Context: an optimization exercise on an open-source flow, tuned for small area. The choices shown serve that exercise and are no tape-out recipe. At most, simulation tests tie the RTL to the original design; equivalence was not proved. Some runs may be left out. An edit can pass the tests and still lose a function that they never use. Only the layout flow was run in runs 4 to 6; the RTL was not checked for function there. No activity file was given, so power comes from the tool's default toggle rates.

**config.mk**
```make
export PLATFORM = sky130hd
export DESIGN_NAME = udp_ip_mac_top
export DESIGN_NICKNAME = udp_ip_mac_top
export VERILOG_FILES = /design/flow/design.v
export SDC_FILE = /design/flow/constraint.sdc
export NUM_CORES = 4
export LEC_CHECK = 0
export CAP_MARGIN = 20
export CORE_MARGIN = 2
export CORE_UTILIZATION = 40
export PLACE_DENSITY = 0.6
export SLEW_MARGIN = 20
```
**constraint.sdc**
```tcl
create_clock -name core_clock -period 8.0 [get_ports {rgmii_clk}]
set_input_delay 1.6000 -clock core_clock [delete_from_list [all_inputs] [get_ports {rgmii_clk}]]
set_output_delay 1.6000 -clock core_clock [all_outputs]
set_load 0.01 [all_outputs]
```
**design.v**
```verilog
`timescale 1ns / 1ps
module crc32_gen(
	input         clk,
    input         rstn,
	input         crc32_init,       
	input         crc32_en,         
	input         crc_read, 
    input  [7:0]  data,	 
	output [7:0]  crc_out 
);
    reg [31:0]   crc_temp;
    assign crc_out = crc_read ? ~{crc_temp[24], crc_temp[25], crc_temp[26], crc_temp[27],
    	                          crc_temp[28], crc_temp[29], crc_temp[30], crc_temp[31]} : 8'h00;			  
    always@(posedge clk) 
    begin        
       if(!rstn)
    	    crc_temp <= 32'hffffffff;		  
       else if(crc32_init)
    	    crc_temp <= 32'hffffffff;
       else if(crc32_en)
    	  begin
    		 crc_temp[0]  <= crc_temp[24] ^ crc_temp[30] ^ data[1] ^ data[7];
    		 crc_temp[1]  <= crc_temp[25] ^ crc_temp[31] ^ data[0] ^ data[6] ^ crc_temp[24] ^ crc_temp[30] ^ data[1] ^ data[7];
    		 crc_temp[2]  <= crc_temp[26] ^ data[5]      ^ crc_temp[25] ^ crc_temp[31]^data[0] ^ data[6]^crc_temp[24]^crc_temp[30]^data[1]^data[7];
    		 crc_temp[3]  <= crc_temp[27] ^ data[4]      ^ crc_temp[26] ^ data[5]^crc_temp[25] ^ crc_temp[31]^data[0]^data[6];
    		 crc_temp[4]  <= crc_temp[28] ^ data[3]      ^ crc_temp[27] ^ data[4]^crc_temp[26] ^ data[5]^crc_temp[24]^crc_temp[30]^data[1]^data[7];
    		 crc_temp[5]  <= crc_temp[29] ^ data[2]      ^ crc_temp[28] ^ data[3]^crc_temp[27] ^ data[4]^crc_temp[25]^crc_temp[31]^data[0]^data[6]^crc_temp[24]^crc_temp[30]^data[1]^data[7];
    		 crc_temp[6]  <= crc_temp[30] ^ data[1]      ^ crc_temp[29] ^ data[2]^crc_temp[28] ^ data[3]^crc_temp[26]^data[5]^crc_temp[25]^crc_temp[31]^data[0]^data[6];
    		 crc_temp[7]  <= crc_temp[31] ^ data[0]      ^ crc_temp[29] ^ data[2]^crc_temp[27] ^ data[4]^crc_temp[26]^data[5]^crc_temp[24]^data[7];
    		 crc_temp[8]  <= crc_temp[ 0] ^ crc_temp[28] ^ data[3] ^crc_temp[27] ^ data[4] ^ crc_temp[25]^data[6]^crc_temp[24]^data[7];
    		 crc_temp[9]  <= crc_temp[ 1] ^ crc_temp[29] ^ data[2] ^crc_temp[28] ^ data[3] ^ crc_temp[26]^data[5]^crc_temp[25]^data[6];
    		 crc_temp[10] <= crc_temp[ 2] ^ crc_temp[29] ^ data[2] ^crc_temp[27] ^ data[4] ^ crc_temp[26]^data[5]^crc_temp[24]^data[7];
    		 crc_temp[11] <= crc_temp[ 3] ^ crc_temp[28] ^ data[3] ^crc_temp[27] ^ data[4] ^ crc_temp[25]^data[6]^crc_temp[24]^data[7];
    		 crc_temp[12] <= crc_temp[ 4] ^ crc_temp[29] ^ data[2] ^crc_temp[28] ^ data[3] ^ crc_temp[26]^data[5]^crc_temp[25]^data[6]^crc_temp[24]^crc_temp[30]^data[1]^data[7];
    		 crc_temp[13] <= crc_temp[ 5] ^ crc_temp[30] ^ data[1] ^crc_temp[29] ^ data[2] ^ crc_temp[27]^data[4]^crc_temp[26]^data[5]^crc_temp[25]^crc_temp[31]^data[0]^data[6];
    		 crc_temp[14] <= crc_temp[ 6] ^ crc_temp[31] ^ data[0] ^crc_temp[30] ^ data[1] ^ crc_temp[28]^data[3]^crc_temp[27]^data[4]^crc_temp[26]^data[5];
    		 crc_temp[15] <= crc_temp[ 7] ^ crc_temp[31] ^ data[0] ^crc_temp[29] ^ data[2] ^ crc_temp[28]^data[3]^crc_temp[27]^data[4];
    		 crc_temp[16] <= crc_temp[ 8] ^ crc_temp[29] ^ data[2] ^crc_temp[28] ^ data[3] ^ crc_temp[24]^data[7];
    		 crc_temp[17] <= crc_temp[ 9] ^ crc_temp[30] ^ data[1] ^crc_temp[29] ^ data[2] ^ crc_temp[25]^data[6];
    		 crc_temp[18] <= crc_temp[10] ^ crc_temp[31] ^ data[0] ^crc_temp[30] ^ data[1] ^ crc_temp[26]^data[5];
    		 crc_temp[19] <= crc_temp[11] ^ crc_temp[31] ^ data[0] ^crc_temp[27] ^ data[4];
    		 crc_temp[20] <= crc_temp[12] ^ crc_temp[28] ^ data[3];                    
    		 crc_temp[21] <= crc_temp[13] ^ crc_temp[29] ^ data[2];                    
    		 crc_temp[22] <= crc_temp[14] ^ crc_temp[24] ^ data[7];                    
    		 crc_temp[23] <= crc_temp[15] ^ crc_temp[25] ^ data[6] ^crc_temp[24] ^ crc_temp[30] ^ data[1] ^ data[7];
    		 crc_temp[24] <= crc_temp[16] ^ crc_temp[26] ^ data[5] ^crc_temp[25] ^ crc_temp[31] ^ data[0] ^ data[6];
    		 crc_temp[25] <= crc_temp[17] ^ crc_temp[27] ^ data[4] ^crc_temp[26] ^ data[5];
    		 crc_temp[26] <= crc_temp[18] ^ crc_temp[28] ^ data[3] ^crc_temp[27] ^ data[4] ^ crc_temp[24] ^ crc_temp[30]^data[1]^data[7];
    		 crc_temp[27] <= crc_temp[19] ^ crc_temp[29] ^ data[2] ^crc_temp[28] ^ data[3] ^ crc_temp[25] ^ crc_temp[31]^data[0]^data[6];
    		 crc_temp[28] <= crc_temp[20] ^ crc_temp[30] ^ data[1] ^crc_temp[29] ^ data[2] ^ crc_temp[26] ^ data[5];
    		 crc_temp[29] <= crc_temp[21] ^ crc_temp[31] ^ data[0] ^crc_temp[30] ^ data[1] ^ crc_temp[27] ^ data[4];
    		 crc_temp[30] <= crc_temp[22] ^ crc_temp[31] ^ data[0] ^crc_temp[28] ^ data[3];
    		 crc_temp[31] <= crc_temp[23] ^ crc_temp[29] ^ data[2];
    	  end
    	else if(crc_read)
    	    crc_temp <= {crc_temp[23:0], 8'hff};
    end
endmodule
`timescale 1ns / 1ps
module mac_tx_mode(
    input               clk ,
    input               rstn,
    input               mac_send_end,
    input               arp_tx_req,
    input               arp_tx_ready ,
    input      [7:0]    arp_tx_data,
    input               arp_tx_end,
    output reg          arp_tx_ack,
    input               ip_tx_req,
    input               ip_tx_ready,
    input      [7:0]    ip_tx_data,
    input               ip_tx_end,
    output reg          ip_tx_ack,
    input               mac_tx_ack,
    output reg          mac_tx_req,         
    output reg          mac_tx_ready,
    output reg [7:0]    mac_tx_data,
    output reg          mac_tx_end
);
    reg [15:0]    timeout ;
    parameter IDLE       = 5'b00001 ;
    parameter ARP_WAIT   = 5'b00010 ;
    parameter ARP        = 5'b00100 ;
    parameter IP_WAIT    = 5'b01000 ;
    parameter IP         = 5'b10000 ;
    reg [4:0]    state  ;
    reg [4:0]    state_n ;
    always @(posedge clk)
    begin
        if (~rstn)
          state  <=  IDLE  ;
        else
          state  <= state_n ;
    end
    always @(*)
    begin
        case(state)
            IDLE        :
            begin
                if (arp_tx_req)
                    state_n = ARP_WAIT ;
                else if (ip_tx_req)
                    state_n = IP_WAIT  ;
                else
                    state_n = IDLE ;
            end
            ARP_WAIT  :
            begin
                if (mac_tx_ack)
                    state_n = ARP ;
                else
                    state_n = ARP_WAIT ;
            end        
            ARP         :
            begin
                if (mac_send_end)
                    state_n = IDLE ;
                else if (timeout == 16'hffff)
                    state_n = IDLE ;
                else
                    state_n = ARP ;
            end
            IP_WAIT  :
            begin
                if (mac_tx_ack)
                    state_n = IP ;
                else
                    state_n = IP_WAIT ;
            end    
            IP          :
            begin
                if (mac_send_end)
                    state_n = IDLE ;
                else if (timeout == 16'hffff)
                    state_n = IDLE ;
                else
                    state_n = IP ;
            end
            default     :
                state_n = IDLE ;
      endcase
    end
    always @(posedge clk)
    begin
        if (~rstn)
            timeout <= 16'd0 ;
        else if (state == ARP || state == IP)
            timeout <= timeout + 1'b1 ;
        else
            timeout <= 16'd0 ;
    end
    always @(posedge clk)
    begin
        if (~rstn)
            arp_tx_ack <= 1'b0 ;
        else if (state == ARP)
            arp_tx_ack <= 1'b1 ;
        else
            arp_tx_ack <= 1'b0 ;
    end  
    always @(posedge clk)
    begin
        if (~rstn)
            ip_tx_ack <= 1'b0 ;
        else if (state == IP)
            ip_tx_ack <= 1'b1 ;
        else
            ip_tx_ack <= 1'b0 ;
    end 
    always @(posedge clk)
    begin
        if (~rstn)
            mac_tx_req <= 1'b0 ;
        else if (state == ARP_WAIT || state == IP_WAIT)
            mac_tx_req <= 1'b1 ;
        else
            mac_tx_req <= 1'b0 ;
    end   
    always @(posedge clk)
    begin
        if (~rstn)
        begin
            mac_tx_ready      <= 1'b0  ;
            mac_tx_data       <= 8'h00 ;
            mac_tx_end        <= 1'b0  ;
        end
        else if (state == ARP)
        begin
            mac_tx_ready      <= arp_tx_ready ;
            mac_tx_data       <= arp_tx_data ;
            mac_tx_end        <= arp_tx_end ;
        end
        else if (state == IP)
        begin
            mac_tx_ready      <= ip_tx_ready ;
            mac_tx_data       <= ip_tx_data ;
            mac_tx_end        <= ip_tx_end ;
        end
        else
        begin
            mac_tx_ready      <= 1'b0  ;
            mac_tx_data       <= 8'h00 ;
            mac_tx_end        <= 1'b0  ;
        end
    end
endmodule
`timescale 1ns / 1ps
module mac_tx(
    input                  clk,
    input                  rstn,
    input                  mac_tx_req,       
    input                  mac_tx_ready,     
    input      [7:0]       mac_frame_data,   
    input                  mac_tx_end,       
    output reg             mac_tx_ack,       
    output reg             mac_data_req,     
    output reg             mac_send_end,     
    output reg [7:0]       mac_tx_data,      
    output reg             mac_data_valid    
) ;
    reg  [3:0]          mac_tx_cnt    ;     
    reg  [7:0]          mac_frame_data_1d ; 
    reg                 mac_tx_end_dly_1d,mac_tx_end_dly_2d ; 
    reg  [7:0]          mac_tx_data_tmp ;   
    reg                 mac_data_valid_tmp ;
    reg  [15:0]         timeout ;           
    parameter SEND_IDLE         =  6'b000_001  ;
    parameter SEND_START        =  6'b000_010  ;
    parameter SEND_PREAMBLE     =  6'b000_100  ;
    parameter SEND_DATA         =  6'b001_000  ;
    parameter SEND_FCS          =  6'b010_000  ;
    parameter SEND_END          =  6'b100_000  ;
    reg [5:0]     send_state   ;
    reg [5:0]     send_state_n ;
    always @(posedge clk)
    begin
        if (~rstn)
            send_state <= SEND_IDLE ;
        else
            send_state <= send_state_n ;
    end
    always @(*)
    begin
        case(send_state)
          SEND_IDLE    :
          begin
              if (mac_tx_req)
                  send_state_n = SEND_START ;
              else
                  send_state_n = SEND_IDLE ;
          end
          SEND_START     :
          begin
              if (mac_tx_ready)
                  send_state_n = SEND_PREAMBLE ;
              else
                  send_state_n = SEND_START ;
          end
          SEND_PREAMBLE   :
          begin
              if (mac_tx_cnt == 7)
                  send_state_n = SEND_DATA ;
              else
                  send_state_n = SEND_PREAMBLE ;
          end
          SEND_DATA       :
          begin
              if (mac_tx_end_dly_2d)
                  send_state_n = SEND_FCS ;
              else if (timeout == 16'hffff)
                  send_state_n = SEND_END ;
              else
                  send_state_n = SEND_DATA ;
          end
          SEND_FCS        :
          begin
              if (mac_tx_cnt == 4)
                  send_state_n = SEND_END ;
              else
                  send_state_n = SEND_FCS ;
          end
          SEND_END        :
              send_state_n = SEND_IDLE  ;
          default         :
              send_state_n = SEND_IDLE  ;
        endcase
    end
    always @(posedge clk)
    begin
       if (~rstn)
           mac_tx_ack <= 1'b0 ;
       else if (send_state == SEND_START)
           mac_tx_ack <= 1'b1 ;
       else
           mac_tx_ack <= 1'b0 ;
    end 
    always @(posedge clk)
    begin
        if (~rstn)
            mac_send_end <= 1'b0 ;
        else if (send_state == SEND_END)
            mac_send_end <= 1'b1 ;
        else
            mac_send_end <= 1'b0 ;
    end
    reg             crcen;
    reg             crcre;
    reg [7:0]       crc_din;
    always @(posedge clk)
    begin
        if (~rstn)
        begin
            crcre   <= 1'b1 ;
            crcen   <= 1'b0 ;
            crc_din <= 8'd0 ;
        end
        else if (send_state == SEND_DATA)
        begin
            crcre   <= 1'b0 ;
            crcen   <= 1'b1 ;
            crc_din <= mac_frame_data_1d;
        end
        else if(mac_send_end)
        begin
            crcre   <= 1'b1 ;
            crcen   <= 1'b0 ;
            crc_din <= 8'd0 ;
        end
        else
        begin
            crcre   <= 1'b0 ;
            crcen   <= 1'b0 ;
            crc_din <= 8'd0 ;
        end
    end
    wire [7:0] crc_data;
    wire       crc_out_en;
    assign crc_out_en = (send_state == SEND_FCS);
    crc32_gen crc32_gen(
        .clk           (  clk        ), 
        .rstn          (  rstn       ), 
        .crc32_init    (  crcre      ), 
        .crc32_en      (  crcen      ), 
        .crc_read      (  crc_out_en ), 
        .data          (  crc_din    ), 
        .crc_out       (  crc_data   )  
    );
    always @(posedge clk)
    begin
        if (~rstn)
            mac_data_valid_tmp <= 1'b0 ;
        else if (send_state == SEND_PREAMBLE || send_state == SEND_DATA || (send_state == SEND_FCS && mac_tx_cnt < 4))
            mac_data_valid_tmp <= 1'b1 ;
        else
            mac_data_valid_tmp <= 1'b0 ;
    end
    always @(posedge clk)
    begin
        if (~rstn)
            mac_data_valid <= 1'b0 ;
        else
            mac_data_valid <= mac_data_valid_tmp ;
    end
    always @(posedge clk)
    begin
        if (~rstn)
            mac_data_req <= 1'b0 ;
        else if (send_state == SEND_PREAMBLE && mac_tx_cnt == 4'd3)
            mac_data_req <= 1'b1 ;
        else
            mac_data_req <= 1'b0 ;
    end
    always @(posedge clk)
    begin
        if (~rstn)
            timeout <= 16'd0 ;
        else if (send_state == SEND_DATA)
            timeout <= timeout + 1'b1 ;
        else
            timeout <= 16'd0 ;
    end
    always @(posedge clk)
    begin
        if (~rstn)
        begin
            mac_frame_data_1d <= 8'd0 ;
            mac_tx_end_dly_1d <= 1'b0 ;
            mac_tx_end_dly_2d <= 1'b0;
        end
        else
        begin
            mac_frame_data_1d <= mac_frame_data ;
            mac_tx_end_dly_1d     <= mac_tx_end ;
            mac_tx_end_dly_2d     <= mac_tx_end_dly_1d ;
        end
    end
    always @(posedge clk)
    begin
        if (~rstn)
            mac_tx_cnt <= 4'd0 ;
        else if (send_state == SEND_PREAMBLE || send_state == SEND_FCS)
            mac_tx_cnt <= mac_tx_cnt + 1'b1 ;
        else
            mac_tx_cnt <= 4'd0 ;
    end
    always @(posedge clk)
    begin
        if (~rstn)
            mac_tx_data_tmp <= 8'h00 ;
        else if (send_state == SEND_PREAMBLE)
        begin
            if (mac_tx_cnt < 7)
                mac_tx_data_tmp <= 8'h55 ;
            else
                mac_tx_data_tmp <= 8'hd5 ;
        end
        else if (send_state == SEND_DATA)
            mac_tx_data_tmp <= mac_frame_data_1d ;
    end
    always @(posedge clk)
    begin
        if (~rstn)
            mac_tx_data <= 8'h00 ;
        else if (send_state == SEND_FCS)
        begin
            case(mac_tx_cnt)
                4'd0    : mac_tx_data <= mac_tx_data_tmp ;
                4'd1    , 
                4'd2    , 
                4'd3    , 
                4'd4    : mac_tx_data <= crc_data;
                default : mac_tx_data <= 8'h00 ;
            endcase
        end
        else
            mac_tx_data <= mac_tx_data_tmp ;
    end
endmodule
`timescale 1ns / 1ps
module mac_rx(
    input                  clk,   
    input                  rstn,    
    input                  rx_en,
    input      [7:0]       mac_rx_datain,
    input                  checksum_err,      
    input                  ip_rx_end,         
    input                  arp_rx_end,        
    output reg             ip_rx_req,         
    output reg             arp_rx_req,        
    output     [7:0]       mac_rx_dataout,
    output reg             mac_rec_error ,
    output reg [47:0]      mac_rx_dest_mac_addr,
    output reg [47:0]      mac_rx_sour_mac_addr
);
    reg [4:0]               mac_rx_cnt        ;
    reg [15:0]              mac_crc_cnt      ;
    reg [63:0]              preamble         ;        
    reg [3:0]               preamble_cnt     ;
    reg [15:0]              frame_type       ;    
    wire                    rx_en_posedge    ;
    reg                     rx_en_1d         ;
    reg                     rx_en_2d         ;
    reg [7:0]               mac_rx_data_1d   ;
    reg [7:0]               mac_rx_data_2d   ;
    reg [7:0]               mac_rx_data_3d   ;
    reg  [15:0]             timeout          ;   
    reg                     crc_error        ;
    assign mac_rx_dataout = mac_rx_data_3d ;
    assign rx_en_posedge  = ~rx_en_1d & rx_en ;
    parameter IDLE                =  8'b0000_0001 ;
    parameter REC_PREAMBLE        =  8'b0000_0010 ;
    parameter REC_MAC_HEAD        =  8'b0000_0100 ;
    parameter REC_IDENTIFY        =  8'b0000_1000 ;
    parameter REC_DATA            =  8'b0001_0000 ;
    parameter REC_FCS             =  8'b0010_0000 ;
    parameter REC_ERROR           =  8'b0100_0000 ;
    parameter REC_END             =  8'b1000_0000 ;
    reg [7:0]     rec_state    ;
    reg [7:0]     rec_state_n ;
    always @(posedge clk)
    begin
        if (~rstn)
            rec_state <= IDLE ;
        else 
            rec_state <= rec_state_n ;
    end
    always @(*)
    begin
        case(rec_state)
            IDLE            :  
            begin
                if (rx_en_posedge == 1'b1)
                    rec_state_n = REC_PREAMBLE ;
                else
                    rec_state_n = IDLE ;
            end
            REC_PREAMBLE    :  
            begin
                if (mac_rx_cnt == 7)
                    rec_state_n =  REC_MAC_HEAD  ;
                else
                    rec_state_n =  REC_PREAMBLE    ;
            end
            REC_MAC_HEAD    : 
            begin
                if (preamble != 64'h55_55_55_55_55_55_55_d5)
                    rec_state_n = REC_ERROR ;
                else if ( mac_rx_cnt == 16'd21)
                    rec_state_n = REC_IDENTIFY ;
                else
                    rec_state_n = REC_MAC_HEAD ; 
            end
            REC_IDENTIFY    : 
            begin
                if (frame_type == 16'h0800 || frame_type == 16'h0806)
                    rec_state_n = REC_DATA ;
                else
                    rec_state_n = REC_ERROR ;
            end
            REC_DATA        : 
            begin
                if (checksum_err)
                    rec_state_n = REC_ERROR ;
                else if (ip_rx_end|arp_rx_end)
                    rec_state_n = REC_FCS ;
                else if (timeout == 16'hffff)
                    rec_state_n = REC_ERROR ;
                else
                    rec_state_n = REC_DATA ;
            end                               
            REC_FCS         : 
            begin
                if (crc_error)
                    rec_state_n = REC_ERROR ;
                else if (mac_rx_cnt == 5'd27)
                    rec_state_n = REC_END ;
                else
                    rec_state_n = REC_FCS ;
            end
            REC_ERROR :  rec_state_n = IDLE  ;
            REC_END   :  rec_state_n = IDLE  ;
            default   :  rec_state_n = IDLE  ;
        endcase
    end
    always @(posedge clk)
    begin
        if (~rstn)
        begin
            rx_en_1d       <= 1'b0 ;
            rx_en_2d       <= 1'b0 ;
            mac_rx_data_1d <= 8'd0 ;
            mac_rx_data_2d <= 8'd0 ;
            mac_rx_data_3d <= 8'd0 ;
        end
        else
        begin
            rx_en_1d        <= rx_en ;                         
            rx_en_2d        <= rx_en_1d ;                      
            mac_rx_data_1d  <= mac_rx_datain ;                 
            mac_rx_data_2d  <= mac_rx_data_1d ;                
            mac_rx_data_3d  <= mac_rx_data_2d ;                
        end
    end
    always @(posedge clk)
    begin
        if (~rstn)
           timeout <= 16'd0 ;
        else if (rec_state == REC_DATA)
           timeout <= timeout + 1'b1 ;
        else
           timeout <= 16'd0 ;
    end
    always @(posedge clk)
    begin
        if (~rstn)
            mac_rx_cnt <= 5'd0 ;
        else if (rec_state == REC_PREAMBLE || rec_state == REC_MAC_HEAD || rec_state == REC_FCS)
            mac_rx_cnt <= mac_rx_cnt + 1'b1 ;
        else
            mac_rx_cnt <= 5'd0 ;
    end
    always @(posedge clk)
    begin
        if (~rstn)
            mac_crc_cnt <= 16'd0 ;
        else if (rx_en_2d)
            mac_crc_cnt <= mac_crc_cnt + 1'b1 ;
        else
            mac_crc_cnt <= 16'd0 ;
    end
    always @(posedge clk)
    begin
        if (~rstn)
            mac_rec_error <= 1'b0 ;
        else if (rx_en_posedge)
            mac_rec_error <= 1'b0 ;
        else if (rec_state == REC_ERROR)
            mac_rec_error <= 1'b1 ;
    end
    reg  [31:0] crc_check    ;                      
    reg         crcen        ;          
    reg         crcre        ; 
    reg  [7:0]  crc_din      ;
    reg  [31:0] crc_rec      ;
    always @(posedge clk)
    begin
        if (~rstn)
        begin
            crcen   <= 1'b0 ;
            crcre   <= 1'b1 ;
            crc_din <= 8'd0 ;
        end
        else if ((rec_state == REC_MAC_HEAD && mac_rx_cnt >8) || rec_state == REC_IDENTIFY || rec_state == REC_DATA)
        begin
            crcen   <= 1'b1 ;
            crcre   <= 1'b0 ;
            crc_din <= mac_rx_data_2d ;
        end
        else if(rec_state == REC_FCS && mac_rx_cnt == 5)
        begin
            crcen   <= 1'b0 ;
            crcre   <= 1'b1 ;
            crc_din <= 8'd0 ;
        end
        else
        begin
            crcen   <= 1'b0 ;
            crcre   <= 1'b0 ;
            crc_din <= 8'd0 ;
        end
    end
    wire [7:0] crc_data;
    wire       crc_out_en;
    assign crc_out_en = rec_state == REC_FCS;
    crc32_gen crc32_gen(
        .clk           (  clk        ), 
        .rstn          (  rstn       ), 
        .crc32_init    (  crcre      ), 
        .crc32_en      (  crcen      ), 
        .crc_read      (  crc_out_en ), 
        .data          (  crc_din    ), 
        .crc_out       (  crc_data   )  
    );
    always @(posedge clk)
    begin
        if (~rstn)
            crc_check <= 32'd0 ;
        else if (rec_state == REC_FCS)
        begin
            case(mac_rx_cnt)
                5'd1  :  crc_check[31:24] <= crc_data ;
                5'd2  :  crc_check[23:16] <= crc_data;
                5'd3  :  crc_check[15:8]  <= crc_data;
                5'd4  :  crc_check[7:0]   <= crc_data;
                default :  crc_check <= crc_check ;
            endcase
        end
        else 
            crc_check <= 32'd0 ;
    end
    always @(posedge clk)
    begin
        if (~rstn) 
            crc_rec  <= 48'd0 ;
        else if (rec_state == REC_FCS)
        begin
            case(mac_rx_cnt)
                5'd1   : crc_rec[31:24]      <= mac_rx_data_3d ;
                5'd2   : crc_rec[23:16]      <= mac_rx_data_3d ;
                5'd3   : crc_rec[15:8]       <= mac_rx_data_3d ;
                5'd4   : crc_rec[7:0]        <= mac_rx_data_3d ;
                default : crc_rec            <= crc_rec     ;
            endcase
        end
        else
            crc_rec <= crc_rec ;
    end 
    always @(posedge clk)
    begin
        if (~rstn)
            crc_error <= 1'b0 ;
        else if (rec_state == REC_FCS && mac_rx_cnt == 5)
        begin
            if (crc_check == crc_rec)
                crc_error <= 1'b0 ;
            else
                crc_error <= 1'b1 ;
        end
        else
            crc_error <= 1'b0 ;
    end
    always @(posedge clk)
    begin
        if (~rstn) 
            preamble_cnt  <= 4'd0 ;
        else if (rx_en)
        begin
            if (preamble_cnt < 8)
                preamble_cnt <= preamble_cnt + 1'b1 ;
        end
        else
            preamble_cnt <= 4'd0 ;
    end
    always @(posedge clk)
    begin
        if (~rstn) 
          preamble  <= 64'd0 ;
        else if (rx_en)
        begin
            case(preamble_cnt)
                4'd0: preamble[63:56] <= mac_rx_datain ;
                4'd1: preamble[55:48] <= mac_rx_datain ;
                4'd2: preamble[47:40] <= mac_rx_datain ;
                4'd3: preamble[39:32] <= mac_rx_datain ;
                4'd4: preamble[31:24] <= mac_rx_datain ;
                4'd5: preamble[23:16] <= mac_rx_datain ; 
                4'd6: preamble[15:8]  <= mac_rx_datain ;
                4'd7: preamble[7:0]   <= mac_rx_datain ; 
            endcase
        end
        else
            preamble <= 64'd0 ;
    end   
    always @(posedge clk)
    begin
      if (~rstn) 
          mac_rx_dest_mac_addr  <= 48'd0 ;
      else if (rec_state == REC_MAC_HEAD)
      begin
          case(mac_rx_cnt)
              5'd8    : mac_rx_dest_mac_addr[47:40] <= mac_rx_data_1d ;
              5'd9    : mac_rx_dest_mac_addr[39:32] <= mac_rx_data_1d ;
              5'd10   : mac_rx_dest_mac_addr[31:24] <= mac_rx_data_1d ;
              5'd11   : mac_rx_dest_mac_addr[23:16] <= mac_rx_data_1d ;
              5'd12   : mac_rx_dest_mac_addr[15:8]  <= mac_rx_data_1d ;
              5'd13   : mac_rx_dest_mac_addr[7:0]   <= mac_rx_data_1d ;
              default : mac_rx_dest_mac_addr <= mac_rx_dest_mac_addr ;
          endcase
      end
      else
          mac_rx_dest_mac_addr <= mac_rx_dest_mac_addr ;
    end
    always @(posedge clk)
    begin
        if (~rstn) 
            mac_rx_sour_mac_addr  <= 48'd0 ;
        else if (rec_state == REC_MAC_HEAD)
        begin
            case(mac_rx_cnt)
                5'd14   : mac_rx_sour_mac_addr[47:40] <= mac_rx_data_1d ;
                5'd15   : mac_rx_sour_mac_addr[39:32] <= mac_rx_data_1d ;
                5'd16   : mac_rx_sour_mac_addr[31:24] <= mac_rx_data_1d ;
                5'd17   : mac_rx_sour_mac_addr[23:16] <= mac_rx_data_1d ;
                5'd18   : mac_rx_sour_mac_addr[15:8]  <= mac_rx_data_1d ;
                5'd19   : mac_rx_sour_mac_addr[7:0]   <= mac_rx_data_1d ;
                default : mac_rx_sour_mac_addr        <= mac_rx_sour_mac_addr ;
            endcase
        end
        else
            mac_rx_sour_mac_addr <= mac_rx_sour_mac_addr ;
    end
    always @(posedge clk)
    begin
        if (~rstn) 
            frame_type  <= 16'd0 ;
        else if (rec_state == REC_MAC_HEAD)
        begin
            case(mac_rx_cnt)
                5'd20   : frame_type[15:8] <= mac_rx_data_1d ;
                5'd21   : frame_type[7:0]  <= mac_rx_data_1d ;
                default : frame_type       <= frame_type     ;
            endcase
        end
        else
            frame_type <= frame_type ;
    end 
    always @(posedge clk)
    begin
        if (~rstn)
            ip_rx_req <=     1'b0 ;
        else if (rec_state == REC_IDENTIFY &&  frame_type == 16'h0800)
            ip_rx_req <=  1'b1 ;
        else
            ip_rx_req <=  1'b0 ;
    end
    always @(posedge clk)
    begin
        if (~rstn)
            arp_rx_req <= 1'b0 ;
        else if (rec_state == REC_IDENTIFY &&  frame_type == 16'h0806)
            arp_rx_req <= 1'b1 ;
        else
            arp_rx_req <= 1'b0 ;
    end
endmodule
`timescale 1ns / 1ps
module mac_layer(
    input           clk,          
    input           rstn,         
    input           arp_tx_req,   
    input           arp_tx_ready,
    input  [7:0]    arp_tx_data,  
    input           arp_tx_end,   
    output          arp_tx_ack,   
    input           ip_tx_req,    
    input           ip_tx_ready,  
    input  [7:0]    ip_tx_data,   
    input           ip_tx_end,    
    output          ip_tx_ack,    
    output          mac_data_req, 
    output          mac_send_end,  
    output  [7:0]   mac_tx_data,  
    output          mac_data_valid, 
    input           rx_en,               
    input   [7:0]   mac_rx_datain,       
    input           checksum_err,        
    input           ip_rx_end,          
    output          ip_rx_req,          
    input           arp_rx_end,            
    output          arp_rx_req,          
    output  [7:0]   mac_rx_dataout,      
    output          mac_rec_error ,      
    output  [47:0]  mac_rx_dest_mac_addr,
    output  [47:0]  mac_rx_sour_mac_addr 
);
    wire               mac_tx_req;   
    wire     [7:0]     mac_frame_data;
    wire               mac_tx_ready; 
    wire               mac_tx_end;   
    wire               mac_tx_ack;  
    mac_tx_mode mac_tx_mode(
        .clk                  (  clk              ), 
        .rstn                 (  rstn             ), 
        .mac_send_end         (  mac_send_end     ), 
        .arp_tx_req           (  arp_tx_req       ), 
        .arp_tx_ready         (  arp_tx_ready     ), 
        .arp_tx_data          (  arp_tx_data      ), 
        .arp_tx_end           (  arp_tx_end       ), 
        .arp_tx_ack           (  arp_tx_ack       ), 
        .ip_tx_req            (  ip_tx_req        ), 
        .ip_tx_ready          (  ip_tx_ready      ), 
        .ip_tx_data           (  ip_tx_data       ), 
        .ip_tx_end            (  ip_tx_end        ), 
        .ip_tx_ack            (  ip_tx_ack        ), 
        .mac_tx_ack           (  mac_tx_ack       ), 
        .mac_tx_req           (  mac_tx_req       ), 
        .mac_tx_ready         (  mac_tx_ready     ), 
        .mac_tx_data          (  mac_frame_data   ), 
        .mac_tx_end           (  mac_tx_end       )  
    );
    mac_tx mac_tx(
        .clk                  (  clk                   ), 
        .rstn                 (  rstn                  ), 
        .mac_tx_req           (  mac_tx_req            ), 
        .mac_frame_data       (  mac_frame_data        ), 
        .mac_tx_ready         (  mac_tx_ready          ), 
        .mac_tx_end           (  mac_tx_end            ), 
        .mac_tx_ack           (  mac_tx_ack            ), 
        .mac_data_req         (  mac_data_req          ), 
        .mac_tx_data          (  mac_tx_data           ), 
        .mac_send_end         (  mac_send_end          ), 
        .mac_data_valid       (  mac_data_valid        )  
    ) ;
    mac_rx mac_rx(
        .clk                  (  clk                   ), 
        .rstn                 (  rstn                  ), 
        .rx_en                (  rx_en                 ), 
        .mac_rx_datain        (  mac_rx_datain         ), 
        .checksum_err         (  checksum_err          ), 
        .ip_rx_end            (  ip_rx_end             ), 
        .arp_rx_end           (  arp_rx_end            ), 
        .ip_rx_req            (  ip_rx_req             ), 
        .arp_rx_req           (  arp_rx_req            ), 
        .mac_rx_dataout       (  mac_rx_dataout        ), 
        .mac_rec_error        (  mac_rec_error         ), 
        .mac_rx_dest_mac_addr (  mac_rx_dest_mac_addr  ), 
        .mac_rx_sour_mac_addr (  mac_rx_sour_mac_addr  )  
    );
endmodule
`timescale 1ns / 1ps
module arp_cache(
    input                clk ,
    input                rst_n ,
    input                arp_found,
    input      [31:0]    arp_rec_source_ip_addr,
    input      [47:0]    arp_rec_source_mac_addr,
    input      [31:0]    dest_ip_addr,
    output reg [47:0]    dest_mac_addr,
    output reg           mac_not_exist
) ;
    reg [79:0]  arp_cache ;
    always @(posedge clk or negedge rst_n)
    begin
        if (~rst_n)
            arp_cache  <= 80'h00_00_00_00_ff_ff_ff_ff_ff_ff ;
        else if (arp_found)
            arp_cache  <= {arp_rec_source_ip_addr, arp_rec_source_mac_addr} ;
        else
            arp_cache  <= arp_cache ;
    end
    always @(posedge clk or negedge rst_n)
    begin
        if (~rst_n)
            dest_mac_addr  <= 48'hff_ff_ff_ff_ff_ff ;
        else if (dest_ip_addr == arp_cache[79:48])
            dest_mac_addr  <= arp_cache[47:0] ;
        else
            dest_mac_addr  <= 48'hff_ff_ff_ff_ff_ff ;
    end
    always @(posedge clk or negedge rst_n)
    begin
        if (~rst_n)
            mac_not_exist  <= 1'b0 ;
        else if (dest_ip_addr != arp_cache[79:48])
            mac_not_exist  <= 1'b1 ;
        else if (dest_ip_addr == arp_cache[79:48] && arp_cache[47:0] == 48'hff_ff_ff_ff_ff_ff)
            mac_not_exist  <= 1'b1 ;
        else
            mac_not_exist  <= 1'b0 ;
    end
endmodule
`timescale 1ns / 1ps
module arp_tx(
    input                clk             ,                 
    input                rstn            ,                 
    input  [47:0]        sour_mac_addr   ,      
    input  [31:0]        sour_ip_addr    ,  
    input  [47:0]        dest_mac_addr   ,        
    input  [31:0]        dest_ip_addr    , 
    input                arp_request_req,         
    input                arp_reply_req,           
    output reg           arp_reply_ack,           
    input  [31:0]        arp_rec_sour_ip_addr,
    input  [47:0]        arp_rec_sour_mac_addr ,
    input                mac_data_req,           
    output reg           arp_tx_req,
    input                mac_send_end,
    input                mac_tx_ack,
    output reg           arp_tx_ready,
    output reg [7:0]     arp_tx_data,
    output reg           arp_tx_end
) ;
    localparam MAC_TYPE         = 16'h0806 ;
    localparam HARDWARE_TYPE    = 16'h0001 ;
    localparam PROTOCOL_TYPE    = 16'h0800 ;
    localparam MAC_LENGTH       = 8'h06    ;
    localparam IP_LENGTH        = 8'h04    ;
    localparam ARP_REQUEST_CODE = 16'h0001 ;
    localparam ARP_REPLY_CODE   = 16'h0002 ;
    reg  [15:0]        op ;
    reg  [31:0]        arp_dest_ip_addr ;
    reg  [47:0]        arp_dest_mac_addr  ;
    reg  [15:0]        arp_send_cnt ;
    reg  [15:0]        timeout ;
    reg                mac_send_end_d0 ;
    parameter IDLE               = 8'b00000001 ;
    parameter ARP_REQUEST_WAIT_0 = 8'b00000010 ;
    parameter ARP_REQUEST_WAIT_1 = 8'b00000100 ;
    parameter ARP_REQUEST        = 8'b00001000 ;
    parameter ARP_REPLY_WAIT_0   = 8'b00010000 ;
    parameter ARP_REPLY_WAIT_1   = 8'b00100000 ;
    parameter ARP_REPLY          = 8'b01000000 ;
    parameter ARP_END            = 8'b10000000 ;
    reg [7:0]    state  ;
    reg [7:0]    next_state ;
    always @(posedge clk)
    begin
        if (~rstn)
            state  <=  IDLE  ;
        else
            state  <= next_state ;
    end
    always @(*)
    begin
        case(state)
            IDLE             :
            begin
                if (arp_request_req)
                    next_state = ARP_REQUEST_WAIT_0 ;
                else if (arp_reply_req)
                    next_state = ARP_REPLY_WAIT_0  ;
                else
                    next_state = IDLE ;
            end
    	    ARP_REQUEST_WAIT_0 :
            begin
                if (mac_tx_ack)
                    next_state = ARP_REQUEST_WAIT_1     ;
                else
                    next_state = ARP_REQUEST_WAIT_0 ;
            end
            ARP_REQUEST_WAIT_1 :
            begin
                if (mac_data_req)
                    next_state = ARP_REQUEST     ;
                else if (timeout == 16'hffff)
                    next_state = IDLE ;
                else
                    next_state = ARP_REQUEST_WAIT_1 ;
            end
            ARP_REQUEST      :
            begin
                if (arp_tx_end)
                    next_state = ARP_END     ;
                else
                    next_state = ARP_REQUEST ;
            end
    	    ARP_REPLY_WAIT_0   :
            begin
                if (mac_tx_ack)
                    next_state = ARP_REPLY_WAIT_1     ;
                else
                    next_state = ARP_REPLY_WAIT_0 ;
            end
            ARP_REPLY_WAIT_1   :
            begin
                if (mac_data_req)
                    next_state = ARP_REPLY     ;
                else if (timeout == 16'hffff)
                    next_state = IDLE ;
                else
                    next_state = ARP_REPLY_WAIT_1 ;
            end
            ARP_REPLY        :
            begin
                if (arp_tx_end)
                    next_state = ARP_END ;
                else
                    next_state = ARP_REPLY ;
            end
    	    ARP_END :
    		begin
                if (mac_send_end_d0)
                    next_state = IDLE ;
                else
                    next_state = ARP_END ;
            end
            default          :
                next_state = IDLE ;
        endcase
    end
    always @(posedge clk)
    begin
        if (~rstn)
            mac_send_end_d0 <= 1'b0 ;
        else 
            mac_send_end_d0 <= mac_send_end ;
    end  
     always @(posedge clk)
    begin
        if (~rstn)
            arp_tx_req <= 1'b0 ;
        else if (state == ARP_REQUEST_WAIT_0 || state == ARP_REPLY_WAIT_0)
            arp_tx_req <= 1'b1  ;
        else
            arp_tx_req <= 1'b0 ;
    end 
    always @(posedge clk)
    begin
        if (~rstn)
            op <= 16'd0 ;
        else if (state == ARP_REPLY)
            op <= ARP_REPLY_CODE  ;
        else
            op <= ARP_REQUEST_CODE ;
    end
    always @(posedge clk)
    begin
        if (~rstn)
            arp_tx_ready <= 1'b0 ;
        else if (state == ARP_REQUEST_WAIT_1 || state == ARP_REPLY_WAIT_1)
            arp_tx_ready <= 1'b1 ;
        else
            arp_tx_ready <= 1'b0 ;
    end
    always @(posedge clk)
    begin
        if (~rstn)
            arp_tx_end <= 1'b0 ;
        else if ((state == ARP_REQUEST && arp_send_cnt == 13 + 46 ) || (state == ARP_REPLY && arp_send_cnt == 13 + 46 ))
            arp_tx_end <= 1'b1 ;
        else
            arp_tx_end <= 1'b0 ;
    end
    always @(posedge clk)
    begin
        if (~rstn)
            timeout <= 16'd0 ;
        else if (state == ARP_REQUEST_WAIT_1 || state == ARP_REPLY_WAIT_1)
            timeout <= timeout + 1'b1 ;
        else
            timeout <= 16'd0 ;
    end
    always @(posedge clk)
    begin
        if (~rstn)
            arp_dest_ip_addr  <=  32'd0  ;
        else if (state == ARP_REQUEST_WAIT_1)
            arp_dest_ip_addr  <= dest_ip_addr ;
        else if (state == ARP_REPLY_WAIT_1)
            arp_dest_ip_addr  <= arp_rec_sour_ip_addr ;
    end
    always @(posedge clk)
    begin
        if (~rstn)
            arp_dest_mac_addr  <=  48'd0  ;
        else if (state == ARP_REQUEST_WAIT_1)
            arp_dest_mac_addr  <= dest_mac_addr ;
        else if (state == ARP_REPLY_WAIT_1)
            arp_dest_mac_addr  <= arp_rec_sour_mac_addr ;
    end
    always @(posedge clk)
    begin
        if (~rstn)
            arp_reply_ack  <=  1'b0 ;
        else if (state == ARP_REPLY_WAIT_1)
            arp_reply_ack  <= 1'b1 ;
        else
            arp_reply_ack  <=  1'b0 ;
    end
    always @(posedge clk)
    begin
        if (~rstn)
            arp_send_cnt  <= 16'd0 ;
        else if (state == ARP_REQUEST || state == ARP_REPLY)
            arp_send_cnt <= arp_send_cnt + 1'b1 ;
        else
            arp_send_cnt <= 16'd0 ;
    end
    always @(posedge clk)
    begin
        if (~rstn)
            arp_tx_data <= 8'd0 ;
        else if(state == ARP_REQUEST || state == ARP_REPLY)
        begin
            case(arp_send_cnt)
                16'd0   :  arp_tx_data <= arp_dest_mac_addr[47:40];
                16'd1   :  arp_tx_data <= arp_dest_mac_addr[39:32];
                16'd2   :  arp_tx_data <= arp_dest_mac_addr[31:24];
                16'd3   :  arp_tx_data <= arp_dest_mac_addr[23:16];
                16'd4   :  arp_tx_data <= arp_dest_mac_addr[15:8] ;
                16'd5   :  arp_tx_data <= arp_dest_mac_addr[7:0]  ;
                16'd6   :  arp_tx_data <= sour_mac_addr[47:40]    ;
                16'd7   :  arp_tx_data <= sour_mac_addr[39:32]    ;
                16'd8   :  arp_tx_data <= sour_mac_addr[31:24]    ;
                16'd9   :  arp_tx_data <= sour_mac_addr[23:16]    ;
                16'd10  :  arp_tx_data <= sour_mac_addr[15:8]     ;
                16'd11  :  arp_tx_data <= sour_mac_addr[7:0]      ;
                16'd12  :  arp_tx_data <= MAC_TYPE[15:8]          ;     
                16'd13  :  arp_tx_data <= MAC_TYPE[7:0]           ;
                16'd14  :  arp_tx_data <= HARDWARE_TYPE[15:8]     ;      
                16'd15  :  arp_tx_data <= HARDWARE_TYPE[7:0]      ;
                16'd16  :  arp_tx_data <= PROTOCOL_TYPE[15:8]     ;      
                16'd17  :  arp_tx_data <= PROTOCOL_TYPE[7:0]      ;
                16'd18  :  arp_tx_data <= MAC_LENGTH              ;      
                16'd19  :  arp_tx_data <= IP_LENGTH               ;     
                16'd20  :  arp_tx_data <= op[15:8]                ;
                16'd21  :  arp_tx_data <= op[7:0]                 ;
                16'd22  :  arp_tx_data <= sour_mac_addr[47:40]    ;
                16'd23  :  arp_tx_data <= sour_mac_addr[39:32]    ;
                16'd24  :  arp_tx_data <= sour_mac_addr[31:24]    ;
                16'd25  :  arp_tx_data <= sour_mac_addr[23:16]    ;
                16'd26  :  arp_tx_data <= sour_mac_addr[15:8]     ;
                16'd27  :  arp_tx_data <= sour_mac_addr[7:0]      ;
                16'd28  :  arp_tx_data <= sour_ip_addr[31:24]     ;
                16'd29  :  arp_tx_data <= sour_ip_addr[23:16]     ;
                16'd30  :  arp_tx_data <= sour_ip_addr[15:8]      ;
                16'd31  :  arp_tx_data <= sour_ip_addr[7:0]       ;
                16'd32  :  arp_tx_data <= arp_dest_mac_addr[47:40];
                16'd33  :  arp_tx_data <= arp_dest_mac_addr[39:32];
                16'd34  :  arp_tx_data <= arp_dest_mac_addr[31:24];
                16'd35  :  arp_tx_data <= arp_dest_mac_addr[23:16];
                16'd36  :  arp_tx_data <= arp_dest_mac_addr[15:8] ;
                16'd37  :  arp_tx_data <= arp_dest_mac_addr[7:0]  ;
                16'd38  :  arp_tx_data <= arp_dest_ip_addr[31:24] ;
                16'd39  :  arp_tx_data <= arp_dest_ip_addr[23:16] ;
                16'd40  :  arp_tx_data <= arp_dest_ip_addr[15:8]  ;
                16'd41  :  arp_tx_data <= arp_dest_ip_addr[7:0]   ;
                default :  arp_tx_data <= 8'd0                    ;
            endcase
        end
        else if(state == ARP_END)
            arp_tx_data  <= 8'hA5 ;
        else
            arp_tx_data  <= 8'd0 ;
    end
endmodule
`timescale 1ns / 1ps
module arp_rx(
    input                  clk,   
    input                  rstn,    
    input       [31:0]     local_ip_addr,
    input       [47:0]     local_mac_addr,
    input       [ 7:0]     arp_rx_data,                            
    input                  arp_rx_req,                          
    output reg             arp_rx_end,                                      
    input                  arp_reply_ack,           
    output reg             arp_reply_req,           
    output reg [31:0]      arp_rec_sour_ip_addr,          
    output reg [47:0]      arp_rec_sour_mac_addr,               
    output reg             arp_found                       
) ;
    localparam ARP_REQUEST_CODE = 16'h0001 ;
    localparam ARP_REPLY_CODE   = 16'h0002 ;
    reg [31:0]              arp_rec_dest_ip_addr ;
    reg [47:0]              arp_rec_dest_mac_addr ;
    reg [15:0]              arp_rec_op ;
    reg [7:0]               arp_rx_cnt ;
    parameter IDLE          = 4'b0001 ;
    parameter ARP_REC_DATA  = 4'b0010 ;
    parameter ARP_WAIT      = 4'b0100 ;
    parameter ARP_END       = 4'b1000 ;
    reg [3:0]    state  ;
    reg [3:0]    state_n ;
    always @(posedge clk)
    begin
        if (~rstn)
            state  <=  IDLE  ;
        else
            state  <= state_n ;
    end
    always @(*)
    begin
        case(state)
            IDLE         : 
            begin
                if (arp_rx_req)
                    state_n = ARP_REC_DATA ;
                else
                    state_n = IDLE ;
            end
            ARP_REC_DATA : 
            begin
                if (arp_rx_cnt == 45)
                    state_n = ARP_WAIT     ;
                else
                    state_n = ARP_REC_DATA ;
            end    
            ARP_WAIT     : 
            begin
                if (arp_rx_cnt == 99)
                    state_n = ARP_END     ;
                else
                    state_n = ARP_WAIT ;
            end              
            ARP_END      : state_n = IDLE ; 
            default      : state_n = IDLE ;
        endcase
    end
    always @(posedge clk)
    begin
        if (~rstn)
            arp_rx_end <= 1'b0 ;
        else if (state == ARP_REC_DATA && arp_rx_cnt == 44)
            arp_rx_end <= 1'b1 ;
        else
            arp_rx_end <= 1'b0 ;
    end
    always @(posedge clk)
    begin
        if (~rstn)
            arp_reply_req  <= 1'b0 ;
        else if (arp_rx_req)
            arp_reply_req  <= 1'b0 ;
        else if (arp_reply_ack)
            arp_reply_req  <= 1'b0 ;
        else if (state == ARP_END)
        begin 
            if (arp_rec_op == ARP_REQUEST_CODE && (arp_rec_dest_ip_addr | local_ip_addr) == local_ip_addr)          
                arp_reply_req <= 1'b1 ;
        end
    end
    always @(posedge clk)
    begin
      if (~rstn)
        arp_found  <= 1'b0 ;
      else if (state == ARP_END)
      begin 
          if (arp_rec_op == ARP_REPLY_CODE && (arp_rec_dest_ip_addr == local_ip_addr) && (arp_rec_dest_mac_addr == local_mac_addr))          
              arp_found <= 1'b1 ;
          else
              arp_found  <= 1'b0 ;
      end
      else
          arp_found  <= 1'b0 ;
    end
    always @(posedge clk)
    begin
        if (~rstn)
            arp_rx_cnt  <= 8'd0 ;
        else if (state == ARP_REC_DATA || state == ARP_WAIT)
            arp_rx_cnt <= arp_rx_cnt + 1'b1 ;
        else
            arp_rx_cnt <= 8'd0 ;
    end
    always @(posedge clk)
    begin
        if (~rstn)
            arp_rec_op <= 16'd0 ;
        else if (state == ARP_REC_DATA && arp_rx_cnt == 8'd6)
            arp_rec_op[15:8] <= arp_rx_data ;
        else if (state == ARP_REC_DATA && arp_rx_cnt == 8'd7)
            arp_rec_op[7:0] <= arp_rx_data ;
    end
    always @(posedge clk)
    begin
        if (~rstn)
            arp_rec_sour_mac_addr <= 48'd0 ;
        else if (state == ARP_REC_DATA && arp_rx_cnt == 8'd8)
            arp_rec_sour_mac_addr[47:40] <= arp_rx_data ;
        else if (state == ARP_REC_DATA && arp_rx_cnt == 8'd9)
            arp_rec_sour_mac_addr[39:32] <= arp_rx_data ;
        else if (state == ARP_REC_DATA && arp_rx_cnt == 8'd10)
            arp_rec_sour_mac_addr[31:24] <= arp_rx_data ;
        else if (state == ARP_REC_DATA && arp_rx_cnt == 8'd11)
            arp_rec_sour_mac_addr[23:16] <= arp_rx_data ;
        else if (state == ARP_REC_DATA && arp_rx_cnt == 8'd12)
            arp_rec_sour_mac_addr[15:8] <= arp_rx_data ;
        else if (state == ARP_REC_DATA && arp_rx_cnt == 8'd13)
            arp_rec_sour_mac_addr[7:0] <= arp_rx_data ;
    end
    always @(posedge clk)
    begin
        if (~rstn)
            arp_rec_sour_ip_addr <= 32'd0 ;
        else if (state == ARP_REC_DATA && arp_rx_cnt == 8'd14)
            arp_rec_sour_ip_addr[31:24] <= arp_rx_data ;
        else if (state == ARP_REC_DATA && arp_rx_cnt == 8'd15)
            arp_rec_sour_ip_addr[23:16] <= arp_rx_data ;
        else if (state == ARP_REC_DATA && arp_rx_cnt == 8'd16)
            arp_rec_sour_ip_addr[15:8] <= arp_rx_data ;
        else if (state == ARP_REC_DATA && arp_rx_cnt == 8'd17)
            arp_rec_sour_ip_addr[7:0] <= arp_rx_data ;
    end
    always @(posedge clk)
    begin
        if (~rstn)
            arp_rec_dest_mac_addr <= 48'd0 ;
        else if (state == ARP_REC_DATA && arp_rx_cnt == 8'd18)
            arp_rec_dest_mac_addr[47:40] <= arp_rx_data ;
        else if (state == ARP_REC_DATA && arp_rx_cnt == 8'd19)
            arp_rec_dest_mac_addr[39:32] <= arp_rx_data ;
        else if (state == ARP_REC_DATA && arp_rx_cnt == 8'd20)
            arp_rec_dest_mac_addr[31:24] <= arp_rx_data ;
        else if (state == ARP_REC_DATA && arp_rx_cnt == 8'd21)
            arp_rec_dest_mac_addr[23:16] <= arp_rx_data ;
        else if (state == ARP_REC_DATA && arp_rx_cnt == 8'd22)
            arp_rec_dest_mac_addr[15:8] <= arp_rx_data ;
        else if (state == ARP_REC_DATA && arp_rx_cnt == 8'd23)
            arp_rec_dest_mac_addr[7:0] <= arp_rx_data ;
    end
    always @(posedge clk)
    begin
        if (~rstn)
            arp_rec_dest_ip_addr <= 32'd0 ;
        else if (state == ARP_REC_DATA && arp_rx_cnt == 8'd24)
            arp_rec_dest_ip_addr[31:24] <= arp_rx_data ;
        else if (state == ARP_REC_DATA && arp_rx_cnt == 8'd25)
            arp_rec_dest_ip_addr[23:16] <= arp_rx_data ;
        else if (state == ARP_REC_DATA && arp_rx_cnt == 8'd26)
            arp_rec_dest_ip_addr[15:8] <= arp_rx_data ;
        else if (state == ARP_REC_DATA && arp_rx_cnt == 8'd27)
            arp_rec_dest_ip_addr[7:0] <= arp_rx_data ;
    end
endmodule
`timescale 1ns / 1ps
module arp_mac_top#(
    parameter LOCAL_MAC_ADDR = 48'h3C_2B_1A_09_4D_5E,
    parameter LOCAL_IP_ADDR  = 32'hC0_A8_00_02
) (
    input           clk,
    input           rstn,
    input           checksum_err,
    input           ip_tx_req  ,
    input           ip_tx_ready,
    input  [7:0]    ip_tx_data ,
    input           ip_tx_end  ,
    output          ip_tx_ack  ,
    output          mac_data_req,  
    output          mac_send_end,
    input           ip_rx_end  ,
    output          ip_rx_req,
    output  [7:0]   mac_rx_dataout,
    output  [47:0]  mac_rx_dest_mac_addr, 
    output  [47:0]  mac_rx_sour_mac_addr,
    input           arp_request_req, 
    output          arp_found,
    output          mac_not_exist,
    output [47:0]   arp_dest_mac_addr,
    input   [31:0]  dest_ip_addr,
    output          mac_rec_error,
    output  [7:0]   mac_tx_data,  
    output          mac_data_valid, 
    input           rx_en,               
    input   [7:0]   mac_rx_datain 
);    
    wire          arp_tx_req;  
    wire          arp_tx_ready;
    wire [7:0]    arp_tx_data; 
    wire          arp_tx_end;  
    wire          arp_tx_ack;  
    wire          arp_rx_end;
    wire          arp_rx_req;
    wire [31:0]   arp_rec_source_ip; 
    wire [47:0]   arp_rec_source_mac;
    wire [47:0]   dest_mac_addr;
    assign arp_dest_mac_addr = dest_mac_addr;
    arp_cache arp_cache(
        .clk                    (  clk                   ), 
        .rst_n                  (  rstn                  ), 
        .arp_found              (  arp_found             ), 
        .arp_rec_source_ip_addr (  arp_rec_source_ip     ), 
        .arp_rec_source_mac_addr(  arp_rec_source_mac    ), 
        .dest_ip_addr           (  dest_ip_addr          ), 
        .dest_mac_addr          (  dest_mac_addr         ), 
        .mac_not_exist          (  mac_not_exist         )  
    ) ;
    wire    arp_reply_req; 
    arp_tx arp_tx(
        .clk                    (  clk                   ), 
        .rstn                   (  rstn                  ), 
        .dest_mac_addr          (  48'hFF_FF_FF_FF_FF_FF ), 
        .sour_mac_addr          (  LOCAL_MAC_ADDR        ), 
        .sour_ip_addr           (  LOCAL_IP_ADDR         ), 
        .dest_ip_addr           (  dest_ip_addr          ), 
        .mac_data_req           (  mac_data_req          ), 
        .arp_request_req        (  arp_request_req       ), 
        .arp_reply_ack          (  arp_reply_ack         ), 
        .arp_reply_req          (  arp_reply_req         ), 
        .arp_tx_req             (  arp_tx_req            ), 
        .arp_rec_sour_ip_addr   (  arp_rec_source_ip     ), 
        .arp_rec_sour_mac_addr  (  arp_rec_source_mac    ), 
        .mac_send_end           (  mac_send_end          ), 
        .mac_tx_ack             (  arp_tx_ack            ), 
        .arp_tx_ready           (  arp_tx_ready          ), 
        .arp_tx_data            (  arp_tx_data           ), 
        .arp_tx_end             (  arp_tx_end            )  
    ) ;                         
    arp_rx arp_rx(              
        .clk                    (  clk                   ), 
        .rstn                   (  rstn                  ), 
        .local_ip_addr          (  LOCAL_IP_ADDR         ), 
        .local_mac_addr         (  LOCAL_MAC_ADDR        ), 
        .arp_rx_data            (  mac_rx_dataout        ), 
        .arp_rx_req             (  arp_rx_req            ), 
        .arp_rx_end             (  arp_rx_end            ), 
        .arp_reply_ack          (  arp_reply_ack         ), 
        .arp_reply_req          (  arp_reply_req         ), 
        .arp_rec_sour_ip_addr   (  arp_rec_source_ip     ), 
        .arp_rec_sour_mac_addr  (  arp_rec_source_mac    ), 
        .arp_found              (  arp_found             )  
    ) ;                         
    mac_layer mac_layer(        
        .clk                    (  clk                   ), 
        .rstn                   (  rstn                  ), 
        .arp_tx_req             (  arp_tx_req            ), 
        .arp_tx_ready           (  arp_tx_ready          ), 
        .arp_tx_data            (  arp_tx_data           ), 
        .arp_tx_end             (  arp_tx_end            ), 
        .arp_tx_ack             (  arp_tx_ack            ), 
        .ip_tx_req              (  ip_tx_req             ), 
        .ip_tx_ready            (  ip_tx_ready           ), 
        .ip_tx_data             (  ip_tx_data            ), 
        .ip_tx_end              (  ip_tx_end             ), 
        .ip_tx_ack              (  ip_tx_ack             ), 
        .mac_data_req           (  mac_data_req          ), 
        .mac_send_end           (  mac_send_end          ), 
        .mac_tx_data            (  mac_tx_data           ), 
        .mac_data_valid         (  mac_data_valid        ), 
        .rx_en                  (  rx_en                 ), 
        .mac_rx_datain          (  mac_rx_datain         ), 
        .checksum_err           (  checksum_err          ), 
        .ip_rx_end              (  ip_rx_end             ), 
        .arp_rx_end             (  arp_rx_end            ), 
        .ip_rx_req              (  ip_rx_req             ), 
        .arp_rx_req             (  arp_rx_req            ), 
        .mac_rx_dataout         (  mac_rx_dataout        ), 
        .mac_rec_error          (  mac_rec_error         ), 
        .mac_rx_dest_mac_addr   (  mac_rx_dest_mac_addr  ), 
        .mac_rx_sour_mac_addr   (  mac_rx_sour_mac_addr  )  
    );
endmodule
`timescale 1ns / 1ps
module icmp_rx_ram_8_256 (
    input  [7:0]  wr_data,
    input  [10:0] wr_addr,
    input         wr_en,
    input         wr_clk,
    input         wr_rst,
    output reg [7:0] rd_data,
    input  [10:0] rd_addr,
    input         rd_clk,
    input         rd_rst
);
    reg [7:0] mem [0:255];
    reg [7:0] rd_data_0;
    always @(posedge wr_clk)
    begin
        if (wr_en)
            mem[wr_addr[7:0]] <= wr_data;
    end
    always @(posedge rd_clk)
    begin
        if (rd_rst)
        begin
            rd_data_0 <= 8'd0;
            rd_data   <= 8'd0;
        end
        else
        begin
            rd_data_0 <= mem[rd_addr[7:0]];
            rd_data   <= rd_data_0;
        end
    end
endmodule
`timescale 1ns / 1ps
module icmp(
    input                  clk,
    input                  rstn,
    input                  mac_send_end,
    input                  ip_tx_ack,
    input  [7:0]           icmp_rx_data ,              
    input                  icmp_rx_req,               
    input                  icmp_rev_error ,            
    input  [15:0]          upper_layer_data_length,   
    input                  icmp_data_req,             
    output reg             icmp_tx_ready,             
    output reg [7:0]       icmp_tx_data,              
    output                 icmp_tx_end,               
    output reg             icmp_tx_req                
);
    localparam ECHO_REQUEST = 8'h08 ;
    localparam ECHO_REPLY   = 8'h00 ;
    reg  [15:0]             icmp_rx_cnt ;
    reg                     icmp_rx_end ;
    reg                     icmp_checksum_error ;      
    reg                     icmp_type_error ;          
    reg  [15:0]             icmp_data_length ;         
    reg  [15:0]             icmp_data_length_1d ;
    reg  [10:0]             icmp_rec_ram_read_addr ;   
    wire [7:0]              icmp_rec_ram_rdata ;       
    reg  [7:0]              icmp_code  ;               
    reg  [15:0]             icmp_id  ;                 
    reg  [15:0]             icmp_seq ;                 
    reg                     checksum_finish ;          
    reg [10:0]              ram_write_addr ;           
    reg                     ram_wr_en ;                
    reg                     icmp_rev_error_1d ;
    reg  [15:0]             timeout ;                  
    reg  [7:0]              icmp_rx_data_1d ;          
    reg                     mac_send_end_1d ;
    parameter IDLE             =  12'b00000_0000_001  ;
    parameter REC_DATA         =  12'b00000_0000_010  ;
    parameter REC_ODD_DATA     =  12'b00000_0000_100  ;
    parameter VERIFY_CHECKSUM  =  12'b00000_0001_000  ;
    parameter REC_ERROR        =  12'b00000_0010_000  ;
    parameter REC_END_WAIT     =  12'b00000_0100_000  ;
    parameter GEN_CHECKSUM     =  12'b00000_1000_000  ;
    parameter SEND_WAIT_0      =  12'b00001_0000_000  ;
    parameter SEND_WAIT_1      =  12'b00010_0000_000  ;
    parameter SEND             =  12'b00100_0000_000  ;
    parameter REC_END          =  12'b01000_0000_000  ;
    parameter SEND_END         =  12'b10000_0000_000  ;
    reg [11:0]     state      ;
    reg [11:0]     state_n ;
    always @(posedge clk)
    begin
        if (~rstn)
            state <= IDLE ;
        else
            state <= state_n ;
    end
    always @(*)
    begin
        case(state)
          IDLE            :
          begin
              if (icmp_rx_req == 1'b1)
                  state_n = REC_DATA ;
              else
                  state_n = IDLE ;
          end
          REC_DATA       :
          begin
              if (icmp_rev_error_1d || icmp_type_error)
                  state_n = REC_ERROR ;
              else if (icmp_data_length[0] == 1'b0 && icmp_rx_cnt == icmp_data_length - 1)
                  state_n = VERIFY_CHECKSUM ;
              else if (icmp_data_length[0] == 1'b1 && icmp_rx_cnt == icmp_data_length - 2)
                  state_n = REC_ODD_DATA ;
              else if (icmp_rx_cnt == 16'hffff)
                  state_n = IDLE ;
              else
                  state_n = REC_DATA ;
          end
          REC_ODD_DATA   :
          begin
              if (icmp_rev_error_1d || icmp_type_error)
                  state_n = REC_ERROR ;
              else if (icmp_rx_cnt == icmp_data_length - 1)
                  state_n = VERIFY_CHECKSUM ;
              else
                  state_n = REC_ODD_DATA ;
          end
          VERIFY_CHECKSUM:
          begin
              if (icmp_checksum_error)
                  state_n = REC_ERROR ;
              else if (icmp_rx_end && checksum_finish)
                  state_n = REC_END_WAIT ;
              else if (icmp_rx_cnt == 16'hffff)
                  state_n = IDLE ;
              else
                  state_n = VERIFY_CHECKSUM ;
          end
          REC_ERROR      :
              state_n = IDLE  ;
          REC_END_WAIT   :
          begin
              if (icmp_rx_cnt == 16'd63)
                  state_n = REC_END ;
              else
                  state_n = REC_END_WAIT ;
          end
    	  SEND_WAIT_0      :
          begin
              if (ip_tx_ack)
                  state_n = SEND_WAIT_1 ;
              else
                  state_n = SEND_WAIT_0 ;
          end
          SEND_WAIT_1      :
          begin
              if (icmp_data_req)
                  state_n = SEND ;
              else if (timeout == 16'hffff)
                  state_n = IDLE ;
              else
                  state_n = SEND_WAIT_1 ;
          end
          SEND           :
          begin
              if (icmp_rx_cnt == icmp_data_length)
                  state_n = SEND_END ;
              else if (icmp_rx_cnt == 16'hffff)
                  state_n = IDLE ;
              else
                  state_n = SEND ;
          end
          REC_END        :
              state_n = SEND_WAIT_0  ;
          SEND_END       :
    	  begin
    		  if (mac_send_end_1d)
    		      state_n = IDLE  ;
    		  else
    		      state_n = SEND_END  ;
    	  end        
          default        :
              state_n = IDLE  ;
      endcase
    end
    always @(posedge clk)
    begin
        if (~rstn)
            mac_send_end_1d <= 1'b0 ;
        else 
            mac_send_end_1d <= mac_send_end ;
    end   
    always @(posedge clk)
    begin
        if (~rstn)
            icmp_tx_req <=  1'b0 ;
    	else if (state == SEND_WAIT_1)
    	    icmp_tx_req <=  1'b0 ;
        else if (state == REC_END)
            icmp_tx_req <=  1'b1 ;
    end
    always @(posedge clk)
    begin
        if (~rstn)
            icmp_tx_ready <=  1'b0 ;
        else if (state == SEND_WAIT_1)
            icmp_tx_ready <=  1'b1 ;
        else
            icmp_tx_ready <=  1'b0 ;
    end
    always @(posedge clk)
    begin
        if (~rstn)
            ram_wr_en <=  1'b0 ;
        else if (state == REC_DATA  || state == REC_ODD_DATA)
        begin
            if (icmp_rx_cnt < icmp_data_length && icmp_rx_cnt > 16'd7)
                ram_wr_en <=  1'b1 ;
            else
                ram_wr_en <=  1'b0 ;
        end
        else
            ram_wr_en <=  1'b0 ;
    end
    always @(posedge clk)
    begin
        if (~rstn)
            ram_write_addr <=  11'b0 ;
        else if (state == REC_DATA  || state == REC_ODD_DATA)
            ram_write_addr <=  icmp_rx_cnt - 8 ;
        else
            ram_write_addr <=  11'b0 ;
    end
    always @(posedge clk)
    begin
        if (~rstn)
            timeout <= 16'd0 ;
        else if (state == SEND_WAIT_1)
            timeout <= timeout + 1'b1 ;
        else
            timeout <= 16'd0 ;
    end
    always @(posedge clk)
    begin
        if (~rstn)
            icmp_rx_data_1d <= 8'd0 ;
        else
            icmp_rx_data_1d <= icmp_rx_data ;
    end
    always @(posedge clk)
    begin
        if (~rstn)
            icmp_rev_error_1d <= 1'b0 ;
        else
            icmp_rev_error_1d <= icmp_rev_error ;
    end
    always @(posedge clk)
    begin
        if (~rstn)
            icmp_data_length <= 16'd0 ;
        else if (state == IDLE)
            icmp_data_length <= upper_layer_data_length ;
    end
    always @(posedge clk)
    begin
        if (~rstn)
            icmp_rx_cnt <= 16'd0 ;
        else if (state == REC_DATA  || state == REC_END_WAIT ||  state == SEND)
            icmp_rx_cnt <= icmp_rx_cnt + 1'b1 ;
        else
            icmp_rx_cnt <= 16'd0 ;
    end
    always @(posedge clk)
    begin
        if (~rstn)
            icmp_type_error <= 1'b0 ;
        else if (state == REC_DATA && icmp_rx_cnt == 16'd0 && icmp_rx_data != ECHO_REQUEST)
            icmp_type_error <= 1'b1 ;
        else
            icmp_type_error <= 1'b0 ;
    end
    always @(posedge clk)
    begin
        if (~rstn)
            icmp_code <= 8'd0 ;
        else if (state == REC_DATA && icmp_rx_cnt == 16'd1)
            icmp_code <= icmp_rx_data ;
    end
    always @(posedge clk)
    begin
        if (~rstn)
            icmp_id <= 16'd0 ;
        else if (state == REC_DATA && icmp_rx_cnt == 16'd4)
            icmp_id[15:8] <= icmp_rx_data ;
        else if (state == REC_DATA && icmp_rx_cnt == 16'd5)
            icmp_id[7:0] <= icmp_rx_data ;
    end
    always @(posedge clk)
    begin
        if (~rstn)
            icmp_seq <= 16'd0 ;
        else if (state == REC_DATA && icmp_rx_cnt == 16'd6)
            icmp_seq[15:8] <= icmp_rx_data ;
        else if (state == REC_DATA && icmp_rx_cnt == 16'd7)
            icmp_seq[7:0] <= icmp_rx_data ;
    end
    always @(posedge clk)
    begin
        if (~rstn)
            icmp_rec_ram_read_addr <= 11'd0 ;
        else if (state == SEND && icmp_rx_cnt > 5)
            icmp_rec_ram_read_addr <= icmp_rx_cnt - 6 ;
        else
            icmp_rec_ram_read_addr <= 11'd0 ;
    end
    icmp_rx_ram_8_256 icmp_receive_ram(		 
        .wr_data        (  icmp_rx_data_1d         ), 
        .wr_addr        (  ram_write_addr          ), 
        .wr_en          (  ram_wr_en               ), 
        .wr_clk         (  clk                     ), 
        .wr_rst         (  ~rstn                   ), 
        .rd_addr        (  icmp_rec_ram_read_addr  ), 
        .rd_data        (  icmp_rec_ram_rdata      ), 
        .rd_clk         (  clk                     ), 
        .rd_rst         (  ~rstn                   )  
    );
    reg  [31:0] checksum_tmp ;
    reg  [31:0] checksum_buf ;
    reg  [31:0] check_out ;
    reg  [31:0] checkout_buf ;
    wire [15:0] checksum ;
    reg  [2:0]  checksum_cnt ;
    function [31:0] checksum_adder;
        input [31:0] dataina;
        input [31:0] datainb;
        begin
            checksum_adder = dataina + datainb;
        end
    endfunction
    function [31:0] checksum_out;
        input [31:0] dataina;
        begin
            checksum_out = dataina[15:0] + dataina[31:16];
        end
    endfunction
    always @(posedge clk)
    begin
        if(rstn == 1'b0)
            checksum_tmp <= 32'd0;
        else if (state == REC_DATA)
        begin
            if(icmp_rx_cnt[0] == 1'b1)
                checksum_tmp <= checksum_adder({icmp_rx_data_1d,icmp_rx_data},checksum_buf);
        end
        else if (state == REC_ODD_DATA)
            checksum_tmp <= checksum_adder({icmp_rx_data,8'h00},checksum_tmp);    
        else if (state == IDLE)
            checksum_tmp <= 32'd0;
    end
    always @(posedge clk)
    begin
        if(rstn == 1'b0)
            checksum_cnt <= 3'd0 ;
        else if (state ==  VERIFY_CHECKSUM)
            checksum_cnt <= checksum_cnt + 1'b1 ;
        else
            checksum_cnt <= 3'd0 ;
    end
    always @(posedge clk)
    begin
        if(rstn == 1'b0)
            check_out <= 32'd0;
        else if (state ==  VERIFY_CHECKSUM)
        begin
            if (checksum_cnt == 3'd0)
                check_out <= checksum_out(checksum_tmp) ;
            else if (checksum_cnt == 3'd1)
                check_out <= checksum_out(check_out) ;
        end
    end
    always @(posedge clk)
    begin
        if (~rstn)
            checksum_buf <= 32'd0 ;
        else if (state == REC_DATA)
            checksum_buf <= checksum_tmp ;
        else
            checksum_buf <= 32'd0 ;
    end
    always @(posedge clk)
    begin
        if (~rstn)
            checkout_buf <= 32'd0 ;
        else
            checkout_buf <= check_out ;
    end
    assign checksum = ~checkout_buf[15:0] ;
    always @(posedge clk)
    begin
        if (~rstn)
        begin
            icmp_checksum_error <= 1'b0 ;
            icmp_rx_end <= 1'b0 ;
        end
        else if (state == VERIFY_CHECKSUM && checksum_cnt == 3'd3)
        begin
            if (checksum == 16'd0)
            begin
                icmp_checksum_error <= 1'b0 ;
                icmp_rx_end <= 1'b1 ;
            end
            else
            begin
                icmp_checksum_error <= 1'b1 ;
                icmp_rx_end <= 1'b0 ;
            end
        end
        else
        begin
            icmp_checksum_error <= 1'b0 ;
            icmp_rx_end <= 1'b0 ;
        end
    end
    reg  [31:0] reply_checksum_tmp ;
    reg  [31:0] reply_checksum_buf ;
    reg  [31:0] reply_check_out ;
    reg  [31:0] reply_checkout_buf ;
    wire [15:0] reply_checksum ;
    always @(posedge clk)
    begin
        if(rstn == 1'b0)
            reply_checksum_tmp <= 32'd0;
        else if (state == REC_DATA)
        begin
            if (icmp_rx_cnt == 16'd1)
                reply_checksum_tmp <= checksum_adder({8'h00,icmp_rx_data}, 16'h0000);   
            else if (icmp_rx_cnt == 16'd3)
                reply_checksum_tmp <= reply_checksum_tmp ;   
            else
            begin
                if(icmp_rx_cnt[0] == 1'b1)
                    reply_checksum_tmp <= checksum_adder({icmp_rx_data_1d,icmp_rx_data},reply_checksum_buf);
            end
        end
        else if (state == REC_ODD_DATA)
            reply_checksum_tmp <= checksum_adder({icmp_rx_data,8'h00},reply_checksum_tmp);    
        else if (state == IDLE)
            reply_checksum_tmp <= 32'd0;
    end
    always @(posedge clk)
    begin
        if(rstn == 1'b0)
            reply_check_out <= 32'd0;
        else if (state ==  VERIFY_CHECKSUM)
        begin
            if (checksum_cnt == 3'd0)
                reply_check_out <= checksum_out(reply_checksum_tmp) ;
            else if (checksum_cnt == 3'd1)
                reply_check_out <= checksum_out(reply_check_out) ;
        end
    end
    always @(posedge clk)
    begin
        if (~rstn)
            reply_checksum_buf <= 32'd0 ;
        else if (state == REC_DATA)
            reply_checksum_buf <= reply_checksum_tmp ;
        else
            reply_checksum_buf <= 32'd0 ;
    end
    always @(posedge clk)
    begin
        if (~rstn)
            reply_checkout_buf <= 32'd0 ;
        else if (state == VERIFY_CHECKSUM)
            reply_checkout_buf <= reply_check_out ;
    end
    assign reply_checksum = ~reply_checkout_buf[15:0] ;
    always @(posedge clk)
    begin
        if (~rstn)
            checksum_finish <= 1'b0 ;
        else if (state == VERIFY_CHECKSUM && checksum_cnt == 3'd3)
            checksum_finish <= 1'b1 ;
        else
            checksum_finish <= 1'b0 ;
    end
    always @(posedge clk)
    begin
        if (~rstn)
           icmp_tx_data <= 8'h00  ;
        else if (state == SEND)
        begin
            case(icmp_rx_cnt)
                16'd1    :   icmp_tx_data <= ECHO_REPLY ;
                16'd2    :   icmp_tx_data <= icmp_code ;
                16'd3    :   icmp_tx_data <= reply_checksum[15:8];
                16'd4    :   icmp_tx_data <= reply_checksum[7:0] ;
                16'd5    :   icmp_tx_data <= icmp_id[15:8] ;
                16'd6    :   icmp_tx_data <= icmp_id[7:0] ;
                16'd7    :   icmp_tx_data <= icmp_seq[15:8] ;
                16'd8    :   icmp_tx_data <= icmp_seq[7:0] ;
                default  :   icmp_tx_data <= icmp_rec_ram_rdata ;
            endcase
        end
        else
           icmp_tx_data <= 8'h00 ;
    end
endmodule
`timescale 1ns / 1ps
module ip_tx_mode(
    input                    clk ,
    input                    rstn,
    input                    mac_send_end,
    input                    udp_tx_req,
    input                    udp_tx_ready ,
    input      [7:0]         udp_tx_data,
    input      [15:0]        udp_send_data_length,
    output reg               udp_tx_ack,
    input                    icmp_tx_req,
    input                    icmp_tx_ready,
    input      [7:0]         icmp_tx_data,
    input      [15:0]        icmp_send_data_length,
    output reg               icmp_tx_ack,
    input                    ip_tx_ack,
    output reg               ip_tx_req,
    output reg               ip_tx_ready,
    output reg [7:0]         ip_tx_data,
    output reg [7:0]         ip_send_type,
    output reg [15:0]        ip_send_data_length
);
    localparam ip_udp_type  = 8'h11 ;
    localparam ip_icmp_type = 8'h01 ;
    reg [15:0]    timeout ;
    parameter IDLE      = 5'b00001 ;
    parameter UDP_WAIT  = 5'b00010 ;
    parameter UDP       = 5'b00100 ;
    parameter ICMP_WAIT = 5'b01000 ;
    parameter ICMP      = 5'b10000 ;
    reg [4:0]    state  ;
    reg [4:0]    next_state ;
    always @(posedge clk)
    begin
        if (~rstn)
            state  <=  IDLE  ;
        else
            state  <= next_state ;
    end
    always @(*)
    begin
        case(state)
          IDLE        :
          begin
              if (udp_tx_req)
                  next_state = UDP_WAIT ;
              else if (icmp_tx_req)
                  next_state = ICMP_WAIT  ;
              else
                  next_state = IDLE ;
          end
          UDP_WAIT    :
          begin
    		  if (ip_tx_ack)
    		      next_state = UDP ;
    		  else
    		      next_state = UDP_WAIT ;
          end		
          UDP         :
          begin
              if (mac_send_end)
                  next_state = IDLE ;
              else if (timeout == 16'hffff)
                  next_state = IDLE ;
              else
                  next_state = UDP ;
          end
    	  ICMP_WAIT    :
          begin
    		  if (ip_tx_ack)
    		      next_state = ICMP ;
    		  else
    		      next_state = ICMP_WAIT ;
          end	
          ICMP        :
          begin
              if (mac_send_end)
                  next_state = IDLE ;
              else if (timeout == 16'hffff)
                  next_state = IDLE ;
              else
                  next_state = ICMP ;
          end
          default     :
              next_state = IDLE ;
      endcase
    end
    always @(posedge clk)
    begin
        if (~rstn)
            timeout <= 16'd0 ;
        else if (state == UDP || state == ICMP)
            timeout <= timeout + 1'b1 ;
        else
            timeout <= 16'd0 ;
    end
    always @(posedge clk)
    begin
        if (~rstn)
            ip_send_data_length <= 16'd0 ;
        else if (state == ICMP_WAIT || state == ICMP)
            ip_send_data_length <= icmp_send_data_length ;
        else
            ip_send_data_length <= udp_send_data_length + 16'd20 ;
    end
    always @(posedge clk)
    begin
        if (~rstn)
            ip_tx_req  <= 1'b0  ;
        else if (state == UDP_WAIT || state == ICMP_WAIT)
    	    ip_tx_req  <= 1'b1  ;
        else 
    	    ip_tx_req  <= 1'b0  ;
    end
    always @(posedge clk)
    begin
        if (~rstn)
            udp_tx_ack  <= 1'b0  ;
        else if (state == UDP)
    	    udp_tx_ack  <= ip_tx_ack  ;
        else 
    	    udp_tx_ack  <= 1'b0  ;
    end
    always @(posedge clk)
    begin
        if (~rstn)
            icmp_tx_ack  <= 1'b0  ;
        else if (state == ICMP)
    	    icmp_tx_ack  <= ip_tx_ack  ;
        else 
    	    icmp_tx_ack  <= 1'b0  ;
    end
    always @(posedge clk)
    begin
        if (~rstn)
        begin
            ip_tx_ready       <= 1'b0 ;
            ip_tx_data        <= 8'h00 ;
            ip_send_type      <= ip_udp_type ;
        end
        else if (state == UDP)
        begin
            ip_tx_ready       <= udp_tx_ready ;
            ip_tx_data        <= udp_tx_data ;
            ip_send_type      <= ip_udp_type ;
        end
        else if (state == ICMP)
        begin
            ip_tx_ready       <= icmp_tx_ready ;
            ip_tx_data        <= icmp_tx_data ;
            ip_send_type      <= ip_icmp_type ;
        end
        else
        begin
            ip_tx_ready       <= 1'b0 ;
            ip_tx_data        <= 8'h00 ;
            ip_send_type      <= ip_udp_type ;
        end
    end
endmodule
`timescale 1ns / 1ps
module ip_tx(
    input                clk         ,
    input                rstn        ,
    input  [47:0]        dest_mac_addr,   
    input  [47:0]        sour_mac_addr,   
    input  [7:0]         ttl,
    input  [7:0]         ip_send_type,
    input  [31:0]        sour_ip_addr,
    input  [31:0]        dest_ip_addr,
    input  [7:0]         upper_layer_data, 
    output reg           upper_data_req,   
    input                upper_tx_ready,
    input                ip_tx_req,  
    output reg           ip_tx_ack,
    input  [15:0]        ip_send_data_length ,
    input                mac_tx_ack,
    input                mac_send_end,
    input                mac_data_req,
    output reg           ip_tx_ready,
    output reg [7:0]     ip_tx_data,
    output reg           ip_tx_end
) ;
    function [31:0] checksum_adder;
        input [31:0] dataina;
        input [31:0] datainb;
        begin
            checksum_adder = dataina + datainb;
        end
    endfunction
    function [31:0] checksum_out;
        input [31:0] dataina;
        begin
            checksum_out = dataina[15:0] + dataina[31:16];
        end
    endfunction
    localparam MAC_TYPE      = 16'h0800 ;
    localparam IP_VERSION    = 4'h4     ;   
    localparam HEADER_LEN    = 4'h5     ;   
    reg            checksum_finish ;
    reg  [15:0]    identify_code ;
    reg  [15:0]    send_length_1d ;
    reg  [15:0]    ip_send_cnt ;
    reg  [15:0]    timeout ;
    reg  [3:0]     wait_cnt ;
    reg            mac_send_end_1d ;
    parameter IDLE             = 8'b0000_0001 ;
    parameter START            = 8'b0000_0010 ;
    parameter WAIT_DATA_LENGTH = 8'b0000_0100 ;
    parameter GEN_CHECKSUM     = 8'b0000_1000 ;
    parameter SEND_WAIT        = 8'b0001_0000 ;
    parameter WAIT_MAC         = 8'b0010_0000 ;
    parameter IP_SEND          = 8'b0100_0000 ;
    parameter IP_END           = 8'b1000_0000 ;
    reg [7:0]    state  ;
    reg [7:0]    next_state ;
    always @(posedge clk )
    begin
        if (~rstn)
            state  <=  IDLE  ;
        else
            state  <= next_state ;
    end
    always @(*)
    begin
        case(state)
            IDLE            :
            begin
                if (ip_tx_req)
                    next_state = START ;
                else
                    next_state = IDLE ;
            end
            START            :
            begin
                if (mac_tx_ack)
                    next_state = WAIT_DATA_LENGTH ;
                else
                    next_state = START ;
            end  
            WAIT_DATA_LENGTH   :
            begin
                if (wait_cnt == 4'd7)
                    next_state = GEN_CHECKSUM ;
                else
                    next_state = WAIT_DATA_LENGTH ;
            end
            GEN_CHECKSUM     :
            begin
                if (checksum_finish)
                    next_state = SEND_WAIT ;
                else
                    next_state = GEN_CHECKSUM ;
            end
            SEND_WAIT       :
            begin
                if (upper_tx_ready)
                    next_state = WAIT_MAC ;
                else if (timeout == 16'hffff)
                    next_state = IDLE ;
                else
                    next_state = SEND_WAIT ;
            end
            WAIT_MAC         :
            begin
                if (mac_data_req)
                    next_state = IP_SEND ;
                else if (timeout == 16'hffff)
                    next_state = IDLE ;
                else
                    next_state = WAIT_MAC ;
            end
            IP_SEND         :
            begin
                if (ip_send_cnt == 14 + send_length_1d)
                    next_state = IP_END ;
                else
                    next_state = IP_SEND ;
            end
    	    IP_END         :
            begin
                if (mac_send_end_1d)
                    next_state = IDLE ;
                else
                    next_state = IP_END ;
            end
            default          :
                next_state = IDLE ;
        endcase
    end
    always @(posedge clk )
    begin
        if (~rstn)
          mac_send_end_1d <= 1'b0 ;
        else 
          mac_send_end_1d <= mac_send_end ;
    end  
    always @(posedge clk )
    begin
        if (~rstn)
            ip_tx_ack <= 1'b0 ;
        else if (state == WAIT_DATA_LENGTH)
            ip_tx_ack <= 1'b1 ;
        else
            ip_tx_ack <= 1'b0 ;
    end  
    always @(posedge clk )
    begin
        if (~rstn)
            ip_tx_ready <= 1'b0 ;
        else if (state == WAIT_MAC)
            ip_tx_ready <= upper_tx_ready ;
        else
            ip_tx_ready <= 1'b0 ;
    end
    always @(posedge clk )
    begin
        if (~rstn)
            ip_tx_end <= 1'b0 ;
        else if ((state == IP_SEND) && (ip_send_cnt == 12 + send_length_1d))
            ip_tx_end <= 1'b1 ;
        else
            ip_tx_end <= 1'b0 ;
    end
    always @(posedge clk )
    begin
        if (~rstn)
            upper_data_req <= 1'b0 ;
        else if (state == IP_SEND && ip_send_cnt == 16'd29)
            upper_data_req <= 1'b1 ;
        else
            upper_data_req <= 1'b0 ;
    end
    always @(posedge clk )
    begin
        if (~rstn)
            timeout <= 16'd0 ;
        else if (upper_tx_ready)
            timeout <= 16'd0 ;
        else if (state == SEND_WAIT || state == WAIT_MAC)
            timeout <= timeout + 1'b1 ;
        else
            timeout <= 16'd0 ;
    end
    always @(posedge clk )
    begin
        if (~rstn)
            wait_cnt <= 4'd0 ;
        else if (state == WAIT_DATA_LENGTH)
            wait_cnt <= wait_cnt + 1'b1 ;
        else
            wait_cnt <= 4'd0 ;
    end
    always @(posedge clk )
    begin
        if (~rstn)
            identify_code  <= 16'd0 ;
        else if (ip_tx_end)
            identify_code  <= identify_code + 1'b1 ;
    end
    always @(posedge clk )
    begin
        if (~rstn)
            send_length_1d  <= 16'd0 ;
        else
        begin
            if (ip_send_data_length < 46)
                send_length_1d  <= 16'd46 ;
            else
                send_length_1d  <= ip_send_data_length ;
        end
    end
    always @(posedge clk )
    begin
        if (~rstn)
          ip_send_cnt  <= 16'd0 ;
        else if (state == GEN_CHECKSUM || state == IP_SEND)
          ip_send_cnt <= ip_send_cnt + 1'b1 ;
        else
          ip_send_cnt <= 16'd0 ;
    end
    reg  [16:0] checksum_tmp0 ;
    reg  [16:0] checksum_tmp1 ;
    reg  [16:0] checksum_tmp2 ;
    reg  [16:0] checksum_tmp3 ;
    reg  [16:0] checksum_tmp4 ;
    reg  [17:0] checksum_tmp5 ;
    reg  [17:0] checksum_tmp6 ;
    reg  [18:0] checksum_tmp7 ;
    reg  [19:0] checksum_tmp8 ;
    reg  [19:0] check_out ;
    reg  [19:0] checkout_buf ;
    reg  [15:0] checksum ;
    always @(posedge clk )
    begin
        if (~rstn)
        begin
            checksum_tmp0 <= 17'd0 ;
            checksum_tmp1 <= 17'd0 ;
            checksum_tmp2 <= 17'd0 ;
            checksum_tmp3 <= 17'd0 ;
            checksum_tmp4 <= 17'd0 ;
            checksum_tmp5 <= 18'd0 ;
            checksum_tmp6 <= 18'd0 ;
            checksum_tmp7 <= 19'd0 ;
            checksum_tmp8 <= 20'd0 ;
            check_out     <= 20'd0 ;
            checkout_buf  <= 20'd0 ;
        end
        else if (state == GEN_CHECKSUM)
        begin
            checksum_tmp0 <= checksum_adder(16'h4500,ip_send_data_length);
            checksum_tmp1 <= checksum_adder(identify_code, 16'h4000) ;
            checksum_tmp2 <= checksum_adder({ttl,ip_send_type}, 16'h0000) ;
            checksum_tmp3 <= checksum_adder(sour_ip_addr[31:16], sour_ip_addr[15:0]) ;
            checksum_tmp4 <= checksum_adder(dest_ip_addr[31:16], dest_ip_addr[15:0]) ;
            checksum_tmp5 <= checksum_adder(checksum_tmp0, checksum_tmp1) ;
            checksum_tmp6 <= checksum_adder(checksum_tmp2, checksum_tmp3) ;
            checksum_tmp7 <= checksum_adder(checksum_tmp5, checksum_tmp6) ;
            checksum_tmp8 <= checksum_adder(checksum_tmp4, checksum_tmp7) ;
            check_out     <= checksum_out(checksum_tmp8) ;
            checkout_buf  <= checksum_out(check_out) ;
        end
        else if (state == IDLE)
        begin
            checksum_tmp0 <= 17'd0 ;
            checksum_tmp1 <= 17'd0 ;
            checksum_tmp2 <= 17'd0 ;
            checksum_tmp3 <= 17'd0 ;
            checksum_tmp4 <= 17'd0 ;
            checksum_tmp5 <= 18'd0 ;
            checksum_tmp6 <= 18'd0 ;
            checksum_tmp7 <= 19'd0 ;
            checksum_tmp8 <= 20'd0 ;
            check_out     <= 20'd0 ;
            checkout_buf  <= 20'd0 ;
        end
    end
    always @(posedge clk )
    begin
        if (~rstn)
            checksum <= 32'd0 ;
        else if (state == GEN_CHECKSUM)
            checksum <= ~checkout_buf[15:0] ;
    end
    always @(posedge clk )
    begin
        if (~rstn)
            checksum_finish <= 1'b0 ;
        else if (state == GEN_CHECKSUM && ip_send_cnt == 16'd13)
            checksum_finish <= 1'b1 ;
        else
            checksum_finish <= 1'b0 ;
    end
    always @(posedge clk )
    begin
        if (~rstn)
            ip_tx_data <= 8'h00 ;
        else if (state == IP_SEND)
        begin
            case(ip_send_cnt)
                16'd0   :  ip_tx_data <= dest_mac_addr[47:40]     ;
                16'd1   :  ip_tx_data <= dest_mac_addr[39:32]     ;
                16'd2   :  ip_tx_data <= dest_mac_addr[31:24]     ;
                16'd3   :  ip_tx_data <= dest_mac_addr[23:16]     ;
                16'd4   :  ip_tx_data <= dest_mac_addr[15:8]      ;
                16'd5   :  ip_tx_data <= dest_mac_addr[7:0]       ;
                16'd6   :  ip_tx_data <= sour_mac_addr[47:40]     ;
                16'd7   :  ip_tx_data <= sour_mac_addr[39:32]     ;
                16'd8   :  ip_tx_data <= sour_mac_addr[31:24]     ;
                16'd9   :  ip_tx_data <= sour_mac_addr[23:16]     ;
                16'd10  :  ip_tx_data <= sour_mac_addr[15:8]      ;
                16'd11  :  ip_tx_data <= sour_mac_addr[7:0]       ;
                16'd12  :  ip_tx_data <= MAC_TYPE[15:8]           ;
                16'd13  :  ip_tx_data <= MAC_TYPE[7:0]            ; 
                16'd14  :  ip_tx_data <= {IP_VERSION, HEADER_LEN} ;
                16'd15  :  ip_tx_data <= 8'h00                    ;
                16'd16  :  ip_tx_data <= ip_send_data_length[15:8];
                16'd17  :  ip_tx_data <= ip_send_data_length[7:0] ;
                16'd18  :  ip_tx_data <= identify_code[15:8]      ;
                16'd19  :  ip_tx_data <= identify_code[7:0]       ;
                16'd20  :  ip_tx_data <= 8'h40                    ;
                16'd21  :  ip_tx_data <= 8'h00                    ;
                16'd22  :  ip_tx_data <= ttl                      ;
                16'd23  :  ip_tx_data <= ip_send_type             ;
                16'd24  :  ip_tx_data <= checksum[15:8]           ;
                16'd25  :  ip_tx_data <= checksum[7:0]            ;
                16'd26  :  ip_tx_data <= sour_ip_addr[31:24]      ;
                16'd27  :  ip_tx_data <= sour_ip_addr[23:16]      ;
                16'd28  :  ip_tx_data <= sour_ip_addr[15:8]       ;
                16'd29  :  ip_tx_data <= sour_ip_addr[7:0]        ;
                16'd30  :  ip_tx_data <= dest_ip_addr[31:24]      ;
                16'd31  :  ip_tx_data <= dest_ip_addr[23:16]      ;
                16'd32  :  ip_tx_data <= dest_ip_addr[15:8]       ;
                16'd33  :  ip_tx_data <= dest_ip_addr[7:0]        ; 
                default :  ip_tx_data <= upper_layer_data         ;
            endcase
        end
        else
            ip_tx_data  <= 8'h00 ;
    end
endmodule
`timescale 1ns / 1ps
module ip_rx(
    input                  clk,   
    input                  rstn,  
    input    [31:0]        local_ip_addr,
    input    [47:0]        local_mac_addr,
    input  [7:0]           ip_rx_data,
    input                  ip_rx_req,  
    input  [47:0]          mac_rx_dest_mac_addr, 
    output reg             udp_rx_req,                    
    output reg             icmp_rx_req,                   
    output reg             ip_addr_check_error,           
    output reg [15:0]      upper_layer_data_length,       
    output reg [15:0]      ip_total_data_length,          
    output reg [7:0]       net_protocol,                  
    output reg [31:0]      ip_rec_source_addr,            
    output reg [31:0]      ip_rec_dest_addr,       
    output reg             ip_rx_end,
    output reg             ip_checksum_error
) ;
    function [31:0] checksum_adder;
        input [31:0] dataina;
        input [31:0] datainb;
        begin
            checksum_adder = dataina + datainb;
        end
    endfunction
    function [31:0] checksum_out;
        input [31:0] dataina;
        begin
            checksum_out = dataina[15:0] + dataina[31:16];
        end
    endfunction
    reg  [15:0]            ip_rx_cnt ;
    reg  [15:0]            ip_rec_data_length ;
    reg  [7:0]             ip_rx_data_1d ;
    reg  [7:0]             ip_rx_data_2d ;
    reg  [3:0]             header_length_buf ;
    wire [5:0]             header_length ;
    parameter IDLE             =  5'b00001  ;
    parameter REC_HEADER0      =  5'b00010  ;
    parameter REC_HEADER1      =  5'b00100  ;
    parameter REC_DATA         =  5'b01000  ;
    parameter REC_END          =  5'b10000  ;
    reg [4:0]     state      ;
    reg [4:0]     state_n ;
    always @(posedge clk)
    begin
      if (~rstn)
        state <= IDLE ;
      else 
        state <= state_n ;
    end
    always @(*)
    begin
        case(state)
         IDLE            :  
         begin
             if (ip_rx_req == 1'b1)
                 state_n = REC_HEADER0 ;
             else
                 state_n = IDLE ;
         end
         REC_HEADER0    :      
         begin
             if (ip_rx_cnt == 16'd3)
                 state_n = REC_HEADER1 ;
             else
                 state_n = REC_HEADER0 ;
         end
         REC_HEADER1    :      
         begin
             if (ip_rx_cnt == header_length - 1)
                 state_n = REC_DATA ;
             else
                 state_n = REC_HEADER1 ;
         end
         REC_DATA       :   
         begin
             if (ip_checksum_error || ip_rx_end)
                 state_n = REC_END ;        
             else if (ip_rx_cnt == 16'hffff)
                 state_n = REC_END ;                         
             else
                state_n = REC_DATA ;
         end    
         REC_END        :   state_n = IDLE  ;
         default        :   state_n = IDLE  ;
         endcase
    end
    assign header_length = {header_length_buf,2'd0} ; 
    always @(posedge clk)
    begin
        if (~rstn)
            ip_rx_end <= 1'b0 ;
        else if (state == REC_DATA && ip_rx_cnt == ip_total_data_length - 3)
            ip_rx_end <= 1'b1 ;
        else
            ip_rx_end <= 1'b0 ;
    end
    always @(posedge clk)
    begin
        if (~rstn)
            ip_addr_check_error <= 1'b0 ;
        else if (state == REC_DATA)
        begin
            if (mac_rx_dest_mac_addr == local_mac_addr && ip_rec_dest_addr == local_ip_addr)                        
                ip_addr_check_error <= 1'b0 ;
            else
                ip_addr_check_error <= 1'b1 ;
        end
        else
            ip_addr_check_error <= 1'b0 ;
    end
    always @(posedge clk)
    begin
        if (~rstn)
            udp_rx_req <= 1'b0 ;
        else if (state == REC_HEADER1 && net_protocol == 8'h11 && ip_rx_cnt == header_length - 2)
            udp_rx_req <= 1'b1 ;
        else
            udp_rx_req <= 1'b0 ;
    end
    always @(posedge clk)
    begin
        if (~rstn)
            icmp_rx_req <= 1'b0 ;
        else if (state == REC_HEADER1 && net_protocol == 8'h01 && ip_rx_cnt == header_length - 2)
            icmp_rx_req <= 1'b1 ;
        else
            icmp_rx_req <= 1'b0 ;
    end
    always @(posedge clk)
    begin
        if (~rstn)
            upper_layer_data_length <= 16'd0 ;
        else
            upper_layer_data_length <= ip_rec_data_length - header_length  ;
    end 
    always @(posedge clk)
    begin
        if (~rstn)
        begin
            ip_rx_data_1d <= 8'd0 ;
            ip_rx_data_2d <= 8'd0 ;
        end
        else
        begin
            ip_rx_data_1d <= ip_rx_data ;
            ip_rx_data_2d <= ip_rx_data_1d ;
        end
    end  
    always @(posedge clk)
    begin
        if (~rstn)
            ip_rx_cnt <= 16'd0 ;
        else if (state == REC_HEADER0 || state == REC_HEADER1 || state == REC_DATA)
            ip_rx_cnt <= ip_rx_cnt + 1'b1 ;
        else
            ip_rx_cnt <= 16'd0 ;
    end
    always @(posedge clk)
    begin
        if (~rstn)
            ip_total_data_length <= 16'd0 ;
        else if (state == REC_HEADER1)
        begin
            if (ip_rec_data_length < 16'd46)
                ip_total_data_length <= 16'd46 ;
            else
                ip_total_data_length <= ip_rec_data_length ;
        end
    end
    always @(posedge clk)
    begin
        if (~rstn)
            header_length_buf <= 4'd0 ;
        else if (state == REC_HEADER0 && ip_rx_cnt == 16'd0)
            header_length_buf <= ip_rx_data[3:0] ;
    end
    always @(posedge clk)
    begin
        if (~rstn)
            ip_rec_data_length <= 16'd0 ;
        else if (state == REC_HEADER0 && ip_rx_cnt == 16'd2)
            ip_rec_data_length[15:8] <= ip_rx_data  ;
        else if (state == REC_HEADER0 && ip_rx_cnt == 16'd3)
            ip_rec_data_length[7:0] <= ip_rx_data  ;
    end
    always @(posedge clk)
    begin
        if (~rstn)
            net_protocol <= 8'd0 ;
        else if (state == REC_HEADER1 && ip_rx_cnt == 16'd9)
            net_protocol <= ip_rx_data ;
    end
    always @(posedge clk)
    begin
        if (~rstn)
            ip_rec_source_addr <= 32'd0 ;
        else if (state == REC_HEADER1 && ip_rx_cnt == 16'd12)
            ip_rec_source_addr[31:24] <= ip_rx_data ;
        else if (state == REC_HEADER1 && ip_rx_cnt == 16'd13)
            ip_rec_source_addr[23:16] <= ip_rx_data ;
        else if (state == REC_HEADER1 && ip_rx_cnt == 16'd14)
            ip_rec_source_addr[15:8] <= ip_rx_data ;
        else if (state == REC_HEADER1 && ip_rx_cnt == 16'd15)
            ip_rec_source_addr[7:0] <= ip_rx_data ;
    end
    always @(posedge clk)
    begin
        if (~rstn)
            ip_rec_dest_addr <= 32'd0 ;
        else if (state == REC_HEADER1 && ip_rx_cnt == 16'd16)
            ip_rec_dest_addr[31:24] <= ip_rx_data ;
        else if (state == REC_HEADER1 && ip_rx_cnt == 16'd17)
            ip_rec_dest_addr[23:16] <= ip_rx_data ;
        else if (state == REC_HEADER1 && ip_rx_cnt == 16'd18)
            ip_rec_dest_addr[15:8] <= ip_rx_data ;
        else if (state == REC_HEADER1 && ip_rx_cnt == 16'd19)
            ip_rec_dest_addr[7:0] <= ip_rx_data ;
    end
    reg  [31:0] checksum_tmp ;
    reg  [31:0] checksum_buf ;
    reg  [31:0] check_out ;
    reg  [31:0] checkout_buf ;
    wire [15:0] checksum ;
    reg  [2:0]  checksum_cnt ;
    always @(posedge clk)
    begin
        if (~rstn)
            checksum_tmp <= 32'd0; 
        else if (state == REC_HEADER0 || state == REC_HEADER1)
        begin
            if (ip_rx_cnt[0] == 1'b1)
                checksum_tmp <= checksum_adder({ip_rx_data_1d, ip_rx_data},checksum_buf);
        end
        else if (state == IDLE)
            checksum_tmp <= 32'd0; 
    end
    always @(posedge clk)
    begin
      if (~rstn)
          check_out <= 32'd0; 
      else if (state == REC_DATA)   
          check_out <= checksum_out(checksum_tmp) ;
    end
    always @(posedge clk)
    begin
      if(rstn == 1'b0)
          checksum_cnt <= 3'd0 ; 
      else if (state ==     REC_DATA)
      begin
          if (checksum_cnt == 3'd7)
              checksum_cnt <= checksum_cnt ;    
          else    
              checksum_cnt <= checksum_cnt + 1'b1 ;
      end
      else
          checksum_cnt <= 3'd0 ;    
    end
    always @(posedge clk)
    begin
        if (~rstn)
            checksum_buf <= 32'd0 ;
        else
            checksum_buf <= checksum_tmp ;
    end
    always @(posedge clk)
    begin
        if (~rstn)
            checkout_buf <= 32'd0 ;
        else
            checkout_buf <= check_out ;
    end
    assign checksum = ~checkout_buf[15:0] ;
    always @(posedge clk)
    begin
        if (~rstn)
            ip_checksum_error <= 1'b0 ;
        else if (state == REC_DATA && checksum_cnt == 3'd2)
        begin
            if (checksum == 16'd0)     
                ip_checksum_error <= 1'b0 ;
            else
                ip_checksum_error <= 1'b1 ;
        end
        else
            ip_checksum_error <= 1'b0 ;
    end 
endmodule
`timescale 1ns / 1ps
module ip_layer#(
    parameter    LOCAL_IP  = 32'hC0_A8_00_02,
    parameter    LOCAL_MAC = 48'h3C_2B_1A_09_4D_5E
) (
    input              clk, 
    input              rstn,
    input              mac_tx_ack,  
    input              mac_send_end,
    input              mac_data_req,
    output             ip_tx_req, 
    output             ip_tx_ready, 
    output [7:0]       ip_tx_data,  
    output             ip_tx_end,    
    input  [7:0]       ip_rx_data,          
    input              ip_rx_req,           
    input  [47:0]      mac_rx_dest_mac_addr,
    output             ip_rx_end,  
    input              mac_rec_err ,  
    input  [47:0]      dest_mac_addr,
    input  [31:0]      dest_ip_addr,
    input              udp_tx_req,          
    input              udp_tx_ready ,       
    input      [7:0]   udp_tx_data,         
    input      [15:0]  udp_send_data_length,
    output             udp_tx_ack,     
    output             upper_data_req,    
    output             udp_rx_req,
    output             ip_addr_check_error ,                                                       
    output [7:0]       net_protocol,           
    output [31:0]      ip_rec_source_addr,     
    output [31:0]      ip_rec_dest_addr,   
    output [15:0]      upper_layer_data_length,
    output             ip_checksum_error        
);
    wire [7:0]         upper_layer_data;      
    wire               upper_tx_ready;                             
    wire               icmp_rx_req;
    wire [15:0]        ip_send_data_length;                                  
    wire               ip_tx_ack;
    wire               icmp_tx_ready;
    wire [7:0]         icmp_tx_data; 
    wire               icmp_tx_end;  
    wire               icmp_tx_req;
    wire               icmp_tx_ack;  
    wire  [7:0]        ip_send_type;
    wire [15:0]        icmp_send_data_length;  
    wire               icmp_rev_error;
    assign  icmp_rev_error = (mac_rec_err | ip_addr_check_error | ip_checksum_error);
    icmp icmp(
        .clk                      (  clk                      ), 
        .rstn                     (  rstn                     ), 
        .mac_send_end             (  mac_send_end             ), 
        .ip_tx_ack                (  icmp_tx_ack              ), 
        .icmp_rx_data             (  ip_rx_data               ), 
        .icmp_rx_req              (  icmp_rx_req              ), 
        .icmp_rev_error           (  icmp_rev_error           ), 
        .upper_layer_data_length  (  upper_layer_data_length  ), 
        .icmp_data_req            (  upper_data_req           ), 
        .icmp_tx_ready            (  icmp_tx_ready            ), 
        .icmp_tx_data             (  icmp_tx_data             ), 
        .icmp_tx_end              (                           ), 
        .icmp_tx_req              (  icmp_tx_req              )  
    );
    wire       tx_ack;  
    wire       tx_req;  
    wire       tx_ready ;
    wire[7:0]  tx_data; 
    assign ip_tx_req= tx_req;
    ip_tx_mode ip_tx_mode(
        .clk                      (  clk                      ), 
        .rstn                     (  rstn                     ), 
        .mac_send_end             (  mac_send_end             ), 
        .udp_tx_req               (  udp_tx_req               ), 
        .udp_tx_ready             (  udp_tx_ready             ), 
        .udp_tx_data              (  udp_tx_data              ), 
        .udp_send_data_length     (  udp_send_data_length     ), 
        .udp_tx_ack               (  udp_tx_ack               ), 
        .icmp_tx_req              (  icmp_tx_req              ), 
        .icmp_tx_ready            (  icmp_tx_ready            ), 
        .icmp_tx_data             (  icmp_tx_data             ), 
        .icmp_send_data_length    (  icmp_send_data_length    ), 
        .icmp_tx_ack              (  icmp_tx_ack              ), 
        .ip_tx_ack                (  tx_ack                   ), 
        .ip_tx_req                (  tx_req                   ), 
        .ip_tx_ready              (  tx_ready                 ), 
        .ip_tx_data               (  tx_data                  ), 
        .ip_send_type             (  ip_send_type             ), 
        .ip_send_data_length      (  ip_send_data_length      )  
    );
    ip_tx ip_tx(
        .clk                      (  clk                      ), 
        .rstn                     (  rstn                     ), 
        .dest_mac_addr            (  dest_mac_addr            ), 
        .sour_mac_addr            (  LOCAL_MAC                ), 
        .ttl                      (  8'h80                    ), 
        .ip_send_type             (  ip_send_type             ), 
        .sour_ip_addr             (  LOCAL_IP                 ), 
        .dest_ip_addr             (  dest_ip_addr             ), 
        .upper_layer_data         (  tx_data                  ), 
        .upper_data_req           (  upper_data_req           ), 
        .upper_tx_ready           (  tx_ready                 ), 
        .ip_tx_req                (  tx_req                   ), 
        .ip_tx_ack                (  tx_ack                   ), 
        .ip_send_data_length      (  ip_send_data_length      ), 
        .mac_tx_ack               (  mac_tx_ack               ), 
        .mac_send_end             (  mac_send_end             ), 
        .mac_data_req             (  mac_data_req             ), 
        .ip_tx_ready              (  ip_tx_ready              ), 
        .ip_tx_data               (  ip_tx_data               ), 
        .ip_tx_end                (  ip_tx_end                )  
    ) ;
    ip_rx ip_rx(
        .clk                      (  clk                      ), 
        .rstn                     (  rstn                     ), 
        .local_ip_addr            (  LOCAL_IP                 ), 
        .local_mac_addr           (  LOCAL_MAC                ), 
        .ip_rx_data               (  ip_rx_data               ), 
        .ip_rx_req                (  ip_rx_req                ), 
        .mac_rx_dest_mac_addr     (  mac_rx_dest_mac_addr     ), 
        .udp_rx_req               (  udp_rx_req               ), 
        .icmp_rx_req              (  icmp_rx_req              ), 
        .ip_addr_check_error      (  ip_addr_check_error      ), 
        .upper_layer_data_length  (  upper_layer_data_length  ), 
        .ip_total_data_length     (  icmp_send_data_length    ), 
        .net_protocol             (  net_protocol             ), 
        .ip_rec_source_addr       (  ip_rec_source_addr       ), 
        .ip_rec_dest_addr         (  ip_rec_dest_addr         ), 
        .ip_rx_end                (  ip_rx_end                ), 
        .ip_checksum_error        (  ip_checksum_error        )  
    ) ;
endmodule
`timescale 1ns / 1ps
module udp_shift_register (
    input  [7:0] din,
    input        clk,
    input        rst,
    output [7:0] dout
);
    reg [7:0] sr [0:7];
    integer i;
    always @(posedge clk)
    begin
        sr[0] <= din;
        for (i = 1; i < 8; i = i + 1)
            sr[i] <= sr[i-1];
    end
    assign dout = sr[7];
endmodule
`timescale 1ns / 1ps
module udp_tx #(
    parameter LOCAL_PORT_NUM = 16'hf000    
) (
    input wire         udp_send_clk,                                                                                                                                                                                                                                                                                                                                                                    
    input wire         rstn,                                                                                                                                                                                                                                                                                                                                                              
    input wire         app_data_in_valid,                                                                                                                                                                                                                                                                                                                    
    input wire [7:0]   app_data_in,                                                                                                                                                                                                                                                                                                                                          
    input wire [15:0]  app_data_length,                                                                                                                                                                                                                                                                                               
    input wire [15:0]  udp_dest_port,                                                                                                                                                                                                                                                                                                                                      
    input wire         app_data_request,                                                                                                                                                                                                                                                                                                                                    
    output wire        udp_send_ready,                                                                                                                                                                                                                                                                                                                          
    output wire        udp_send_ack,                                                                                                                                                                                                                                                                                                                             
    input wire         ip_send_ready,                                                                                                                                                                                                                                                                                                                             
    input wire         ip_send_ack,                                                                                                                                                                                                                                                                                                                              
    output wire        udp_send_request,                                                                                                                                                                                                                                                                                                                                        
    output reg         udp_data_out_valid,                                                                                                                                                                                                                                                                                                                                  
    output reg [7:0]   udp_data_out,                                                                                                                                                                                                                                                                                                                                               
    output reg [15:0]  udp_packet_length                                                                                                                                                                                                                                                                                                                    
);
    reg [3:0]   cnt; 
    wire [7:0]  shift_data_out;
    reg  [15:0] trans_data_cnt;
    localparam  CHECKSUM = 16'h0000;        
    assign udp_send_ready = state != IDLE; 
    assign udp_send_request = app_data_request;
    assign udp_send_ack = ip_send_ready;
    udp_shift_register udp_shift_register    (           
          .din  (   app_data_in           ), 
          .clk  (   udp_send_clk          ), 
          .rst  (   ~rstn                 ), 
          .dout (   shift_data_out        )  
    );
    localparam  IDLE = 2'd0;
    localparam  WAIT_ACK = 2'd1;
    localparam  SEND_UDP_HEADER = 2'd2;
    localparam  SEND_UDP_PACKET = 2'd3;
    reg  [1:0]  state;
    reg  [1:0]  state_n;
    always @(posedge udp_send_clk) 
    begin
        if(~rstn)
            state <= IDLE;
        else
            state <= state_n;
    end
    always @(*) 
    begin
        case(state)
            IDLE:
            begin
                if(udp_send_request) 
                    state_n = WAIT_ACK;
                else
                    state_n = IDLE;
            end
            WAIT_ACK:
            begin
                if(ip_send_ready)
                    state_n = SEND_UDP_HEADER;
                else
                    state_n = WAIT_ACK;
            end
            SEND_UDP_HEADER:
            begin
                if(cnt == 4'd7)
                    state_n = SEND_UDP_PACKET;
                else
                    state_n = SEND_UDP_HEADER;
            end
            SEND_UDP_PACKET:
            begin
                if (trans_data_cnt != (udp_packet_length - 16'd8)) 
                    state_n = SEND_UDP_PACKET;
                else 
                    state_n = IDLE;
            end
            default: state_n = IDLE;
        endcase  
    end
    always @(posedge udp_send_clk) 
    begin
        if(~rstn) 
            udp_packet_length <= 16'h0008;       
        else
            udp_packet_length <= app_data_length + 16'h0008;       
    end
    always @(posedge udp_send_clk) 
    begin
        if(~rstn) 
        begin
             cnt <= 4'h0;
             udp_data_out_valid <= 1'b0;
             udp_data_out <= 8'd0;
             trans_data_cnt <= 16'd0;
        end
        else 
        begin
            if(state == SEND_UDP_HEADER)
            begin
                case (cnt) 
                    4'd0: 
                    begin
                        if(app_data_in_valid) begin
                            udp_data_out <= LOCAL_PORT_NUM[15:8];
                            udp_data_out_valid <= 1'b1;
                            cnt <= cnt + 1'b1;
                        end
                        else
                            cnt <= 4'd0;
                    end
                    4'd1: 
                    begin
                        udp_data_out <= LOCAL_PORT_NUM[7:0];
                        cnt <= cnt + 1'b1;
                    end
                    4'd2: 
                    begin
                        udp_data_out <= udp_dest_port[15:8];
                        cnt <= cnt + 1'b1;
                    end
                    4'd3: 
                    begin
                        udp_data_out <= udp_dest_port[7:0];
                        cnt <= cnt + 1'b1;
                    end
                    4'd4: 
                    begin
                        udp_data_out <= udp_packet_length[15:8];
                        cnt <= cnt + 1'b1;
                    end
                    4'd5: 
                    begin
                        udp_data_out <= udp_packet_length[7:0];
                        cnt <= cnt + 1'b1;
                    end
                    4'd6: 
                    begin    
                        udp_data_out <= CHECKSUM[15:8];
                        cnt <= cnt + 1'b1;
                    end
                    4'd7:
                    begin
                        udp_data_out <= CHECKSUM[7:0];
                        cnt <= 4'h0;
                    end
                    default: cnt <= 4'h0;
                endcase
            end
            else if(state == SEND_UDP_PACKET)
            begin
                if (trans_data_cnt != (udp_packet_length - 16'd8)) 
                begin
                    udp_data_out_valid <= 1'b1;
                    udp_data_out <= shift_data_out;
                    trans_data_cnt <= trans_data_cnt + 1'b1;
                end
                else 
                begin
                    trans_data_cnt <= 16'd0;
                    udp_data_out_valid <= 1'b0;
                    udp_data_out <= 8'd0;
                    cnt <= 4'h0;
                end
            end
        end    
    end
endmodule
`timescale 1ns / 1ps
module udp_rx #(
    parameter              LOCAL_PORT= 16'hF000
)(
    input                  clk,   
    input                  rstn,  
    input      [7:0]       udp_rx_data,
    input                  udp_rx_req,
    input                  ip_checksum_error,
    input                  ip_addr_check_error,
    output reg [7:0]       udp_rec_rdata ,       
    output reg [15:0]      udp_rec_data_length,      
    output reg             udp_rec_data_valid        
);
    reg  [15:0]             udp_rx_cnt ;
    reg  [15:0]             udp_data_length ;
    reg  [15:0]             udp_dest_port;
    localparam IDLE             =  8'b0000_0001  ;
    localparam REC_HEAD         =  8'b0000_0010  ;
    localparam REC_DATA         =  8'b0000_0100  ;
    localparam REC_ODD_DATA     =  8'b0000_1000  ;
    localparam VERIFY_CHECKSUM  =  8'b0001_0000  ;
    localparam REC_ERROR        =  8'b0010_0000  ;
    localparam REC_END_WAIT     =  8'b0100_0000  ;
    localparam REC_END          =  8'b1000_0000  ;
    reg [7:0]     state      ;
    reg [7:0]     state_n ;
    always @(posedge clk)
    begin
      if (~rstn)
        state <= IDLE ;
      else 
        state <= state_n ;
    end
    always @(*)
    begin
        case(state)
         IDLE            :
         begin
             if (udp_rx_req == 1'b1)
                 state_n = REC_HEAD ;
             else
                 state_n = IDLE ;
         end
         REC_HEAD       :
         begin
             if (ip_checksum_error | ip_addr_check_error)
                 state_n = REC_ERROR ;
             else if (udp_rx_cnt == 16'd7)
             begin
                 if(udp_dest_port == LOCAL_PORT)
                     state_n = REC_DATA ;
                 else
                     state_n = REC_ERROR ;
             end
             else
                 state_n = REC_HEAD ;
         end
         REC_DATA       :
         begin
             if (udp_rx_cnt == udp_data_length - 1)
                 state_n = REC_END ;
             else
                 state_n = REC_DATA ;
         end
         REC_ERROR      : state_n = IDLE  ; 
         REC_END        : state_n = IDLE  ;
         default        : state_n = IDLE  ;
         endcase
    end
    always @(posedge clk)
    begin
        if (~rstn)
            udp_dest_port <= 16'd0 ;
        else if (state == REC_HEAD && udp_rx_cnt > 16'd1 && udp_rx_cnt < 16'd4)
            udp_dest_port <= {udp_dest_port[7:0],udp_rx_data};
    end
    always @(posedge clk)
    begin
        if (~rstn)
            udp_data_length <= 16'd0 ;
        else if (state == REC_HEAD && udp_rx_cnt > 16'd3 && udp_rx_cnt < 16'd6)
            udp_data_length <= {udp_data_length[7:0],udp_rx_data};
    end
    always @(posedge clk)
    begin
        if (~rstn)
            udp_rec_data_length <= 16'd0 ;
        else if (state == REC_END)
            udp_rec_data_length <= udp_data_length - 16'd8;
    end
    always @(posedge clk)
    begin
        if (~rstn)
            udp_rx_cnt <= 16'd0 ;
        else if (state == REC_HEAD || state == REC_DATA)
            udp_rx_cnt <= udp_rx_cnt + 1'b1 ;
        else
            udp_rx_cnt <= 16'd0 ;
    end
    always @(posedge clk)
    begin
        if (~rstn)
            udp_rec_rdata <= 8'd0 ;
        else if(udp_rx_cnt > 16'd7 && udp_rx_cnt < udp_data_length)
            udp_rec_rdata <= udp_rx_data ;
    end
    reg  udp_rx_end;
    always @(posedge clk)
    begin
        if (~rstn)
            udp_rx_end <= 1'b0 ;       
        else if (state == REC_END)    
            udp_rx_end <= 1'b1 ;   
        else
            udp_rx_end <= 1'b0 ;    
    end 
    always @(posedge clk)
    begin
        if (~rstn)
            udp_rec_data_valid <= 1'b0 ;
        else if (state == REC_DATA)
            udp_rec_data_valid <= 1'b1 ;
        else
            udp_rec_data_valid <= 1'b0 ;
    end
endmodule
`timescale 1ns / 1ps
module udp_layer #(
    parameter LOCAL_PORT_NUM = 16'hf000    
) (
    input              udp_send_clk,                                                                                                                                                                                                                                                                                                                                                                  
    input              rstn,                                                                                                                                                                                                                                                                                                                                                              
    input              app_data_in_valid,                                                                                                                                                                                                                                                                                                                       
    input      [7:0]   app_data_in,                                                                                                                                                                                                                                                                                                                                        
    input      [15:0]  app_data_length,                                                                                                                                                                                                                                                                                               
    input      [15:0]  udp_dest_port,                                                                                                                                                                                                                                                                                                                              
    input              app_data_request,                                                                                                                                                                                                                                                                                                                                 
    output             udp_send_ready,                                                                                                                                                                                                                                                                                                                      
    output             udp_send_ack,                                                                                                                                                                                                                                                                                                                          
    input              ip_send_ready,                                                                                                                                                                                                                                                                                                                         
    input              ip_send_ack,                                                                                                                                                                                                                                                                                                                              
    output             udp_send_request,                                                                                                                                                                                                                                                                                                                                       
    output             udp_data_out_valid,                                                                                                                                                                                                                                                                                                                                    
    output     [7:0]   udp_data_out,                                                                                                                                                                                                                                                                                                                                                             
    output     [15:0]  udp_packet_length, 
    input      [7:0]   udp_rx_data,
    input              udp_rx_req,
    input              ip_checksum_error,
    input              ip_addr_check_error,
    output     [7:0]   udp_rec_rdata ,      
    output     [15:0]  udp_rec_data_length, 
    output             udp_rec_data_valid   
);
    udp_tx #(
        .LOCAL_PORT_NUM        (  LOCAL_PORT_NUM      )  
    )udp_tx (
        .udp_send_clk          (  udp_send_clk        ), 
        .rstn                  (  rstn                ), 
        .app_data_in_valid     (  app_data_in_valid   ), 
        .app_data_in           (  app_data_in         ), 
        .app_data_length       (  app_data_length     ), 
        .udp_dest_port         (  udp_dest_port       ), 
        .app_data_request      (  app_data_request    ), 
        .udp_send_ready        (  udp_send_ready      ), 
        .udp_send_ack          (  udp_send_ack        ), 
        .ip_send_ready         (  ip_send_ready       ), 
        .ip_send_ack           (  ip_send_ack         ), 
        .udp_send_request      (  udp_send_request    ), 
        .udp_data_out_valid    (  udp_data_out_valid  ), 
        .udp_data_out          (  udp_data_out        ), 
        .udp_packet_length     (  udp_packet_length   )  
    );
    udp_rx #(
        .LOCAL_PORT            (  LOCAL_PORT_NUM      )  
    )udp_rx (
        .clk                   (  udp_send_clk        ), 
        .rstn                  (  rstn                ), 
        .udp_rx_data           (  udp_rx_data         ), 
        .udp_rx_req            (  udp_rx_req          ), 
        .ip_checksum_error     (  ip_checksum_error   ), 
        .ip_addr_check_error   (  ip_addr_check_error ), 
        .udp_rec_rdata         (  udp_rec_rdata       ), 
        .udp_rec_data_length   (  udp_rec_data_length ), 
        .udp_rec_data_valid    (  udp_rec_data_valid  )  
    );
endmodule
`timescale 1ns / 1ps
module udp_ip_mac_top #(
    parameter       LOCAL_MAC = 48'h3C_2B_1A_09_4D_5E,
    parameter       LOCAL_IP  = 32'hC0_A8_01_6E,
    parameter       LOCL_PORT = 16'hF0F0,
    parameter       DEST_MAC  = 48'h04_D9_F5_89_43_66,
    parameter       DEST_IP   = 32'hC0_A8_01_69,
    parameter       DEST_PORT = 16'hA0A0 
)(
    input           rgmii_clk,
    input           rstn,
    input           app_data_in_valid,
    input   [7:0]   app_data_in,      
    input   [15:0]  app_data_length,    
    input           app_data_request, 
    output          udp_send_ack,   
    input           arp_req,
    output          arp_found,
    output          mac_not_exist,
    output          mac_send_end,
    output  [7:0]   udp_rec_rdata ,       
    output  [15:0]  udp_rec_data_length,      
    output          udp_rec_data_valid,        
    output          mac_data_valid,
    output  [7:0]   mac_tx_data,   
    input           rx_en,         
    input   [7:0]   mac_rx_datain
);
    wire             udp_tx_req;         
    wire             udp_tx_ready;       
    wire     [7:0]   udp_tx_data;         
    wire     [15:0]  udp_send_data_length;
    wire             udp_tx_ack;         
    wire             upper_data_req;  
    wire             udp_rx_req; 
    wire             ip_addr_check_error;
    wire [7:0]       net_protocol;      
    wire [31:0]      ip_rec_source_addr;
    wire [31:0]      ip_rec_dest_addr; 
    wire             ip_checksum_error;
    wire [15:0]      upper_layer_data_length;
    wire             mac_data_req;
    wire             mac_rec_err;
    wire  [7:0]      mac_rx_dataout;   
    udp_layer #(
        .LOCAL_PORT_NUM          (  LOCL_PORT                )  
    )udp_layer (                                             
        .udp_send_clk            (  rgmii_clk                ), 
        .rstn                    (  rstn                     ), 
        .app_data_in_valid       (  app_data_in_valid        ), 
        .app_data_in             (  app_data_in              ), 
        .app_data_length         (  app_data_length          ), 
        .udp_dest_port           (  DEST_PORT                ), 
        .app_data_request        (  app_data_request         ), 
        .udp_send_ack            (  udp_send_ack             ), 
        .udp_send_ready          (  udp_tx_ready             ), 
        .ip_send_ready           (  upper_data_req           ), 
        .ip_send_ack             (  udp_tx_ack               ), 
        .udp_send_request        (  udp_tx_req               ), 
        .udp_data_out_valid      (                           ), 
        .udp_data_out            (  udp_tx_data              ), 
        .udp_packet_length       (  udp_send_data_length     ), 
        .udp_rx_data             (  mac_rx_dataout           ), 
        .udp_rx_req              (  udp_rx_req               ), 
        .ip_checksum_error       (  ip_checksum_error        ), 
        .ip_addr_check_error     (  ip_addr_check_error      ), 
        .udp_rec_rdata           (  udp_rec_rdata            ), 
        .udp_rec_data_length     (  udp_rec_data_length      ), 
        .udp_rec_data_valid      (  udp_rec_data_valid       )  
    );
    wire          ip_tx_ready;
    wire [7:0]    ip_tx_data ;
    wire          ip_tx_end  ;
    wire          ip_tx_ack  ; 
    wire          mac_tx_req;
    wire          ip_rx_end  ;
    wire          ip_rx_req  ;       
    wire  [47:0]  mac_rx_dest_mac_addr;
    wire  [47:0]  mac_rx_sour_mac_addr;
    wire  [47:0]  arp_dest_mac_addr;
    ip_layer#(
        .LOCAL_IP                (  LOCAL_IP                 ), 
        .LOCAL_MAC               (  LOCAL_MAC                )  
    ) ip_layer (                                              
        .clk                     (  rgmii_clk                ), 
        .rstn                    (  rstn                     ), 
        .mac_tx_ack              (  ip_tx_ack                ), 
        .mac_send_end            (  mac_send_end             ), 
        .mac_data_req            (  mac_data_req             ), 
        .ip_tx_req               (  ip_tx_req               ), 
        .ip_tx_ready             (  ip_tx_ready              ), 
        .ip_tx_data              (  ip_tx_data               ), 
        .ip_tx_end               (  ip_tx_end                ), 
        .ip_rx_data              (  mac_rx_dataout           ), 
        .ip_rx_req               (  ip_rx_req                ), 
        .mac_rx_dest_mac_addr    (  mac_rx_dest_mac_addr     ), 
        .ip_rx_end               (  ip_rx_end                ), 
        .mac_rec_err             (  mac_rec_err              ), 
        .dest_mac_addr           (  arp_dest_mac_addr        ), 
        .dest_ip_addr            (  DEST_IP                  ), 
        .udp_tx_req              (  udp_tx_req               ), 
        .udp_tx_ready            (  udp_tx_ready             ), 
        .udp_tx_data             (  udp_tx_data              ), 
        .udp_send_data_length    (  udp_send_data_length     ), 
        .udp_tx_ack              (  udp_tx_ack               ), 
        .upper_data_req          (  upper_data_req           ), 
        .udp_rx_req              (  udp_rx_req               ), 
        .ip_addr_check_error     (  ip_addr_check_error      ), 
        .net_protocol            (  net_protocol             ), 
        .ip_rec_source_addr      (  ip_rec_source_addr       ), 
        .ip_rec_dest_addr        (  ip_rec_dest_addr         ), 
        .upper_layer_data_length (  upper_layer_data_length  ), 
        .ip_checksum_error       (  ip_checksum_error        )  
    );                                                       
    arp_mac_top#(                                            
        .LOCAL_MAC_ADDR          (  LOCAL_MAC                ), 
        .LOCAL_IP_ADDR           (  LOCAL_IP                 )  
    ) arp_mac_top_U1 (                                       
        .clk                     (  rgmii_clk                ), 
        .rstn                    (  rstn                     ), 
        .checksum_err            (  ip_checksum_error        ), 
        .ip_tx_req               (  ip_tx_req                ), 
        .ip_tx_ready             (  ip_tx_ready              ), 
        .ip_tx_data              (  ip_tx_data               ), 
        .ip_tx_end               (  ip_tx_end                ), 
        .ip_tx_ack               (  ip_tx_ack                ), 
        .mac_data_req            (  mac_data_req             ), 
        .mac_send_end            (  mac_send_end             ), 
        .ip_rx_end               (  ip_rx_end                ), 
        .ip_rx_req               (  ip_rx_req                ), 
        .mac_rx_dataout          (  mac_rx_dataout           ), 
        .mac_rx_dest_mac_addr    (  mac_rx_dest_mac_addr     ), 
        .mac_rx_sour_mac_addr    (  mac_rx_sour_mac_addr     ), 
        .arp_request_req         (  arp_req                  ), 
        .arp_found               (  arp_found                ), 
        .mac_not_exist           (  mac_not_exist            ), 
        .arp_dest_mac_addr       (  arp_dest_mac_addr        ), 
        .dest_ip_addr            (  DEST_IP                  ), 
        .mac_rec_error           (  mac_rec_err              ), 
        .mac_data_valid          (  mac_data_valid           ), 
        .mac_tx_data             (  mac_tx_data              ), 
        .rx_en                   (  rx_en                    ), 
        .mac_rx_datain           (  mac_rx_datain            )  
    );
endmodule
```
**run.sh**
```bash
#!/bin/bash
# synth_recipe.tcl (not shown) runs the flow's synth.tcl, then flattens the netlist and writes it again
# the make line also repeats each setting of config.mk as NAME=value (left out here)
make -C /OpenROAD-flow-scripts/flow DESIGN_CONFIG=/design/flow/config.mk WORK_HOME=/design/flow/orfs CLKGATE_MAP_FILE= SYNTH_SCRIPT=/design/flow/synth_recipe.tcl finish
```
**Run 1: finished layout with every layer on**

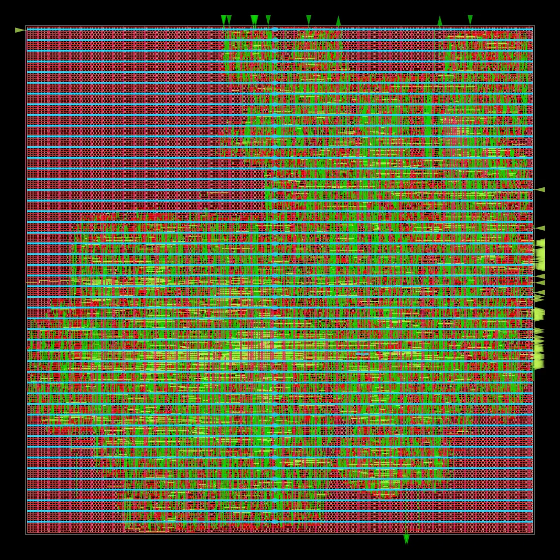
Std-Cell Rows: 236
chip width: 646.9 um
Finished Cell Area: 185800 sq um

**Run 1: placed cells, one color a class**

Fill, decap, tap and diode cells in gray.
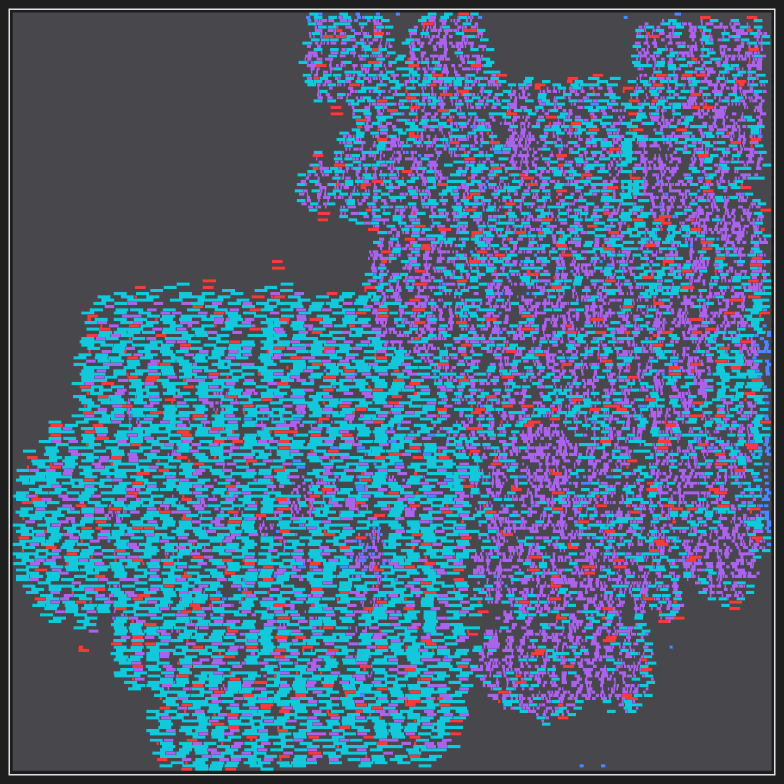
class	color	cells	share of their area
sequential cells	cyan	3972	56%
clock drivers and dummy loads	red	766	7.8%
combinational and other logic	purple	8500	35%
remaining buffers and delay cells	blue	246	1.3%

==> summary.txt, run 1 <==
- Hold Fails Final Rpt: 0
- Multi-input logic area: 61080 sq um
- CP max stage delay: approximately 0.83 ns
- Layout area overhead: 12.43%
- Drt total wl: ~420000 um
- I/O Pins: 76
- Antenna viol nets, final: 0
- 1st-iter DRT viols: between 9k and 10k
- Initial Util: 40.10%
- PortBufs: 75
- Yosys warns: 18
- CP startpoint: ip_layer.icmp.icmp_rec_ram_read_addr[1]$_SDFF_PN0_
- Max transition margin: 23.44%
- Commonest non-fill, non-tap cells in the layout: 2048 x edfxtp_1, 1773 x dfxtp_1, 1474 x nor2_1
- Routability Congestion: between 0.8 and 0.9
- Busiest grt layer: met2
- Mux cell area share after synthesis: 11.28%
- Worst setup path class: reg -> reg
- Worst hold path depth: 0
- Post-DP HPWL: 267400 um
- Fmax: ~230 MHz
- WL met2: 198200 um
- Max Cap Viol: 0
- Synth top area cells: edfxtp_1 37%, dfxtp_1 22%, mux4_2 8.7%
- Worst hold path type: reg -> reg
- DIE AREA: 418400 sq um
- DP Worst Slack: 3.347 ns
- Clk sinks: 3972
- Synth top cells by count: 2048 x edfxtp_1, 1795 x dfxtp_1, 1492 x nor2_1
- Reg2reg end: ip_layer.icmp.icmp_receive_ram.rd_data_0[6]$_SDFF_PN0_
- Initial antenna violation count: 9
- Most common cell after layout, fill and taps aside: edfxtp_1
- HP Start: udp_layer.udp_tx.udp_shift_register.sr[5][5]$_DFF_P_
- Pleak: 66.64 nW
- Max-slew violation count: 0
- Design Power: 0.04154 W
- Worst-Skew Late Latency: 1.00 ns
- Compound-cell area share of the yosys netlist: ~7.2%
- Worst setup SP type: flip-flop
- Total track usage: around 20%
- DR vias: 104.1k
- TritonCTS clock tree: built
- Clk root buf: clkbuf_16
- Fin util: 45.09%
- Synthesized area: 165300 sq um
- Tightest Pin Transition: between 1 and 1.5 ns
- Placed Cells: 18.19k
- Routed len/inst: 22.23 um
- Final setup skew: 0.09106 ns
- Crit. End Element: flip-flop
- Max FFs per register: roughly 2.0k
- Post-DR vias/cell: about 5.5
- Post-synthesis xor/xnor area fraction: 3.738%
- Final net count: ~13k
- Storage cell area: 100900 sq um
- Setup TNS: 0 ns
- Number of remaining DRC errors: 0
- Fin crit share: a little under three fifths
- Largest family of logic cells by synthesized area: simple AND/OR/NAND/NOR gates
- Crit path DAT: 5.29 ns
- Mapped Nets: 13.55k
- Met3 usage: 3.085%
- Adder-Cell Fraction of Synth Area: around 2.2%
- Status: finished clean
- Routed met1 length: 184200 um
- Final-layout fill cell count: 37.14k
- Synth Instances: ~13k
- Final setup vio count: 0
- Register area share after synthesis: 60.97%
- PwrDens: 223.5 nW/um^2
- Hold_ws: 0.3088 ns
**Run 1: wires at chosen ports, followed through buffers**

Scale bar: 200 um.
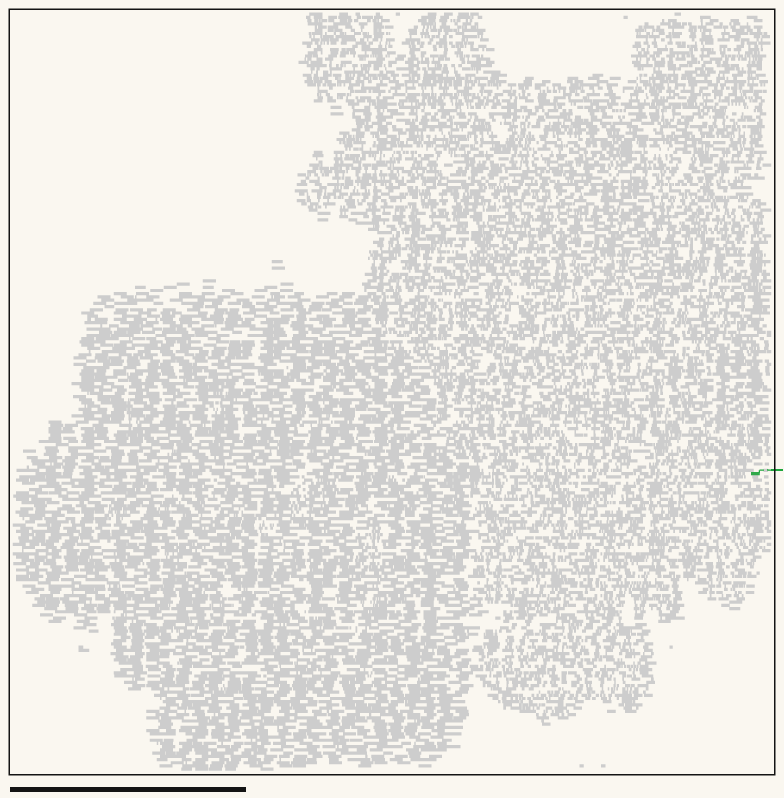
port	color	bits	direction	edge	end cells	buffers	wire
udp_rec_data_valid	green	1	output	east	1	1	10.7 um

**Run 1: flops by top-level scope**

Scale bar: 200 um. Other cells in gray.
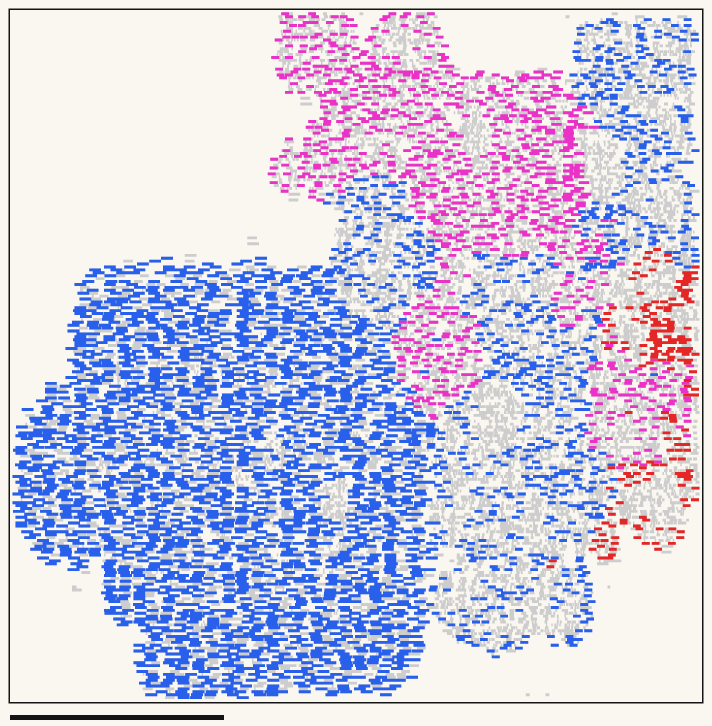
scope	color	flops
arp_mac_top_U1	magenta	883
udp_layer	red	188
ip_layer	blue	2901

==> run 1: critical path, delay by kind of cell (launching register included) <==
kind                   cells  cell delay, ns
multiplexers               3            1.56
buffers and inverters      2            0.92
flip-flops                 1            0.83
AND/OR/NAND/NOR            1            0.54
AO/OA/AOI/OAI              1            0.22
==> run 1: cells by family (layout without fill, tap and decap cells) <==
kind of cell	count (synthesis)	count (layout)
and+or+nand+nor	4366	4366
DFF	3972	3972
AOI/OAI and AO/OA	1909	1909
muxes	1052	1052
buffers and inverters	947	1202
xor gates and xnor gates	704	704
adders and majority gates	279	279
other	0	3
==> run 1: report_power, final <==
| group | switching (W) | internal, W |
|---|---|---|
| sequential | 0.0000838 | 0.0213 |
| combinational | 0.000309 | 0.000111 |
| clock | 0.00827 | 0.0115 |
==> run 1: final cells by class <==
| type | instances | area share, % |
|---|---|---|
| flip-flops and latches | 3972 | 54.27 |
| well taps | 5474 | 3.685 |
| clock inverters | 222 | 1.458 |
| clock buffers | 544 | 6.079 |
| diodes | 3 | 0.004039 |
| multi-input cells | 8310 | 32.87 |
| repair buffers | 246 | 1.248 |
| inverters | 190 | 0.3878 |
**Run 1: clock network drawn from the DEF**

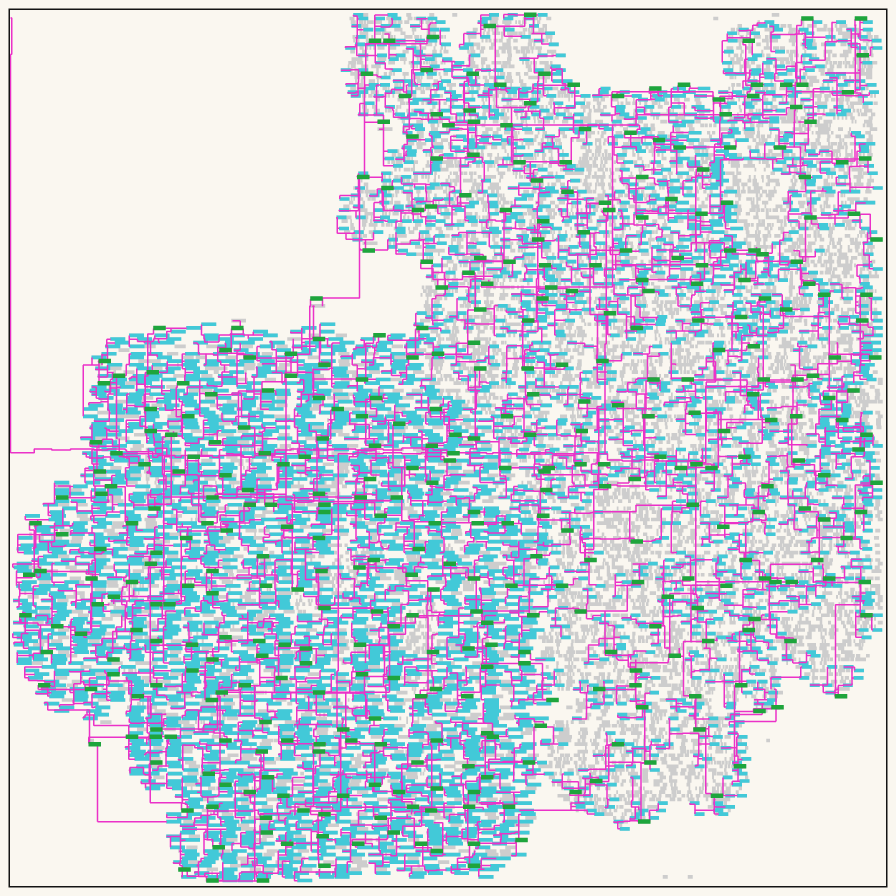

==> run 1 -> run 2 <==
--- a/design.v
+++ b/design.v
@@ -1482,36 +1482,49 @@
 endmodule
 `timescale 1ns / 1ps
 module icmp_rx_ram_8_256 (
-    input  [7:0]  wr_data,
-    input  [10:0] wr_addr,
+    input         clk,
     input         wr_en,
-    input         wr_clk,
-    input         wr_rst,
-    output reg [7:0] rd_data,
-    input  [10:0] rd_addr,
-    input         rd_clk,
-    input         rd_rst
+    input         wr_first,    
+    input  [7:0]  wr_data,
+    input         rd_start,    
+    output [7:0]  rd_data      
 );
-    reg [7:0] mem [0:255];
-    reg [7:0] rd_data_0;
-    always @(posedge wr_clk)
+    reg [7:0] ring [0:255];
+    reg [7:0] pos0;            
+    reg [4:0] csel;
+    reg [2:0] ksel;
+    reg [7:0] dly [1:7];
+    wire [7:0] pstart = pos0 + 8'd9;
+    integer i;
+    always @(posedge clk)
     begin
-        if (wr_en)
-            mem[wr_addr[7:0]] <= wr_data;
+        ring[0] <= wr_en ? wr_data : ring[255];
+        for (i = 1; i < 256; i = i + 1)
+            ring[i] <= ring[i-1];
     end
-    always @(posedge rd_clk)
+    always @(posedge clk)
     begin
-        if (rd_rst)
-        begin
-            rd_data_0 <= 8'd0;
-            rd_data   <= 8'd0;
-        end
+        if (wr_en && wr_first)
+            pos0 <= 8'd0;
         else
+            pos0 <= pos0 + 8'd1;
+    end
+    always @(posedge clk)
+    begin
+        if (rd_start)
         begin
-            rd_data_0 <= mem[rd_addr[7:0]];
-            rd_data   <= rd_data_0;
+            csel <= pstart[7:3];
+            ksel <= pstart[2:0];
         end
     end
+    wire [7:0] tap = ring[{csel, 3'b000}];
+    always @(posedge clk)
+    begin
+        dly[1] <= tap;
+        for (i = 2; i < 8; i = i + 1)
+            dly[i] <= dly[i-1];
+    end
+    assign rd_data = (ksel == 3'd0) ? tap : dly[ksel];
 endmodule
 `timescale 1ns / 1ps
 module icmp(
@@ -1537,13 +1550,11 @@
     reg                     icmp_type_error ;          
     reg  [15:0]             icmp_data_length ;         
     reg  [15:0]             icmp_data_length_1d ;
-    reg  [10:0]             icmp_rec_ram_read_addr ;   
     wire [7:0]              icmp_rec_ram_rdata ;       
     reg  [7:0]              icmp_code  ;               
     reg  [15:0]             icmp_id  ;                 
     reg  [15:0]             icmp_seq ;                 
     reg                     checksum_finish ;          
-    reg [10:0]              ram_write_addr ;           
     reg                     ram_wr_en ;                
     reg                     icmp_rev_error_1d ;
     reg  [15:0]             timeout ;                  
@@ -1702,15 +1713,6 @@
     always @(posedge clk)
     begin
         if (~rstn)
-            ram_write_addr <=  11'b0 ;
-        else if (state == REC_DATA  || state == REC_ODD_DATA)
-            ram_write_addr <=  icmp_rx_cnt - 8 ;
-        else
-            ram_write_addr <=  11'b0 ;
-    end
-    always @(posedge clk)
-    begin
-        if (~rstn)
             timeout <= 16'd0 ;
         else if (state == SEND_WAIT_1)
             timeout <= timeout + 1'b1 ;
@@ -1781,25 +1783,21 @@
         else if (state == REC_DATA && icmp_rx_cnt == 16'd7)
             icmp_seq[7:0] <= icmp_rx_data ;
     end
+    reg ram_wr_first ;
     always @(posedge clk)
     begin
         if (~rstn)
-            icmp_rec_ram_read_addr <= 11'd0 ;
-        else if (state == SEND && icmp_rx_cnt > 5)
-            icmp_rec_ram_read_addr <= icmp_rx_cnt - 6 ;
+            ram_wr_first <= 1'b0 ;
         else
-            icmp_rec_ram_read_addr <= 11'd0 ;
+            ram_wr_first <= (icmp_rx_cnt[7:0] == 8'd8) ;
     end
-    icmp_rx_ram_8_256 icmp_receive_ram(		 
-        .wr_data        (  icmp_rx_data_1d         ), 
-        .wr_addr        (  ram_write_addr          ), 
-        .wr_en          (  ram_wr_en               ), 
-        .wr_clk         (  clk                     ), 
-        .wr_rst         (  ~rstn                   ), 
-        .rd_addr        (  icmp_rec_ram_read_addr  ), 
-        .rd_data        (  icmp_rec_ram_rdata      ), 
-        .rd_clk         (  clk                     ), 
-        .rd_rst         (  ~rstn                   )  
+    icmp_rx_ram_8_256 icmp_receive_ram(
+        .clk      (  clk                          ),
+        .wr_en    (  ram_wr_en                    ),
+        .wr_first (  ram_wr_first                 ),
+        .wr_data  (  icmp_rx_data_1d              ),
+        .rd_start (  state == SEND && icmp_rx_cnt == 16'd0 ),
+        .rd_data  (  icmp_rec_ram_rdata           )
     );
     reg  [31:0] checksum_tmp ;
     reg  [31:0] checksum_buf ;
**Run 2: clock network drawn from the DEF**

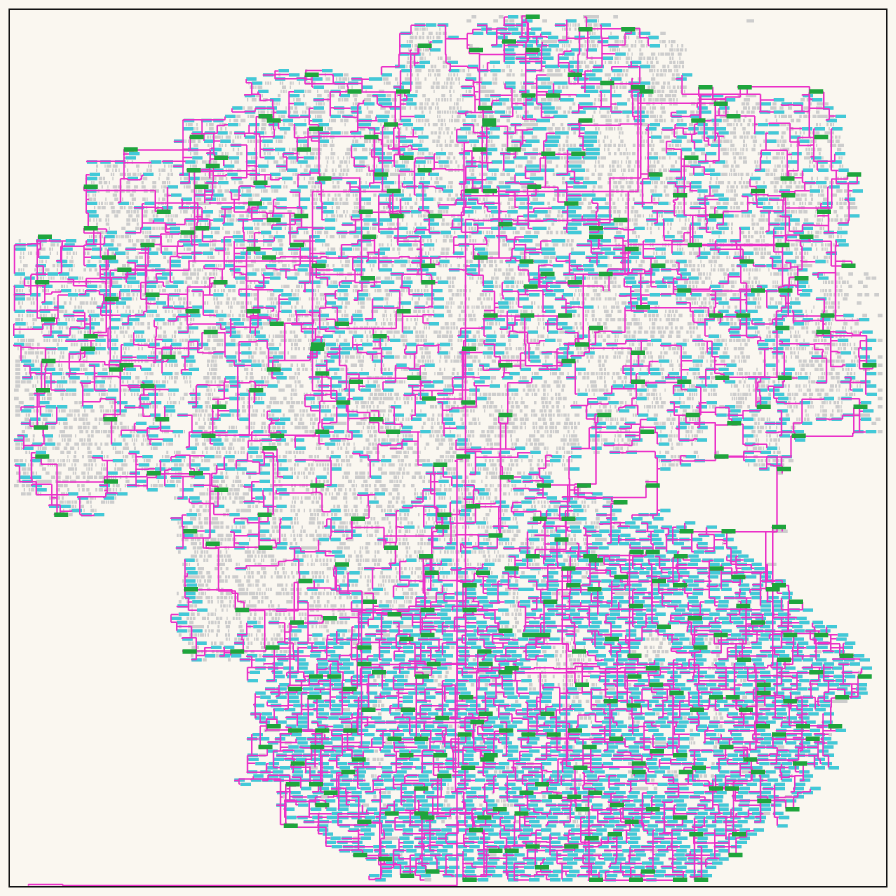
[clock drivers] green | count: 388
[clock wires] magenta | length: 44.3 mm
[flip-flops] cyan | count: 4013
routed clock nets	389
flops lie	all over the die

**Run 2: flops by top-level scope**

Scale bar: 200 um. Other cells in gray.
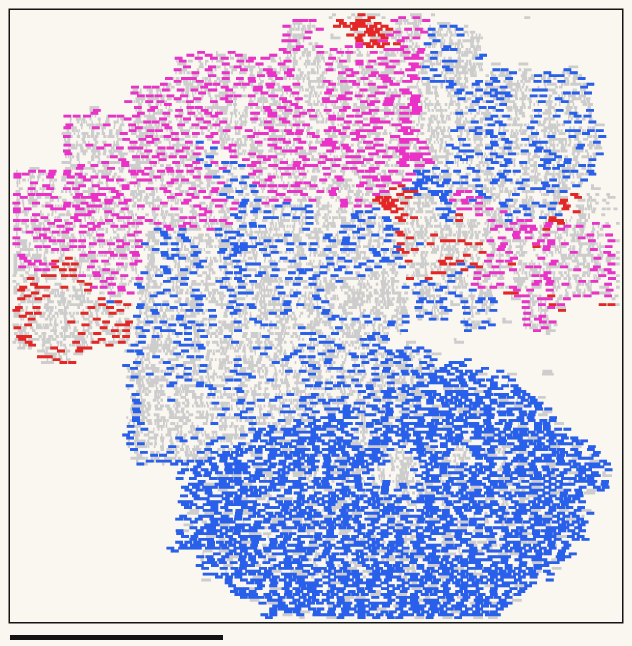
scope	color	flops
ip_layer	blue	2942
arp_mac_top_U1	magenta	883
udp_layer	red	188

==> run 2 against run 1 <==
First-iteration DRC count fell by 31%; sequential share of layout area rose by 0.41 points; non-clock buffer count fell by 58; highest routed layer unchanged; critical endpoint is now udp_send_ack; total power fell by 5.4%; worst hold slack got worse by 0.032 ns; final cell count fell by 11%; largest cell class unchanged; area after synthesis fell by 21%; still clean.
==> summary.txt, run 2 <==
- Status: finished clean
- DR vias: 85.09k (-18%)
- Routability Congestion: 0.9028 (+4.5%)
- Placed Cells: 16.17k (-11%)
- DP Worst Slack: 3.544 ns (+0.1970 ns)
- I/O Pins: 76 (unchanged)
- Routed len/inst: 18.06 um (-19%)
- Fin util: 45.84% (+0.75 points)
- Instance count on the critical path: 1 (-6)
- Synth Instances: 12.23k (-7.6%)
- Multi-input logic area: 46140 sq um (-24%)
- Drt total wl: 304900 um (-28%)
- CP bufs+invs: 1 (-1)
- Clkbuf count: 566 (+4.0%)
- Chip width: 574.3 um (-11%)
- Largest family of logic cells by synthesized area: simple AND/OR/NAND/NOR gates
- CP startpoint: ip_layer.ip_tx.upper_data_req$_SDFF_PN0_
- Mux cell area share after synthesis: 3.519% (-7.8 points)
- Post-DR vias/cell: 5.041 (-8.2%)
- Buffers excl. clock: 188 (-24%)
- Std-Cell Rows: 209 (-11%)
- Design Power: 0.03929 W (-5.4%)
- Syn Area/Cell: about 11 sq um
- Num tapcells: 4325 (-21%)
- Antenna viol nets, final: 0 (unchanged)
- Max FFs per register: 2048 (unchanged)
- Worst setup SP type: flip-flop
- Most common cell after layout, fill and taps aside: dfxtp_1
- Multi-input combinational area share: 31.06% (-1.8 points)
- Compound-cell area share of the yosys netlist: 9.740% (+2.5 points)
- 1st-iter DRT viols: 6666 (-31%)
- DIE AREA: 329800 sq um (-21%)
- Synth unique cells: just over 90
- Reg2reg end: ip_layer.icmp.checksum_tmp[28]$_SDFFE_PN0P_
- Crit. End Element: primary output
- Finished Cell Area: 148500 sq um (-20%)
- Fin crit share: 50.24% (-5.0 points)
- Top delay family on crit path: buffers and inverters
- Final setup skew: 0.05652 ns (-0.03454 ns)
- Adder-Cell Fraction of Synth Area: 2.695% (+0.53 points)
- Worst hold path depth: 0 (unchanged)
- FF-to-FF setup slack: around 4.0 ns
- Share of cells above drive strength 1: under 10%
- Area fraction of clock buffers and clock inverters: 9.013% (+1.5 points)
- Layout area overhead: 14.18%
- Post-DP HPWL: 200800 um (-25%)
- Mapped Nets: 12.54k (-7.4%)
- PwrDens: 264.6 nW/um^2 (+18%)
- Worst-Skew Late Latency: 0.97 ns (-0.03 ns)
- Tightest Pin Transition: 1.190 ns (+0.05058 ns)
- Post-synthesis xor/xnor area fraction: 4.794% (+1.1 points)
- Nonclk inv count: 190 (unchanged)
- Clk sinks: 4013 (+1.0%)
- Synth top area cells: dfxtp_1 60%, nor2_1 3.9%, nand2_1 3.0%
- Clk root buf: clkbuf_16
- Synthesized area: 130100 sq um (-21%)
- Fmax: 248.8 MHz (+9.9%)
- Final net count: 12.55k (-6.7%)
- Worst hold path type: reg -> reg
- Hold_ws: 0.2770 ns (-0.03180 ns)
- Yosys warns: 28 (+10)
- Seq/total area: 54.69% (+0.41 points)
- Number of sequential cells: 4013 (+1.0%)
- EDFF count, synth: 8
- Multi-In Gates: 7453 (-10%)
- Non-clock buffer share: 1.105% (-0.14 points)
- Setup TNS: 0 ns (unchanged)
- Total track usage: 17.96% (-1.7 points)
- Storage cell area: 81220 sq um (-19%)
- HP Start: ip_layer.icmp.icmp_receive_ram.ring[196][5]$_DFF_P_
- TritonCTS clock tree: built
- Antenna cells: 2 (-1)
- Max-slew violation count: 0 (unchanged)
- Final-layout fill cell count: 29.97k (-19%)
- Synth top cells by count: 3876 x dfxtp_1, 1355 x nor2_1, 1024 x nand2_1
- Crit path max-delay cell type: clkdlybuf4s50_1
- Worst setup path class: reg -> out
- Pleak: 56.89 nW (-15%)
- Final setup vio count: 0 (unchanged)
- Register area share after synthesis: 62.41% (+1.4 points)
- Number of remaining DRC errors: 0 (unchanged)
- Initial Util: 40.15% (+0.044 points)
- Max Cap Viol: 0 (unchanged)
- Crit path DAT: 2.42 ns (-2.87 ns)
- PortBufs: 75 (unchanged)
- Dominant class by area: registers
- Hold Fails Final Rpt: 0 (unchanged)
- Max transition margin: 19.92% (-3.5 points)
- Commonest non-fill, non-tap cells in the layout: 3867 x dfxtp_1, 1345 x nor2_1, 1021 x nand2_1
**Run 2: placed cells, one color a class**

Fill, decap, tap and diode cells in gray.
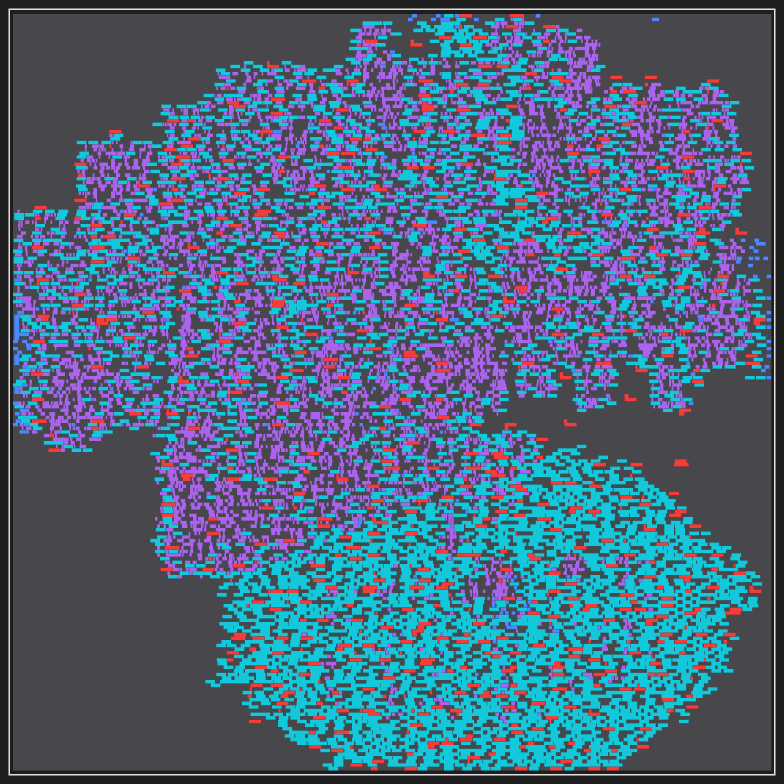
class	color	cells	share of their area
remaining buffers and delay cells	blue	188	1.1%
combinational and other logic	purple	7643	33%
clock drivers and dummy loads	red	709	9.4%
sequential cells	cyan	4013	57%

==> run 2: worst register-to-register path, cell delays in order (launching register included) <==
cell,delay (ns)
dfxtp_4,0.75
buf_4,0.54
ha_1,0.38
o21ai_0,0.23
o21ai_0,0.17
a41oi_1,0.41
o21ai_0,0.26
a31oi_1,0.64
o21a_1,0.24
o211ai_1,0.09
a22oi_1,0.22
==> run 2: layer usage <==
metal / vias to the layer above / track usage [%] / share of wire, % / routed length (um)
met5: - / 0 / 0.0062 / 19
met2: 2014 / 27.00 / 42 / 129500
li1: 42150 / - / - / -
met3: 463 / 2.894 / 5.5 / 16860
met4: 2 / 4.536 / 2.3 / 6972
met1: 40470 / 26.67 / 50 / 151500
==> run 2: report_power, final <==
| part | switching [W] | leakage, nW | total, W | internal (W) |
|---|---|---|---|---|
| sequential | 0.0000801 | 32.8 | 0.0201 | 0.0200 |
| combinational | 0.000249 | 17.6 | 0.000351 | 0.000102 |
| clock | 0.00779 | 6.54 | 0.0188 | 0.0110 |
| total | 0.00812 | 56.9 | 0.0393 | 0.0312 |
**Run 2: finished layout with every layer on**

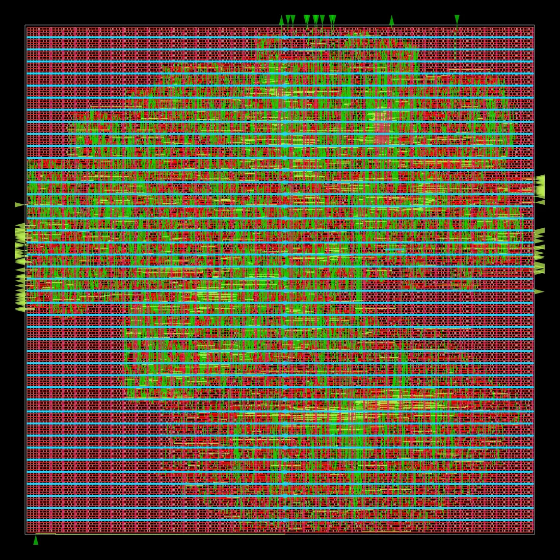

## Run 3: large edit since run 2, in outline
design.v: 3426 -> 3198 lines; modules unchanged: 7
  mac_tx: edited, 231 -> 226 lines
  mac_rx: edited, 356 -> 287 lines
  mac_layer: edited, 83 -> 83 lines
  arp_cache: edited, 41 -> 48 lines
  arp_tx: edited, 265 -> 265 lines
  arp_rx: edited, 177 -> 211 lines
  arp_mac_top: edited, 116 -> 114 lines
  icmp: edited, 455 -> 371 lines
  ip_tx: edited, 341 -> 289 lines
  ip_rx: edited, 290 -> 236 lines
  ip_layer: edited, 131 -> 127 lines
  udp_rx: edited, 126 -> 131 lines
  udp_ip_mac_top: edited, 144 -> 140 lines
==> module arp_tx as of run 3 <==
module arp_tx(
    input                clk             ,                 
    input                rstn            ,                 
    input  [47:0]        sour_mac_addr   ,      
    input  [31:0]        sour_ip_addr    ,  
    input  [47:0]        dest_mac_addr   ,        
    input  [31:0]        dest_ip_addr    , 
    input                arp_request_req,         
    input                arp_reply_req,           
    output reg           arp_reply_ack,           
    input  [31:0]        arp_rec_sour_ip_addr,
    input  [47:0]        arp_rec_sour_mac_addr ,
    input                mac_data_req,           
    output reg           arp_tx_req,
    input                mac_send_end,
    input                mac_tx_ack,
    output reg           arp_tx_ready,
    output reg [7:0]     arp_tx_data,
    output reg           arp_tx_end
) ;
    localparam MAC_TYPE         = 16'h0806 ;
    localparam HARDWARE_TYPE    = 16'h0001 ;
    localparam PROTOCOL_TYPE    = 16'h0800 ;
    localparam MAC_LENGTH       = 8'h06    ;
    localparam IP_LENGTH        = 8'h04    ;
    localparam ARP_REQUEST_CODE = 16'h0001 ;
    localparam ARP_REPLY_CODE   = 16'h0002 ;
    reg  [15:0]        op ;
    reg  [31:0]        arp_dest_ip_addr ;
    reg  [47:0]        arp_dest_mac_addr  ;
    reg  [5:0]         arp_send_cnt ;
    reg  [15:0]        timeout ;
    reg                mac_send_end_d0 ;
    parameter IDLE               = 8'b00000001 ;
    parameter ARP_REQUEST_WAIT_0 = 8'b00000010 ;
    parameter ARP_REQUEST_WAIT_1 = 8'b00000100 ;
    parameter ARP_REQUEST        = 8'b00001000 ;
    parameter ARP_REPLY_WAIT_0   = 8'b00010000 ;
    parameter ARP_REPLY_WAIT_1   = 8'b00100000 ;
    parameter ARP_REPLY          = 8'b01000000 ;
    parameter ARP_END            = 8'b10000000 ;
    reg [7:0]    state  ;
    reg [7:0]    next_state ;
    always @(posedge clk)
    begin
        if (~rstn)
            state  <=  IDLE  ;
        else
            state  <= next_state ;
    end
    always @(*)
    begin
        case(state)
            IDLE             :
            begin
                if (arp_request_req)
                    next_state = ARP_REQUEST_WAIT_0 ;
                else if (arp_reply_req)
                    next_state = ARP_REPLY_WAIT_0  ;
                else
                    next_state = IDLE ;
            end
    	    ARP_REQUEST_WAIT_0 :
            begin
                if (mac_tx_ack)
                    next_state = ARP_REQUEST_WAIT_1     ;
                else
                    next_state = ARP_REQUEST_WAIT_0 ;
            end
            ARP_REQUEST_WAIT_1 :
            begin
                if (mac_data_req)
                    next_state = ARP_REQUEST     ;
                else if (timeout == 16'hffff)
                    next_state = IDLE ;
                else
                    next_state = ARP_REQUEST_WAIT_1 ;
            end
            ARP_REQUEST      :
            begin
                if (arp_tx_end)
                    next_state = ARP_END     ;
                else
                    next_state = ARP_REQUEST ;
            end
    	    ARP_REPLY_WAIT_0   :
            begin
                if (mac_tx_ack)
                    next_state = ARP_REPLY_WAIT_1     ;
                else
                    next_state = ARP_REPLY_WAIT_0 ;
            end
            ARP_REPLY_WAIT_1   :
            begin
                if (mac_data_req)
                    next_state = ARP_REPLY     ;
                else if (timeout == 16'hffff)
                    next_state = IDLE ;
                else
                    next_state = ARP_REPLY_WAIT_1 ;
            end
            ARP_REPLY        :
            begin
                if (arp_tx_end)
                    next_state = ARP_END ;
                else
                    next_state = ARP_REPLY ;
            end
    	    ARP_END :
    		begin
                if (mac_send_end_d0)
                    next_state = IDLE ;
                else
                    next_state = ARP_END ;
            end
            default          :
                next_state = IDLE ;
        endcase
    end
    always @(posedge clk)
    begin
        if (~rstn)
            mac_send_end_d0 <= 1'b0 ;
        else 
            mac_send_end_d0 <= mac_send_end ;
    end  
     always @(posedge clk)
    begin
        if (~rstn)
            arp_tx_req <= 1'b0 ;
        else if (state == ARP_REQUEST_WAIT_0 || state == ARP_REPLY_WAIT_0)
            arp_tx_req <= 1'b1  ;
        else
            arp_tx_req <= 1'b0 ;
    end 
    always @(posedge clk)
    begin
        if (~rstn)
            op <= 16'd0 ;
        else if (state == ARP_REPLY)
            op <= ARP_REPLY_CODE  ;
        else
            op <= ARP_REQUEST_CODE ;
    end
    always @(posedge clk)
    begin
        if (~rstn)
            arp_tx_ready <= 1'b0 ;
        else if (state == ARP_REQUEST_WAIT_1 || state == ARP_REPLY_WAIT_1)
            arp_tx_ready <= 1'b1 ;
        else
            arp_tx_ready <= 1'b0 ;
    end
    always @(posedge clk)
    begin
        if (~rstn)
            arp_tx_end <= 1'b0 ;
        else if ((state == ARP_REQUEST && arp_send_cnt == 13 + 46 ) || (state == ARP_REPLY && arp_send_cnt == 13 + 46 ))
            arp_tx_end <= 1'b1 ;
        else
            arp_tx_end <= 1'b0 ;
    end
    always @(posedge clk)
    begin
        if (~rstn)
            timeout <= 16'd0 ;
        else if (state == ARP_REQUEST_WAIT_1 || state == ARP_REPLY_WAIT_1)
            timeout <= timeout + 1'b1 ;
        else
            timeout <= 16'd0 ;
    end
    always @(posedge clk)
    begin
        if (~rstn)
            arp_dest_ip_addr  <=  32'd0  ;
        else if (state == ARP_REQUEST_WAIT_1)
            arp_dest_ip_addr  <= dest_ip_addr ;
        else if (state == ARP_REPLY_WAIT_1)
            arp_dest_ip_addr  <= arp_rec_sour_ip_addr ;
    end
    always @(posedge clk)
    begin
        if (~rstn)
            arp_dest_mac_addr  <=  48'd0  ;
        else if (state == ARP_REQUEST_WAIT_1)
            arp_dest_mac_addr  <= dest_mac_addr ;
        else if (state == ARP_REPLY_WAIT_1)
            arp_dest_mac_addr  <= arp_rec_sour_mac_addr ;
    end
    always @(posedge clk)
    begin
        if (~rstn)
            arp_reply_ack  <=  1'b0 ;
        else if (state == ARP_REPLY_WAIT_1)
            arp_reply_ack  <= 1'b1 ;
        else
            arp_reply_ack  <=  1'b0 ;
    end
    always @(posedge clk)
    begin
        if (~rstn)
            arp_send_cnt  <= 6'd0 ;
        else if (state == ARP_REQUEST || state == ARP_REPLY)
            arp_send_cnt <= arp_send_cnt + 1'b1 ;
        else
            arp_send_cnt <= 6'd0 ;
    end
    always @(posedge clk)
    begin
        if (~rstn)
            arp_tx_data <= 8'd0 ;
        else if(state == ARP_REQUEST || state == ARP_REPLY)
        begin
            case(arp_send_cnt)
                16'd0   :  arp_tx_data <= arp_dest_mac_addr[47:40];
                16'd1   :  arp_tx_data <= arp_dest_mac_addr[39:32];
                16'd2   :  arp_tx_data <= arp_dest_mac_addr[31:24];
                16'd3   :  arp_tx_data <= arp_dest_mac_addr[23:16];
                16'd4   :  arp_tx_data <= arp_dest_mac_addr[15:8] ;
                16'd5   :  arp_tx_data <= arp_dest_mac_addr[7:0]  ;
                16'd6   :  arp_tx_data <= sour_mac_addr[47:40]    ;
                16'd7   :  arp_tx_data <= sour_mac_addr[39:32]    ;
                16'd8   :  arp_tx_data <= sour_mac_addr[31:24]    ;
                16'd9   :  arp_tx_data <= sour_mac_addr[23:16]    ;
                16'd10  :  arp_tx_data <= sour_mac_addr[15:8]     ;
                16'd11  :  arp_tx_data <= sour_mac_addr[7:0]      ;
                16'd12  :  arp_tx_data <= MAC_TYPE[15:8]          ;     
                16'd13  :  arp_tx_data <= MAC_TYPE[7:0]           ;
                16'd14  :  arp_tx_data <= HARDWARE_TYPE[15:8]     ;      
                16'd15  :  arp_tx_data <= HARDWARE_TYPE[7:0]      ;
                16'd16  :  arp_tx_data <= PROTOCOL_TYPE[15:8]     ;      
                16'd17  :  arp_tx_data <= PROTOCOL_TYPE[7:0]      ;
                16'd18  :  arp_tx_data <= MAC_LENGTH              ;      
                16'd19  :  arp_tx_data <= IP_LENGTH               ;     
                16'd20  :  arp_tx_data <= op[15:8]                ;
                16'd21  :  arp_tx_data <= op[7:0]                 ;
                16'd22  :  arp_tx_data <= sour_mac_addr[47:40]    ;
                16'd23  :  arp_tx_data <= sour_mac_addr[39:32]    ;
                16'd24  :  arp_tx_data <= sour_mac_addr[31:24]    ;
                16'd25  :  arp_tx_data <= sour_mac_addr[23:16]    ;
                16'd26  :  arp_tx_data <= sour_mac_addr[15:8]     ;
                16'd27  :  arp_tx_data <= sour_mac_addr[7:0]      ;
                16'd28  :  arp_tx_data <= sour_ip_addr[31:24]     ;
                16'd29  :  arp_tx_data <= sour_ip_addr[23:16]     ;
                16'd30  :  arp_tx_data <= sour_ip_addr[15:8]      ;
                16'd31  :  arp_tx_data <= sour_ip_addr[7:0]       ;
                16'd32  :  arp_tx_data <= arp_dest_mac_addr[47:40];
                16'd33  :  arp_tx_data <= arp_dest_mac_addr[39:32];
                16'd34  :  arp_tx_data <= arp_dest_mac_addr[31:24];
                16'd35  :  arp_tx_data <= arp_dest_mac_addr[23:16];
                16'd36  :  arp_tx_data <= arp_dest_mac_addr[15:8] ;
                16'd37  :  arp_tx_data <= arp_dest_mac_addr[7:0]  ;
                16'd38  :  arp_tx_data <= arp_dest_ip_addr[31:24] ;
                16'd39  :  arp_tx_data <= arp_dest_ip_addr[23:16] ;
                16'd40  :  arp_tx_data <= arp_dest_ip_addr[15:8]  ;
                16'd41  :  arp_tx_data <= arp_dest_ip_addr[7:0]   ;
                default :  arp_tx_data <= 8'd0                    ;
            endcase
        end
        else if(state == ARP_END)
            arp_tx_data  <= 8'hA5 ;
        else
            arp_tx_data  <= 8'd0 ;
    end
endmodule
==> module arp_mac_top as of run 3 <==
module arp_mac_top#(
    parameter LOCAL_MAC_ADDR = 48'h3C_2B_1A_09_4D_5E,
    parameter LOCAL_IP_ADDR  = 32'hC0_A8_00_02
) (
    input           clk,
    input           rstn,
    input           checksum_err,
    input           ip_tx_req  ,
    input           ip_tx_ready,
    input  [7:0]    ip_tx_data ,
    input           ip_tx_end  ,
    output          ip_tx_ack  ,
    output          mac_data_req,  
    output          mac_send_end,
    input           ip_rx_end  ,
    output          ip_rx_req,
    output  [7:0]   mac_rx_dataout,
    output          mac_rx_dest_mac_ok,
    input           arp_request_req, 
    output          arp_found,
    output          mac_not_exist,
    output [47:0]   arp_dest_mac_addr,
    input   [31:0]  dest_ip_addr,
    output          mac_rec_error,
    output  [7:0]   mac_tx_data,  
    output          mac_data_valid, 
    input           rx_en,               
    input   [7:0]   mac_rx_datain 
);    
    wire          arp_tx_req;  
    wire          arp_tx_ready;
    wire [7:0]    arp_tx_data; 
    wire          arp_tx_end;  
    wire          arp_tx_ack;  
    wire          arp_rx_end;
    wire          arp_rx_req;
    wire [31:0]   arp_rec_source_ip; 
    wire [47:0]   arp_rec_source_mac;
    wire [47:0]   dest_mac_addr;
    assign arp_dest_mac_addr = dest_mac_addr;
    arp_cache arp_cache(
        .clk                    (  clk                   ), 
        .rst_n                  (  rstn                  ), 
        .arp_found              (  arp_found             ), 
        .arp_rec_source_ip_addr (  arp_rec_source_ip     ), 
        .arp_rec_source_mac_addr(  arp_rec_source_mac    ), 
        .dest_ip_addr           (  dest_ip_addr          ), 
        .dest_mac_addr          (  dest_mac_addr         ), 
        .mac_not_exist          (  mac_not_exist         )  
    ) ;
    wire    arp_reply_req; 
    arp_tx arp_tx(
        .clk                    (  clk                   ), 
        .rstn                   (  rstn                  ), 
        .dest_mac_addr          (  48'hFF_FF_FF_FF_FF_FF ), 
        .sour_mac_addr          (  LOCAL_MAC_ADDR        ), 
        .sour_ip_addr           (  LOCAL_IP_ADDR         ), 
        .dest_ip_addr           (  dest_ip_addr          ), 
        .mac_data_req           (  mac_data_req          ), 
        .arp_request_req        (  arp_request_req       ), 
        .arp_reply_ack          (  arp_reply_ack         ), 
        .arp_reply_req          (  arp_reply_req         ), 
        .arp_tx_req             (  arp_tx_req            ), 
        .arp_rec_sour_ip_addr   (  arp_rec_source_ip     ), 
        .arp_rec_sour_mac_addr  (  arp_rec_source_mac    ), 
        .mac_send_end           (  mac_send_end          ), 
        .mac_tx_ack             (  arp_tx_ack            ), 
        .arp_tx_ready           (  arp_tx_ready          ), 
        .arp_tx_data            (  arp_tx_data           ), 
        .arp_tx_end             (  arp_tx_end            )  
    ) ;                         
    arp_rx arp_rx(              
        .clk                    (  clk                   ), 
        .rstn                   (  rstn                  ), 
        .local_ip_addr          (  LOCAL_IP_ADDR         ), 
        .local_mac_addr         (  LOCAL_MAC_ADDR        ), 
        .arp_rx_data            (  mac_rx_dataout        ), 
        .arp_rx_req             (  arp_rx_req            ), 
        .arp_rx_end             (  arp_rx_end            ), 
        .arp_reply_ack          (  arp_reply_ack         ), 
        .arp_reply_req          (  arp_reply_req         ), 
        .arp_rec_sour_ip_addr   (  arp_rec_source_ip     ), 
        .arp_rec_sour_mac_addr  (  arp_rec_source_mac    ), 
        .arp_found              (  arp_found             )  
    ) ;                         
    mac_layer #(.LOCAL_MAC(LOCAL_MAC_ADDR)) mac_layer(        
        .clk                    (  clk                   ), 
        .rstn                   (  rstn                  ), 
        .arp_tx_req             (  arp_tx_req            ), 
        .arp_tx_ready           (  arp_tx_ready          ), 
        .arp_tx_data            (  arp_tx_data           ), 
        .arp_tx_end             (  arp_tx_end            ), 
        .arp_tx_ack             (  arp_tx_ack            ), 
        .ip_tx_req              (  ip_tx_req             ), 
        .ip_tx_ready            (  ip_tx_ready           ), 
        .ip_tx_data             (  ip_tx_data            ), 
        .ip_tx_end              (  ip_tx_end             ), 
        .ip_tx_ack              (  ip_tx_ack             ), 
        .mac_data_req           (  mac_data_req          ), 
        .mac_send_end           (  mac_send_end          ), 
        .mac_tx_data            (  mac_tx_data           ), 
        .mac_data_valid         (  mac_data_valid        ), 
        .rx_en                  (  rx_en                 ), 
        .mac_rx_datain          (  mac_rx_datain         ), 
        .checksum_err           (  checksum_err          ), 
        .ip_rx_end              (  ip_rx_end             ), 
        .arp_rx_end             (  arp_rx_end            ), 
        .ip_rx_req              (  ip_rx_req             ), 
        .arp_rx_req             (  arp_rx_req            ), 
        .mac_rx_dataout         (  mac_rx_dataout        ), 
        .mac_rec_error          (  mac_rec_error         ), 
        .mac_rx_dest_mac_ok     (  mac_rx_dest_mac_ok    )
    );
endmodule
==> module arp_cache as of run 3 <==
module arp_cache(
    input                clk ,
    input                rst_n ,
    input                arp_found,
    input      [31:0]    arp_rec_source_ip_addr,
    input      [47:0]    arp_rec_source_mac_addr,
    input      [31:0]    dest_ip_addr,
    output reg [47:0]    dest_mac_addr,
    output reg           mac_not_exist
) ;
    reg  ip_match ;       
    reg  mac_ones ;       
    reg  arp_found_1d ;
    always @(posedge clk)
    begin
        if (~rst_n)
        begin
            ip_match <= (dest_ip_addr == 32'h00_00_00_00) ;
            mac_ones <= 1'b1 ;
        end
        else if (arp_found)
        begin
            ip_match <= (dest_ip_addr == arp_rec_source_ip_addr) ;
            mac_ones <= (arp_rec_source_mac_addr == 48'hff_ff_ff_ff_ff_ff) ;
        end
    end
    always @(posedge clk)
    begin
        if (~rst_n)
            arp_found_1d <= 1'b0 ;
        else
            arp_found_1d <= arp_found ;
    end
    always @(posedge clk)
    begin
        if (~rst_n)
            dest_mac_addr  <= 48'hff_ff_ff_ff_ff_ff ;
        else if (arp_found_1d)
            dest_mac_addr  <= ip_match ? arp_rec_source_mac_addr : 48'hff_ff_ff_ff_ff_ff ;
    end
    always @(posedge clk or negedge rst_n)
    begin
        if (~rst_n)
            mac_not_exist  <= 1'b0 ;
        else
            mac_not_exist  <= ~ip_match | mac_ones ;
    end
endmodule
**Run 3: finished layout with every layer on**

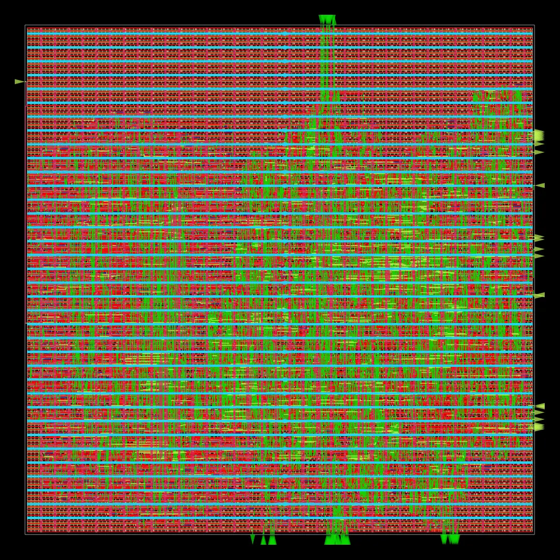
fin cells: 12.55k
Die Y-Extent: 500.8 um
fin util: 46.22%

**Run 3: placed cells, one color a class**

Fill, decap, tap and diode cells in gray.
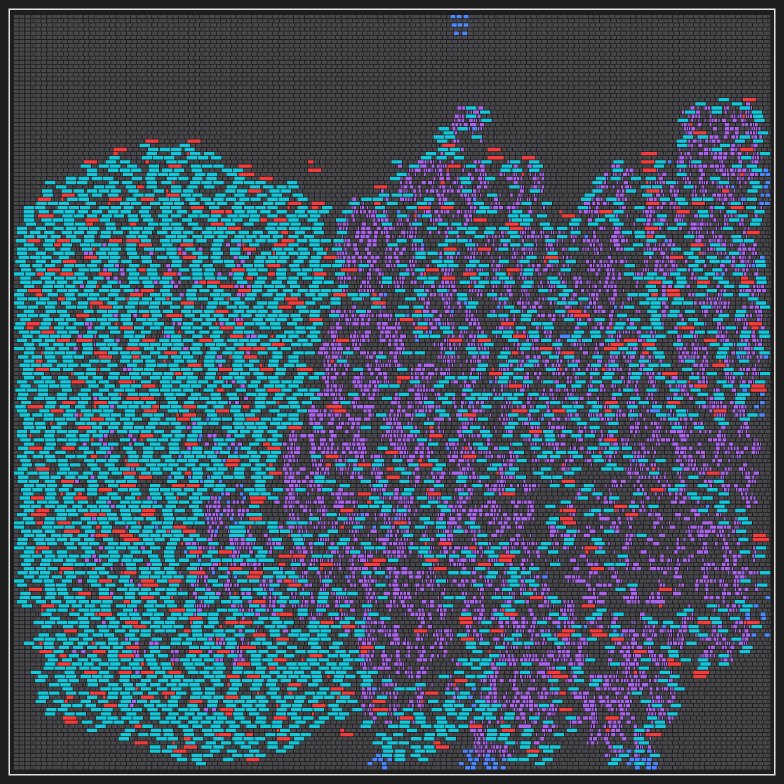
class	color	cells	share of their area
sequential cells	cyan	3223	59%
clock drivers and dummy loads	red	557	9.7%
combinational and other logic	purple	5385	30%
remaining buffers and delay cells	blue	158	1.3%

**Run 3: flops by top-level scope**

Scale bar: 200 um. Other cells in gray.
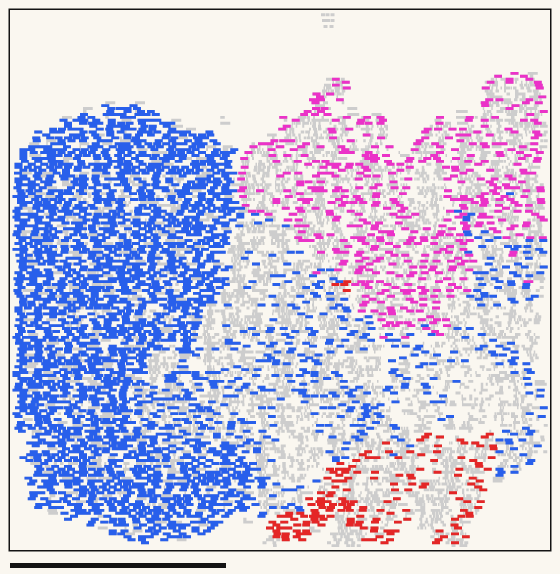
scope	color	flops
udp_layer	red	174
ip_layer	blue	2530
arp_mac_top_U1	magenta	519

==> run 3 against run 2 <==
Highest routed layer is now met4; sequential power down about 20%; worst hold slack worse by 0.0060 ns; flip-flop and latch count down 790; wire length down 23%; die area down 24%; setup slack worse by 2.4 ns; critical path type is now reg -> reg; global-route usage up 0.38 points; first-iteration DRC count down 32%; count of clock-buffer cells in the layout down 133; synthesized cell count down 27%; area after synthesis down 24%; critical endpoint is now ip_layer.ip_tx.checksum[11]$_SDFFE_PN0P_.
==> summary.txt, run 3 <==
- HP Start: ip_layer.icmp.icmp_receive_ram.ring[3][1]$_DFF_P_
- Combinational group share of total power: 1.3% (+0.4 points)
- EDFF count, synth: 8 (unchanged)
- Register area share after synthesis: 65.45% (+3.0 points)
- Mapped Nets: 9220 (-26%)
- Fin crit share: 80.61% (+30 points)
- Sequential share of power: 51.2% (about the same)
- Pint: 0.02517 W (-19%)
- Std-Cell Rows: 182 (-13%)
- Total track usage: 18.35% (+0.38 points)
- Routed met1 length: 107600 um (-29%)
- Hold Path Sink: ip_layer.icmp.icmp_receive_ram.ring[4][1]$_DFF_P_
- Share of cells above drive strength 1: 7.723% (-0.51 points)
- Reg2reg end: ip_layer.ip_tx.checksum[11]$_SDFFE_PN0P_
- Crit path DAT: 7.20 ns (+4.78 ns)
- Sequential power: 0.0161 W (-20%)
- Layout area overhead: 15.05%
- Final-layout fill cell count: 22.28k (-26%)
- Worst setup SP type: flip-flop
- Vias in the first global route: 62.04k
- Max-slew violation count: 0 (unchanged)
- Post-synthesis xor/xnor area fraction: 5.108% (+0.31 points)
- Hold Fails Final Rpt: 0 (unchanged)
- Worst-Skew Late Latency: 0.94 ns (-0.03 ns)
- Comb power: 0.000413 W
- Routability Congestion: 0.8627 (-4.4%)
- Mux cell area share after synthesis: 1.369% (-2.1 points)
- Pwr top: sequential cells
- WL met2: 109300 um (-16%)
- Largest family of logic cells by synthesized area: simple AND/OR/NAND/NOR gates
- Worst hold path depth: 0 (unchanged)
- 1st-iter DRT viols: 4518 (-32%)
- Critical path peak fanout: 5
- Post-DR vias/cell: 5.079 (+0.75%)
- Chip width: 500.8 um (-13%)
- Max transition margin: 28.32% (+8.4 points)
- Met3 WL: 11200 um (-34%)
- Compound-cell area share of the yosys netlist: 9.848% (+0.11 points)
- Yosys warns: 28 (unchanged)
- Fmax: 155.1 MHz (-38%)
- DIE AREA: 250800 sq um (-24%)
- Synth Instances: 8967 (-27%)
- Synth unique cells: 106 (+15%)
- Met1 Use GR: 24.61% (-2.1 points)
- Final net count: 9340 (-26%)
- TritonCTS clock tree: built
- Synthesized area: 98710 sq um (-24%)
- I/O Pins: 76 (unchanged)
- Placed Cells: 11.98k (-26%)
- CP startpoint: ip_layer.ip_tx.identify_code[4]$_SDFFE_PN0P_
- Top Metal Used: met4
- Worst setup path class: reg -> reg
- Tightest Pin Transition: 1.071 ns (-0.1189 ns)
- Routed len/inst: 18.79 um (+4.0%)
- Synth top area cells: dfxtp_1 65%, nor2_1 3.6%, xnor2_1 2.9%
- PwrDens: 277.8 nW/um^2 (+5.0%)
- Most common cell after layout, fill and taps aside: dfxtp_1
- Initial Util: 40.18% (about the same)
- Maximum VDD drop: 0.2374 mV
- Max Cap Viol: 0 (unchanged)
- Crit. End Element: flip-flop
- Antenna viol nets, final: 0 (unchanged)
- Adder-Cell Fraction of Synth Area: 2.801% (+0.11 points)
- Synth top cells by count: 3214 x dfxtp_1, 946 x nor2_1, 731 x nand2_1
- Number of remaining DRC errors: 0 (unchanged)
- Psw: 0.006384 W (-21%)
- Max FFs per register: 2048 (unchanged)
- PortBufs: 75 (unchanged)
- Final setup skew: 0.07266 ns (+0.01614 ns)
- Final setup vio count: 0 (unchanged)
- Switching Fraction: 20.23% (-0.44 points)
- Met2 Usage GRT: 30.16% (+3.2 points)
- Syn Area/Cell: 11.01 sq um (+3.5%)
- Commonest non-fill, non-tap cells in the layout: 3206 x dfxtp_1, 916 x nor2_1, 730 x nand2_1
- Setup TNS: 0 ns (unchanged)
- Clk. pwr: 0.0150 W (-20%)
- Met3 usage: 2.710% (-0.18 points)
- DR vias: 63.72k (-25%)
- Pleak: 43.35 nW (-24%)
- Clock power share: 47.5% (-0.4 points)
- Worst hold path type: reg -> reg
- Post-DP HPWL: 158300 um (-21%)
- Drt total wl: 235800 um (-23%)
- Clk sinks: 3223 (-20%)
- FF-to-FF setup slack: 1.55 ns (-2.45 ns)
- Status: finished clean
- Busiest grt layer: met2
run 3: layout make-up:
class / instances / area [sq um] / area share (%)
well taps: 3220 / 4029 / 3.548
repair buffers: 158 / 1408 / 1.239
multi-input cells: 5196 / 32190 / 28.34
clock buffers: 433 / 9131 / 8.040
diodes: 3 / 7.507 / 0.006610
inverters: 189 / 716.9 / 0.6313
flip-flops and latches: 3223 / 64620 / 56.90
clock inverters: 124 / 1469 / 1.293
run 3: critical path, delay by kind of cell, from the launching register on:
kind | cells | cell delay (ns)
compound gates | 9 | 1.64
flops | 1 | 0.38
fa+ha+maj | 5 | 1.34
simple gates | 10 | 2.64
xor+xnor | 2 | 0.31
run 3: metrics by stage:
step                      setup WS (ns)  util [%]  hold slack (ns)  total power, W  instance area (sq um)
final                             1.551     46.22           0.2711         0.03155                 113600
after CTS                         1.522     46.20           0.2659         0.03188                 113500
after global routing             0.7128     46.22           0.2738         0.03255                 113600
after global placement            1.489     41.88           0.3096         0.01691                 102900
after detailed placement          1.554     41.89           0.3121         0.01692                 102900
after floorplan                   2.537         -           0.3096         0.01676                  98710
**Run 3: wires at chosen ports, followed through buffers**

Scale bar: 200 um.
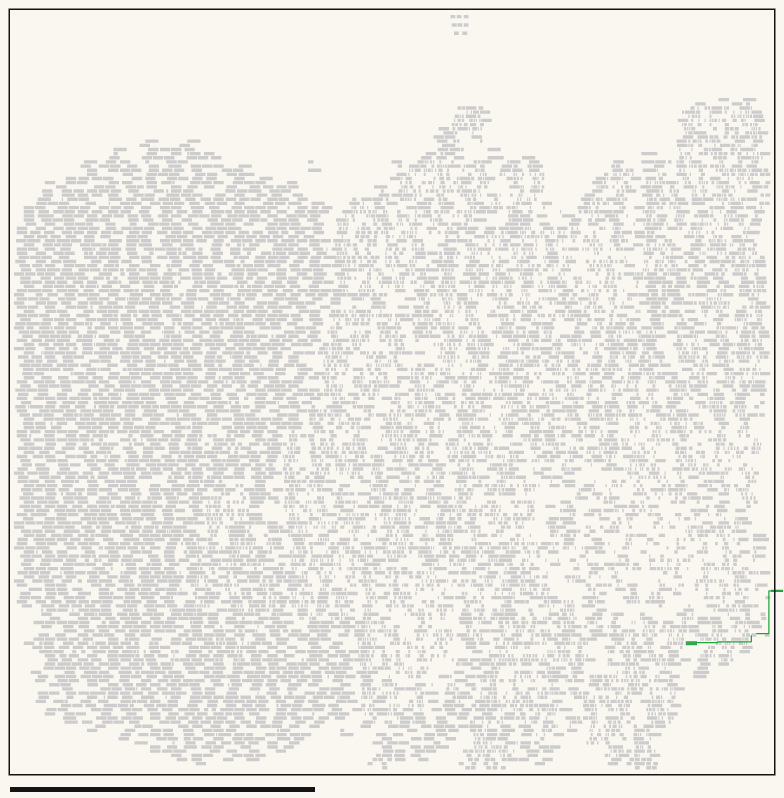

--- run 4: outline of the changes from run 3 ---
design.v: 3198 -> 3134 lines; modules unchanged: 6
  crc32_gen: edited, 57 -> 55 lines
  timeout_lfsr: new, 16 lines
  mac_tx_mode: edited, 147 -> 144 lines
  mac_tx: edited, 226 -> 223 lines
  mac_rx: edited, 287 -> 284 lines
  arp_tx: edited, 265 -> 258 lines
  arp_rx: edited, 211 -> 207 lines
  icmp: edited, 371 -> 353 lines
  ip_tx_mode: edited, 159 -> 154 lines
  ip_tx: edited, 289 -> 279 lines
  ip_rx: edited, 236 -> 219 lines
  ip_layer: edited, 127 -> 125 lines
  udp_tx: edited, 167 -> 164 lines
  udp_rx: edited, 131 -> 129 lines
  udp_ip_mac_top: edited, 140 -> 139 lines
==> module ip_tx as of run 4 <==
module ip_tx(
    input                clk         ,
    input                rstn        ,
    input  [47:0]        dest_mac_addr,   
    input  [47:0]        sour_mac_addr,   
    input  [7:0]         ttl,
    input  [7:0]         ip_send_type,
    input  [31:0]        sour_ip_addr,
    input  [31:0]        dest_ip_addr,
    input  [7:0]         upper_layer_data, 
    output reg           upper_data_req,   
    input                upper_tx_ready,
    input                ip_tx_req,  
    output reg           ip_tx_ack,
    input  [15:0]        ip_send_data_length ,
    input                mac_tx_ack,
    input                mac_send_end,
    input                mac_data_req,
    output reg           ip_tx_ready,
    output reg [7:0]     ip_tx_data,
    output reg           ip_tx_end
) ;
    function [31:0] checksum_adder;
        input [31:0] dataina;
        input [31:0] datainb;
        begin
            checksum_adder = dataina + datainb;
        end
    endfunction
    function [31:0] checksum_out;
        input [31:0] dataina;
        begin
            checksum_out = dataina[15:0] + dataina[31:16];
        end
    endfunction
    localparam MAC_TYPE      = 16'h0800 ;
    localparam IP_VERSION    = 4'h4     ;   
    localparam HEADER_LEN    = 4'h5     ;   
    reg            checksum_finish ;
    reg  [15:0]    identify_code ;
    reg  [15:0]    send_length_1d ;
    reg  [15:0]    ip_send_cnt ;
    wire timeout_hit ;
    reg  [3:0]     wait_cnt ;
    reg            mac_send_end_1d ;
    parameter IDLE             = 3'd0 ;
    parameter START            = 3'd1 ;
    parameter WAIT_DATA_LENGTH = 3'd2 ;
    parameter GEN_CHECKSUM     = 3'd3 ;
    parameter SEND_WAIT        = 3'd4 ;
    parameter WAIT_MAC         = 3'd5 ;
    parameter IP_SEND          = 3'd6 ;
    parameter IP_END           = 3'd7 ;
    reg [2:0]    state  ;
    reg [2:0]    next_state ;
    always @(posedge clk )
    begin
        if (~rstn)
            state  <=  IDLE  ;
        else
            state  <= next_state ;
    end
    always @(*)
    begin
        case(state)
            IDLE            :
            begin
                if (ip_tx_req)
                    next_state = START ;
                else
                    next_state = IDLE ;
            end
            START            :
            begin
                if (mac_tx_ack)
                    next_state = WAIT_DATA_LENGTH ;
                else
                    next_state = START ;
            end  
            WAIT_DATA_LENGTH   :
            begin
                if (wait_cnt == 4'd7)
                    next_state = GEN_CHECKSUM ;
                else
                    next_state = WAIT_DATA_LENGTH ;
            end
            GEN_CHECKSUM     :
            begin
                if (checksum_finish)
                    next_state = SEND_WAIT ;
                else
                    next_state = GEN_CHECKSUM ;
            end
            SEND_WAIT       :
            begin
                if (upper_tx_ready)
                    next_state = WAIT_MAC ;
                else if (timeout_hit)
                    next_state = IDLE ;
                else
                    next_state = SEND_WAIT ;
            end
            WAIT_MAC         :
            begin
                if (mac_data_req)
                    next_state = IP_SEND ;
                else if (timeout_hit)
                    next_state = IDLE ;
                else
                    next_state = WAIT_MAC ;
            end
            IP_SEND         :
            begin
                if (ip_send_cnt == 14 + send_length_1d)
                    next_state = IP_END ;
                else
                    next_state = IP_SEND ;
            end
    	    IP_END         :
            begin
                if (mac_send_end_1d)
                    next_state = IDLE ;
                else
                    next_state = IP_END ;
            end
            default          :
                next_state = IDLE ;
        endcase
    end
    always @(posedge clk )
    begin
        if (~rstn)
          mac_send_end_1d <= 1'b0 ;
        else 
          mac_send_end_1d <= mac_send_end ;
    end  
    always @(posedge clk )
    begin
        if (~rstn)
            ip_tx_ack <= 1'b0 ;
        else if (state == WAIT_DATA_LENGTH)
            ip_tx_ack <= 1'b1 ;
        else
            ip_tx_ack <= 1'b0 ;
    end  
    always @(posedge clk )
    begin
        if (~rstn)
            ip_tx_ready <= 1'b0 ;
        else if (state == WAIT_MAC)
            ip_tx_ready <= upper_tx_ready ;
        else
            ip_tx_ready <= 1'b0 ;
    end
    always @(posedge clk )
    begin
        if (~rstn)
            ip_tx_end <= 1'b0 ;
        else if ((state == IP_SEND) && (ip_send_cnt == 12 + send_length_1d))
            ip_tx_end <= 1'b1 ;
        else
            ip_tx_end <= 1'b0 ;
    end
    always @(posedge clk )
    begin
        if (~rstn)
            upper_data_req <= 1'b0 ;
        else if (state == IP_SEND && ip_send_cnt == 16'd29)
            upper_data_req <= 1'b1 ;
        else
            upper_data_req <= 1'b0 ;
    end
    timeout_lfsr timeout_cnt (
        .clk  ( clk ),
        .rstn ( rstn ),
        .run  ( ~upper_tx_ready && (state == SEND_WAIT || state == WAIT_MAC) ),
        .hit  ( timeout_hit )
    );
    always @(posedge clk )
    begin
        if (~rstn)
            wait_cnt <= 4'd0 ;
        else if (state == WAIT_DATA_LENGTH)
            wait_cnt <= wait_cnt + 1'b1 ;
        else
            wait_cnt <= 4'd0 ;
    end
    always @(posedge clk )
    begin
        if (~rstn)
            identify_code  <= 16'd0 ;
        else if (ip_tx_end)
            identify_code  <= identify_code + 1'b1 ;
    end
    always @(posedge clk )
    begin
        begin
            if (ip_send_data_length < 46)
                send_length_1d  <= 16'd46 ;
            else
                send_length_1d  <= ip_send_data_length ;
        end
    end
    always @(posedge clk )
    begin
        if (~rstn)
          ip_send_cnt  <= 16'd0 ;
        else if (state == GEN_CHECKSUM || state == IP_SEND)
          ip_send_cnt <= ip_send_cnt + 1'b1 ;
        else
          ip_send_cnt <= 16'd0 ;
    end
    reg  [15:0] checksum ;
    wire [31:0] hdr_sum = 32'h4500 + ip_send_data_length + identify_code + 32'h4000 + {ttl,ip_send_type}
                        + sour_ip_addr[31:16] + sour_ip_addr[15:0] + dest_ip_addr[31:16] + dest_ip_addr[15:0] ;
    wire [16:0] hdr_fold1 = hdr_sum[15:0] + hdr_sum[31:16] ;
    wire [15:0] hdr_fold2 = hdr_fold1[15:0] + hdr_fold1[16] ;
    always @(posedge clk )
    begin
        if (state == GEN_CHECKSUM && ip_send_cnt == 16'd8)
            checksum <= ~hdr_fold2 ;
    end
    always @(posedge clk )
    begin
        if (~rstn)
            checksum_finish <= 1'b0 ;
        else if (state == GEN_CHECKSUM && ip_send_cnt == 16'd13)
            checksum_finish <= 1'b1 ;
        else
            checksum_finish <= 1'b0 ;
    end
    always @(posedge clk )
    begin
        if (~rstn)
            ip_tx_data <= 8'h00 ;
        else if (state == IP_SEND)
        begin
            case(ip_send_cnt)
                16'd0   :  ip_tx_data <= dest_mac_addr[47:40]     ;
                16'd1   :  ip_tx_data <= dest_mac_addr[39:32]     ;
                16'd2   :  ip_tx_data <= dest_mac_addr[31:24]     ;
                16'd3   :  ip_tx_data <= dest_mac_addr[23:16]     ;
                16'd4   :  ip_tx_data <= dest_mac_addr[15:8]      ;
                16'd5   :  ip_tx_data <= dest_mac_addr[7:0]       ;
                16'd6   :  ip_tx_data <= sour_mac_addr[47:40]     ;
                16'd7   :  ip_tx_data <= sour_mac_addr[39:32]     ;
                16'd8   :  ip_tx_data <= sour_mac_addr[31:24]     ;
                16'd9   :  ip_tx_data <= sour_mac_addr[23:16]     ;
                16'd10  :  ip_tx_data <= sour_mac_addr[15:8]      ;
                16'd11  :  ip_tx_data <= sour_mac_addr[7:0]       ;
                16'd12  :  ip_tx_data <= MAC_TYPE[15:8]           ;
                16'd13  :  ip_tx_data <= MAC_TYPE[7:0]            ; 
                16'd14  :  ip_tx_data <= {IP_VERSION, HEADER_LEN} ;
                16'd15  :  ip_tx_data <= 8'h00                    ;
                16'd16  :  ip_tx_data <= ip_send_data_length[15:8];
                16'd17  :  ip_tx_data <= ip_send_data_length[7:0] ;
                16'd18  :  ip_tx_data <= identify_code[15:8]      ;
                16'd19  :  ip_tx_data <= identify_code[7:0]       ;
                16'd20  :  ip_tx_data <= 8'h40                    ;
                16'd21  :  ip_tx_data <= 8'h00                    ;
                16'd22  :  ip_tx_data <= ttl                      ;
                16'd23  :  ip_tx_data <= ip_send_type             ;
                16'd24  :  ip_tx_data <= checksum[15:8]           ;
                16'd25  :  ip_tx_data <= checksum[7:0]            ;
                16'd26  :  ip_tx_data <= sour_ip_addr[31:24]      ;
                16'd27  :  ip_tx_data <= sour_ip_addr[23:16]      ;
                16'd28  :  ip_tx_data <= sour_ip_addr[15:8]       ;
                16'd29  :  ip_tx_data <= sour_ip_addr[7:0]        ;
                16'd30  :  ip_tx_data <= dest_ip_addr[31:24]      ;
                16'd31  :  ip_tx_data <= dest_ip_addr[23:16]      ;
                16'd32  :  ip_tx_data <= dest_ip_addr[15:8]       ;
                16'd33  :  ip_tx_data <= dest_ip_addr[7:0]        ; 
                default :  ip_tx_data <= upper_layer_data         ;
            endcase
        end
        else
            ip_tx_data  <= 8'h00 ;
    end
endmodule
==> module udp_ip_mac_top as of run 4 <==
module udp_ip_mac_top #(
    parameter       LOCAL_MAC = 48'h3C_2B_1A_09_4D_5E,
    parameter       LOCAL_IP  = 32'hC0_A8_01_6E,
    parameter       LOCL_PORT = 16'hF0F0,
    parameter       DEST_MAC  = 48'h04_D9_F5_89_43_66,
    parameter       DEST_IP   = 32'hC0_A8_01_69,
    parameter       DEST_PORT = 16'hA0A0 
)(
    input           rgmii_clk,
    input           rstn,
    input           app_data_in_valid,
    input   [7:0]   app_data_in,      
    input   [15:0]  app_data_length,    
    input           app_data_request, 
    output          udp_send_ack,   
    input           arp_req,
    output          arp_found,
    output          mac_not_exist,
    output          mac_send_end,
    output  [7:0]   udp_rec_rdata ,       
    output  [15:0]  udp_rec_data_length,      
    output          udp_rec_data_valid,        
    output          mac_data_valid,
    output  [7:0]   mac_tx_data,   
    input           rx_en,         
    input   [7:0]   mac_rx_datain
);
    wire             udp_tx_req;         
    wire             udp_tx_ready;       
    wire     [7:0]   udp_tx_data;         
    wire     [15:0]  udp_send_data_length;
    wire             udp_tx_ack;         
    wire             upper_data_req;  
    wire             udp_rx_req; 
    wire             ip_addr_check_error;
    wire [7:0]       net_protocol;      
    wire [31:0]      ip_rec_source_addr;
    wire [31:0]      ip_rec_dest_addr; 
    wire             ip_checksum_error;
    wire [15:0]      upper_layer_data_length;
    wire             mac_data_req;
    wire             mac_rec_err;
    wire  [7:0]      mac_rx_dataout;   
    udp_layer #(
        .LOCAL_PORT_NUM          (  LOCL_PORT                )  
    )udp_layer (                                             
        .udp_send_clk            (  rgmii_clk                ), 
        .rstn                    (  rstn                     ), 
        .app_data_in_valid       (  app_data_in_valid        ), 
        .app_data_in             (  app_data_in              ), 
        .app_data_length         (  app_data_length          ), 
        .udp_dest_port           (  DEST_PORT                ), 
        .app_data_request        (  app_data_request         ), 
        .udp_send_ack            (  udp_send_ack             ), 
        .udp_send_ready          (  udp_tx_ready             ), 
        .ip_send_ready           (  upper_data_req           ), 
        .ip_send_ack             (  udp_tx_ack               ), 
        .udp_send_request        (  udp_tx_req               ), 
        .udp_data_out_valid      (                           ), 
        .udp_data_out            (  udp_tx_data              ), 
        .udp_packet_length       (  udp_send_data_length     ), 
        .udp_rx_data             (  mac_rx_dataout           ), 
        .udp_rx_req              (  udp_rx_req               ), 
        .ip_checksum_error       (  ip_checksum_error        ), 
        .ip_addr_check_error     (  ip_addr_check_error      ), 
        .udp_rec_rdata           (  udp_rec_rdata            ), 
        .udp_rec_data_length     (  udp_rec_data_length      ), 
        .udp_rec_data_valid      (  udp_rec_data_valid       )  
    );
    wire          ip_tx_ready;
    wire [7:0]    ip_tx_data ;
    wire          ip_tx_end  ;
    wire          ip_tx_ack  ; 
    wire          mac_tx_req;
    wire          ip_rx_end  ;
    wire          ip_rx_req  ;       
    wire          mac_rx_dest_mac_ok;
    wire  [47:0]  arp_dest_mac_addr;
    ip_layer#(
        .LOCAL_IP                (  LOCAL_IP                 ), 
        .LOCAL_MAC               (  LOCAL_MAC                )  
    ) ip_layer (                                              
        .clk                     (  rgmii_clk                ), 
        .rstn                    (  rstn                     ), 
        .mac_tx_ack              (  ip_tx_ack                ), 
        .mac_send_end            (  mac_send_end             ), 
        .mac_data_req            (  mac_data_req             ), 
        .ip_tx_req               (  ip_tx_req               ), 
        .ip_tx_ready             (  ip_tx_ready              ), 
        .ip_tx_data              (  ip_tx_data               ), 
        .ip_tx_end               (  ip_tx_end                ), 
        .ip_rx_data              (  mac_rx_dataout           ), 
        .ip_rx_req               (  ip_rx_req                ), 
        .mac_rx_dest_mac_ok      (  mac_rx_dest_mac_ok       ),
        .ip_rx_end               (  ip_rx_end                ), 
        .mac_rec_err             (  mac_rec_err              ), 
        .dest_mac_addr           (  arp_dest_mac_addr        ), 
        .dest_ip_addr            (  DEST_IP                  ), 
        .udp_tx_req              (  udp_tx_req               ), 
        .udp_tx_ready            (  udp_tx_ready             ), 
        .udp_tx_data             (  udp_tx_data              ), 
        .udp_send_data_length    (  udp_send_data_length     ), 
        .udp_tx_ack              (  udp_tx_ack               ), 
        .upper_data_req          (  upper_data_req           ), 
        .udp_rx_req              (  udp_rx_req               ), 
        .ip_addr_check_error     (  ip_addr_check_error      ), 
        .upper_layer_data_length (  upper_layer_data_length  ), 
        .ip_checksum_error       (  ip_checksum_error        )  
    );                                                       
    arp_mac_top#(                                            
        .LOCAL_MAC_ADDR          (  LOCAL_MAC                ), 
        .LOCAL_IP_ADDR           (  LOCAL_IP                 )  
    ) arp_mac_top_U1 (                                       
        .clk                     (  rgmii_clk                ), 
        .rstn                    (  rstn                     ), 
        .checksum_err            (  ip_checksum_error        ), 
        .ip_tx_req               (  ip_tx_req                ), 
        .ip_tx_ready             (  ip_tx_ready              ), 
        .ip_tx_data              (  ip_tx_data               ), 
        .ip_tx_end               (  ip_tx_end                ), 
        .ip_tx_ack               (  ip_tx_ack                ), 
        .mac_data_req            (  mac_data_req             ), 
        .mac_send_end            (  mac_send_end             ), 
        .ip_rx_end               (  ip_rx_end                ), 
        .ip_rx_req               (  ip_rx_req                ), 
        .mac_rx_dataout          (  mac_rx_dataout           ), 
        .mac_rx_dest_mac_ok      (  mac_rx_dest_mac_ok       ),                
        .arp_request_req         (  arp_req                  ), 
        .arp_found               (  arp_found                ), 
        .mac_not_exist           (  mac_not_exist            ), 
        .arp_dest_mac_addr       (  arp_dest_mac_addr        ), 
        .dest_ip_addr            (  DEST_IP                  ), 
        .mac_rec_error           (  mac_rec_err              ), 
        .mac_data_valid          (  mac_data_valid           ), 
        .mac_tx_data             (  mac_tx_data              ), 
        .rx_en                   (  rx_en                    ), 
        .mac_rx_datain           (  mac_rx_datain            )  
    );
endmodule
==> module mac_tx_mode as of run 4 <==
module mac_tx_mode(
    input               clk ,
    input               rstn,
    input               mac_send_end,
    input               arp_tx_req,
    input               arp_tx_ready ,
    input      [7:0]    arp_tx_data,
    input               arp_tx_end,
    output reg          arp_tx_ack,
    input               ip_tx_req,
    input               ip_tx_ready,
    input      [7:0]    ip_tx_data,
    input               ip_tx_end,
    output reg          ip_tx_ack,
    input               mac_tx_ack,
    output reg          mac_tx_req,         
    output reg          mac_tx_ready,
    output reg [7:0]    mac_tx_data,
    output reg          mac_tx_end
);
    wire timeout_hit ;
    parameter IDLE       = 3'd0 ;
    parameter ARP_WAIT   = 3'd1 ;
    parameter ARP        = 3'd2 ;
    parameter IP_WAIT    = 3'd3 ;
    parameter IP         = 3'd4 ;
    reg [2:0]    state  ;
    reg [2:0]    state_n ;
    always @(posedge clk)
    begin
        if (~rstn)
          state  <=  IDLE  ;
        else
          state  <= state_n ;
    end
    always @(*)
    begin
        case(state)
            IDLE        :
            begin
                if (arp_tx_req)
                    state_n = ARP_WAIT ;
                else if (ip_tx_req)
                    state_n = IP_WAIT  ;
                else
                    state_n = IDLE ;
            end
            ARP_WAIT  :
            begin
                if (mac_tx_ack)
                    state_n = ARP ;
                else
                    state_n = ARP_WAIT ;
            end        
            ARP         :
            begin
                if (mac_send_end)
                    state_n = IDLE ;
                else if (timeout_hit)
                    state_n = IDLE ;
                else
                    state_n = ARP ;
            end
            IP_WAIT  :
            begin
                if (mac_tx_ack)
                    state_n = IP ;
                else
                    state_n = IP_WAIT ;
            end    
            IP          :
            begin
                if (mac_send_end)
                    state_n = IDLE ;
                else if (timeout_hit)
                    state_n = IDLE ;
                else
                    state_n = IP ;
            end
            default     :
                state_n = IDLE ;
      endcase
    end
    timeout_lfsr timeout_cnt (
        .clk  ( clk ),
        .rstn ( rstn ),
        .run  ( state == ARP || state == IP ),
        .hit  ( timeout_hit )
    );
    always @(posedge clk)
    begin
        if (~rstn)
            arp_tx_ack <= 1'b0 ;
        else if (state == ARP)
            arp_tx_ack <= 1'b1 ;
        else
            arp_tx_ack <= 1'b0 ;
    end  
    always @(posedge clk)
    begin
        if (~rstn)
            ip_tx_ack <= 1'b0 ;
        else if (state == IP)
            ip_tx_ack <= 1'b1 ;
        else
            ip_tx_ack <= 1'b0 ;
    end 
    always @(posedge clk)
    begin
        if (~rstn)
            mac_tx_req <= 1'b0 ;
        else if (state == ARP_WAIT || state == IP_WAIT)
            mac_tx_req <= 1'b1 ;
        else
            mac_tx_req <= 1'b0 ;
    end   
    always @(posedge clk)
    begin
        if (~rstn)
        begin
            mac_tx_ready      <= 1'b0  ;
            mac_tx_data       <= 8'h00 ;
            mac_tx_end        <= 1'b0  ;
        end
        else if (state == ARP)
        begin
            mac_tx_ready      <= arp_tx_ready ;
            mac_tx_data       <= arp_tx_data ;
            mac_tx_end        <= arp_tx_end ;
        end
        else if (state == IP)
        begin
            mac_tx_ready      <= ip_tx_ready ;
            mac_tx_data       <= ip_tx_data ;
            mac_tx_end        <= ip_tx_end ;
        end
        else
        begin
            mac_tx_ready      <= 1'b0  ;
            mac_tx_data       <= 8'h00 ;
            mac_tx_end        <= 1'b0  ;
        end
    end
endmodule
==> module timeout_lfsr as of run 4 <==
module timeout_lfsr (
    input  clk,
    input  rstn,
    input  run,
    output hit
);
    reg [16:0] lfsr ;
    always @(posedge clk)
    begin
        if (run)
            lfsr <= {lfsr[15:0], ~(lfsr[16] ^ lfsr[13])} ;
        else
            lfsr <= 17'd0 ;
    end
    assign hit = (lfsr == 17'h1ff01) ;
endmodule
--- a/config.mk
+++ b/config.mk
@@ -9,4 +9,7 @@
 export CORE_MARGIN = 2
 export CORE_UTILIZATION = 40
+export CTS_BUF_LIST = sky130_fd_sc_hd__clkbuf_8
+export CTS_CLUSTER_DIAMETER = 50
+export CTS_CLUSTER_SIZE = 20
 export PLACE_DENSITY = 0.6
 export SLEW_MARGIN = 20
**Run 4: wires at chosen ports, followed through buffers**

Scale bar: 100 um.
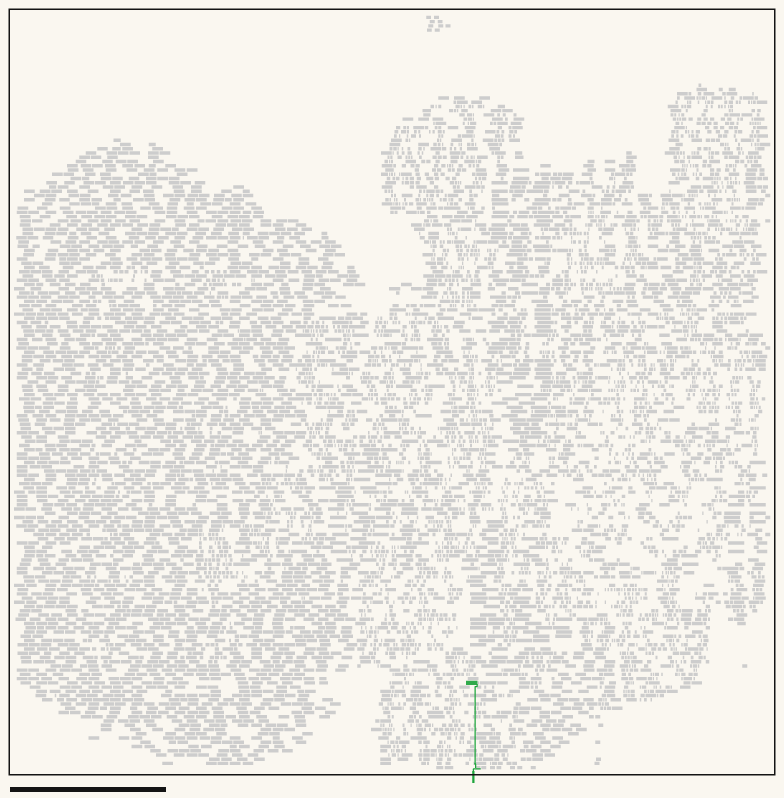
port	color	bits	direction	edge	end cells	buffers	wire
udp_rec_data_valid	green	1	output	south	1	1	62.6 um

**Run 4: clock network drawn from the DEF**

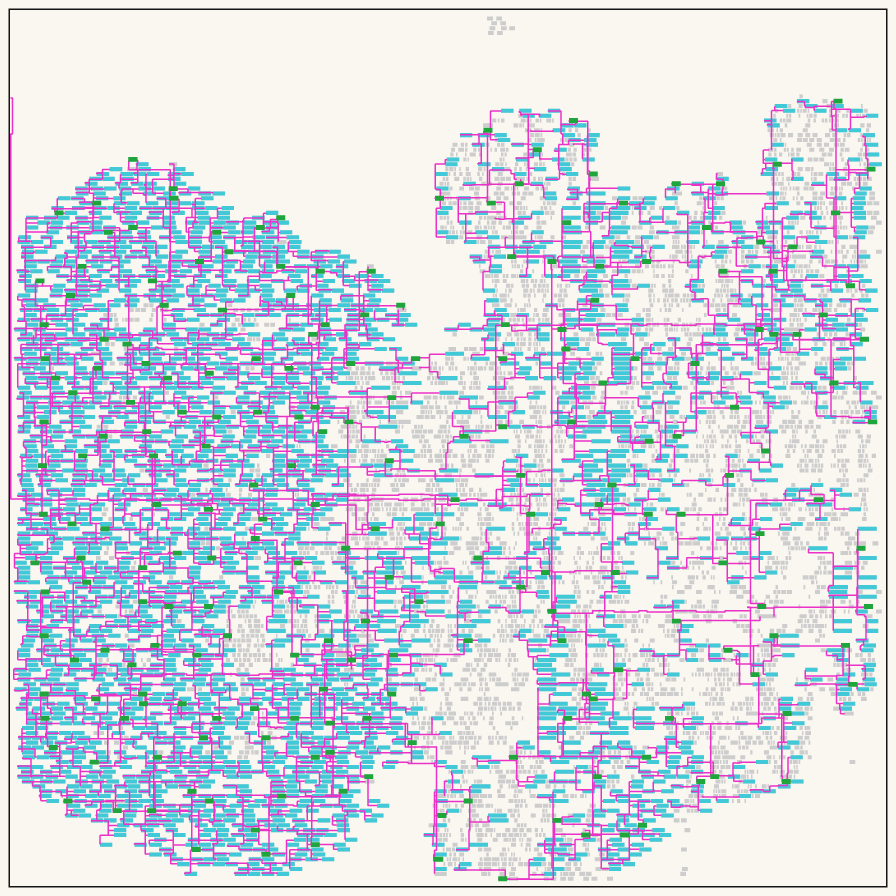
[flip-flops] cyan | count: 3189
[clock wires] magenta | length: 31.0 mm
[clock drivers] green | count: 224
flops lie	all over the die
routed clock nets	225

**Run 4: finished layout with every layer on**

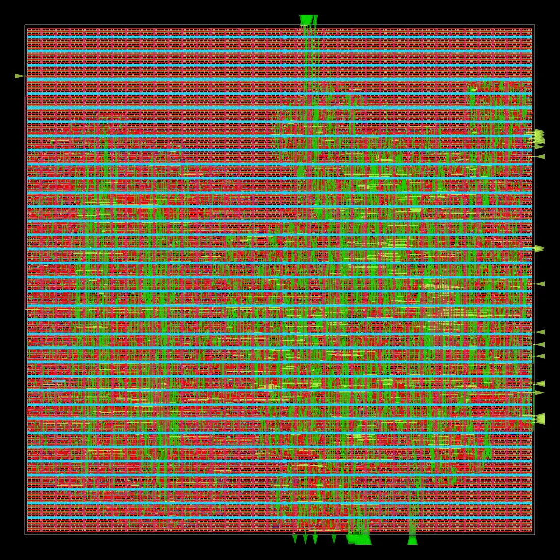
Std-Cell Rows: 178
Die Y-Extent: 490.3 um
chip width: 490.3 um
Finished Cell Area: 103500 sq um

==> run 4 against run 3 <==
Still clean; register-to-register slack got worse by 0.65 ns; area after synthesis shrank 4.2%; global-route usage is 1.3 points lower.
==> summary.txt, run 4 <==
- Status: finished clean
- Final net count: 8027 (-14%)
- Crit path DAT: 7.86 ns (+0.66 ns)
- Fin cells: 11.05k (-12%)
- HP Start: ip_layer.icmp.icmp_receive_ram.ring[211][1]$_DFF_P_
- Pleak: 39.02 nW (-10%)
- Maximum VDD drop: 0.1977 mV (-17%)
- Worst-Skew Late Latency: 1.07 ns (+0.13 ns)
- Instance count on the critical path: 30 (+15%)
- Design Power: 0.02531 W (-20%)
- PwrDens: 244.5 nW/um^2 (-12%)
- Max-slew violation count: 0 (unchanged)
- Synth unique cells: 98 (-7.5%)
- Post-DR vias/cell: 4.954 (-2.5%)
- Yosys warns: 29 (+3.6%)
- CP bufs+invs: 2 (+2)
- Total track usage: 17.04% (-1.3 points)
- Met3 usage: 2.501% (-0.21 points)
- Setup TNS: 0 ns (unchanged)
- DR vias: 54.76k (-14%)
- Share of cells above drive strength 1: 7.102% (-0.62 points)
- Fin util: 44.02% (-2.2 points)
- Critical path peak fanout: 5 (unchanged)
- Synth top area cells: dfxtp_1 62%, edfxtp_1 8.3%, xnor2_1 2.8%
- Tightest Pin Transition: 1.091 ns (+0.01943 ns)
- Mapped Nets: 7933 (-14%)
- Routed len/inst: 19.03 um (+1.2%)
- Number of remaining DRC errors: 0 (unchanged)
- Max Cap Viol: 0 (unchanged)
- Max transition margin: 26.72% (-1.6 points)
- Final setup skew: 0.06776 ns (-0.004906 ns)
- Met3 WL: 9360 um (-16%)
- Top delay family on crit path: simple AND/OR/NAND/NOR gates
- Commonest non-fill, non-tap cells in the layout: 2915 x dfxtp_1, 536 x nor2_1, 443 x nand2_1
- Worst setup SP type: flip-flop
- DIE AREA: 240400 sq um (-4.2%)
- WL met2: 97330 um (-11%)
- DP Worst Slack: 0.9588 ns (-0.5956 ns)
- TritonCTS clock tree: built
- Reg2reg end: ip_layer.ip_tx.checksum[14]$_DFFE_PP_
- Met1 Use GR: 22.97% (-1.6 points)
- Hold Path Sink: ip_layer.icmp.icmp_receive_ram.ring[212][1]$_DFF_P_
- Max FFs per register: 2048 (unchanged)
- Vias in the first global route: 53.17k (-14%)
- Clk sinks: 3189 (-1.1%)
- Worst setup path class: reg -> reg
- Synth Instances: 7684 (-14%)
- FF-to-FF setup slack: 0.90 ns (-0.65 ns)
- Busiest grt layer: met2
- 1st-iter DRT viols: 3722 (-18%)
- PortBufs: 75 (unchanged)
- Routability Congestion: 0.9189 (+6.5%)
- Initial Util: 40.22% (+0.040 points)
- Routed met1 length: 96750 um (-10%)
- Worst hold path type: reg -> reg
- Met2 Usage GRT: 27.94% (-2.2 points)
- Fin crit share: 88.76% (+8.1 points)
- Placed Cells: 10.70k (-11%)
- Layout area overhead: 9.448%
- Post-placement cell area: 98870 sq um (-3.9%)
- Syn Area/Cell: 12.31 sq um (+12%)
- EDFF count, synth: 263 (+255)
- Synthesized area: 94580 sq um (-4.2%)
- Crit. End Element: flip-flop
- Top Metal Used: met5
- Clock-pin slew of the registers on the worst-case setup and hold paths: 0.11 ns
- Antenna viol nets, final: 0 (unchanged)
- I/O Pins: 76 (unchanged)
- Post-DP HPWL: 144400 um (-8.8%)
- Most common cell after layout, fill and taps aside: dfxtp_1
- Synth top cells by count: 2925 x dfxtp_1, 558 x nor2_1, 444 x nand2_1
run 4: cell types whose count changed in the layout (fill, tap and decap cells not counted), sizes merged, moves of 59 or more:
| cell | previous run | this run |
|---|---|---|
| xor2 | 245 | 186 |
| mux2i | 117 | 40 |
| o21ai | 251 | 183 |
| nor2 | 947 | 562 |
| edfxtp | 8 | 263 |
| clkbuf | 433 | 233 |
| nand2 | 731 | 445 |
| a21oi | 444 | 272 |
| dfxtp | 3214 | 2925 |
| nand3 | 272 | 195 |
run 4: cell type report:
type	count	area, sq um
fill	21580	131700
tap	3150	3941
multi-input combinational	4037	26480
clock inverter	115	1434
sequential	3189	66490
clock buffer	232	3193
antenna	4	10.01
timing repair buffer	149	1301
inverter	177	666.9
run 4: cells by family (layout without fill, tap and decap cells):
kind of cell	Yosys count	after routing	synth area share, %
simple gates	2052	2052	10.82
other cells	0	4	0
flops	3189	3189	70.29
xor+xnor	487	487	4.510
buf+inv	458	673	1.844
compound gates	1214	1214	8.769
fa+ha+maj	213	213	2.892
mux	71	71	0.8757
run 4: report_power, final:
part           switching, W  total [W]  internal, W
sequential        0.0000924     0.0162       0.0161
combinational      0.000363   0.000586     0.000223
clock               0.00538    0.00850      0.00311
total               0.00584     0.0253       0.0195
**Run 4: flops by top-level scope**

Scale bar: 100 um. Other sequential cells in the stronger gray, the rest of the logic in the fainter gray.
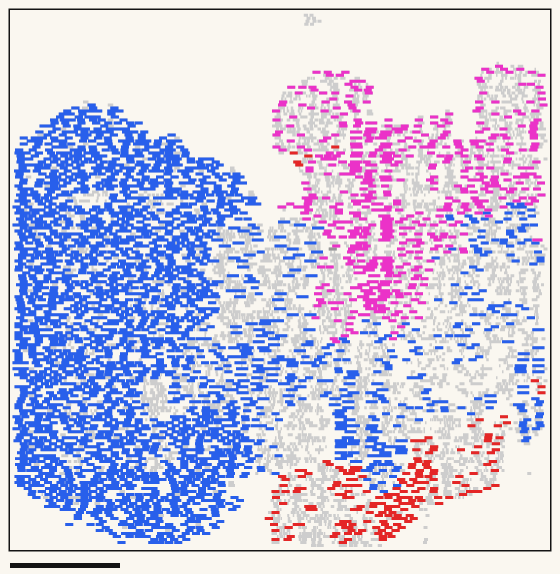

==> run 4 -> run 5 <==
--- a/config.mk
+++ b/config.mk
@@ -8,8 +8,8 @@
 export CAP_MARGIN = 20
 export CORE_MARGIN = 2
 export CORE_UTILIZATION = 40
-export CTS_BUF_LIST = sky130_fd_sc_hd__clkbuf_8
-export CTS_CLUSTER_DIAMETER = 50
-export CTS_CLUSTER_SIZE = 20
+export CTS_BUF_LIST = sky130_fd_sc_hd__clkbuf_4
+export CTS_CLUSTER_DIAMETER = 40
+export CTS_CLUSTER_SIZE = 10
 export PLACE_DENSITY = 0.6
 export SLEW_MARGIN = 20
**Run 5: flops by top-level scope**

Scale bar: 100 um. Other sequential cells in the stronger gray, the rest of the logic in the fainter gray.
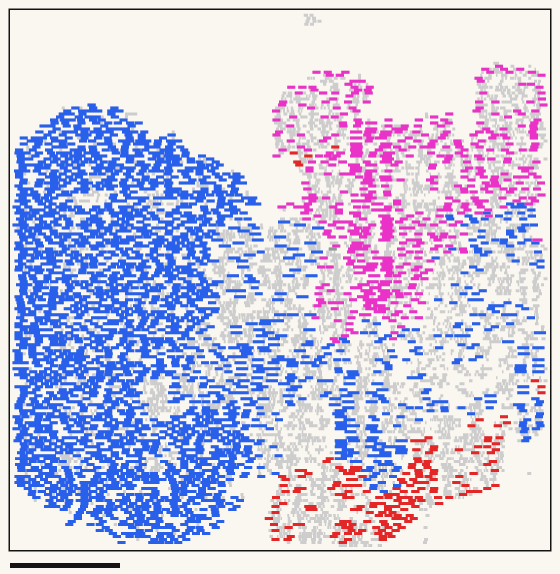
scope	color	flops
ip_layer	blue	2511
udp_layer	red	172
arp_mac_top_U1	magenta	505
not colored	1

**Run 5: placed cells, one color a class**

Fill, decap, tap and diode cells in gray.
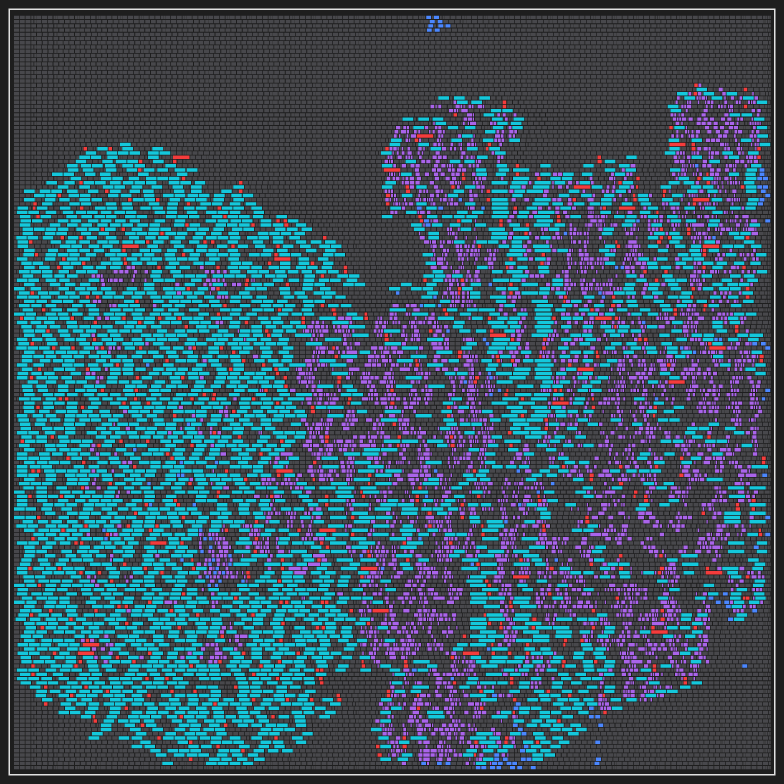
class	color	cells	share of their area
combinational and other logic	purple	4214	27%
remaining buffers and delay cells	blue	149	1.3%
sequential cells	cyan	3189	67%
clock drivers and dummy loads	red	594	5.0%

**Run 5: finished layout with every layer on**

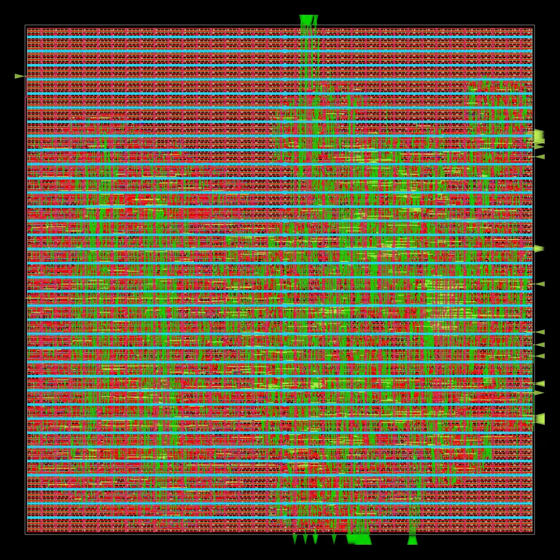
Finished Cell Area: 103900 sq um
drt total wl: 212800 um
I/O Pins: 76
fin util: 44.17%

==> run 5 against run 4 <==
Die area stayed put; fmax is 0.35% higher; final cell count is 2.3% higher; critical endpoint unchanged; worst hold slack worse by 0.066 ns; sequential power hardly changed.
==> summary.txt, run 5 <==
- Fin cells: 11.31k (+2.3%)
- Busiest grt layer: met2
- Commonest non-fill, non-tap cells in the layout: 2915 x dfxtp_1, 536 x nor2_1, 469 x clkbuf_4
- CP bufs+invs: 0 (-2)
- Max-slew violation count: 0 (unchanged)
- Clock-pin slew of the registers on the worst-case setup and hold paths: 0.11 ns (about the same)
- Post-DR vias/cell: 4.968 (+0.27%)
- Worst hold path type: reg -> reg
- Maximum VDD drop: 0.1838 mV (-7.0%)
- Max Cap Viol: 0 (unchanged)
- 1st-iter DRT viols: 3864 (+3.8%)
- Layout area overhead: 9.836%
- Worst setup SP type: flip-flop
- Worst setup path class: reg -> reg
- Crit path DAT: 8.18 ns (+0.32 ns)
- Synth top area cells: dfxtp_1 62%, edfxtp_1 8.3%, xnor2_1 2.8%
- Post-cts resize count: 0
- EDFF count, synth: 263 (unchanged)
- Top delay family on crit path: simple AND/OR/NAND/NOR gates
- Post-DP HPWL: 144400 um (unchanged)
- Post-placement cell area: 98870 sq um (unchanged)
- Most common cell after layout, fill and taps aside: dfxtp_1
- Placed Cells: 10.70k (unchanged)
- Final net count: 8225 (+2.5%)
- DP Worst Slack: 0.9588 ns (unchanged)
- Final setup skew: 0.1311 ns (+0.06335 ns)
- Mapped Nets: 7933 (unchanged)
- Std-Cell Rows: 178 (unchanged)
- Syn Area/Cell: 12.31 sq um (unchanged)
- Crit. End Element: flip-flop
- Critical path peak fanout: 5 (unchanged)
- Tightest Pin Transition: 1.125 ns (+0.03453 ns)
- Initial Util: 40.22% (unchanged)
- Synth Instances: 7684 (unchanged)
- Synth top cells by count: 2925 x dfxtp_1, 558 x nor2_1, 444 x nand2_1
- Synth unique cells: 98 (unchanged)
- FF-to-FF setup slack: 0.92 ns (+0.02 ns)
- TritonCTS clock tree: built
- Register area share after synthesis: between 70% and 80%
- Yosys warns: 29 (unchanged)
- Met2 Usage GRT: 28.05% (+0.11 points)
- Die Y-Extent: 490.3 um (unchanged)
- Fin crit share: 88.45% (-0.31 points)
- Status: finished clean
- Design Power: 0.02576 W (+1.8%)
- Routed met1 length: 96880 um (+0.13%)
- Worst-Skew Late Latency: 1.43 ns (+0.36 ns)
- Routability Congestion: 0.9189 (unchanged)
- DR vias: 56.17k (+2.6%)
- Max FFs per register: 2048 (unchanged)
- Share of cells above drive strength 1: 9.894% (+2.8 points)
- Total track usage: 17.29% (+0.25 points)
- Met1 Use GR: 22.96% (about the same)
- Synthesized area: 94580 sq um (unchanged)
- Chip width: 490.3 um (unchanged)
- Routed len/inst: 18.82 um (-1.1%)
- Setup TNS: 0 ns (unchanged)
- Met3 WL: 9998 um (+6.8%)
- Reg2reg end: ip_layer.ip_tx.checksum[14]$_DFFE_PP_
- WL met2: 98190 um (+0.89%)
- PwrDens: 248.0 nW/um^2 (+1.4%)
- Instance count on the critical path: 29 (-3.3%)
==> run 5: changes by cell type in the layout (fill, tap and decap cells not counted), moves of 13 or more <==
cell / before / now
clkbuf_4: 0 / 469
clkbuf_8: 232 / 0
bufinv_16: 5 / 27
clkinv_2: 5 / 27
clkinv_8: 22 / 0
clkinv_1: 2 / 19
inv_8: 16 / 0
inv_1: 189 / 174
inv_12: 13 / 0
==> run 5: logic make-up after synthesis <==
group / after synthesis / synth area share (%)
compound gates: 1214 / 8.769
xor+xnor: 487 / 4.510
fa+ha+maj: 213 / 2.892
buf+inv: 458 / 1.844
flops: 3189 / 70.29
mux: 71 / 0.8757
simple gates: 2052 / 10.82
==> run 5: area by class of cell <==
type                            instances  area (sq um)
Clock buffer                          469          3521
Sequential cell                      3189         66490
Fill cell                           21740        131300
Inverter                              177         666.9
Clock inverter                        125          1445
Timing Repair Buffer                  149          1306
Tap cell                             3150          3941
Antenna cell                           11         27.53
Multi-Input combinational cell       4037         26490
==> run 5: where the power goes <==
group | internal, W | leakage, nW | switching, W
Sequential | 0.0161 | 26.2 | 0.0000917
Combinational | 0.000223 | 10.5 | 0.000361
Clock | 0.00372 | 2.86 | 0.00523
Total | 0.0201 | 39.5 | 0.00569
**Run 5: wires at chosen ports, followed through buffers**

Scale bar: 100 um.
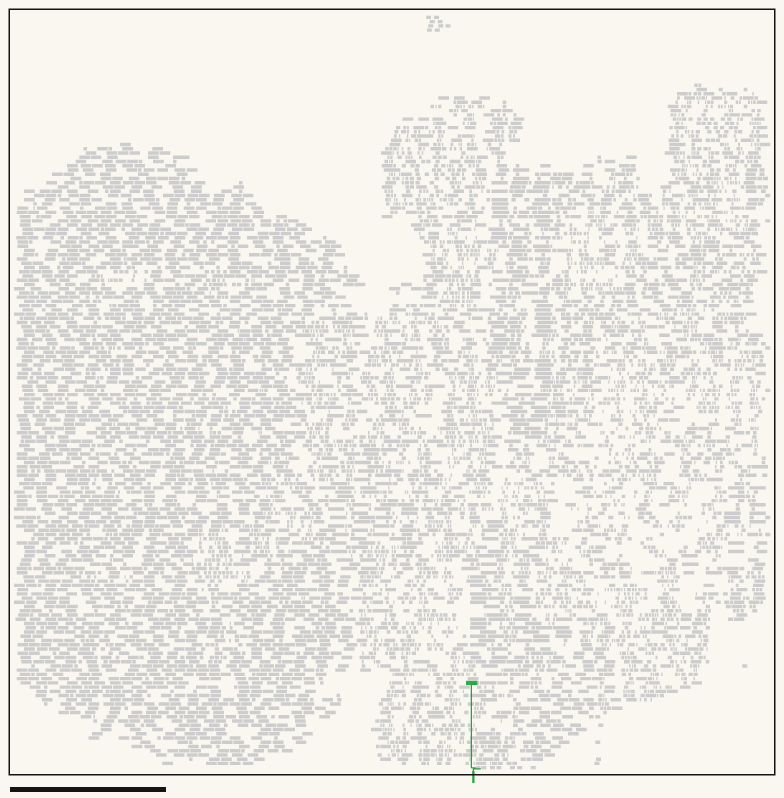

==> run 5 -> run 6 <==
--- a/design.v
+++ b/design.v
@@ -1508,7 +1508,8 @@
     reg                     icmp_checksum_error ;      
     reg                     icmp_type_error ;          
     reg  [15:0]             icmp_data_length ;         
-    reg  [15:0]             icmp_data_length_1d ;
+    wire                    len_ge2 = |icmp_data_length[15:1] ;
+    wire                    rec_last_word = len_ge2 && icmp_rx_cnt[0] && (icmp_rx_cnt[15:1] == icmp_data_length[15:1] - 15'd1) ;
     wire [7:0]              icmp_rec_ram_rdata ;       
     reg  [7:0]              icmp_code  ;               
     reg  [15:0]             icmp_id  ;                 
@@ -1554,10 +1555,8 @@
           begin
               if (icmp_rev_error_1d || icmp_type_error)
                   state_n = REC_ERROR ;
-              else if (icmp_data_length[0] == 1'b0 && icmp_rx_cnt == icmp_data_length - 1)
-                  state_n = VERIFY_CHECKSUM ;
-              else if (icmp_data_length[0] == 1'b1 && icmp_rx_cnt == icmp_data_length - 2)
-                  state_n = REC_ODD_DATA ;
+              else if (rec_last_word)
+                  state_n = icmp_data_length[0] ? REC_ODD_DATA : VERIFY_CHECKSUM ;
               else if (icmp_rx_cnt == 16'hffff)
                   state_n = IDLE ;
               else
@@ -1567,10 +1566,8 @@
           begin
               if (icmp_rev_error_1d || icmp_type_error)
                   state_n = REC_ERROR ;
-              else if (icmp_rx_cnt == icmp_data_length - 1)
+              else    
                   state_n = VERIFY_CHECKSUM ;
-              else
-                  state_n = REC_ODD_DATA ;
           end
           VERIFY_CHECKSUM:
           begin
@@ -1661,7 +1658,7 @@
             ram_wr_en <=  1'b0 ;
         else if (state == REC_DATA  || state == REC_ODD_DATA)
         begin
-            if (icmp_rx_cnt < icmp_data_length && icmp_rx_cnt > 16'd7)
+            if (len_ge2 && icmp_rx_cnt > 16'd7)    
                 ram_wr_en <=  1'b1 ;
             else
                 ram_wr_en <=  1'b0 ;
@@ -1937,7 +1934,7 @@
         if (state == ICMP_WAIT || state == ICMP)
             ip_send_data_length <= icmp_send_data_length ;
         else
-            ip_send_data_length <= udp_send_data_length + 16'd20 ;
+            ip_send_data_length <= udp_send_data_length + 16'd28 ;    
     end
     always @(posedge clk)
     begin
@@ -2655,9 +2652,12 @@
     output wire        udp_send_request,                                                                                                                                                                                                                                                                                                                                        
     output reg         udp_data_out_valid,                                                                                                                                                                                                                                                                                                                                  
     output reg [7:0]   udp_data_out,                                                                                                                                                                                                                                                                                                                                               
-    output reg [15:0]  udp_packet_length                                                                                                                                                                                                                                                                                                                    
+    output     [15:0]  udp_packet_length     
 );
     reg [3:0]   cnt; 
+    reg [15:0]  app_len_1d;
+    wire [15:0] udp_length = app_len_1d + 16'h0008;    
+    assign udp_packet_length = app_len_1d;
     wire [7:0]  shift_data_out;
     reg  [15:0] trans_data_cnt;
     localparam  CHECKSUM = 16'h0000;        
@@ -2709,7 +2709,7 @@
             end
             SEND_UDP_PACKET:
             begin
-                if (trans_data_cnt != (udp_packet_length - 16'd8)) 
+                if (trans_data_cnt != udp_packet_length) 
                     state_n = SEND_UDP_PACKET;
                 else 
                     state_n = IDLE;
@@ -2719,7 +2719,7 @@
     end
     always @(posedge udp_send_clk) 
     begin
-        udp_packet_length <= app_data_length + 16'h0008;       
+        app_len_1d <= app_data_length;       
     end
     always @(posedge udp_send_clk) 
     begin
@@ -2762,12 +2762,12 @@
                     end
                     4'd4: 
                     begin
-                        udp_data_out <= udp_packet_length[15:8];
+                        udp_data_out <= udp_length[15:8];
                         cnt <= cnt + 1'b1;
                     end
                     4'd5: 
                     begin
-                        udp_data_out <= udp_packet_length[7:0];
+                        udp_data_out <= udp_length[7:0];
                         cnt <= cnt + 1'b1;
                     end
                     4'd6: 
@@ -2785,7 +2785,7 @@
             end
             else if(state == SEND_UDP_PACKET)
             begin
-                if (trans_data_cnt != (udp_packet_length - 16'd8)) 
+                if (trans_data_cnt != udp_packet_length) 
                 begin
                     udp_data_out_valid <= 1'b1;
                     udp_data_out <= shift_data_out;
==> flow/run.sh (new file) <==
#!/bin/bash
# Layout flow: the standard ORFS flow (standard.sh), with these changes:
#  - synthesis maps adders as plain logic (no full-adder extraction, no
#    Kogge-Stone carry map) and uses an area-oriented ABC script (flow/abc_speed.script)
#  - CTS builds the tree from clkbuf_8 with up to 20 sinks per cluster and
#    inserts no dummy loads
# Each tool's output stays in ORFS's own logs (orfs/logs); make's output is in
# standard_flow.log in this folder.
set -euo pipefail
WORK=$(pwd)
SX=$WORK/scripts_x
mkdir -p "$SX"
for f in "$FLOW_HOME"/scripts/*; do ln -sf "$f" "$SX/"; done
rm -f "$SX/abc_speed.script"
cp "$WORK/flow/abc_speed.script" "$SX/abc_speed.script"
export CTS_ARGS="-sink_clustering_enable -repair_clock_nets -dont_use_dummy_load -buf_list sky130_fd_sc_hd__clkbuf_8 -sink_clustering_size 20 -sink_clustering_max_diameter 50"
export MAKEFLAGS="ADDER_MAP_FILE= SYNTH_OPERATIONS_ARGS=-nofsm SCRIPTS_DIR=$SX"
bash standard.sh > "$WORK/standard_flow.log" 2>&1
==> flow/abc_speed.script (new file) <==
strash
&get -n
&fraig -x
&put
dc2
strash
&get -n
&dch -f
&nf
&put
==> standard.sh (new file) <==
#!/bin/bash
# synth_recipe.tcl (not shown) runs the flow's synth.tcl, then flattens the netlist and writes it again
# the make line also repeats each setting of config.mk as NAME=value (left out here)
make -C /OpenROAD-flow-scripts/flow DESIGN_CONFIG=/design/flow/config.mk WORK_HOME=/design/flow/orfs CLKGATE_MAP_FILE= SYNTH_SCRIPT=/design/flow/synth_recipe.tcl "${@:-finish}"
--- a/config.mk
+++ b/config.mk
@@ -8,8 +8,5 @@
 export CAP_MARGIN = 20
 export CORE_MARGIN = 2
 export CORE_UTILIZATION = 40
-export CTS_BUF_LIST = sky130_fd_sc_hd__clkbuf_4
-export CTS_CLUSTER_DIAMETER = 40
-export CTS_CLUSTER_SIZE = 10
 export PLACE_DENSITY = 0.6
 export SLEW_MARGIN = 20
removed: run.sh
**Run 6: wires at chosen ports, followed through buffers**

Scale bar: 100 um.
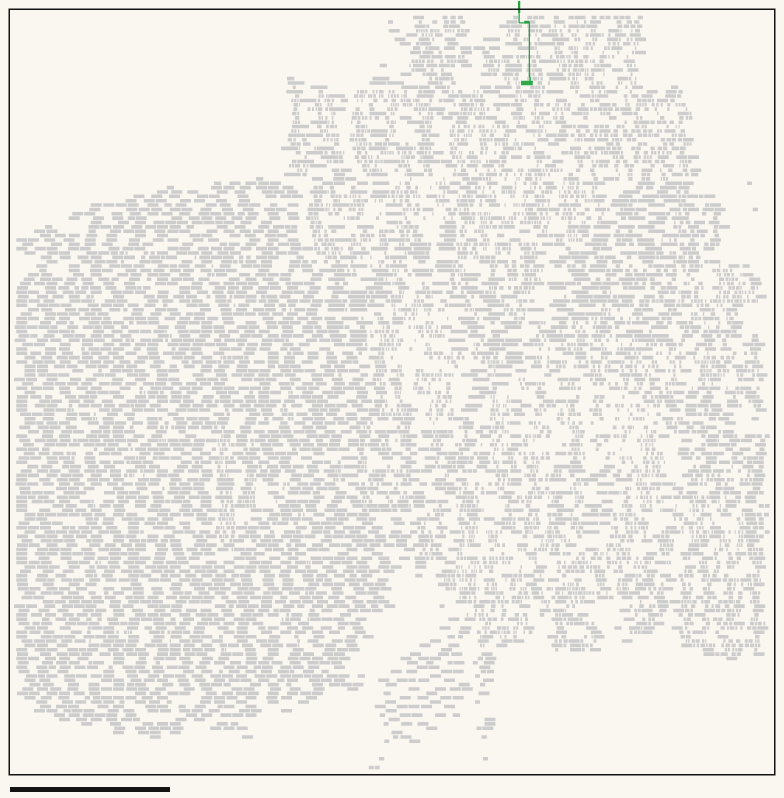
port	color	bits	direction	edge	end cells	buffers	wire
udp_rec_data_valid	green	1	output	north	1	1	56.5 um

**Run 6: finished layout with every layer on**

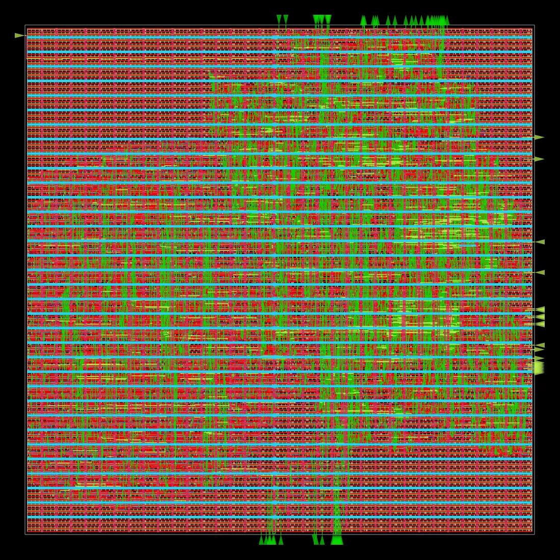
chip width: 476.7 um
Std-Cell Rows: 173
Die Y-Extent: 476.7 um

==> run 6 against run 5 <==
Clock skew increased by 0.029 ns; via count fell by 7.8%; die area down 5.5%; global-route usage shrank 0.38 points; critical path type unchanged; synthesized cell count decreased by 9.6%; clock power is 19% lower; still clean on timing, DRC and antenna; setup slack better by 0.59 ns; largest cell class unchanged; flip-flop and latch count did not move; design area shrank 5.8%; wire length fell by 7.5%.
==> summary.txt, run 6 <==
- Comb power: 0.000503 W (-14%)
- CP bufs+invs: 0 (unchanged)
- Synthesized area: 89360 sq um (-5.5%)
- Instance count on the critical path: 19 (-34%)
- Design Power: 0.02426 W (-5.8%)
- Share of cells above drive strength 1: 5.023% (-4.9 points)
- Clkbuf count: 241 (-49%)
- FF-to-FF setup slack: 1.52 ns (+0.59 ns)
- Post-DP HPWL: 132800 um (-8.0%)
- Nonclk inv count: 84 (-53%)
- Final setup skew: 0.1596 ns (+0.02851 ns)
- Worst setup path class: reg -> reg
- Post-placement cell area: 94500 sq um (-4.4%)
- Number of remaining DRC errors: 0
- TritonCTS clock tree: built
- Multi-In Gates: 3653 (-9.5%)
- Post-DR vias/cell: 5.018 (+1.0%)
- Buffers excl. clock: 160 (+7.4%)
- Routability Congestion: 0.9136 (-0.58%)
- Routed len/inst: 19.07 um (+1.4%)
- Worst-Skew Late Latency: 1.12 ns (-0.31 ns)
- I/O Pins: 76 (unchanged)
- Post-cts resize count: 0 (unchanged)
- Switching Fraction: 20.87% (-1.2 points)
- Met3 WL: 9981 um (-0.17%)
- Clk. pwr: 0.00728 W (-19%)
- Crit. End Element: flip-flop
- Status: finished clean
- Dominant class by area: registers
- Psw: 0.005064 W (-11%)
- Setup TNS: 0 ns (unchanged)
- Clock power share: 30.0% (-4.7 points)
- Multi-input logic area: 22610 sq um (-15%)
- Fin crit share: 81.05% (-7.4 points)
- Sequential power: 0.0165 W (about the same)
- Met2 Usage GRT: 27.77% (-0.28 points)
- Compound-cell area share of the yosys netlist: 9.447% (+0.68 points)
- Max Cap Viol: 0 (unchanged)
- Finished Cell Area: 97880 sq um (-5.8%)
- Drt total wl: 196700 um (-7.5%)
- Clock-pin slew of the registers on the worst-case setup and hold paths: 0.11 ns (about the same)
- Routed met1 length: 88690 um (-8.4%)
- Mapped Nets: 6984 (-12%)
- Final setup vio count: 0
- Synth top cells by count: 2925 x dfxtp_1, 435 x nor2_1, 358 x a21oi_1
- Yosys warns: 29 (unchanged)
- Synth Instances: 6946 (-9.6%)
- Worst setup SP type: flip-flop
- Synth top area cells: dfxtp_1 66%, edfxtp_1 8.8%, xnor2_1 2.9%
- WL met2: 91980 um (-6.3%)
- Maximum VDD drop: 0.1945 mV (+5.8%)
- Synth Area in Simple Gates: 10.48% (-0.34 points)
- Most common cell after layout, fill and taps aside: dfxtp_1
- Core ar.: 222100 sq um
- Final-layout fill cell count: 20.27k (-6.8%)
- Initial Util: 40.24% (about the same)
- Tightest Pin Transition: 1.169 ns (+0.04337 ns)
- Non-clock buffer share: 1.420% (+0.16 points)
- Seq/total area: 67.93% (+3.9 points)
- Max-slew violation count: 0 (unchanged)
- Commonest non-fill, non-tap cells in the layout: 2914 x dfxtp_1, 423 x nor2_1, 358 x a21oi_1
- Busiest grt layer: met2
- Mux cell area share after synthesis: 0.1918% (-0.68 points)
- Synth unique cells: 71 (-28%)
- Post-synthesis xor/xnor area fraction: 4.714% (+0.20 points)
- Register area share after synthesis: 74.39% (+4.1 points)
- Adder-Cell Fraction of Synth Area: 0.3360% (-2.6 points)
- Pwr top: sequential cells
- Fin util: 44.07% (-0.098 points)
- Fin cells: 10.32k (-8.8%)
- EDFF count, synth: 263 (unchanged)
- Layout area overhead: 9.532%
- Placed Cells: 10.06k (-6.0%)
- Area fraction of clock buffers and clock inverters: 3.389% (-1.4 points)
- Max transition margin: between 20% and 30%
- Storage cell area: 66490 sq um (about the same)
- 1st-iter DRT viols: 4089 (+5.8%)
- Max FFs per register: 2048 (unchanged)
- Combinational group share of total power: 2.1% (-0.2 points)
- Maximum number of pins on one net before global-route repair: 97
- Syn Area/Cell: 12.87 sq um (+4.5%)
- Pint: 0.01920 W (-4.4%)
- Antenna cells: 13 (+2)
- Largest family of logic cells by synthesized area: simple AND/OR/NAND/NOR gates
- Top delay family on crit path: adder cells
- DR vias: 51.76k (-7.8%)
- Crit path DAT: 7.19 ns (-0.99 ns)
- Final net count: 7367 (-10%)
- Total track usage: 16.91% (-0.38 points)
- PwrDens: 247.9 nW/um^2 (about the same)
**Run 6: flops by top-level scope**

Scale bar: 100 um. Other sequential cells in the stronger gray, the rest of the logic in the fainter gray.
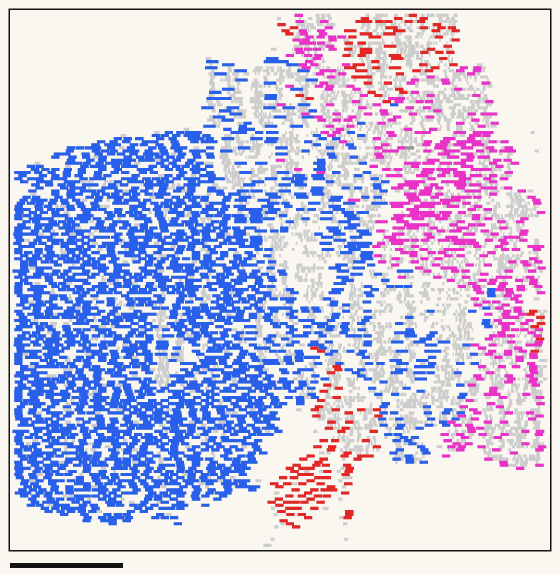
scope	color	flops
udp_layer	red	172
ip_layer	blue	2511
arp_mac_top_U1	magenta	505
not colored	1

run 6: path summary, 6_finish.rpt:
check,start,to
max,ip_layer.icmp.reply_acc[0]$_DFFE_PP_,ip_layer.icmp.reply_acc[15]$_DFFE_PP_
min,ip_layer.icmp.icmp_receive_ram.ring[109][4]$_DFF_P_,ip_layer.icmp.icmp_receive_ram.ring[110][4]$_DFF_P_
max reg2reg,ip_layer.icmp.reply_acc[0]$_DFFE_PP_,ip_layer.icmp.reply_acc[15]$_DFFE_PP_
min reg2reg,ip_layer.icmp.icmp_receive_ram.ring[109][4]$_DFF_P_,ip_layer.icmp.icmp_receive_ram.ring[110][4]$_DFF_P_
max in group asynchronous,rstn,arp_mac_top_U1.arp_cache.mac_not_exist$_DFF_PN0_
min in group asynchronous,rstn,arp_mac_top_U1.arp_cache.mac_not_exist$_DFF_PN0_
run 6: stage by stage:
stage | setup slack, ns | hold slack (ns)
2_1_floorplan | 1.488 | 0.3096
4_1_cts | 1.570 | 0.2340
3_5_place_dp | 1.554 | 0.3121
6_report | 1.516 | 0.2424
5_1_grt | 1.208 | 0.2506
3_3_place_gp | 1.523 | 0.3096
**Run 6: placed cells, one color a class**

Fill, decap, tap and diode cells in gray.
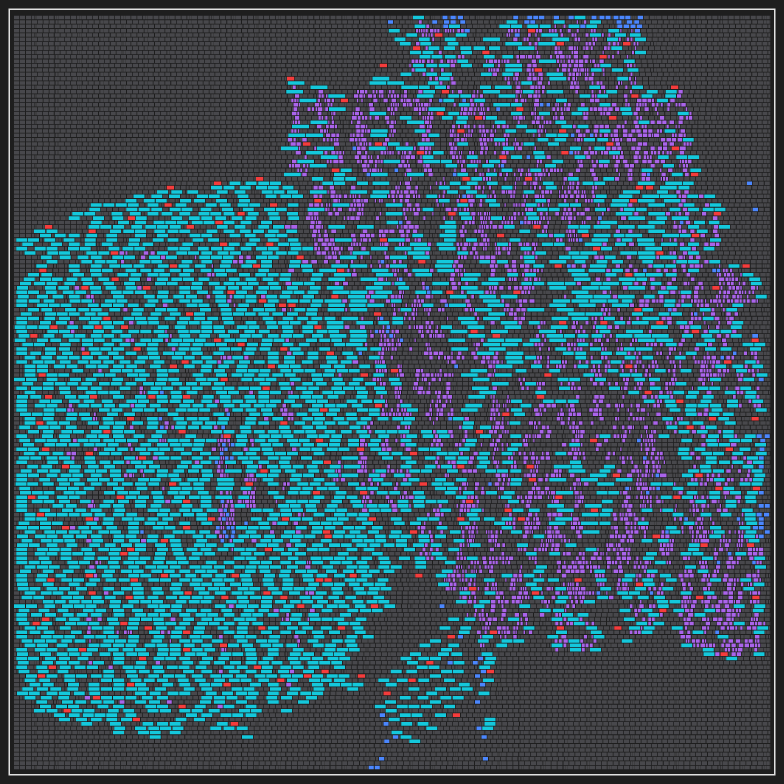

--- run 7: outline of the changes from run 6 ---
design.v: 3134 -> 3138 lines; modules unchanged: 10
  crc32_gen: edited, 55 -> 56 lines
  mac_tx_mode: edited, 144 -> 149 lines
  mac_tx: edited, 223 -> 221 lines
  mac_rx: edited, 284 -> 282 lines
  arp_tx: edited, 258 -> 254 lines
  arp_rx: edited, 207 -> 205 lines
  icmp: edited, 350 -> 344 lines
  ip_tx_mode: edited, 154 -> 159 lines
  ip_tx: edited, 279 -> 287 lines
  ip_rx: edited, 219 -> 219 lines
  udp_rx: edited, 129 -> 130 lines
==> module arp_rx as of run 7 <==
module arp_rx(
    input                  clk,   
    input                  rstn,    
    input       [31:0]     local_ip_addr,
    input       [47:0]     local_mac_addr,
    input       [ 7:0]     arp_rx_data,                            
    input                  arp_rx_req,                          
    output reg             arp_rx_end,                                      
    input                  arp_reply_ack,           
    output reg             arp_reply_req,           
    output reg [31:0]      arp_rec_sour_ip_addr,          
    output reg [47:0]      arp_rec_sour_mac_addr,               
    output reg             arp_found                       
) ;
    localparam ARP_REQUEST_CODE = 16'h0001 ;
    localparam ARP_REPLY_CODE   = 16'h0002 ;
    reg [3:0]               dip_eq ;       
    reg [3:0]               dip_sub ;      
    reg [5:0]               dmac_eq ;      
    reg                     op_hi0, op_lo1, op_lo2 ;
    reg [6:0]               arp_rx_cnt ;
    wire                    op_request = op_hi0 & op_lo1 ;
    wire                    op_reply   = op_hi0 & op_lo2 ;
    parameter IDLE          = 2'd0 ;
    parameter ARP_REC_DATA  = 2'd1 ;
    parameter ARP_WAIT      = 2'd3 ;
    parameter ARP_END       = 2'd2 ;
    reg [1:0]    state  ;
    reg [1:0]    state_n ;
    always @(posedge clk)
    begin
        if (~rstn)
            state  <=  IDLE  ;
        else
            state  <= state_n ;
    end
    always @(*)
    begin
        case(state)
            IDLE         : 
            begin
                if (arp_rx_req)
                    state_n = ARP_REC_DATA ;
                else
                    state_n = IDLE ;
            end
            ARP_REC_DATA : 
            begin
                if (arp_rx_cnt == 45)
                    state_n = ARP_WAIT     ;
                else
                    state_n = ARP_REC_DATA ;
            end    
            ARP_WAIT     : 
            begin
                if (arp_rx_cnt == 99)
                    state_n = ARP_END     ;
                else
                    state_n = ARP_WAIT ;
            end              
            ARP_END      : state_n = IDLE ; 
            default      : state_n = IDLE ;
        endcase
    end
    always @(posedge clk)
    begin
        if (~rstn)
            arp_rx_end <= 1'b0 ;
        else if (state == ARP_REC_DATA && arp_rx_cnt == 44)
            arp_rx_end <= 1'b1 ;
        else
            arp_rx_end <= 1'b0 ;
    end
    always @(posedge clk)
    begin
        if (~rstn)
            arp_reply_req  <= 1'b0 ;
        else if (arp_rx_req)
            arp_reply_req  <= 1'b0 ;
        else if (arp_reply_ack)
            arp_reply_req  <= 1'b0 ;
        else if (state == ARP_END)
        begin 
            if (op_request && (&dip_sub))          
                arp_reply_req <= 1'b1 ;
        end
    end
    always @(posedge clk)
    begin
      if (~rstn)
        arp_found  <= 1'b0 ;
      else if (state == ARP_END)
      begin 
          if (op_reply && (&dip_eq) && (&dmac_eq))          
              arp_found <= 1'b1 ;
          else
              arp_found  <= 1'b0 ;
      end
      else
          arp_found  <= 1'b0 ;
    end
    always @(posedge clk)
    begin
        if (state == ARP_REC_DATA || state == ARP_WAIT)
            arp_rx_cnt <= arp_rx_cnt + 1'b1 ;
        else
            arp_rx_cnt <= 7'd0 ;
    end
    always @(posedge clk)
    begin
        if (~rstn)
        begin
            op_hi0 <= 1'b1 ;
            op_lo1 <= 1'b0 ;
            op_lo2 <= 1'b0 ;
        end
        else if (state == ARP_REC_DATA && arp_rx_cnt == 7'd6)
            op_hi0 <= (arp_rx_data == 8'h00) ;
        else if (state == ARP_REC_DATA && arp_rx_cnt == 7'd7)
        begin
            op_lo1 <= (arp_rx_data == 8'h01) ;
            op_lo2 <= (arp_rx_data == 8'h02) ;
        end
    end
    always @(posedge clk)
    begin
        if (state == ARP_REC_DATA && arp_rx_cnt == 7'd8)
            arp_rec_sour_mac_addr[47:40] <= arp_rx_data ;
        else if (state == ARP_REC_DATA && arp_rx_cnt == 7'd9)
            arp_rec_sour_mac_addr[39:32] <= arp_rx_data ;
        else if (state == ARP_REC_DATA && arp_rx_cnt == 7'd10)
            arp_rec_sour_mac_addr[31:24] <= arp_rx_data ;
        else if (state == ARP_REC_DATA && arp_rx_cnt == 7'd11)
            arp_rec_sour_mac_addr[23:16] <= arp_rx_data ;
        else if (state == ARP_REC_DATA && arp_rx_cnt == 7'd12)
            arp_rec_sour_mac_addr[15:8] <= arp_rx_data ;
        else if (state == ARP_REC_DATA && arp_rx_cnt == 7'd13)
            arp_rec_sour_mac_addr[7:0] <= arp_rx_data ;
    end
    always @(posedge clk)
    begin
        if (state == ARP_REC_DATA && arp_rx_cnt == 7'd14)
            arp_rec_sour_ip_addr[31:24] <= arp_rx_data ;
        else if (state == ARP_REC_DATA && arp_rx_cnt == 7'd15)
            arp_rec_sour_ip_addr[23:16] <= arp_rx_data ;
        else if (state == ARP_REC_DATA && arp_rx_cnt == 7'd16)
            arp_rec_sour_ip_addr[15:8] <= arp_rx_data ;
        else if (state == ARP_REC_DATA && arp_rx_cnt == 7'd17)
            arp_rec_sour_ip_addr[7:0] <= arp_rx_data ;
    end
    function [5:0] mac_byte_eq_rst;
        input [47:0] m;
        integer k;
        begin
            for (k = 0; k < 6; k = k + 1)
                mac_byte_eq_rst[k] = (m[8*k +: 8] == 8'h00);
        end
    endfunction
    always @(posedge clk)
    begin
        if (~rstn)
            dmac_eq <= mac_byte_eq_rst(local_mac_addr) ;
        else if (state == ARP_REC_DATA && arp_rx_cnt == 7'd18)
            dmac_eq[5] <= (arp_rx_data == local_mac_addr[47:40]) ;
        else if (state == ARP_REC_DATA && arp_rx_cnt == 7'd19)
            dmac_eq[4] <= (arp_rx_data == local_mac_addr[39:32]) ;
        else if (state == ARP_REC_DATA && arp_rx_cnt == 7'd20)
            dmac_eq[3] <= (arp_rx_data == local_mac_addr[31:24]) ;
        else if (state == ARP_REC_DATA && arp_rx_cnt == 7'd21)
            dmac_eq[2] <= (arp_rx_data == local_mac_addr[23:16]) ;
        else if (state == ARP_REC_DATA && arp_rx_cnt == 7'd22)
            dmac_eq[1] <= (arp_rx_data == local_mac_addr[15:8]) ;
        else if (state == ARP_REC_DATA && arp_rx_cnt == 7'd23)
            dmac_eq[0] <= (arp_rx_data == local_mac_addr[7:0]) ;
    end
    always @(posedge clk)
    begin
        if (~rstn)
        begin
            dip_eq  <= {local_ip_addr[31:24] == 8'h00, local_ip_addr[23:16] == 8'h00,
                        local_ip_addr[15:8]  == 8'h00, local_ip_addr[7:0]   == 8'h00} ;
            dip_sub <= 4'hf ;
        end
        else if (state == ARP_REC_DATA && arp_rx_cnt == 7'd24)
        begin
            dip_eq[3]  <= (arp_rx_data == local_ip_addr[31:24]) ;
            dip_sub[3] <= ((arp_rx_data | local_ip_addr[31:24]) == local_ip_addr[31:24]) ;
        end
        else if (state == ARP_REC_DATA && arp_rx_cnt == 7'd25)
        begin
            dip_eq[2]  <= (arp_rx_data == local_ip_addr[23:16]) ;
            dip_sub[2] <= ((arp_rx_data | local_ip_addr[23:16]) == local_ip_addr[23:16]) ;
        end
        else if (state == ARP_REC_DATA && arp_rx_cnt == 7'd26)
        begin
            dip_eq[1]  <= (arp_rx_data == local_ip_addr[15:8]) ;
            dip_sub[1] <= ((arp_rx_data | local_ip_addr[15:8]) == local_ip_addr[15:8]) ;
        end
        else if (state == ARP_REC_DATA && arp_rx_cnt == 7'd27)
        begin
            dip_eq[0]  <= (arp_rx_data == local_ip_addr[7:0]) ;
            dip_sub[0] <= ((arp_rx_data | local_ip_addr[7:0]) == local_ip_addr[7:0]) ;
        end
    end
endmodule
==> flow/run.sh (replaced) <==
#!/bin/bash
# Layout flow: the standard ORFS flow (standard.sh), with these changes:
#  - synthesis maps adders as plain logic (no full-adder extraction, no
#    Kogge-Stone carry map) and uses an area-oriented ABC script (flow/abc_speed.script)
#  - port buffers are buf_1
#  - CTS builds the tree from clkbuf_8 with up to 18 sinks per cluster and
#    inserts no dummy loads
# Each tool's output stays in ORFS's own logs (orfs/logs); make's output is in
# standard_flow.log in this folder.
set -euo pipefail
WORK=$(pwd)
SX=$WORK/scripts_x
mkdir -p "$SX"
for f in "$FLOW_HOME"/scripts/*; do ln -sf "$f" "$SX/"; done
rm -f "$SX/abc_speed.script"
cp "$WORK/flow/abc_speed.script" "$SX/abc_speed.script"
export CTS_ARGS="-sink_clustering_enable -repair_clock_nets -dont_use_dummy_load -buf_list sky130_fd_sc_hd__clkbuf_16 -sink_clustering_size 36 -sink_clustering_max_diameter 60"
export BUFFER_PORTS_ARGS="-buffer_cell sky130_fd_sc_hd__buf_1"
export MAKEFLAGS="ADDER_MAP_FILE= SYNTH_OPERATIONS_ARGS=-nofsm SCRIPTS_DIR=$SX"
bash standard.sh > "$WORK/standard_flow.log" 2>&1
--- a/config.mk
+++ b/config.mk
@@ -9,4 +9,5 @@
 export CORE_MARGIN = 2
 export CORE_UTILIZATION = 40
+export GPL_TIMING_DRIVEN = 0
 export PLACE_DENSITY = 0.6
 export SLEW_MARGIN = 20
**Run 7: placed cells, one color a class**

Fill, decap, tap and diode cells in gray.
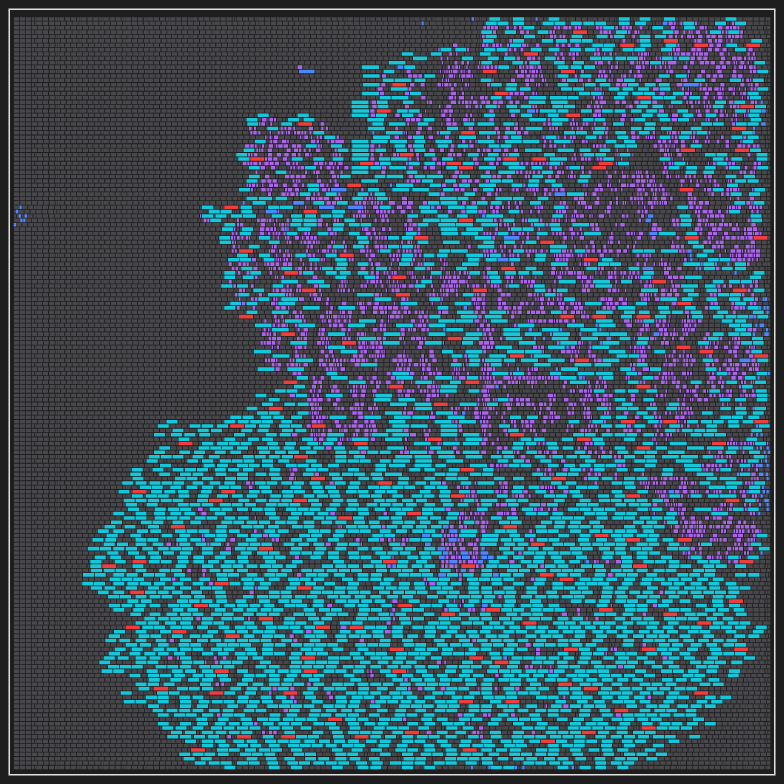
class	color	cells	share of their area
remaining buffers and delay cells	blue	159	1.2%
clock drivers	red	155	4.1%
combinational and other logic	purple	3640	24%
sequential cells	cyan	3190	71%

**Run 7: finished layout with every layer on**

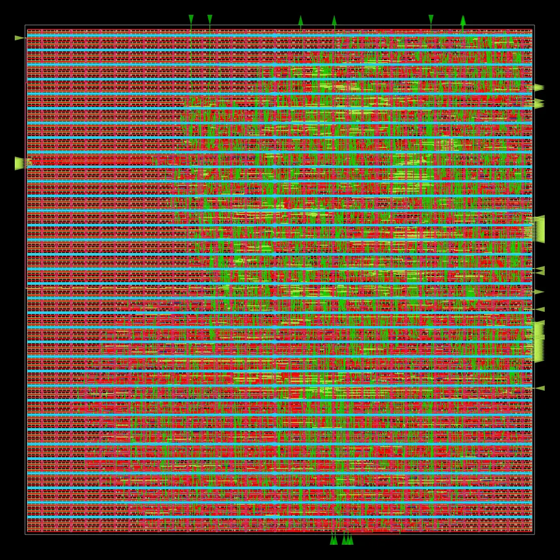
Std-Cell Rows: 172
DIE AREA: 225400 sq um
fin cells: 10.11k

==> run 7 against run 6 <==
Still clean on timing, DRC and antenna; setup slack better by 0.077 ns; clock skew is 0.042 ns lower; clock power is about 10% higher; first-iteration DRC count is 11% higher; worst hold slack better by 0.028 ns; sequential share of layout area is 0.13 points higher; final cell count is 2.0% lower.
==> summary.txt, run 7 <==
- Drt total wl: 191400 um (-2.7%)
- Seq/total area: 68.06% (+0.13 points)
- Share of cells above drive strength 1: 4.521% (-0.50 points)
- Pint: 0.01995 W (+3.9%)
- Total track usage: 16.66% (-0.25 points)
- Switching Fraction: 20.08% (-0.79 points)
- Routed len/inst: 18.93 um (-0.75%)
- Adder-Cell Fraction of Synth Area: 0.2822% (-0.054 points)
- Top delay family on crit path: compound AO/OA/AOI/OAI gates
- Nonclk inv count: 72 (-14%)
- Layout area overhead: 10.28%
- HP Start: ip_layer.icmp.icmp_receive_ram.ring[254][2]$_DFF_P_
- Sequential power: 0.0165 W (about the same)
- Multi-In Gates: 3568 (-2.3%)
- Met2 Usage GRT: 23.88% (-3.9 points)
- Max transition margin: 20.11% (-2.0 points)
- Pleak: 35.63 nW
- Clkbuf count: 155 (-36%)
- Comb power: 0.000431 W (-14%)
- Commonest non-fill, non-tap cells in the layout: 2912 x dfxtp_1, 394 x nor2_1, 365 x nand2_1
- Fin util: 44.46% (+0.38 points)
- Worst setup path class: reg -> reg
- Final net count: 7184 (-2.5%)
- Clk. pwr: 0.00804 W (+10%)
- Maximum number of pins on one net before global-route repair: 75 (-23%)
- Antenna cells: 11 (-2)
- Routability Congestion: 0.8699 (-4.8%)
- Chip width: 474.8 um (-0.39%)
- Die Y-Extent: 474.8 um (-0.39%)
- Max FFs per register: 2048 (unchanged)
- DR vias: 50.71k (-2.0%)
- Crit. End Element: flip-flop
- Most common cell after layout, fill and taps aside: dfxtp_1
- Max Cap Viol: 0 (unchanged)
- Max-slew violation count: 0 (unchanged)
- Area fraction of clock buffers and clock inverters: 3.967% (+0.58 points)
- Yosys warns: 29 (unchanged)
- Initial Util: 40.31% (+0.074 points)
- Design Power: 0.02497 W (+2.9%)
- Core ar.: 219900 sq um (-0.97%)
- Clk root buf: clkbuf_16
- PwrDens: 255.3 nW/um^2 (+3.0%)
- Final-layout fill cell count: 19.88k (-1.9%)
- Multi-input logic area: 22190 sq um (-1.8%)
- Worst setup SP type: flip-flop
- Reg-to-reg startpoint: ip_layer.ip_tx.ip_send_cnt[12]$_SDFF_PN0_
- Clock-pin slew of the registers on the worst-case setup and hold paths: 0.12 ns (about the same)
- Synth top cells by count: 2925 x dfxtp_1, 431 x nor2_1, 365 x nand2_1
- 1st-iter DRT viols: 4540 (+11%)
- Syn Area/Cell: 12.94 sq um (+0.61%)
- Mapped Nets: 6888 (-1.4%)
- Dominant class by area: registers
- Post-synthesis xor/xnor area fraction: 4.001% (-0.71 points)
- Post-DR vias/cell: 5.014 (about the same)
- Most frequent CP cell: maj3_1
- Fin crit share: 80.09% (-0.96 points)
- Buffers excl. clock: 159 (-0.63%)
- Setup TNS: 0 ns (unchanged)
- Maximum VDD drop: 0.2083 mV (+7.1%)
- CP startpoint: ip_layer.ip_tx.ip_send_cnt[12]$_SDFF_PN0_
- Flops & latches, synth: 3190
- Number of remaining DRC errors: 0 (unchanged)
- Tightest Pin Transition: 1.189 ns (+0.02057 ns)
- Psw: 0.005014 W (-0.98%)
- EDFF count, synth: 264 (+0.38%)
- Pwr top: sequential cells
- Storage cell area: 66550 sq um (about the same)
- Crit path DAT: 7.00 ns (-0.19 ns)
- CP bufs+invs: 1 (+1)
- Hold_ws: 0.2700 ns (+0.02759 ns)
- Setup WS post-layout: 1.592 ns (+0.07664 ns)
- Synth Instances: 6850 (-1.4%)
- Synth Area in Simple Gates: 10.54% (+0.062 points)
- Busiest grt layer: met1
- Worst-Skew Late Latency: 0.87 ns (-0.25 ns)
- Largest family of logic cells by synthesized area: simple AND/OR/NAND/NOR gates
- Post-cts resize count: 0 (unchanged)
- Post-DP HPWL: 132600 um (-0.15%)
- Compound-cell area share of the yosys netlist: 9.428% (-0.019 points)
- Synthesized area: 88660 sq um (-0.78%)
- Status: finished clean
- I/O Pins: 76 (unchanged)
**Run 7: wires at chosen ports, followed through buffers**

Scale bar: 100 um.
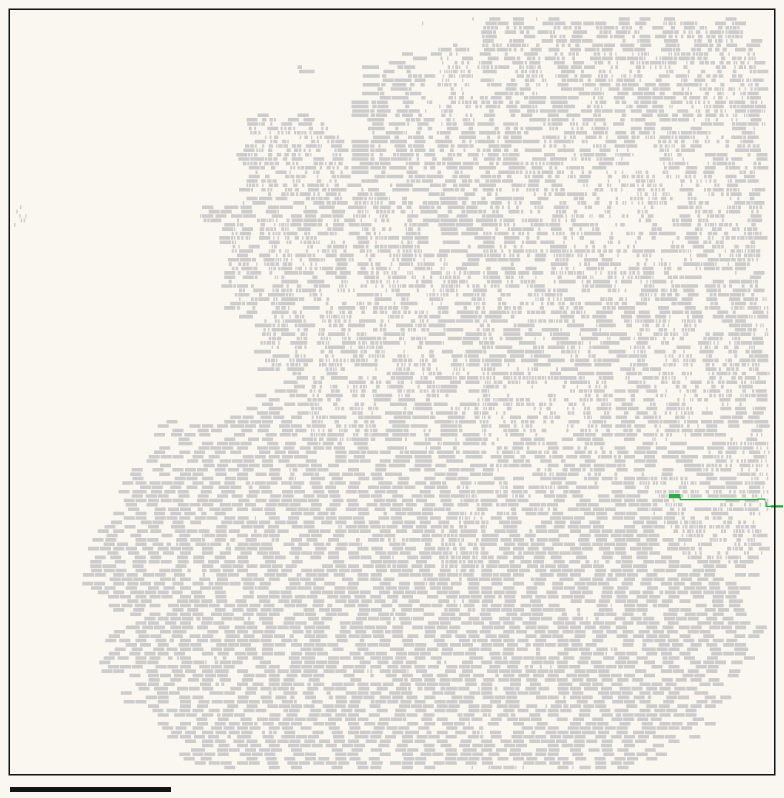
port	color	bits	direction	edge	end cells	buffers	wire
udp_rec_data_valid	green	1	output	east	1	1	62.1 um

run 7: changes by cell type in the layout (fill, tap and decap cells not counted), sizes merged, moves of 28 or more:
cell / before / now
clkdlybuf4s50: 74 / 0
buf: 86 / 159
xor2: 184 / 145
clkbuf: 241 / 155
xnor2: 297 / 260
nand2: 337 / 365
and2: 133 / 101
run 7: worst paths after layout:
check / to / slack, ns / cells past startpoint
max reg2reg: ip_layer.ip_tx.checksum[15]$_DFFE_PP_ / 1.59 / 18
min: ip_layer.icmp.icmp_receive_ram.ring[255][2]$_DFF_P_ / 0.27 / 0
min in group asynchronous: arp_mac_top_U1.arp_cache.mac_not_exist$_DFF_PN0_ / 1.50 / 3
min reg2reg: ip_layer.icmp.icmp_receive_ram.ring[255][2]$_DFF_P_ / 0.27 / 0
max: ip_layer.ip_tx.checksum[15]$_DFFE_PP_ / 1.59 / 18
max in group asynchronous: arp_mac_top_U1.arp_cache.mac_not_exist$_DFF_PN0_ / 6.33 / 3
run 7: routing by layer:
layer,share of wire [%],vias to the layer above
met2,41,1211
met4,2.4,0
li1,-,24670
met3,5.5,260
met1,51,24570
met5,0,-
**Run 7: clock network drawn from the DEF**

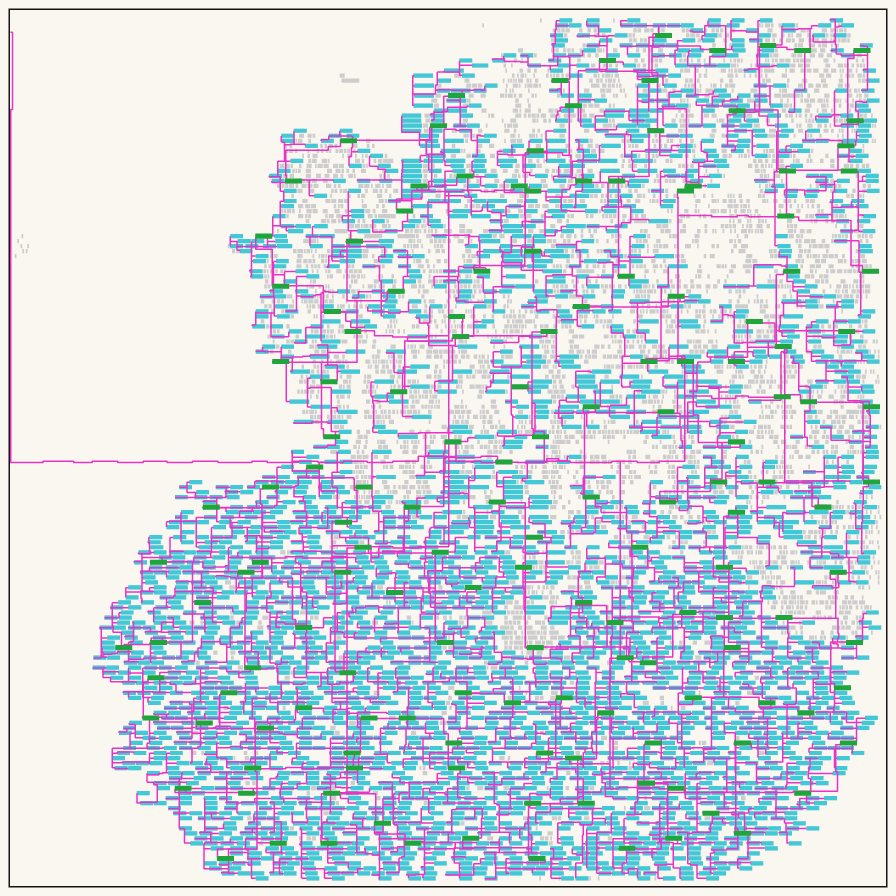

==> run 7 -> run 8 <==
--- a/flow/run.sh
+++ b/flow/run.sh
@@ -14,7 +14,7 @@
 for f in "$FLOW_HOME"/scripts/*; do ln -sf "$f" "$SX/"; done
 rm -f "$SX/abc_speed.script"
 cp "$WORK/flow/abc_speed.script" "$SX/abc_speed.script"
-export CTS_ARGS="-sink_clustering_enable -repair_clock_nets -dont_use_dummy_load -buf_list sky130_fd_sc_hd__clkbuf_16 -sink_clustering_size 36 -sink_clustering_max_diameter 60"
+export CTS_ARGS="-sink_clustering_enable -repair_clock_nets -dont_use_dummy_load -buf_list sky130_fd_sc_hd__clkbuf_8 -sink_clustering_size 18 -sink_clustering_max_diameter 45"
 export BUFFER_PORTS_ARGS="-buffer_cell sky130_fd_sc_hd__buf_1"
 export MAKEFLAGS="ADDER_MAP_FILE= SYNTH_OPERATIONS_ARGS=-nofsm SCRIPTS_DIR=$SX"
 bash standard.sh > "$WORK/standard_flow.log" 2>&1
--- a/config.mk
+++ b/config.mk
@@ -7,7 +7,7 @@
 export LEC_CHECK = 0
 export CAP_MARGIN = 20
 export CORE_MARGIN = 2
-export CORE_UTILIZATION = 40
+export CORE_UTILIZATION = 55
 export GPL_TIMING_DRIVEN = 0
-export PLACE_DENSITY = 0.6
+export PLACE_DENSITY = 0.7
 export SLEW_MARGIN = 20
**Run 8: clock network drawn from the DEF**

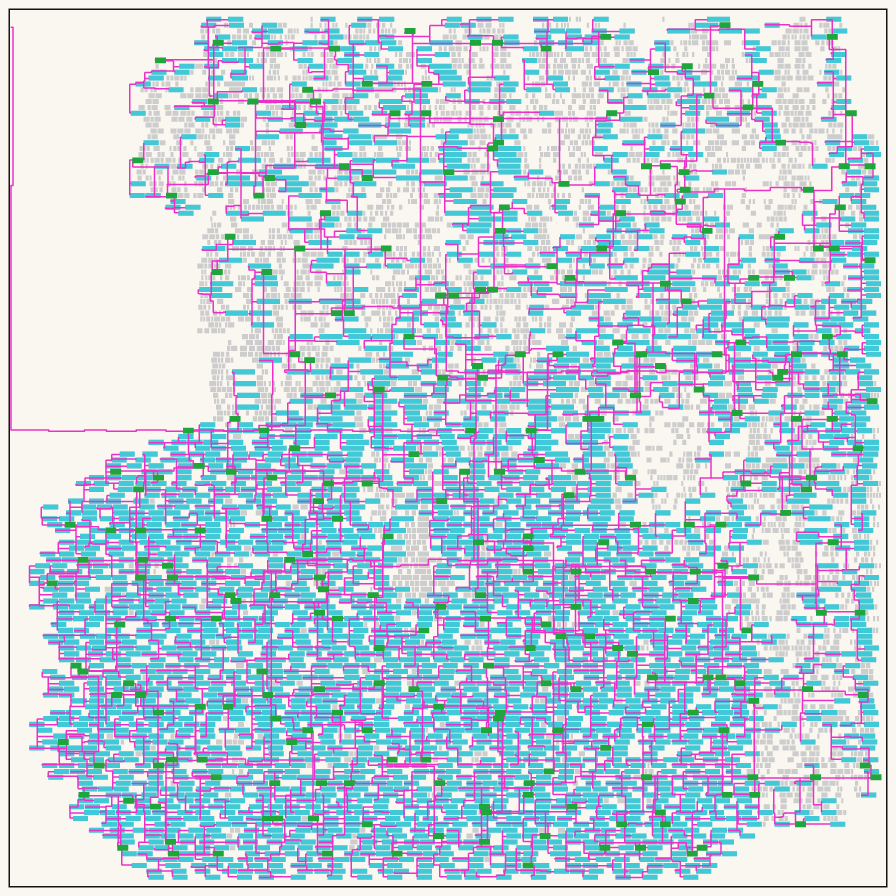
[clock wires] magenta | length: 29.3 mm
[clock drivers] green | count: 276
[flip-flops] cyan | count: 3190
routed clock nets	277
flops lie	all over the die

**Run 8: wires at chosen ports, followed through buffers**

Scale bar: 100 um.
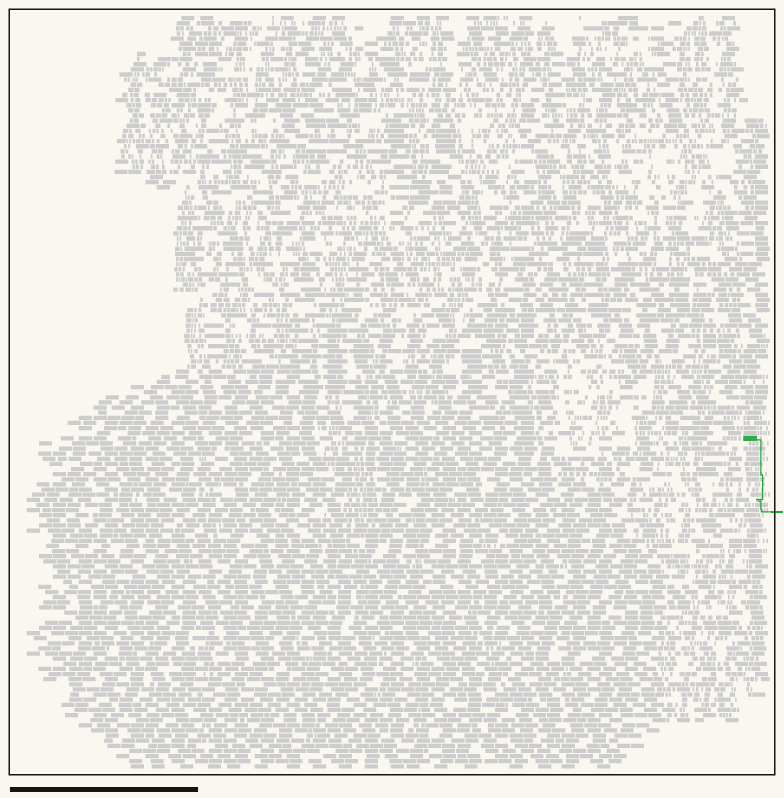
port	color	bits	direction	edge	end cells	buffers	wire
udp_rec_data_valid	green	1	output	east	1	1	52.1 um

**Run 8: finished layout with every layer on**

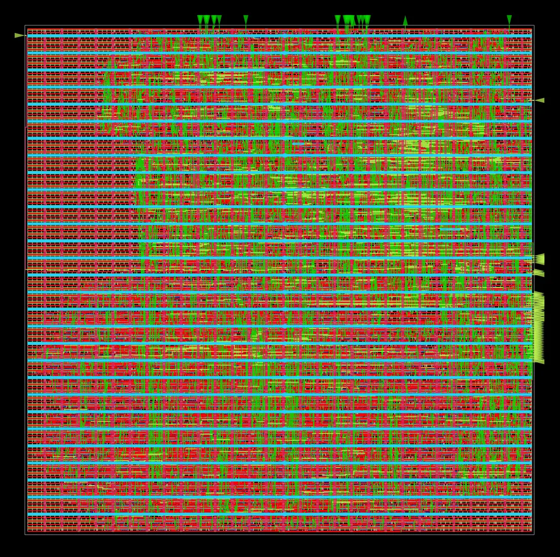
DIE AREA: 164400 sq um
Std-Cell Rows: 147
fin cells: 9430
chip width: 405.5 um
Die Y-Extent: 405.5 um

==> run 8 against run 7 <==
Clock skew rose by 0.0045 ns; highest routed layer is now met5; sequential power barely moved; register-to-register slack improved by 0.23 ns; critical endpoint unchanged; first-iteration DRC count rose by 5.2%; wire length fell by 1.5%.
==> summary.txt, run 8 <==
- Yosys warns: 29 (unchanged)
- Status: finished clean
- Syn Area/Cell: 12.94 sq um (unchanged)
- Total track usage: 22.58% (+5.9 points)
- Post-synthesis xor/xnor area fraction: 4.001% (unchanged)
- Worst setup path endpoint: ip_layer.ip_tx.checksum[15]$_DFFE_PP_
- Flops & latches, synth: 3190 (unchanged)
-- run 8: cell counts after synthesis --
Identical to the previous run, type by type.
-- run 8: metal layers --
layer | up-vias | part of all wire, % | global-route usage, %
li1 | 24860 | - | -
met2 | 1538 | 44 | 34.36
met5 | - | 0.011 | 0
met4 | 4 | 3.4 | 8.550
met3 | 390 | 6.5 | 4.699
met1 | 24690 | 46 | 31.78
-- run 8: layout make-up --
cell class | count | area share (%)
well taps | 2160 | 2.795
inverters | 72 | 0.2847
clock buffers | 276 | 3.929
repair buffers | 137 | 1.131
flip-flops and latches | 3190 | 68.82
multi-input cells | 3568 | 22.95
diodes | 7 | 0.01812
plain buffers | 20 | 0.07764

==> layout pictures side by side <==
Clock network drawn from the DEF.
image #1
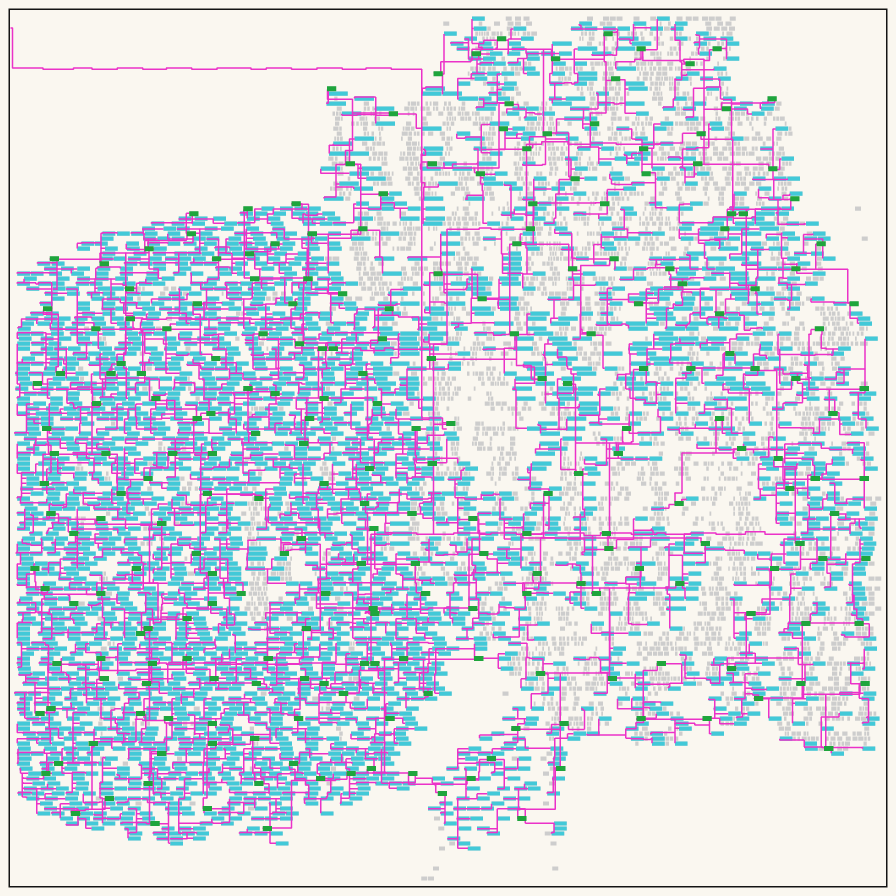
image #2
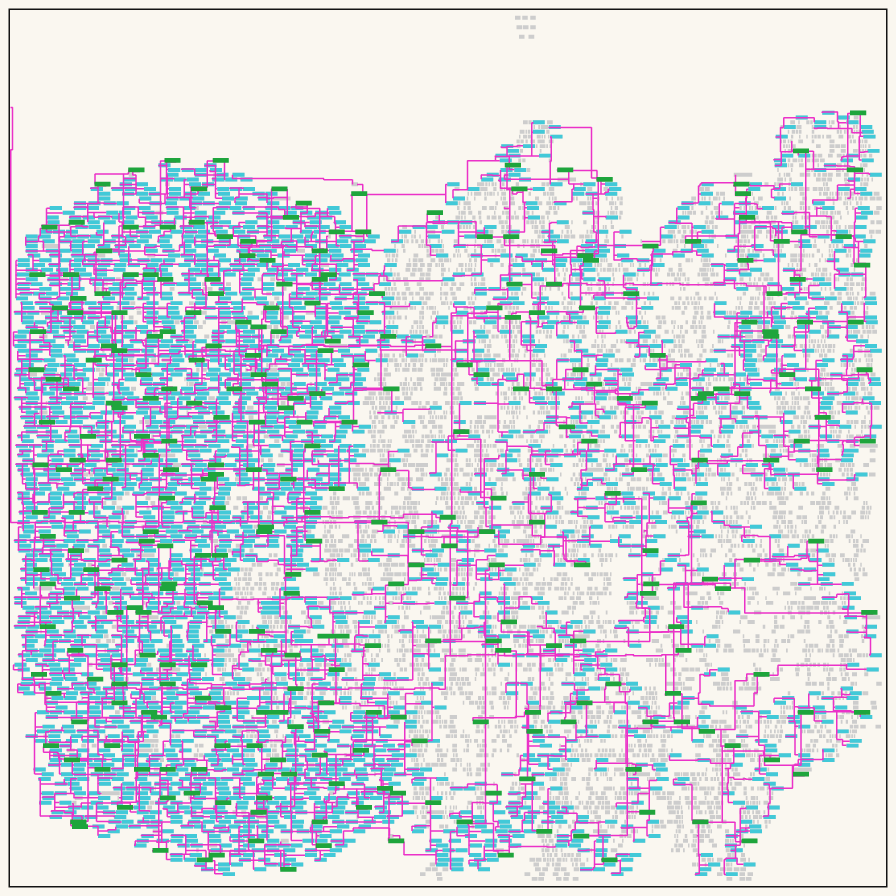
| picture | from |
|---|---|
| image #2 | run 3 |
| image #1 | run 6 |

Key to image #1:
[clock wires] magenta | length: 30.8 mm
[clock drivers] green | count: 241
[flip-flops] cyan | count: 3189
routed clock nets	242

## afterwards: timing with drivers on the ports
The results above use ideal ports. As a check the final layouts listed here were re-extracted and re-timed, cells and wires unchanged. Step 1, drivers: a clkbuf_16 drives rgmii_clk and a buf_2 each remaining input, both assumed. Step 2 times the ports against the registers' clock, not the clock port: input delays grow and output delays shrink by t, the midpoint of the rising clock arrivals with the driver on. Slacks: no drivers / after step 1 / after step 2; pairs: no drivers / after step 1.
| run | t, ns | slack for setup (ns) | worst setup path after step 2 |
|---|---|---|---|
| run 1 | 1.065 | 3.582 / 3.582 / 3.182 | input to register |
| run 2 | 1.026 | 3.981 / 3.882 / 3.522 | input to register |
| run 3 | 0.997 | 1.551 / 1.551 / 1.551 | register to register |
| run 4 | 1.115 | 0.899 / 0.899 / 0.899 | register to register |
| run 5 | 1.451 | 0.924 / 0.924 / 0.924 | register to register |
| run 6 | 1.083 | 1.516 / 1.516 / 1.516 | register to register |
| run 7 | 0.886 | 1.592 / 1.592 / 1.385 | input to register |
| run 8 | 1.066 | 1.818 / 1.818 / 1.818 | register to register |
After both steps setup and hold are still met in every run listed. For run 2, which loses most, drivers alone change the setup slack by -0.099 ns; drivers and shift together by -0.459 ns.
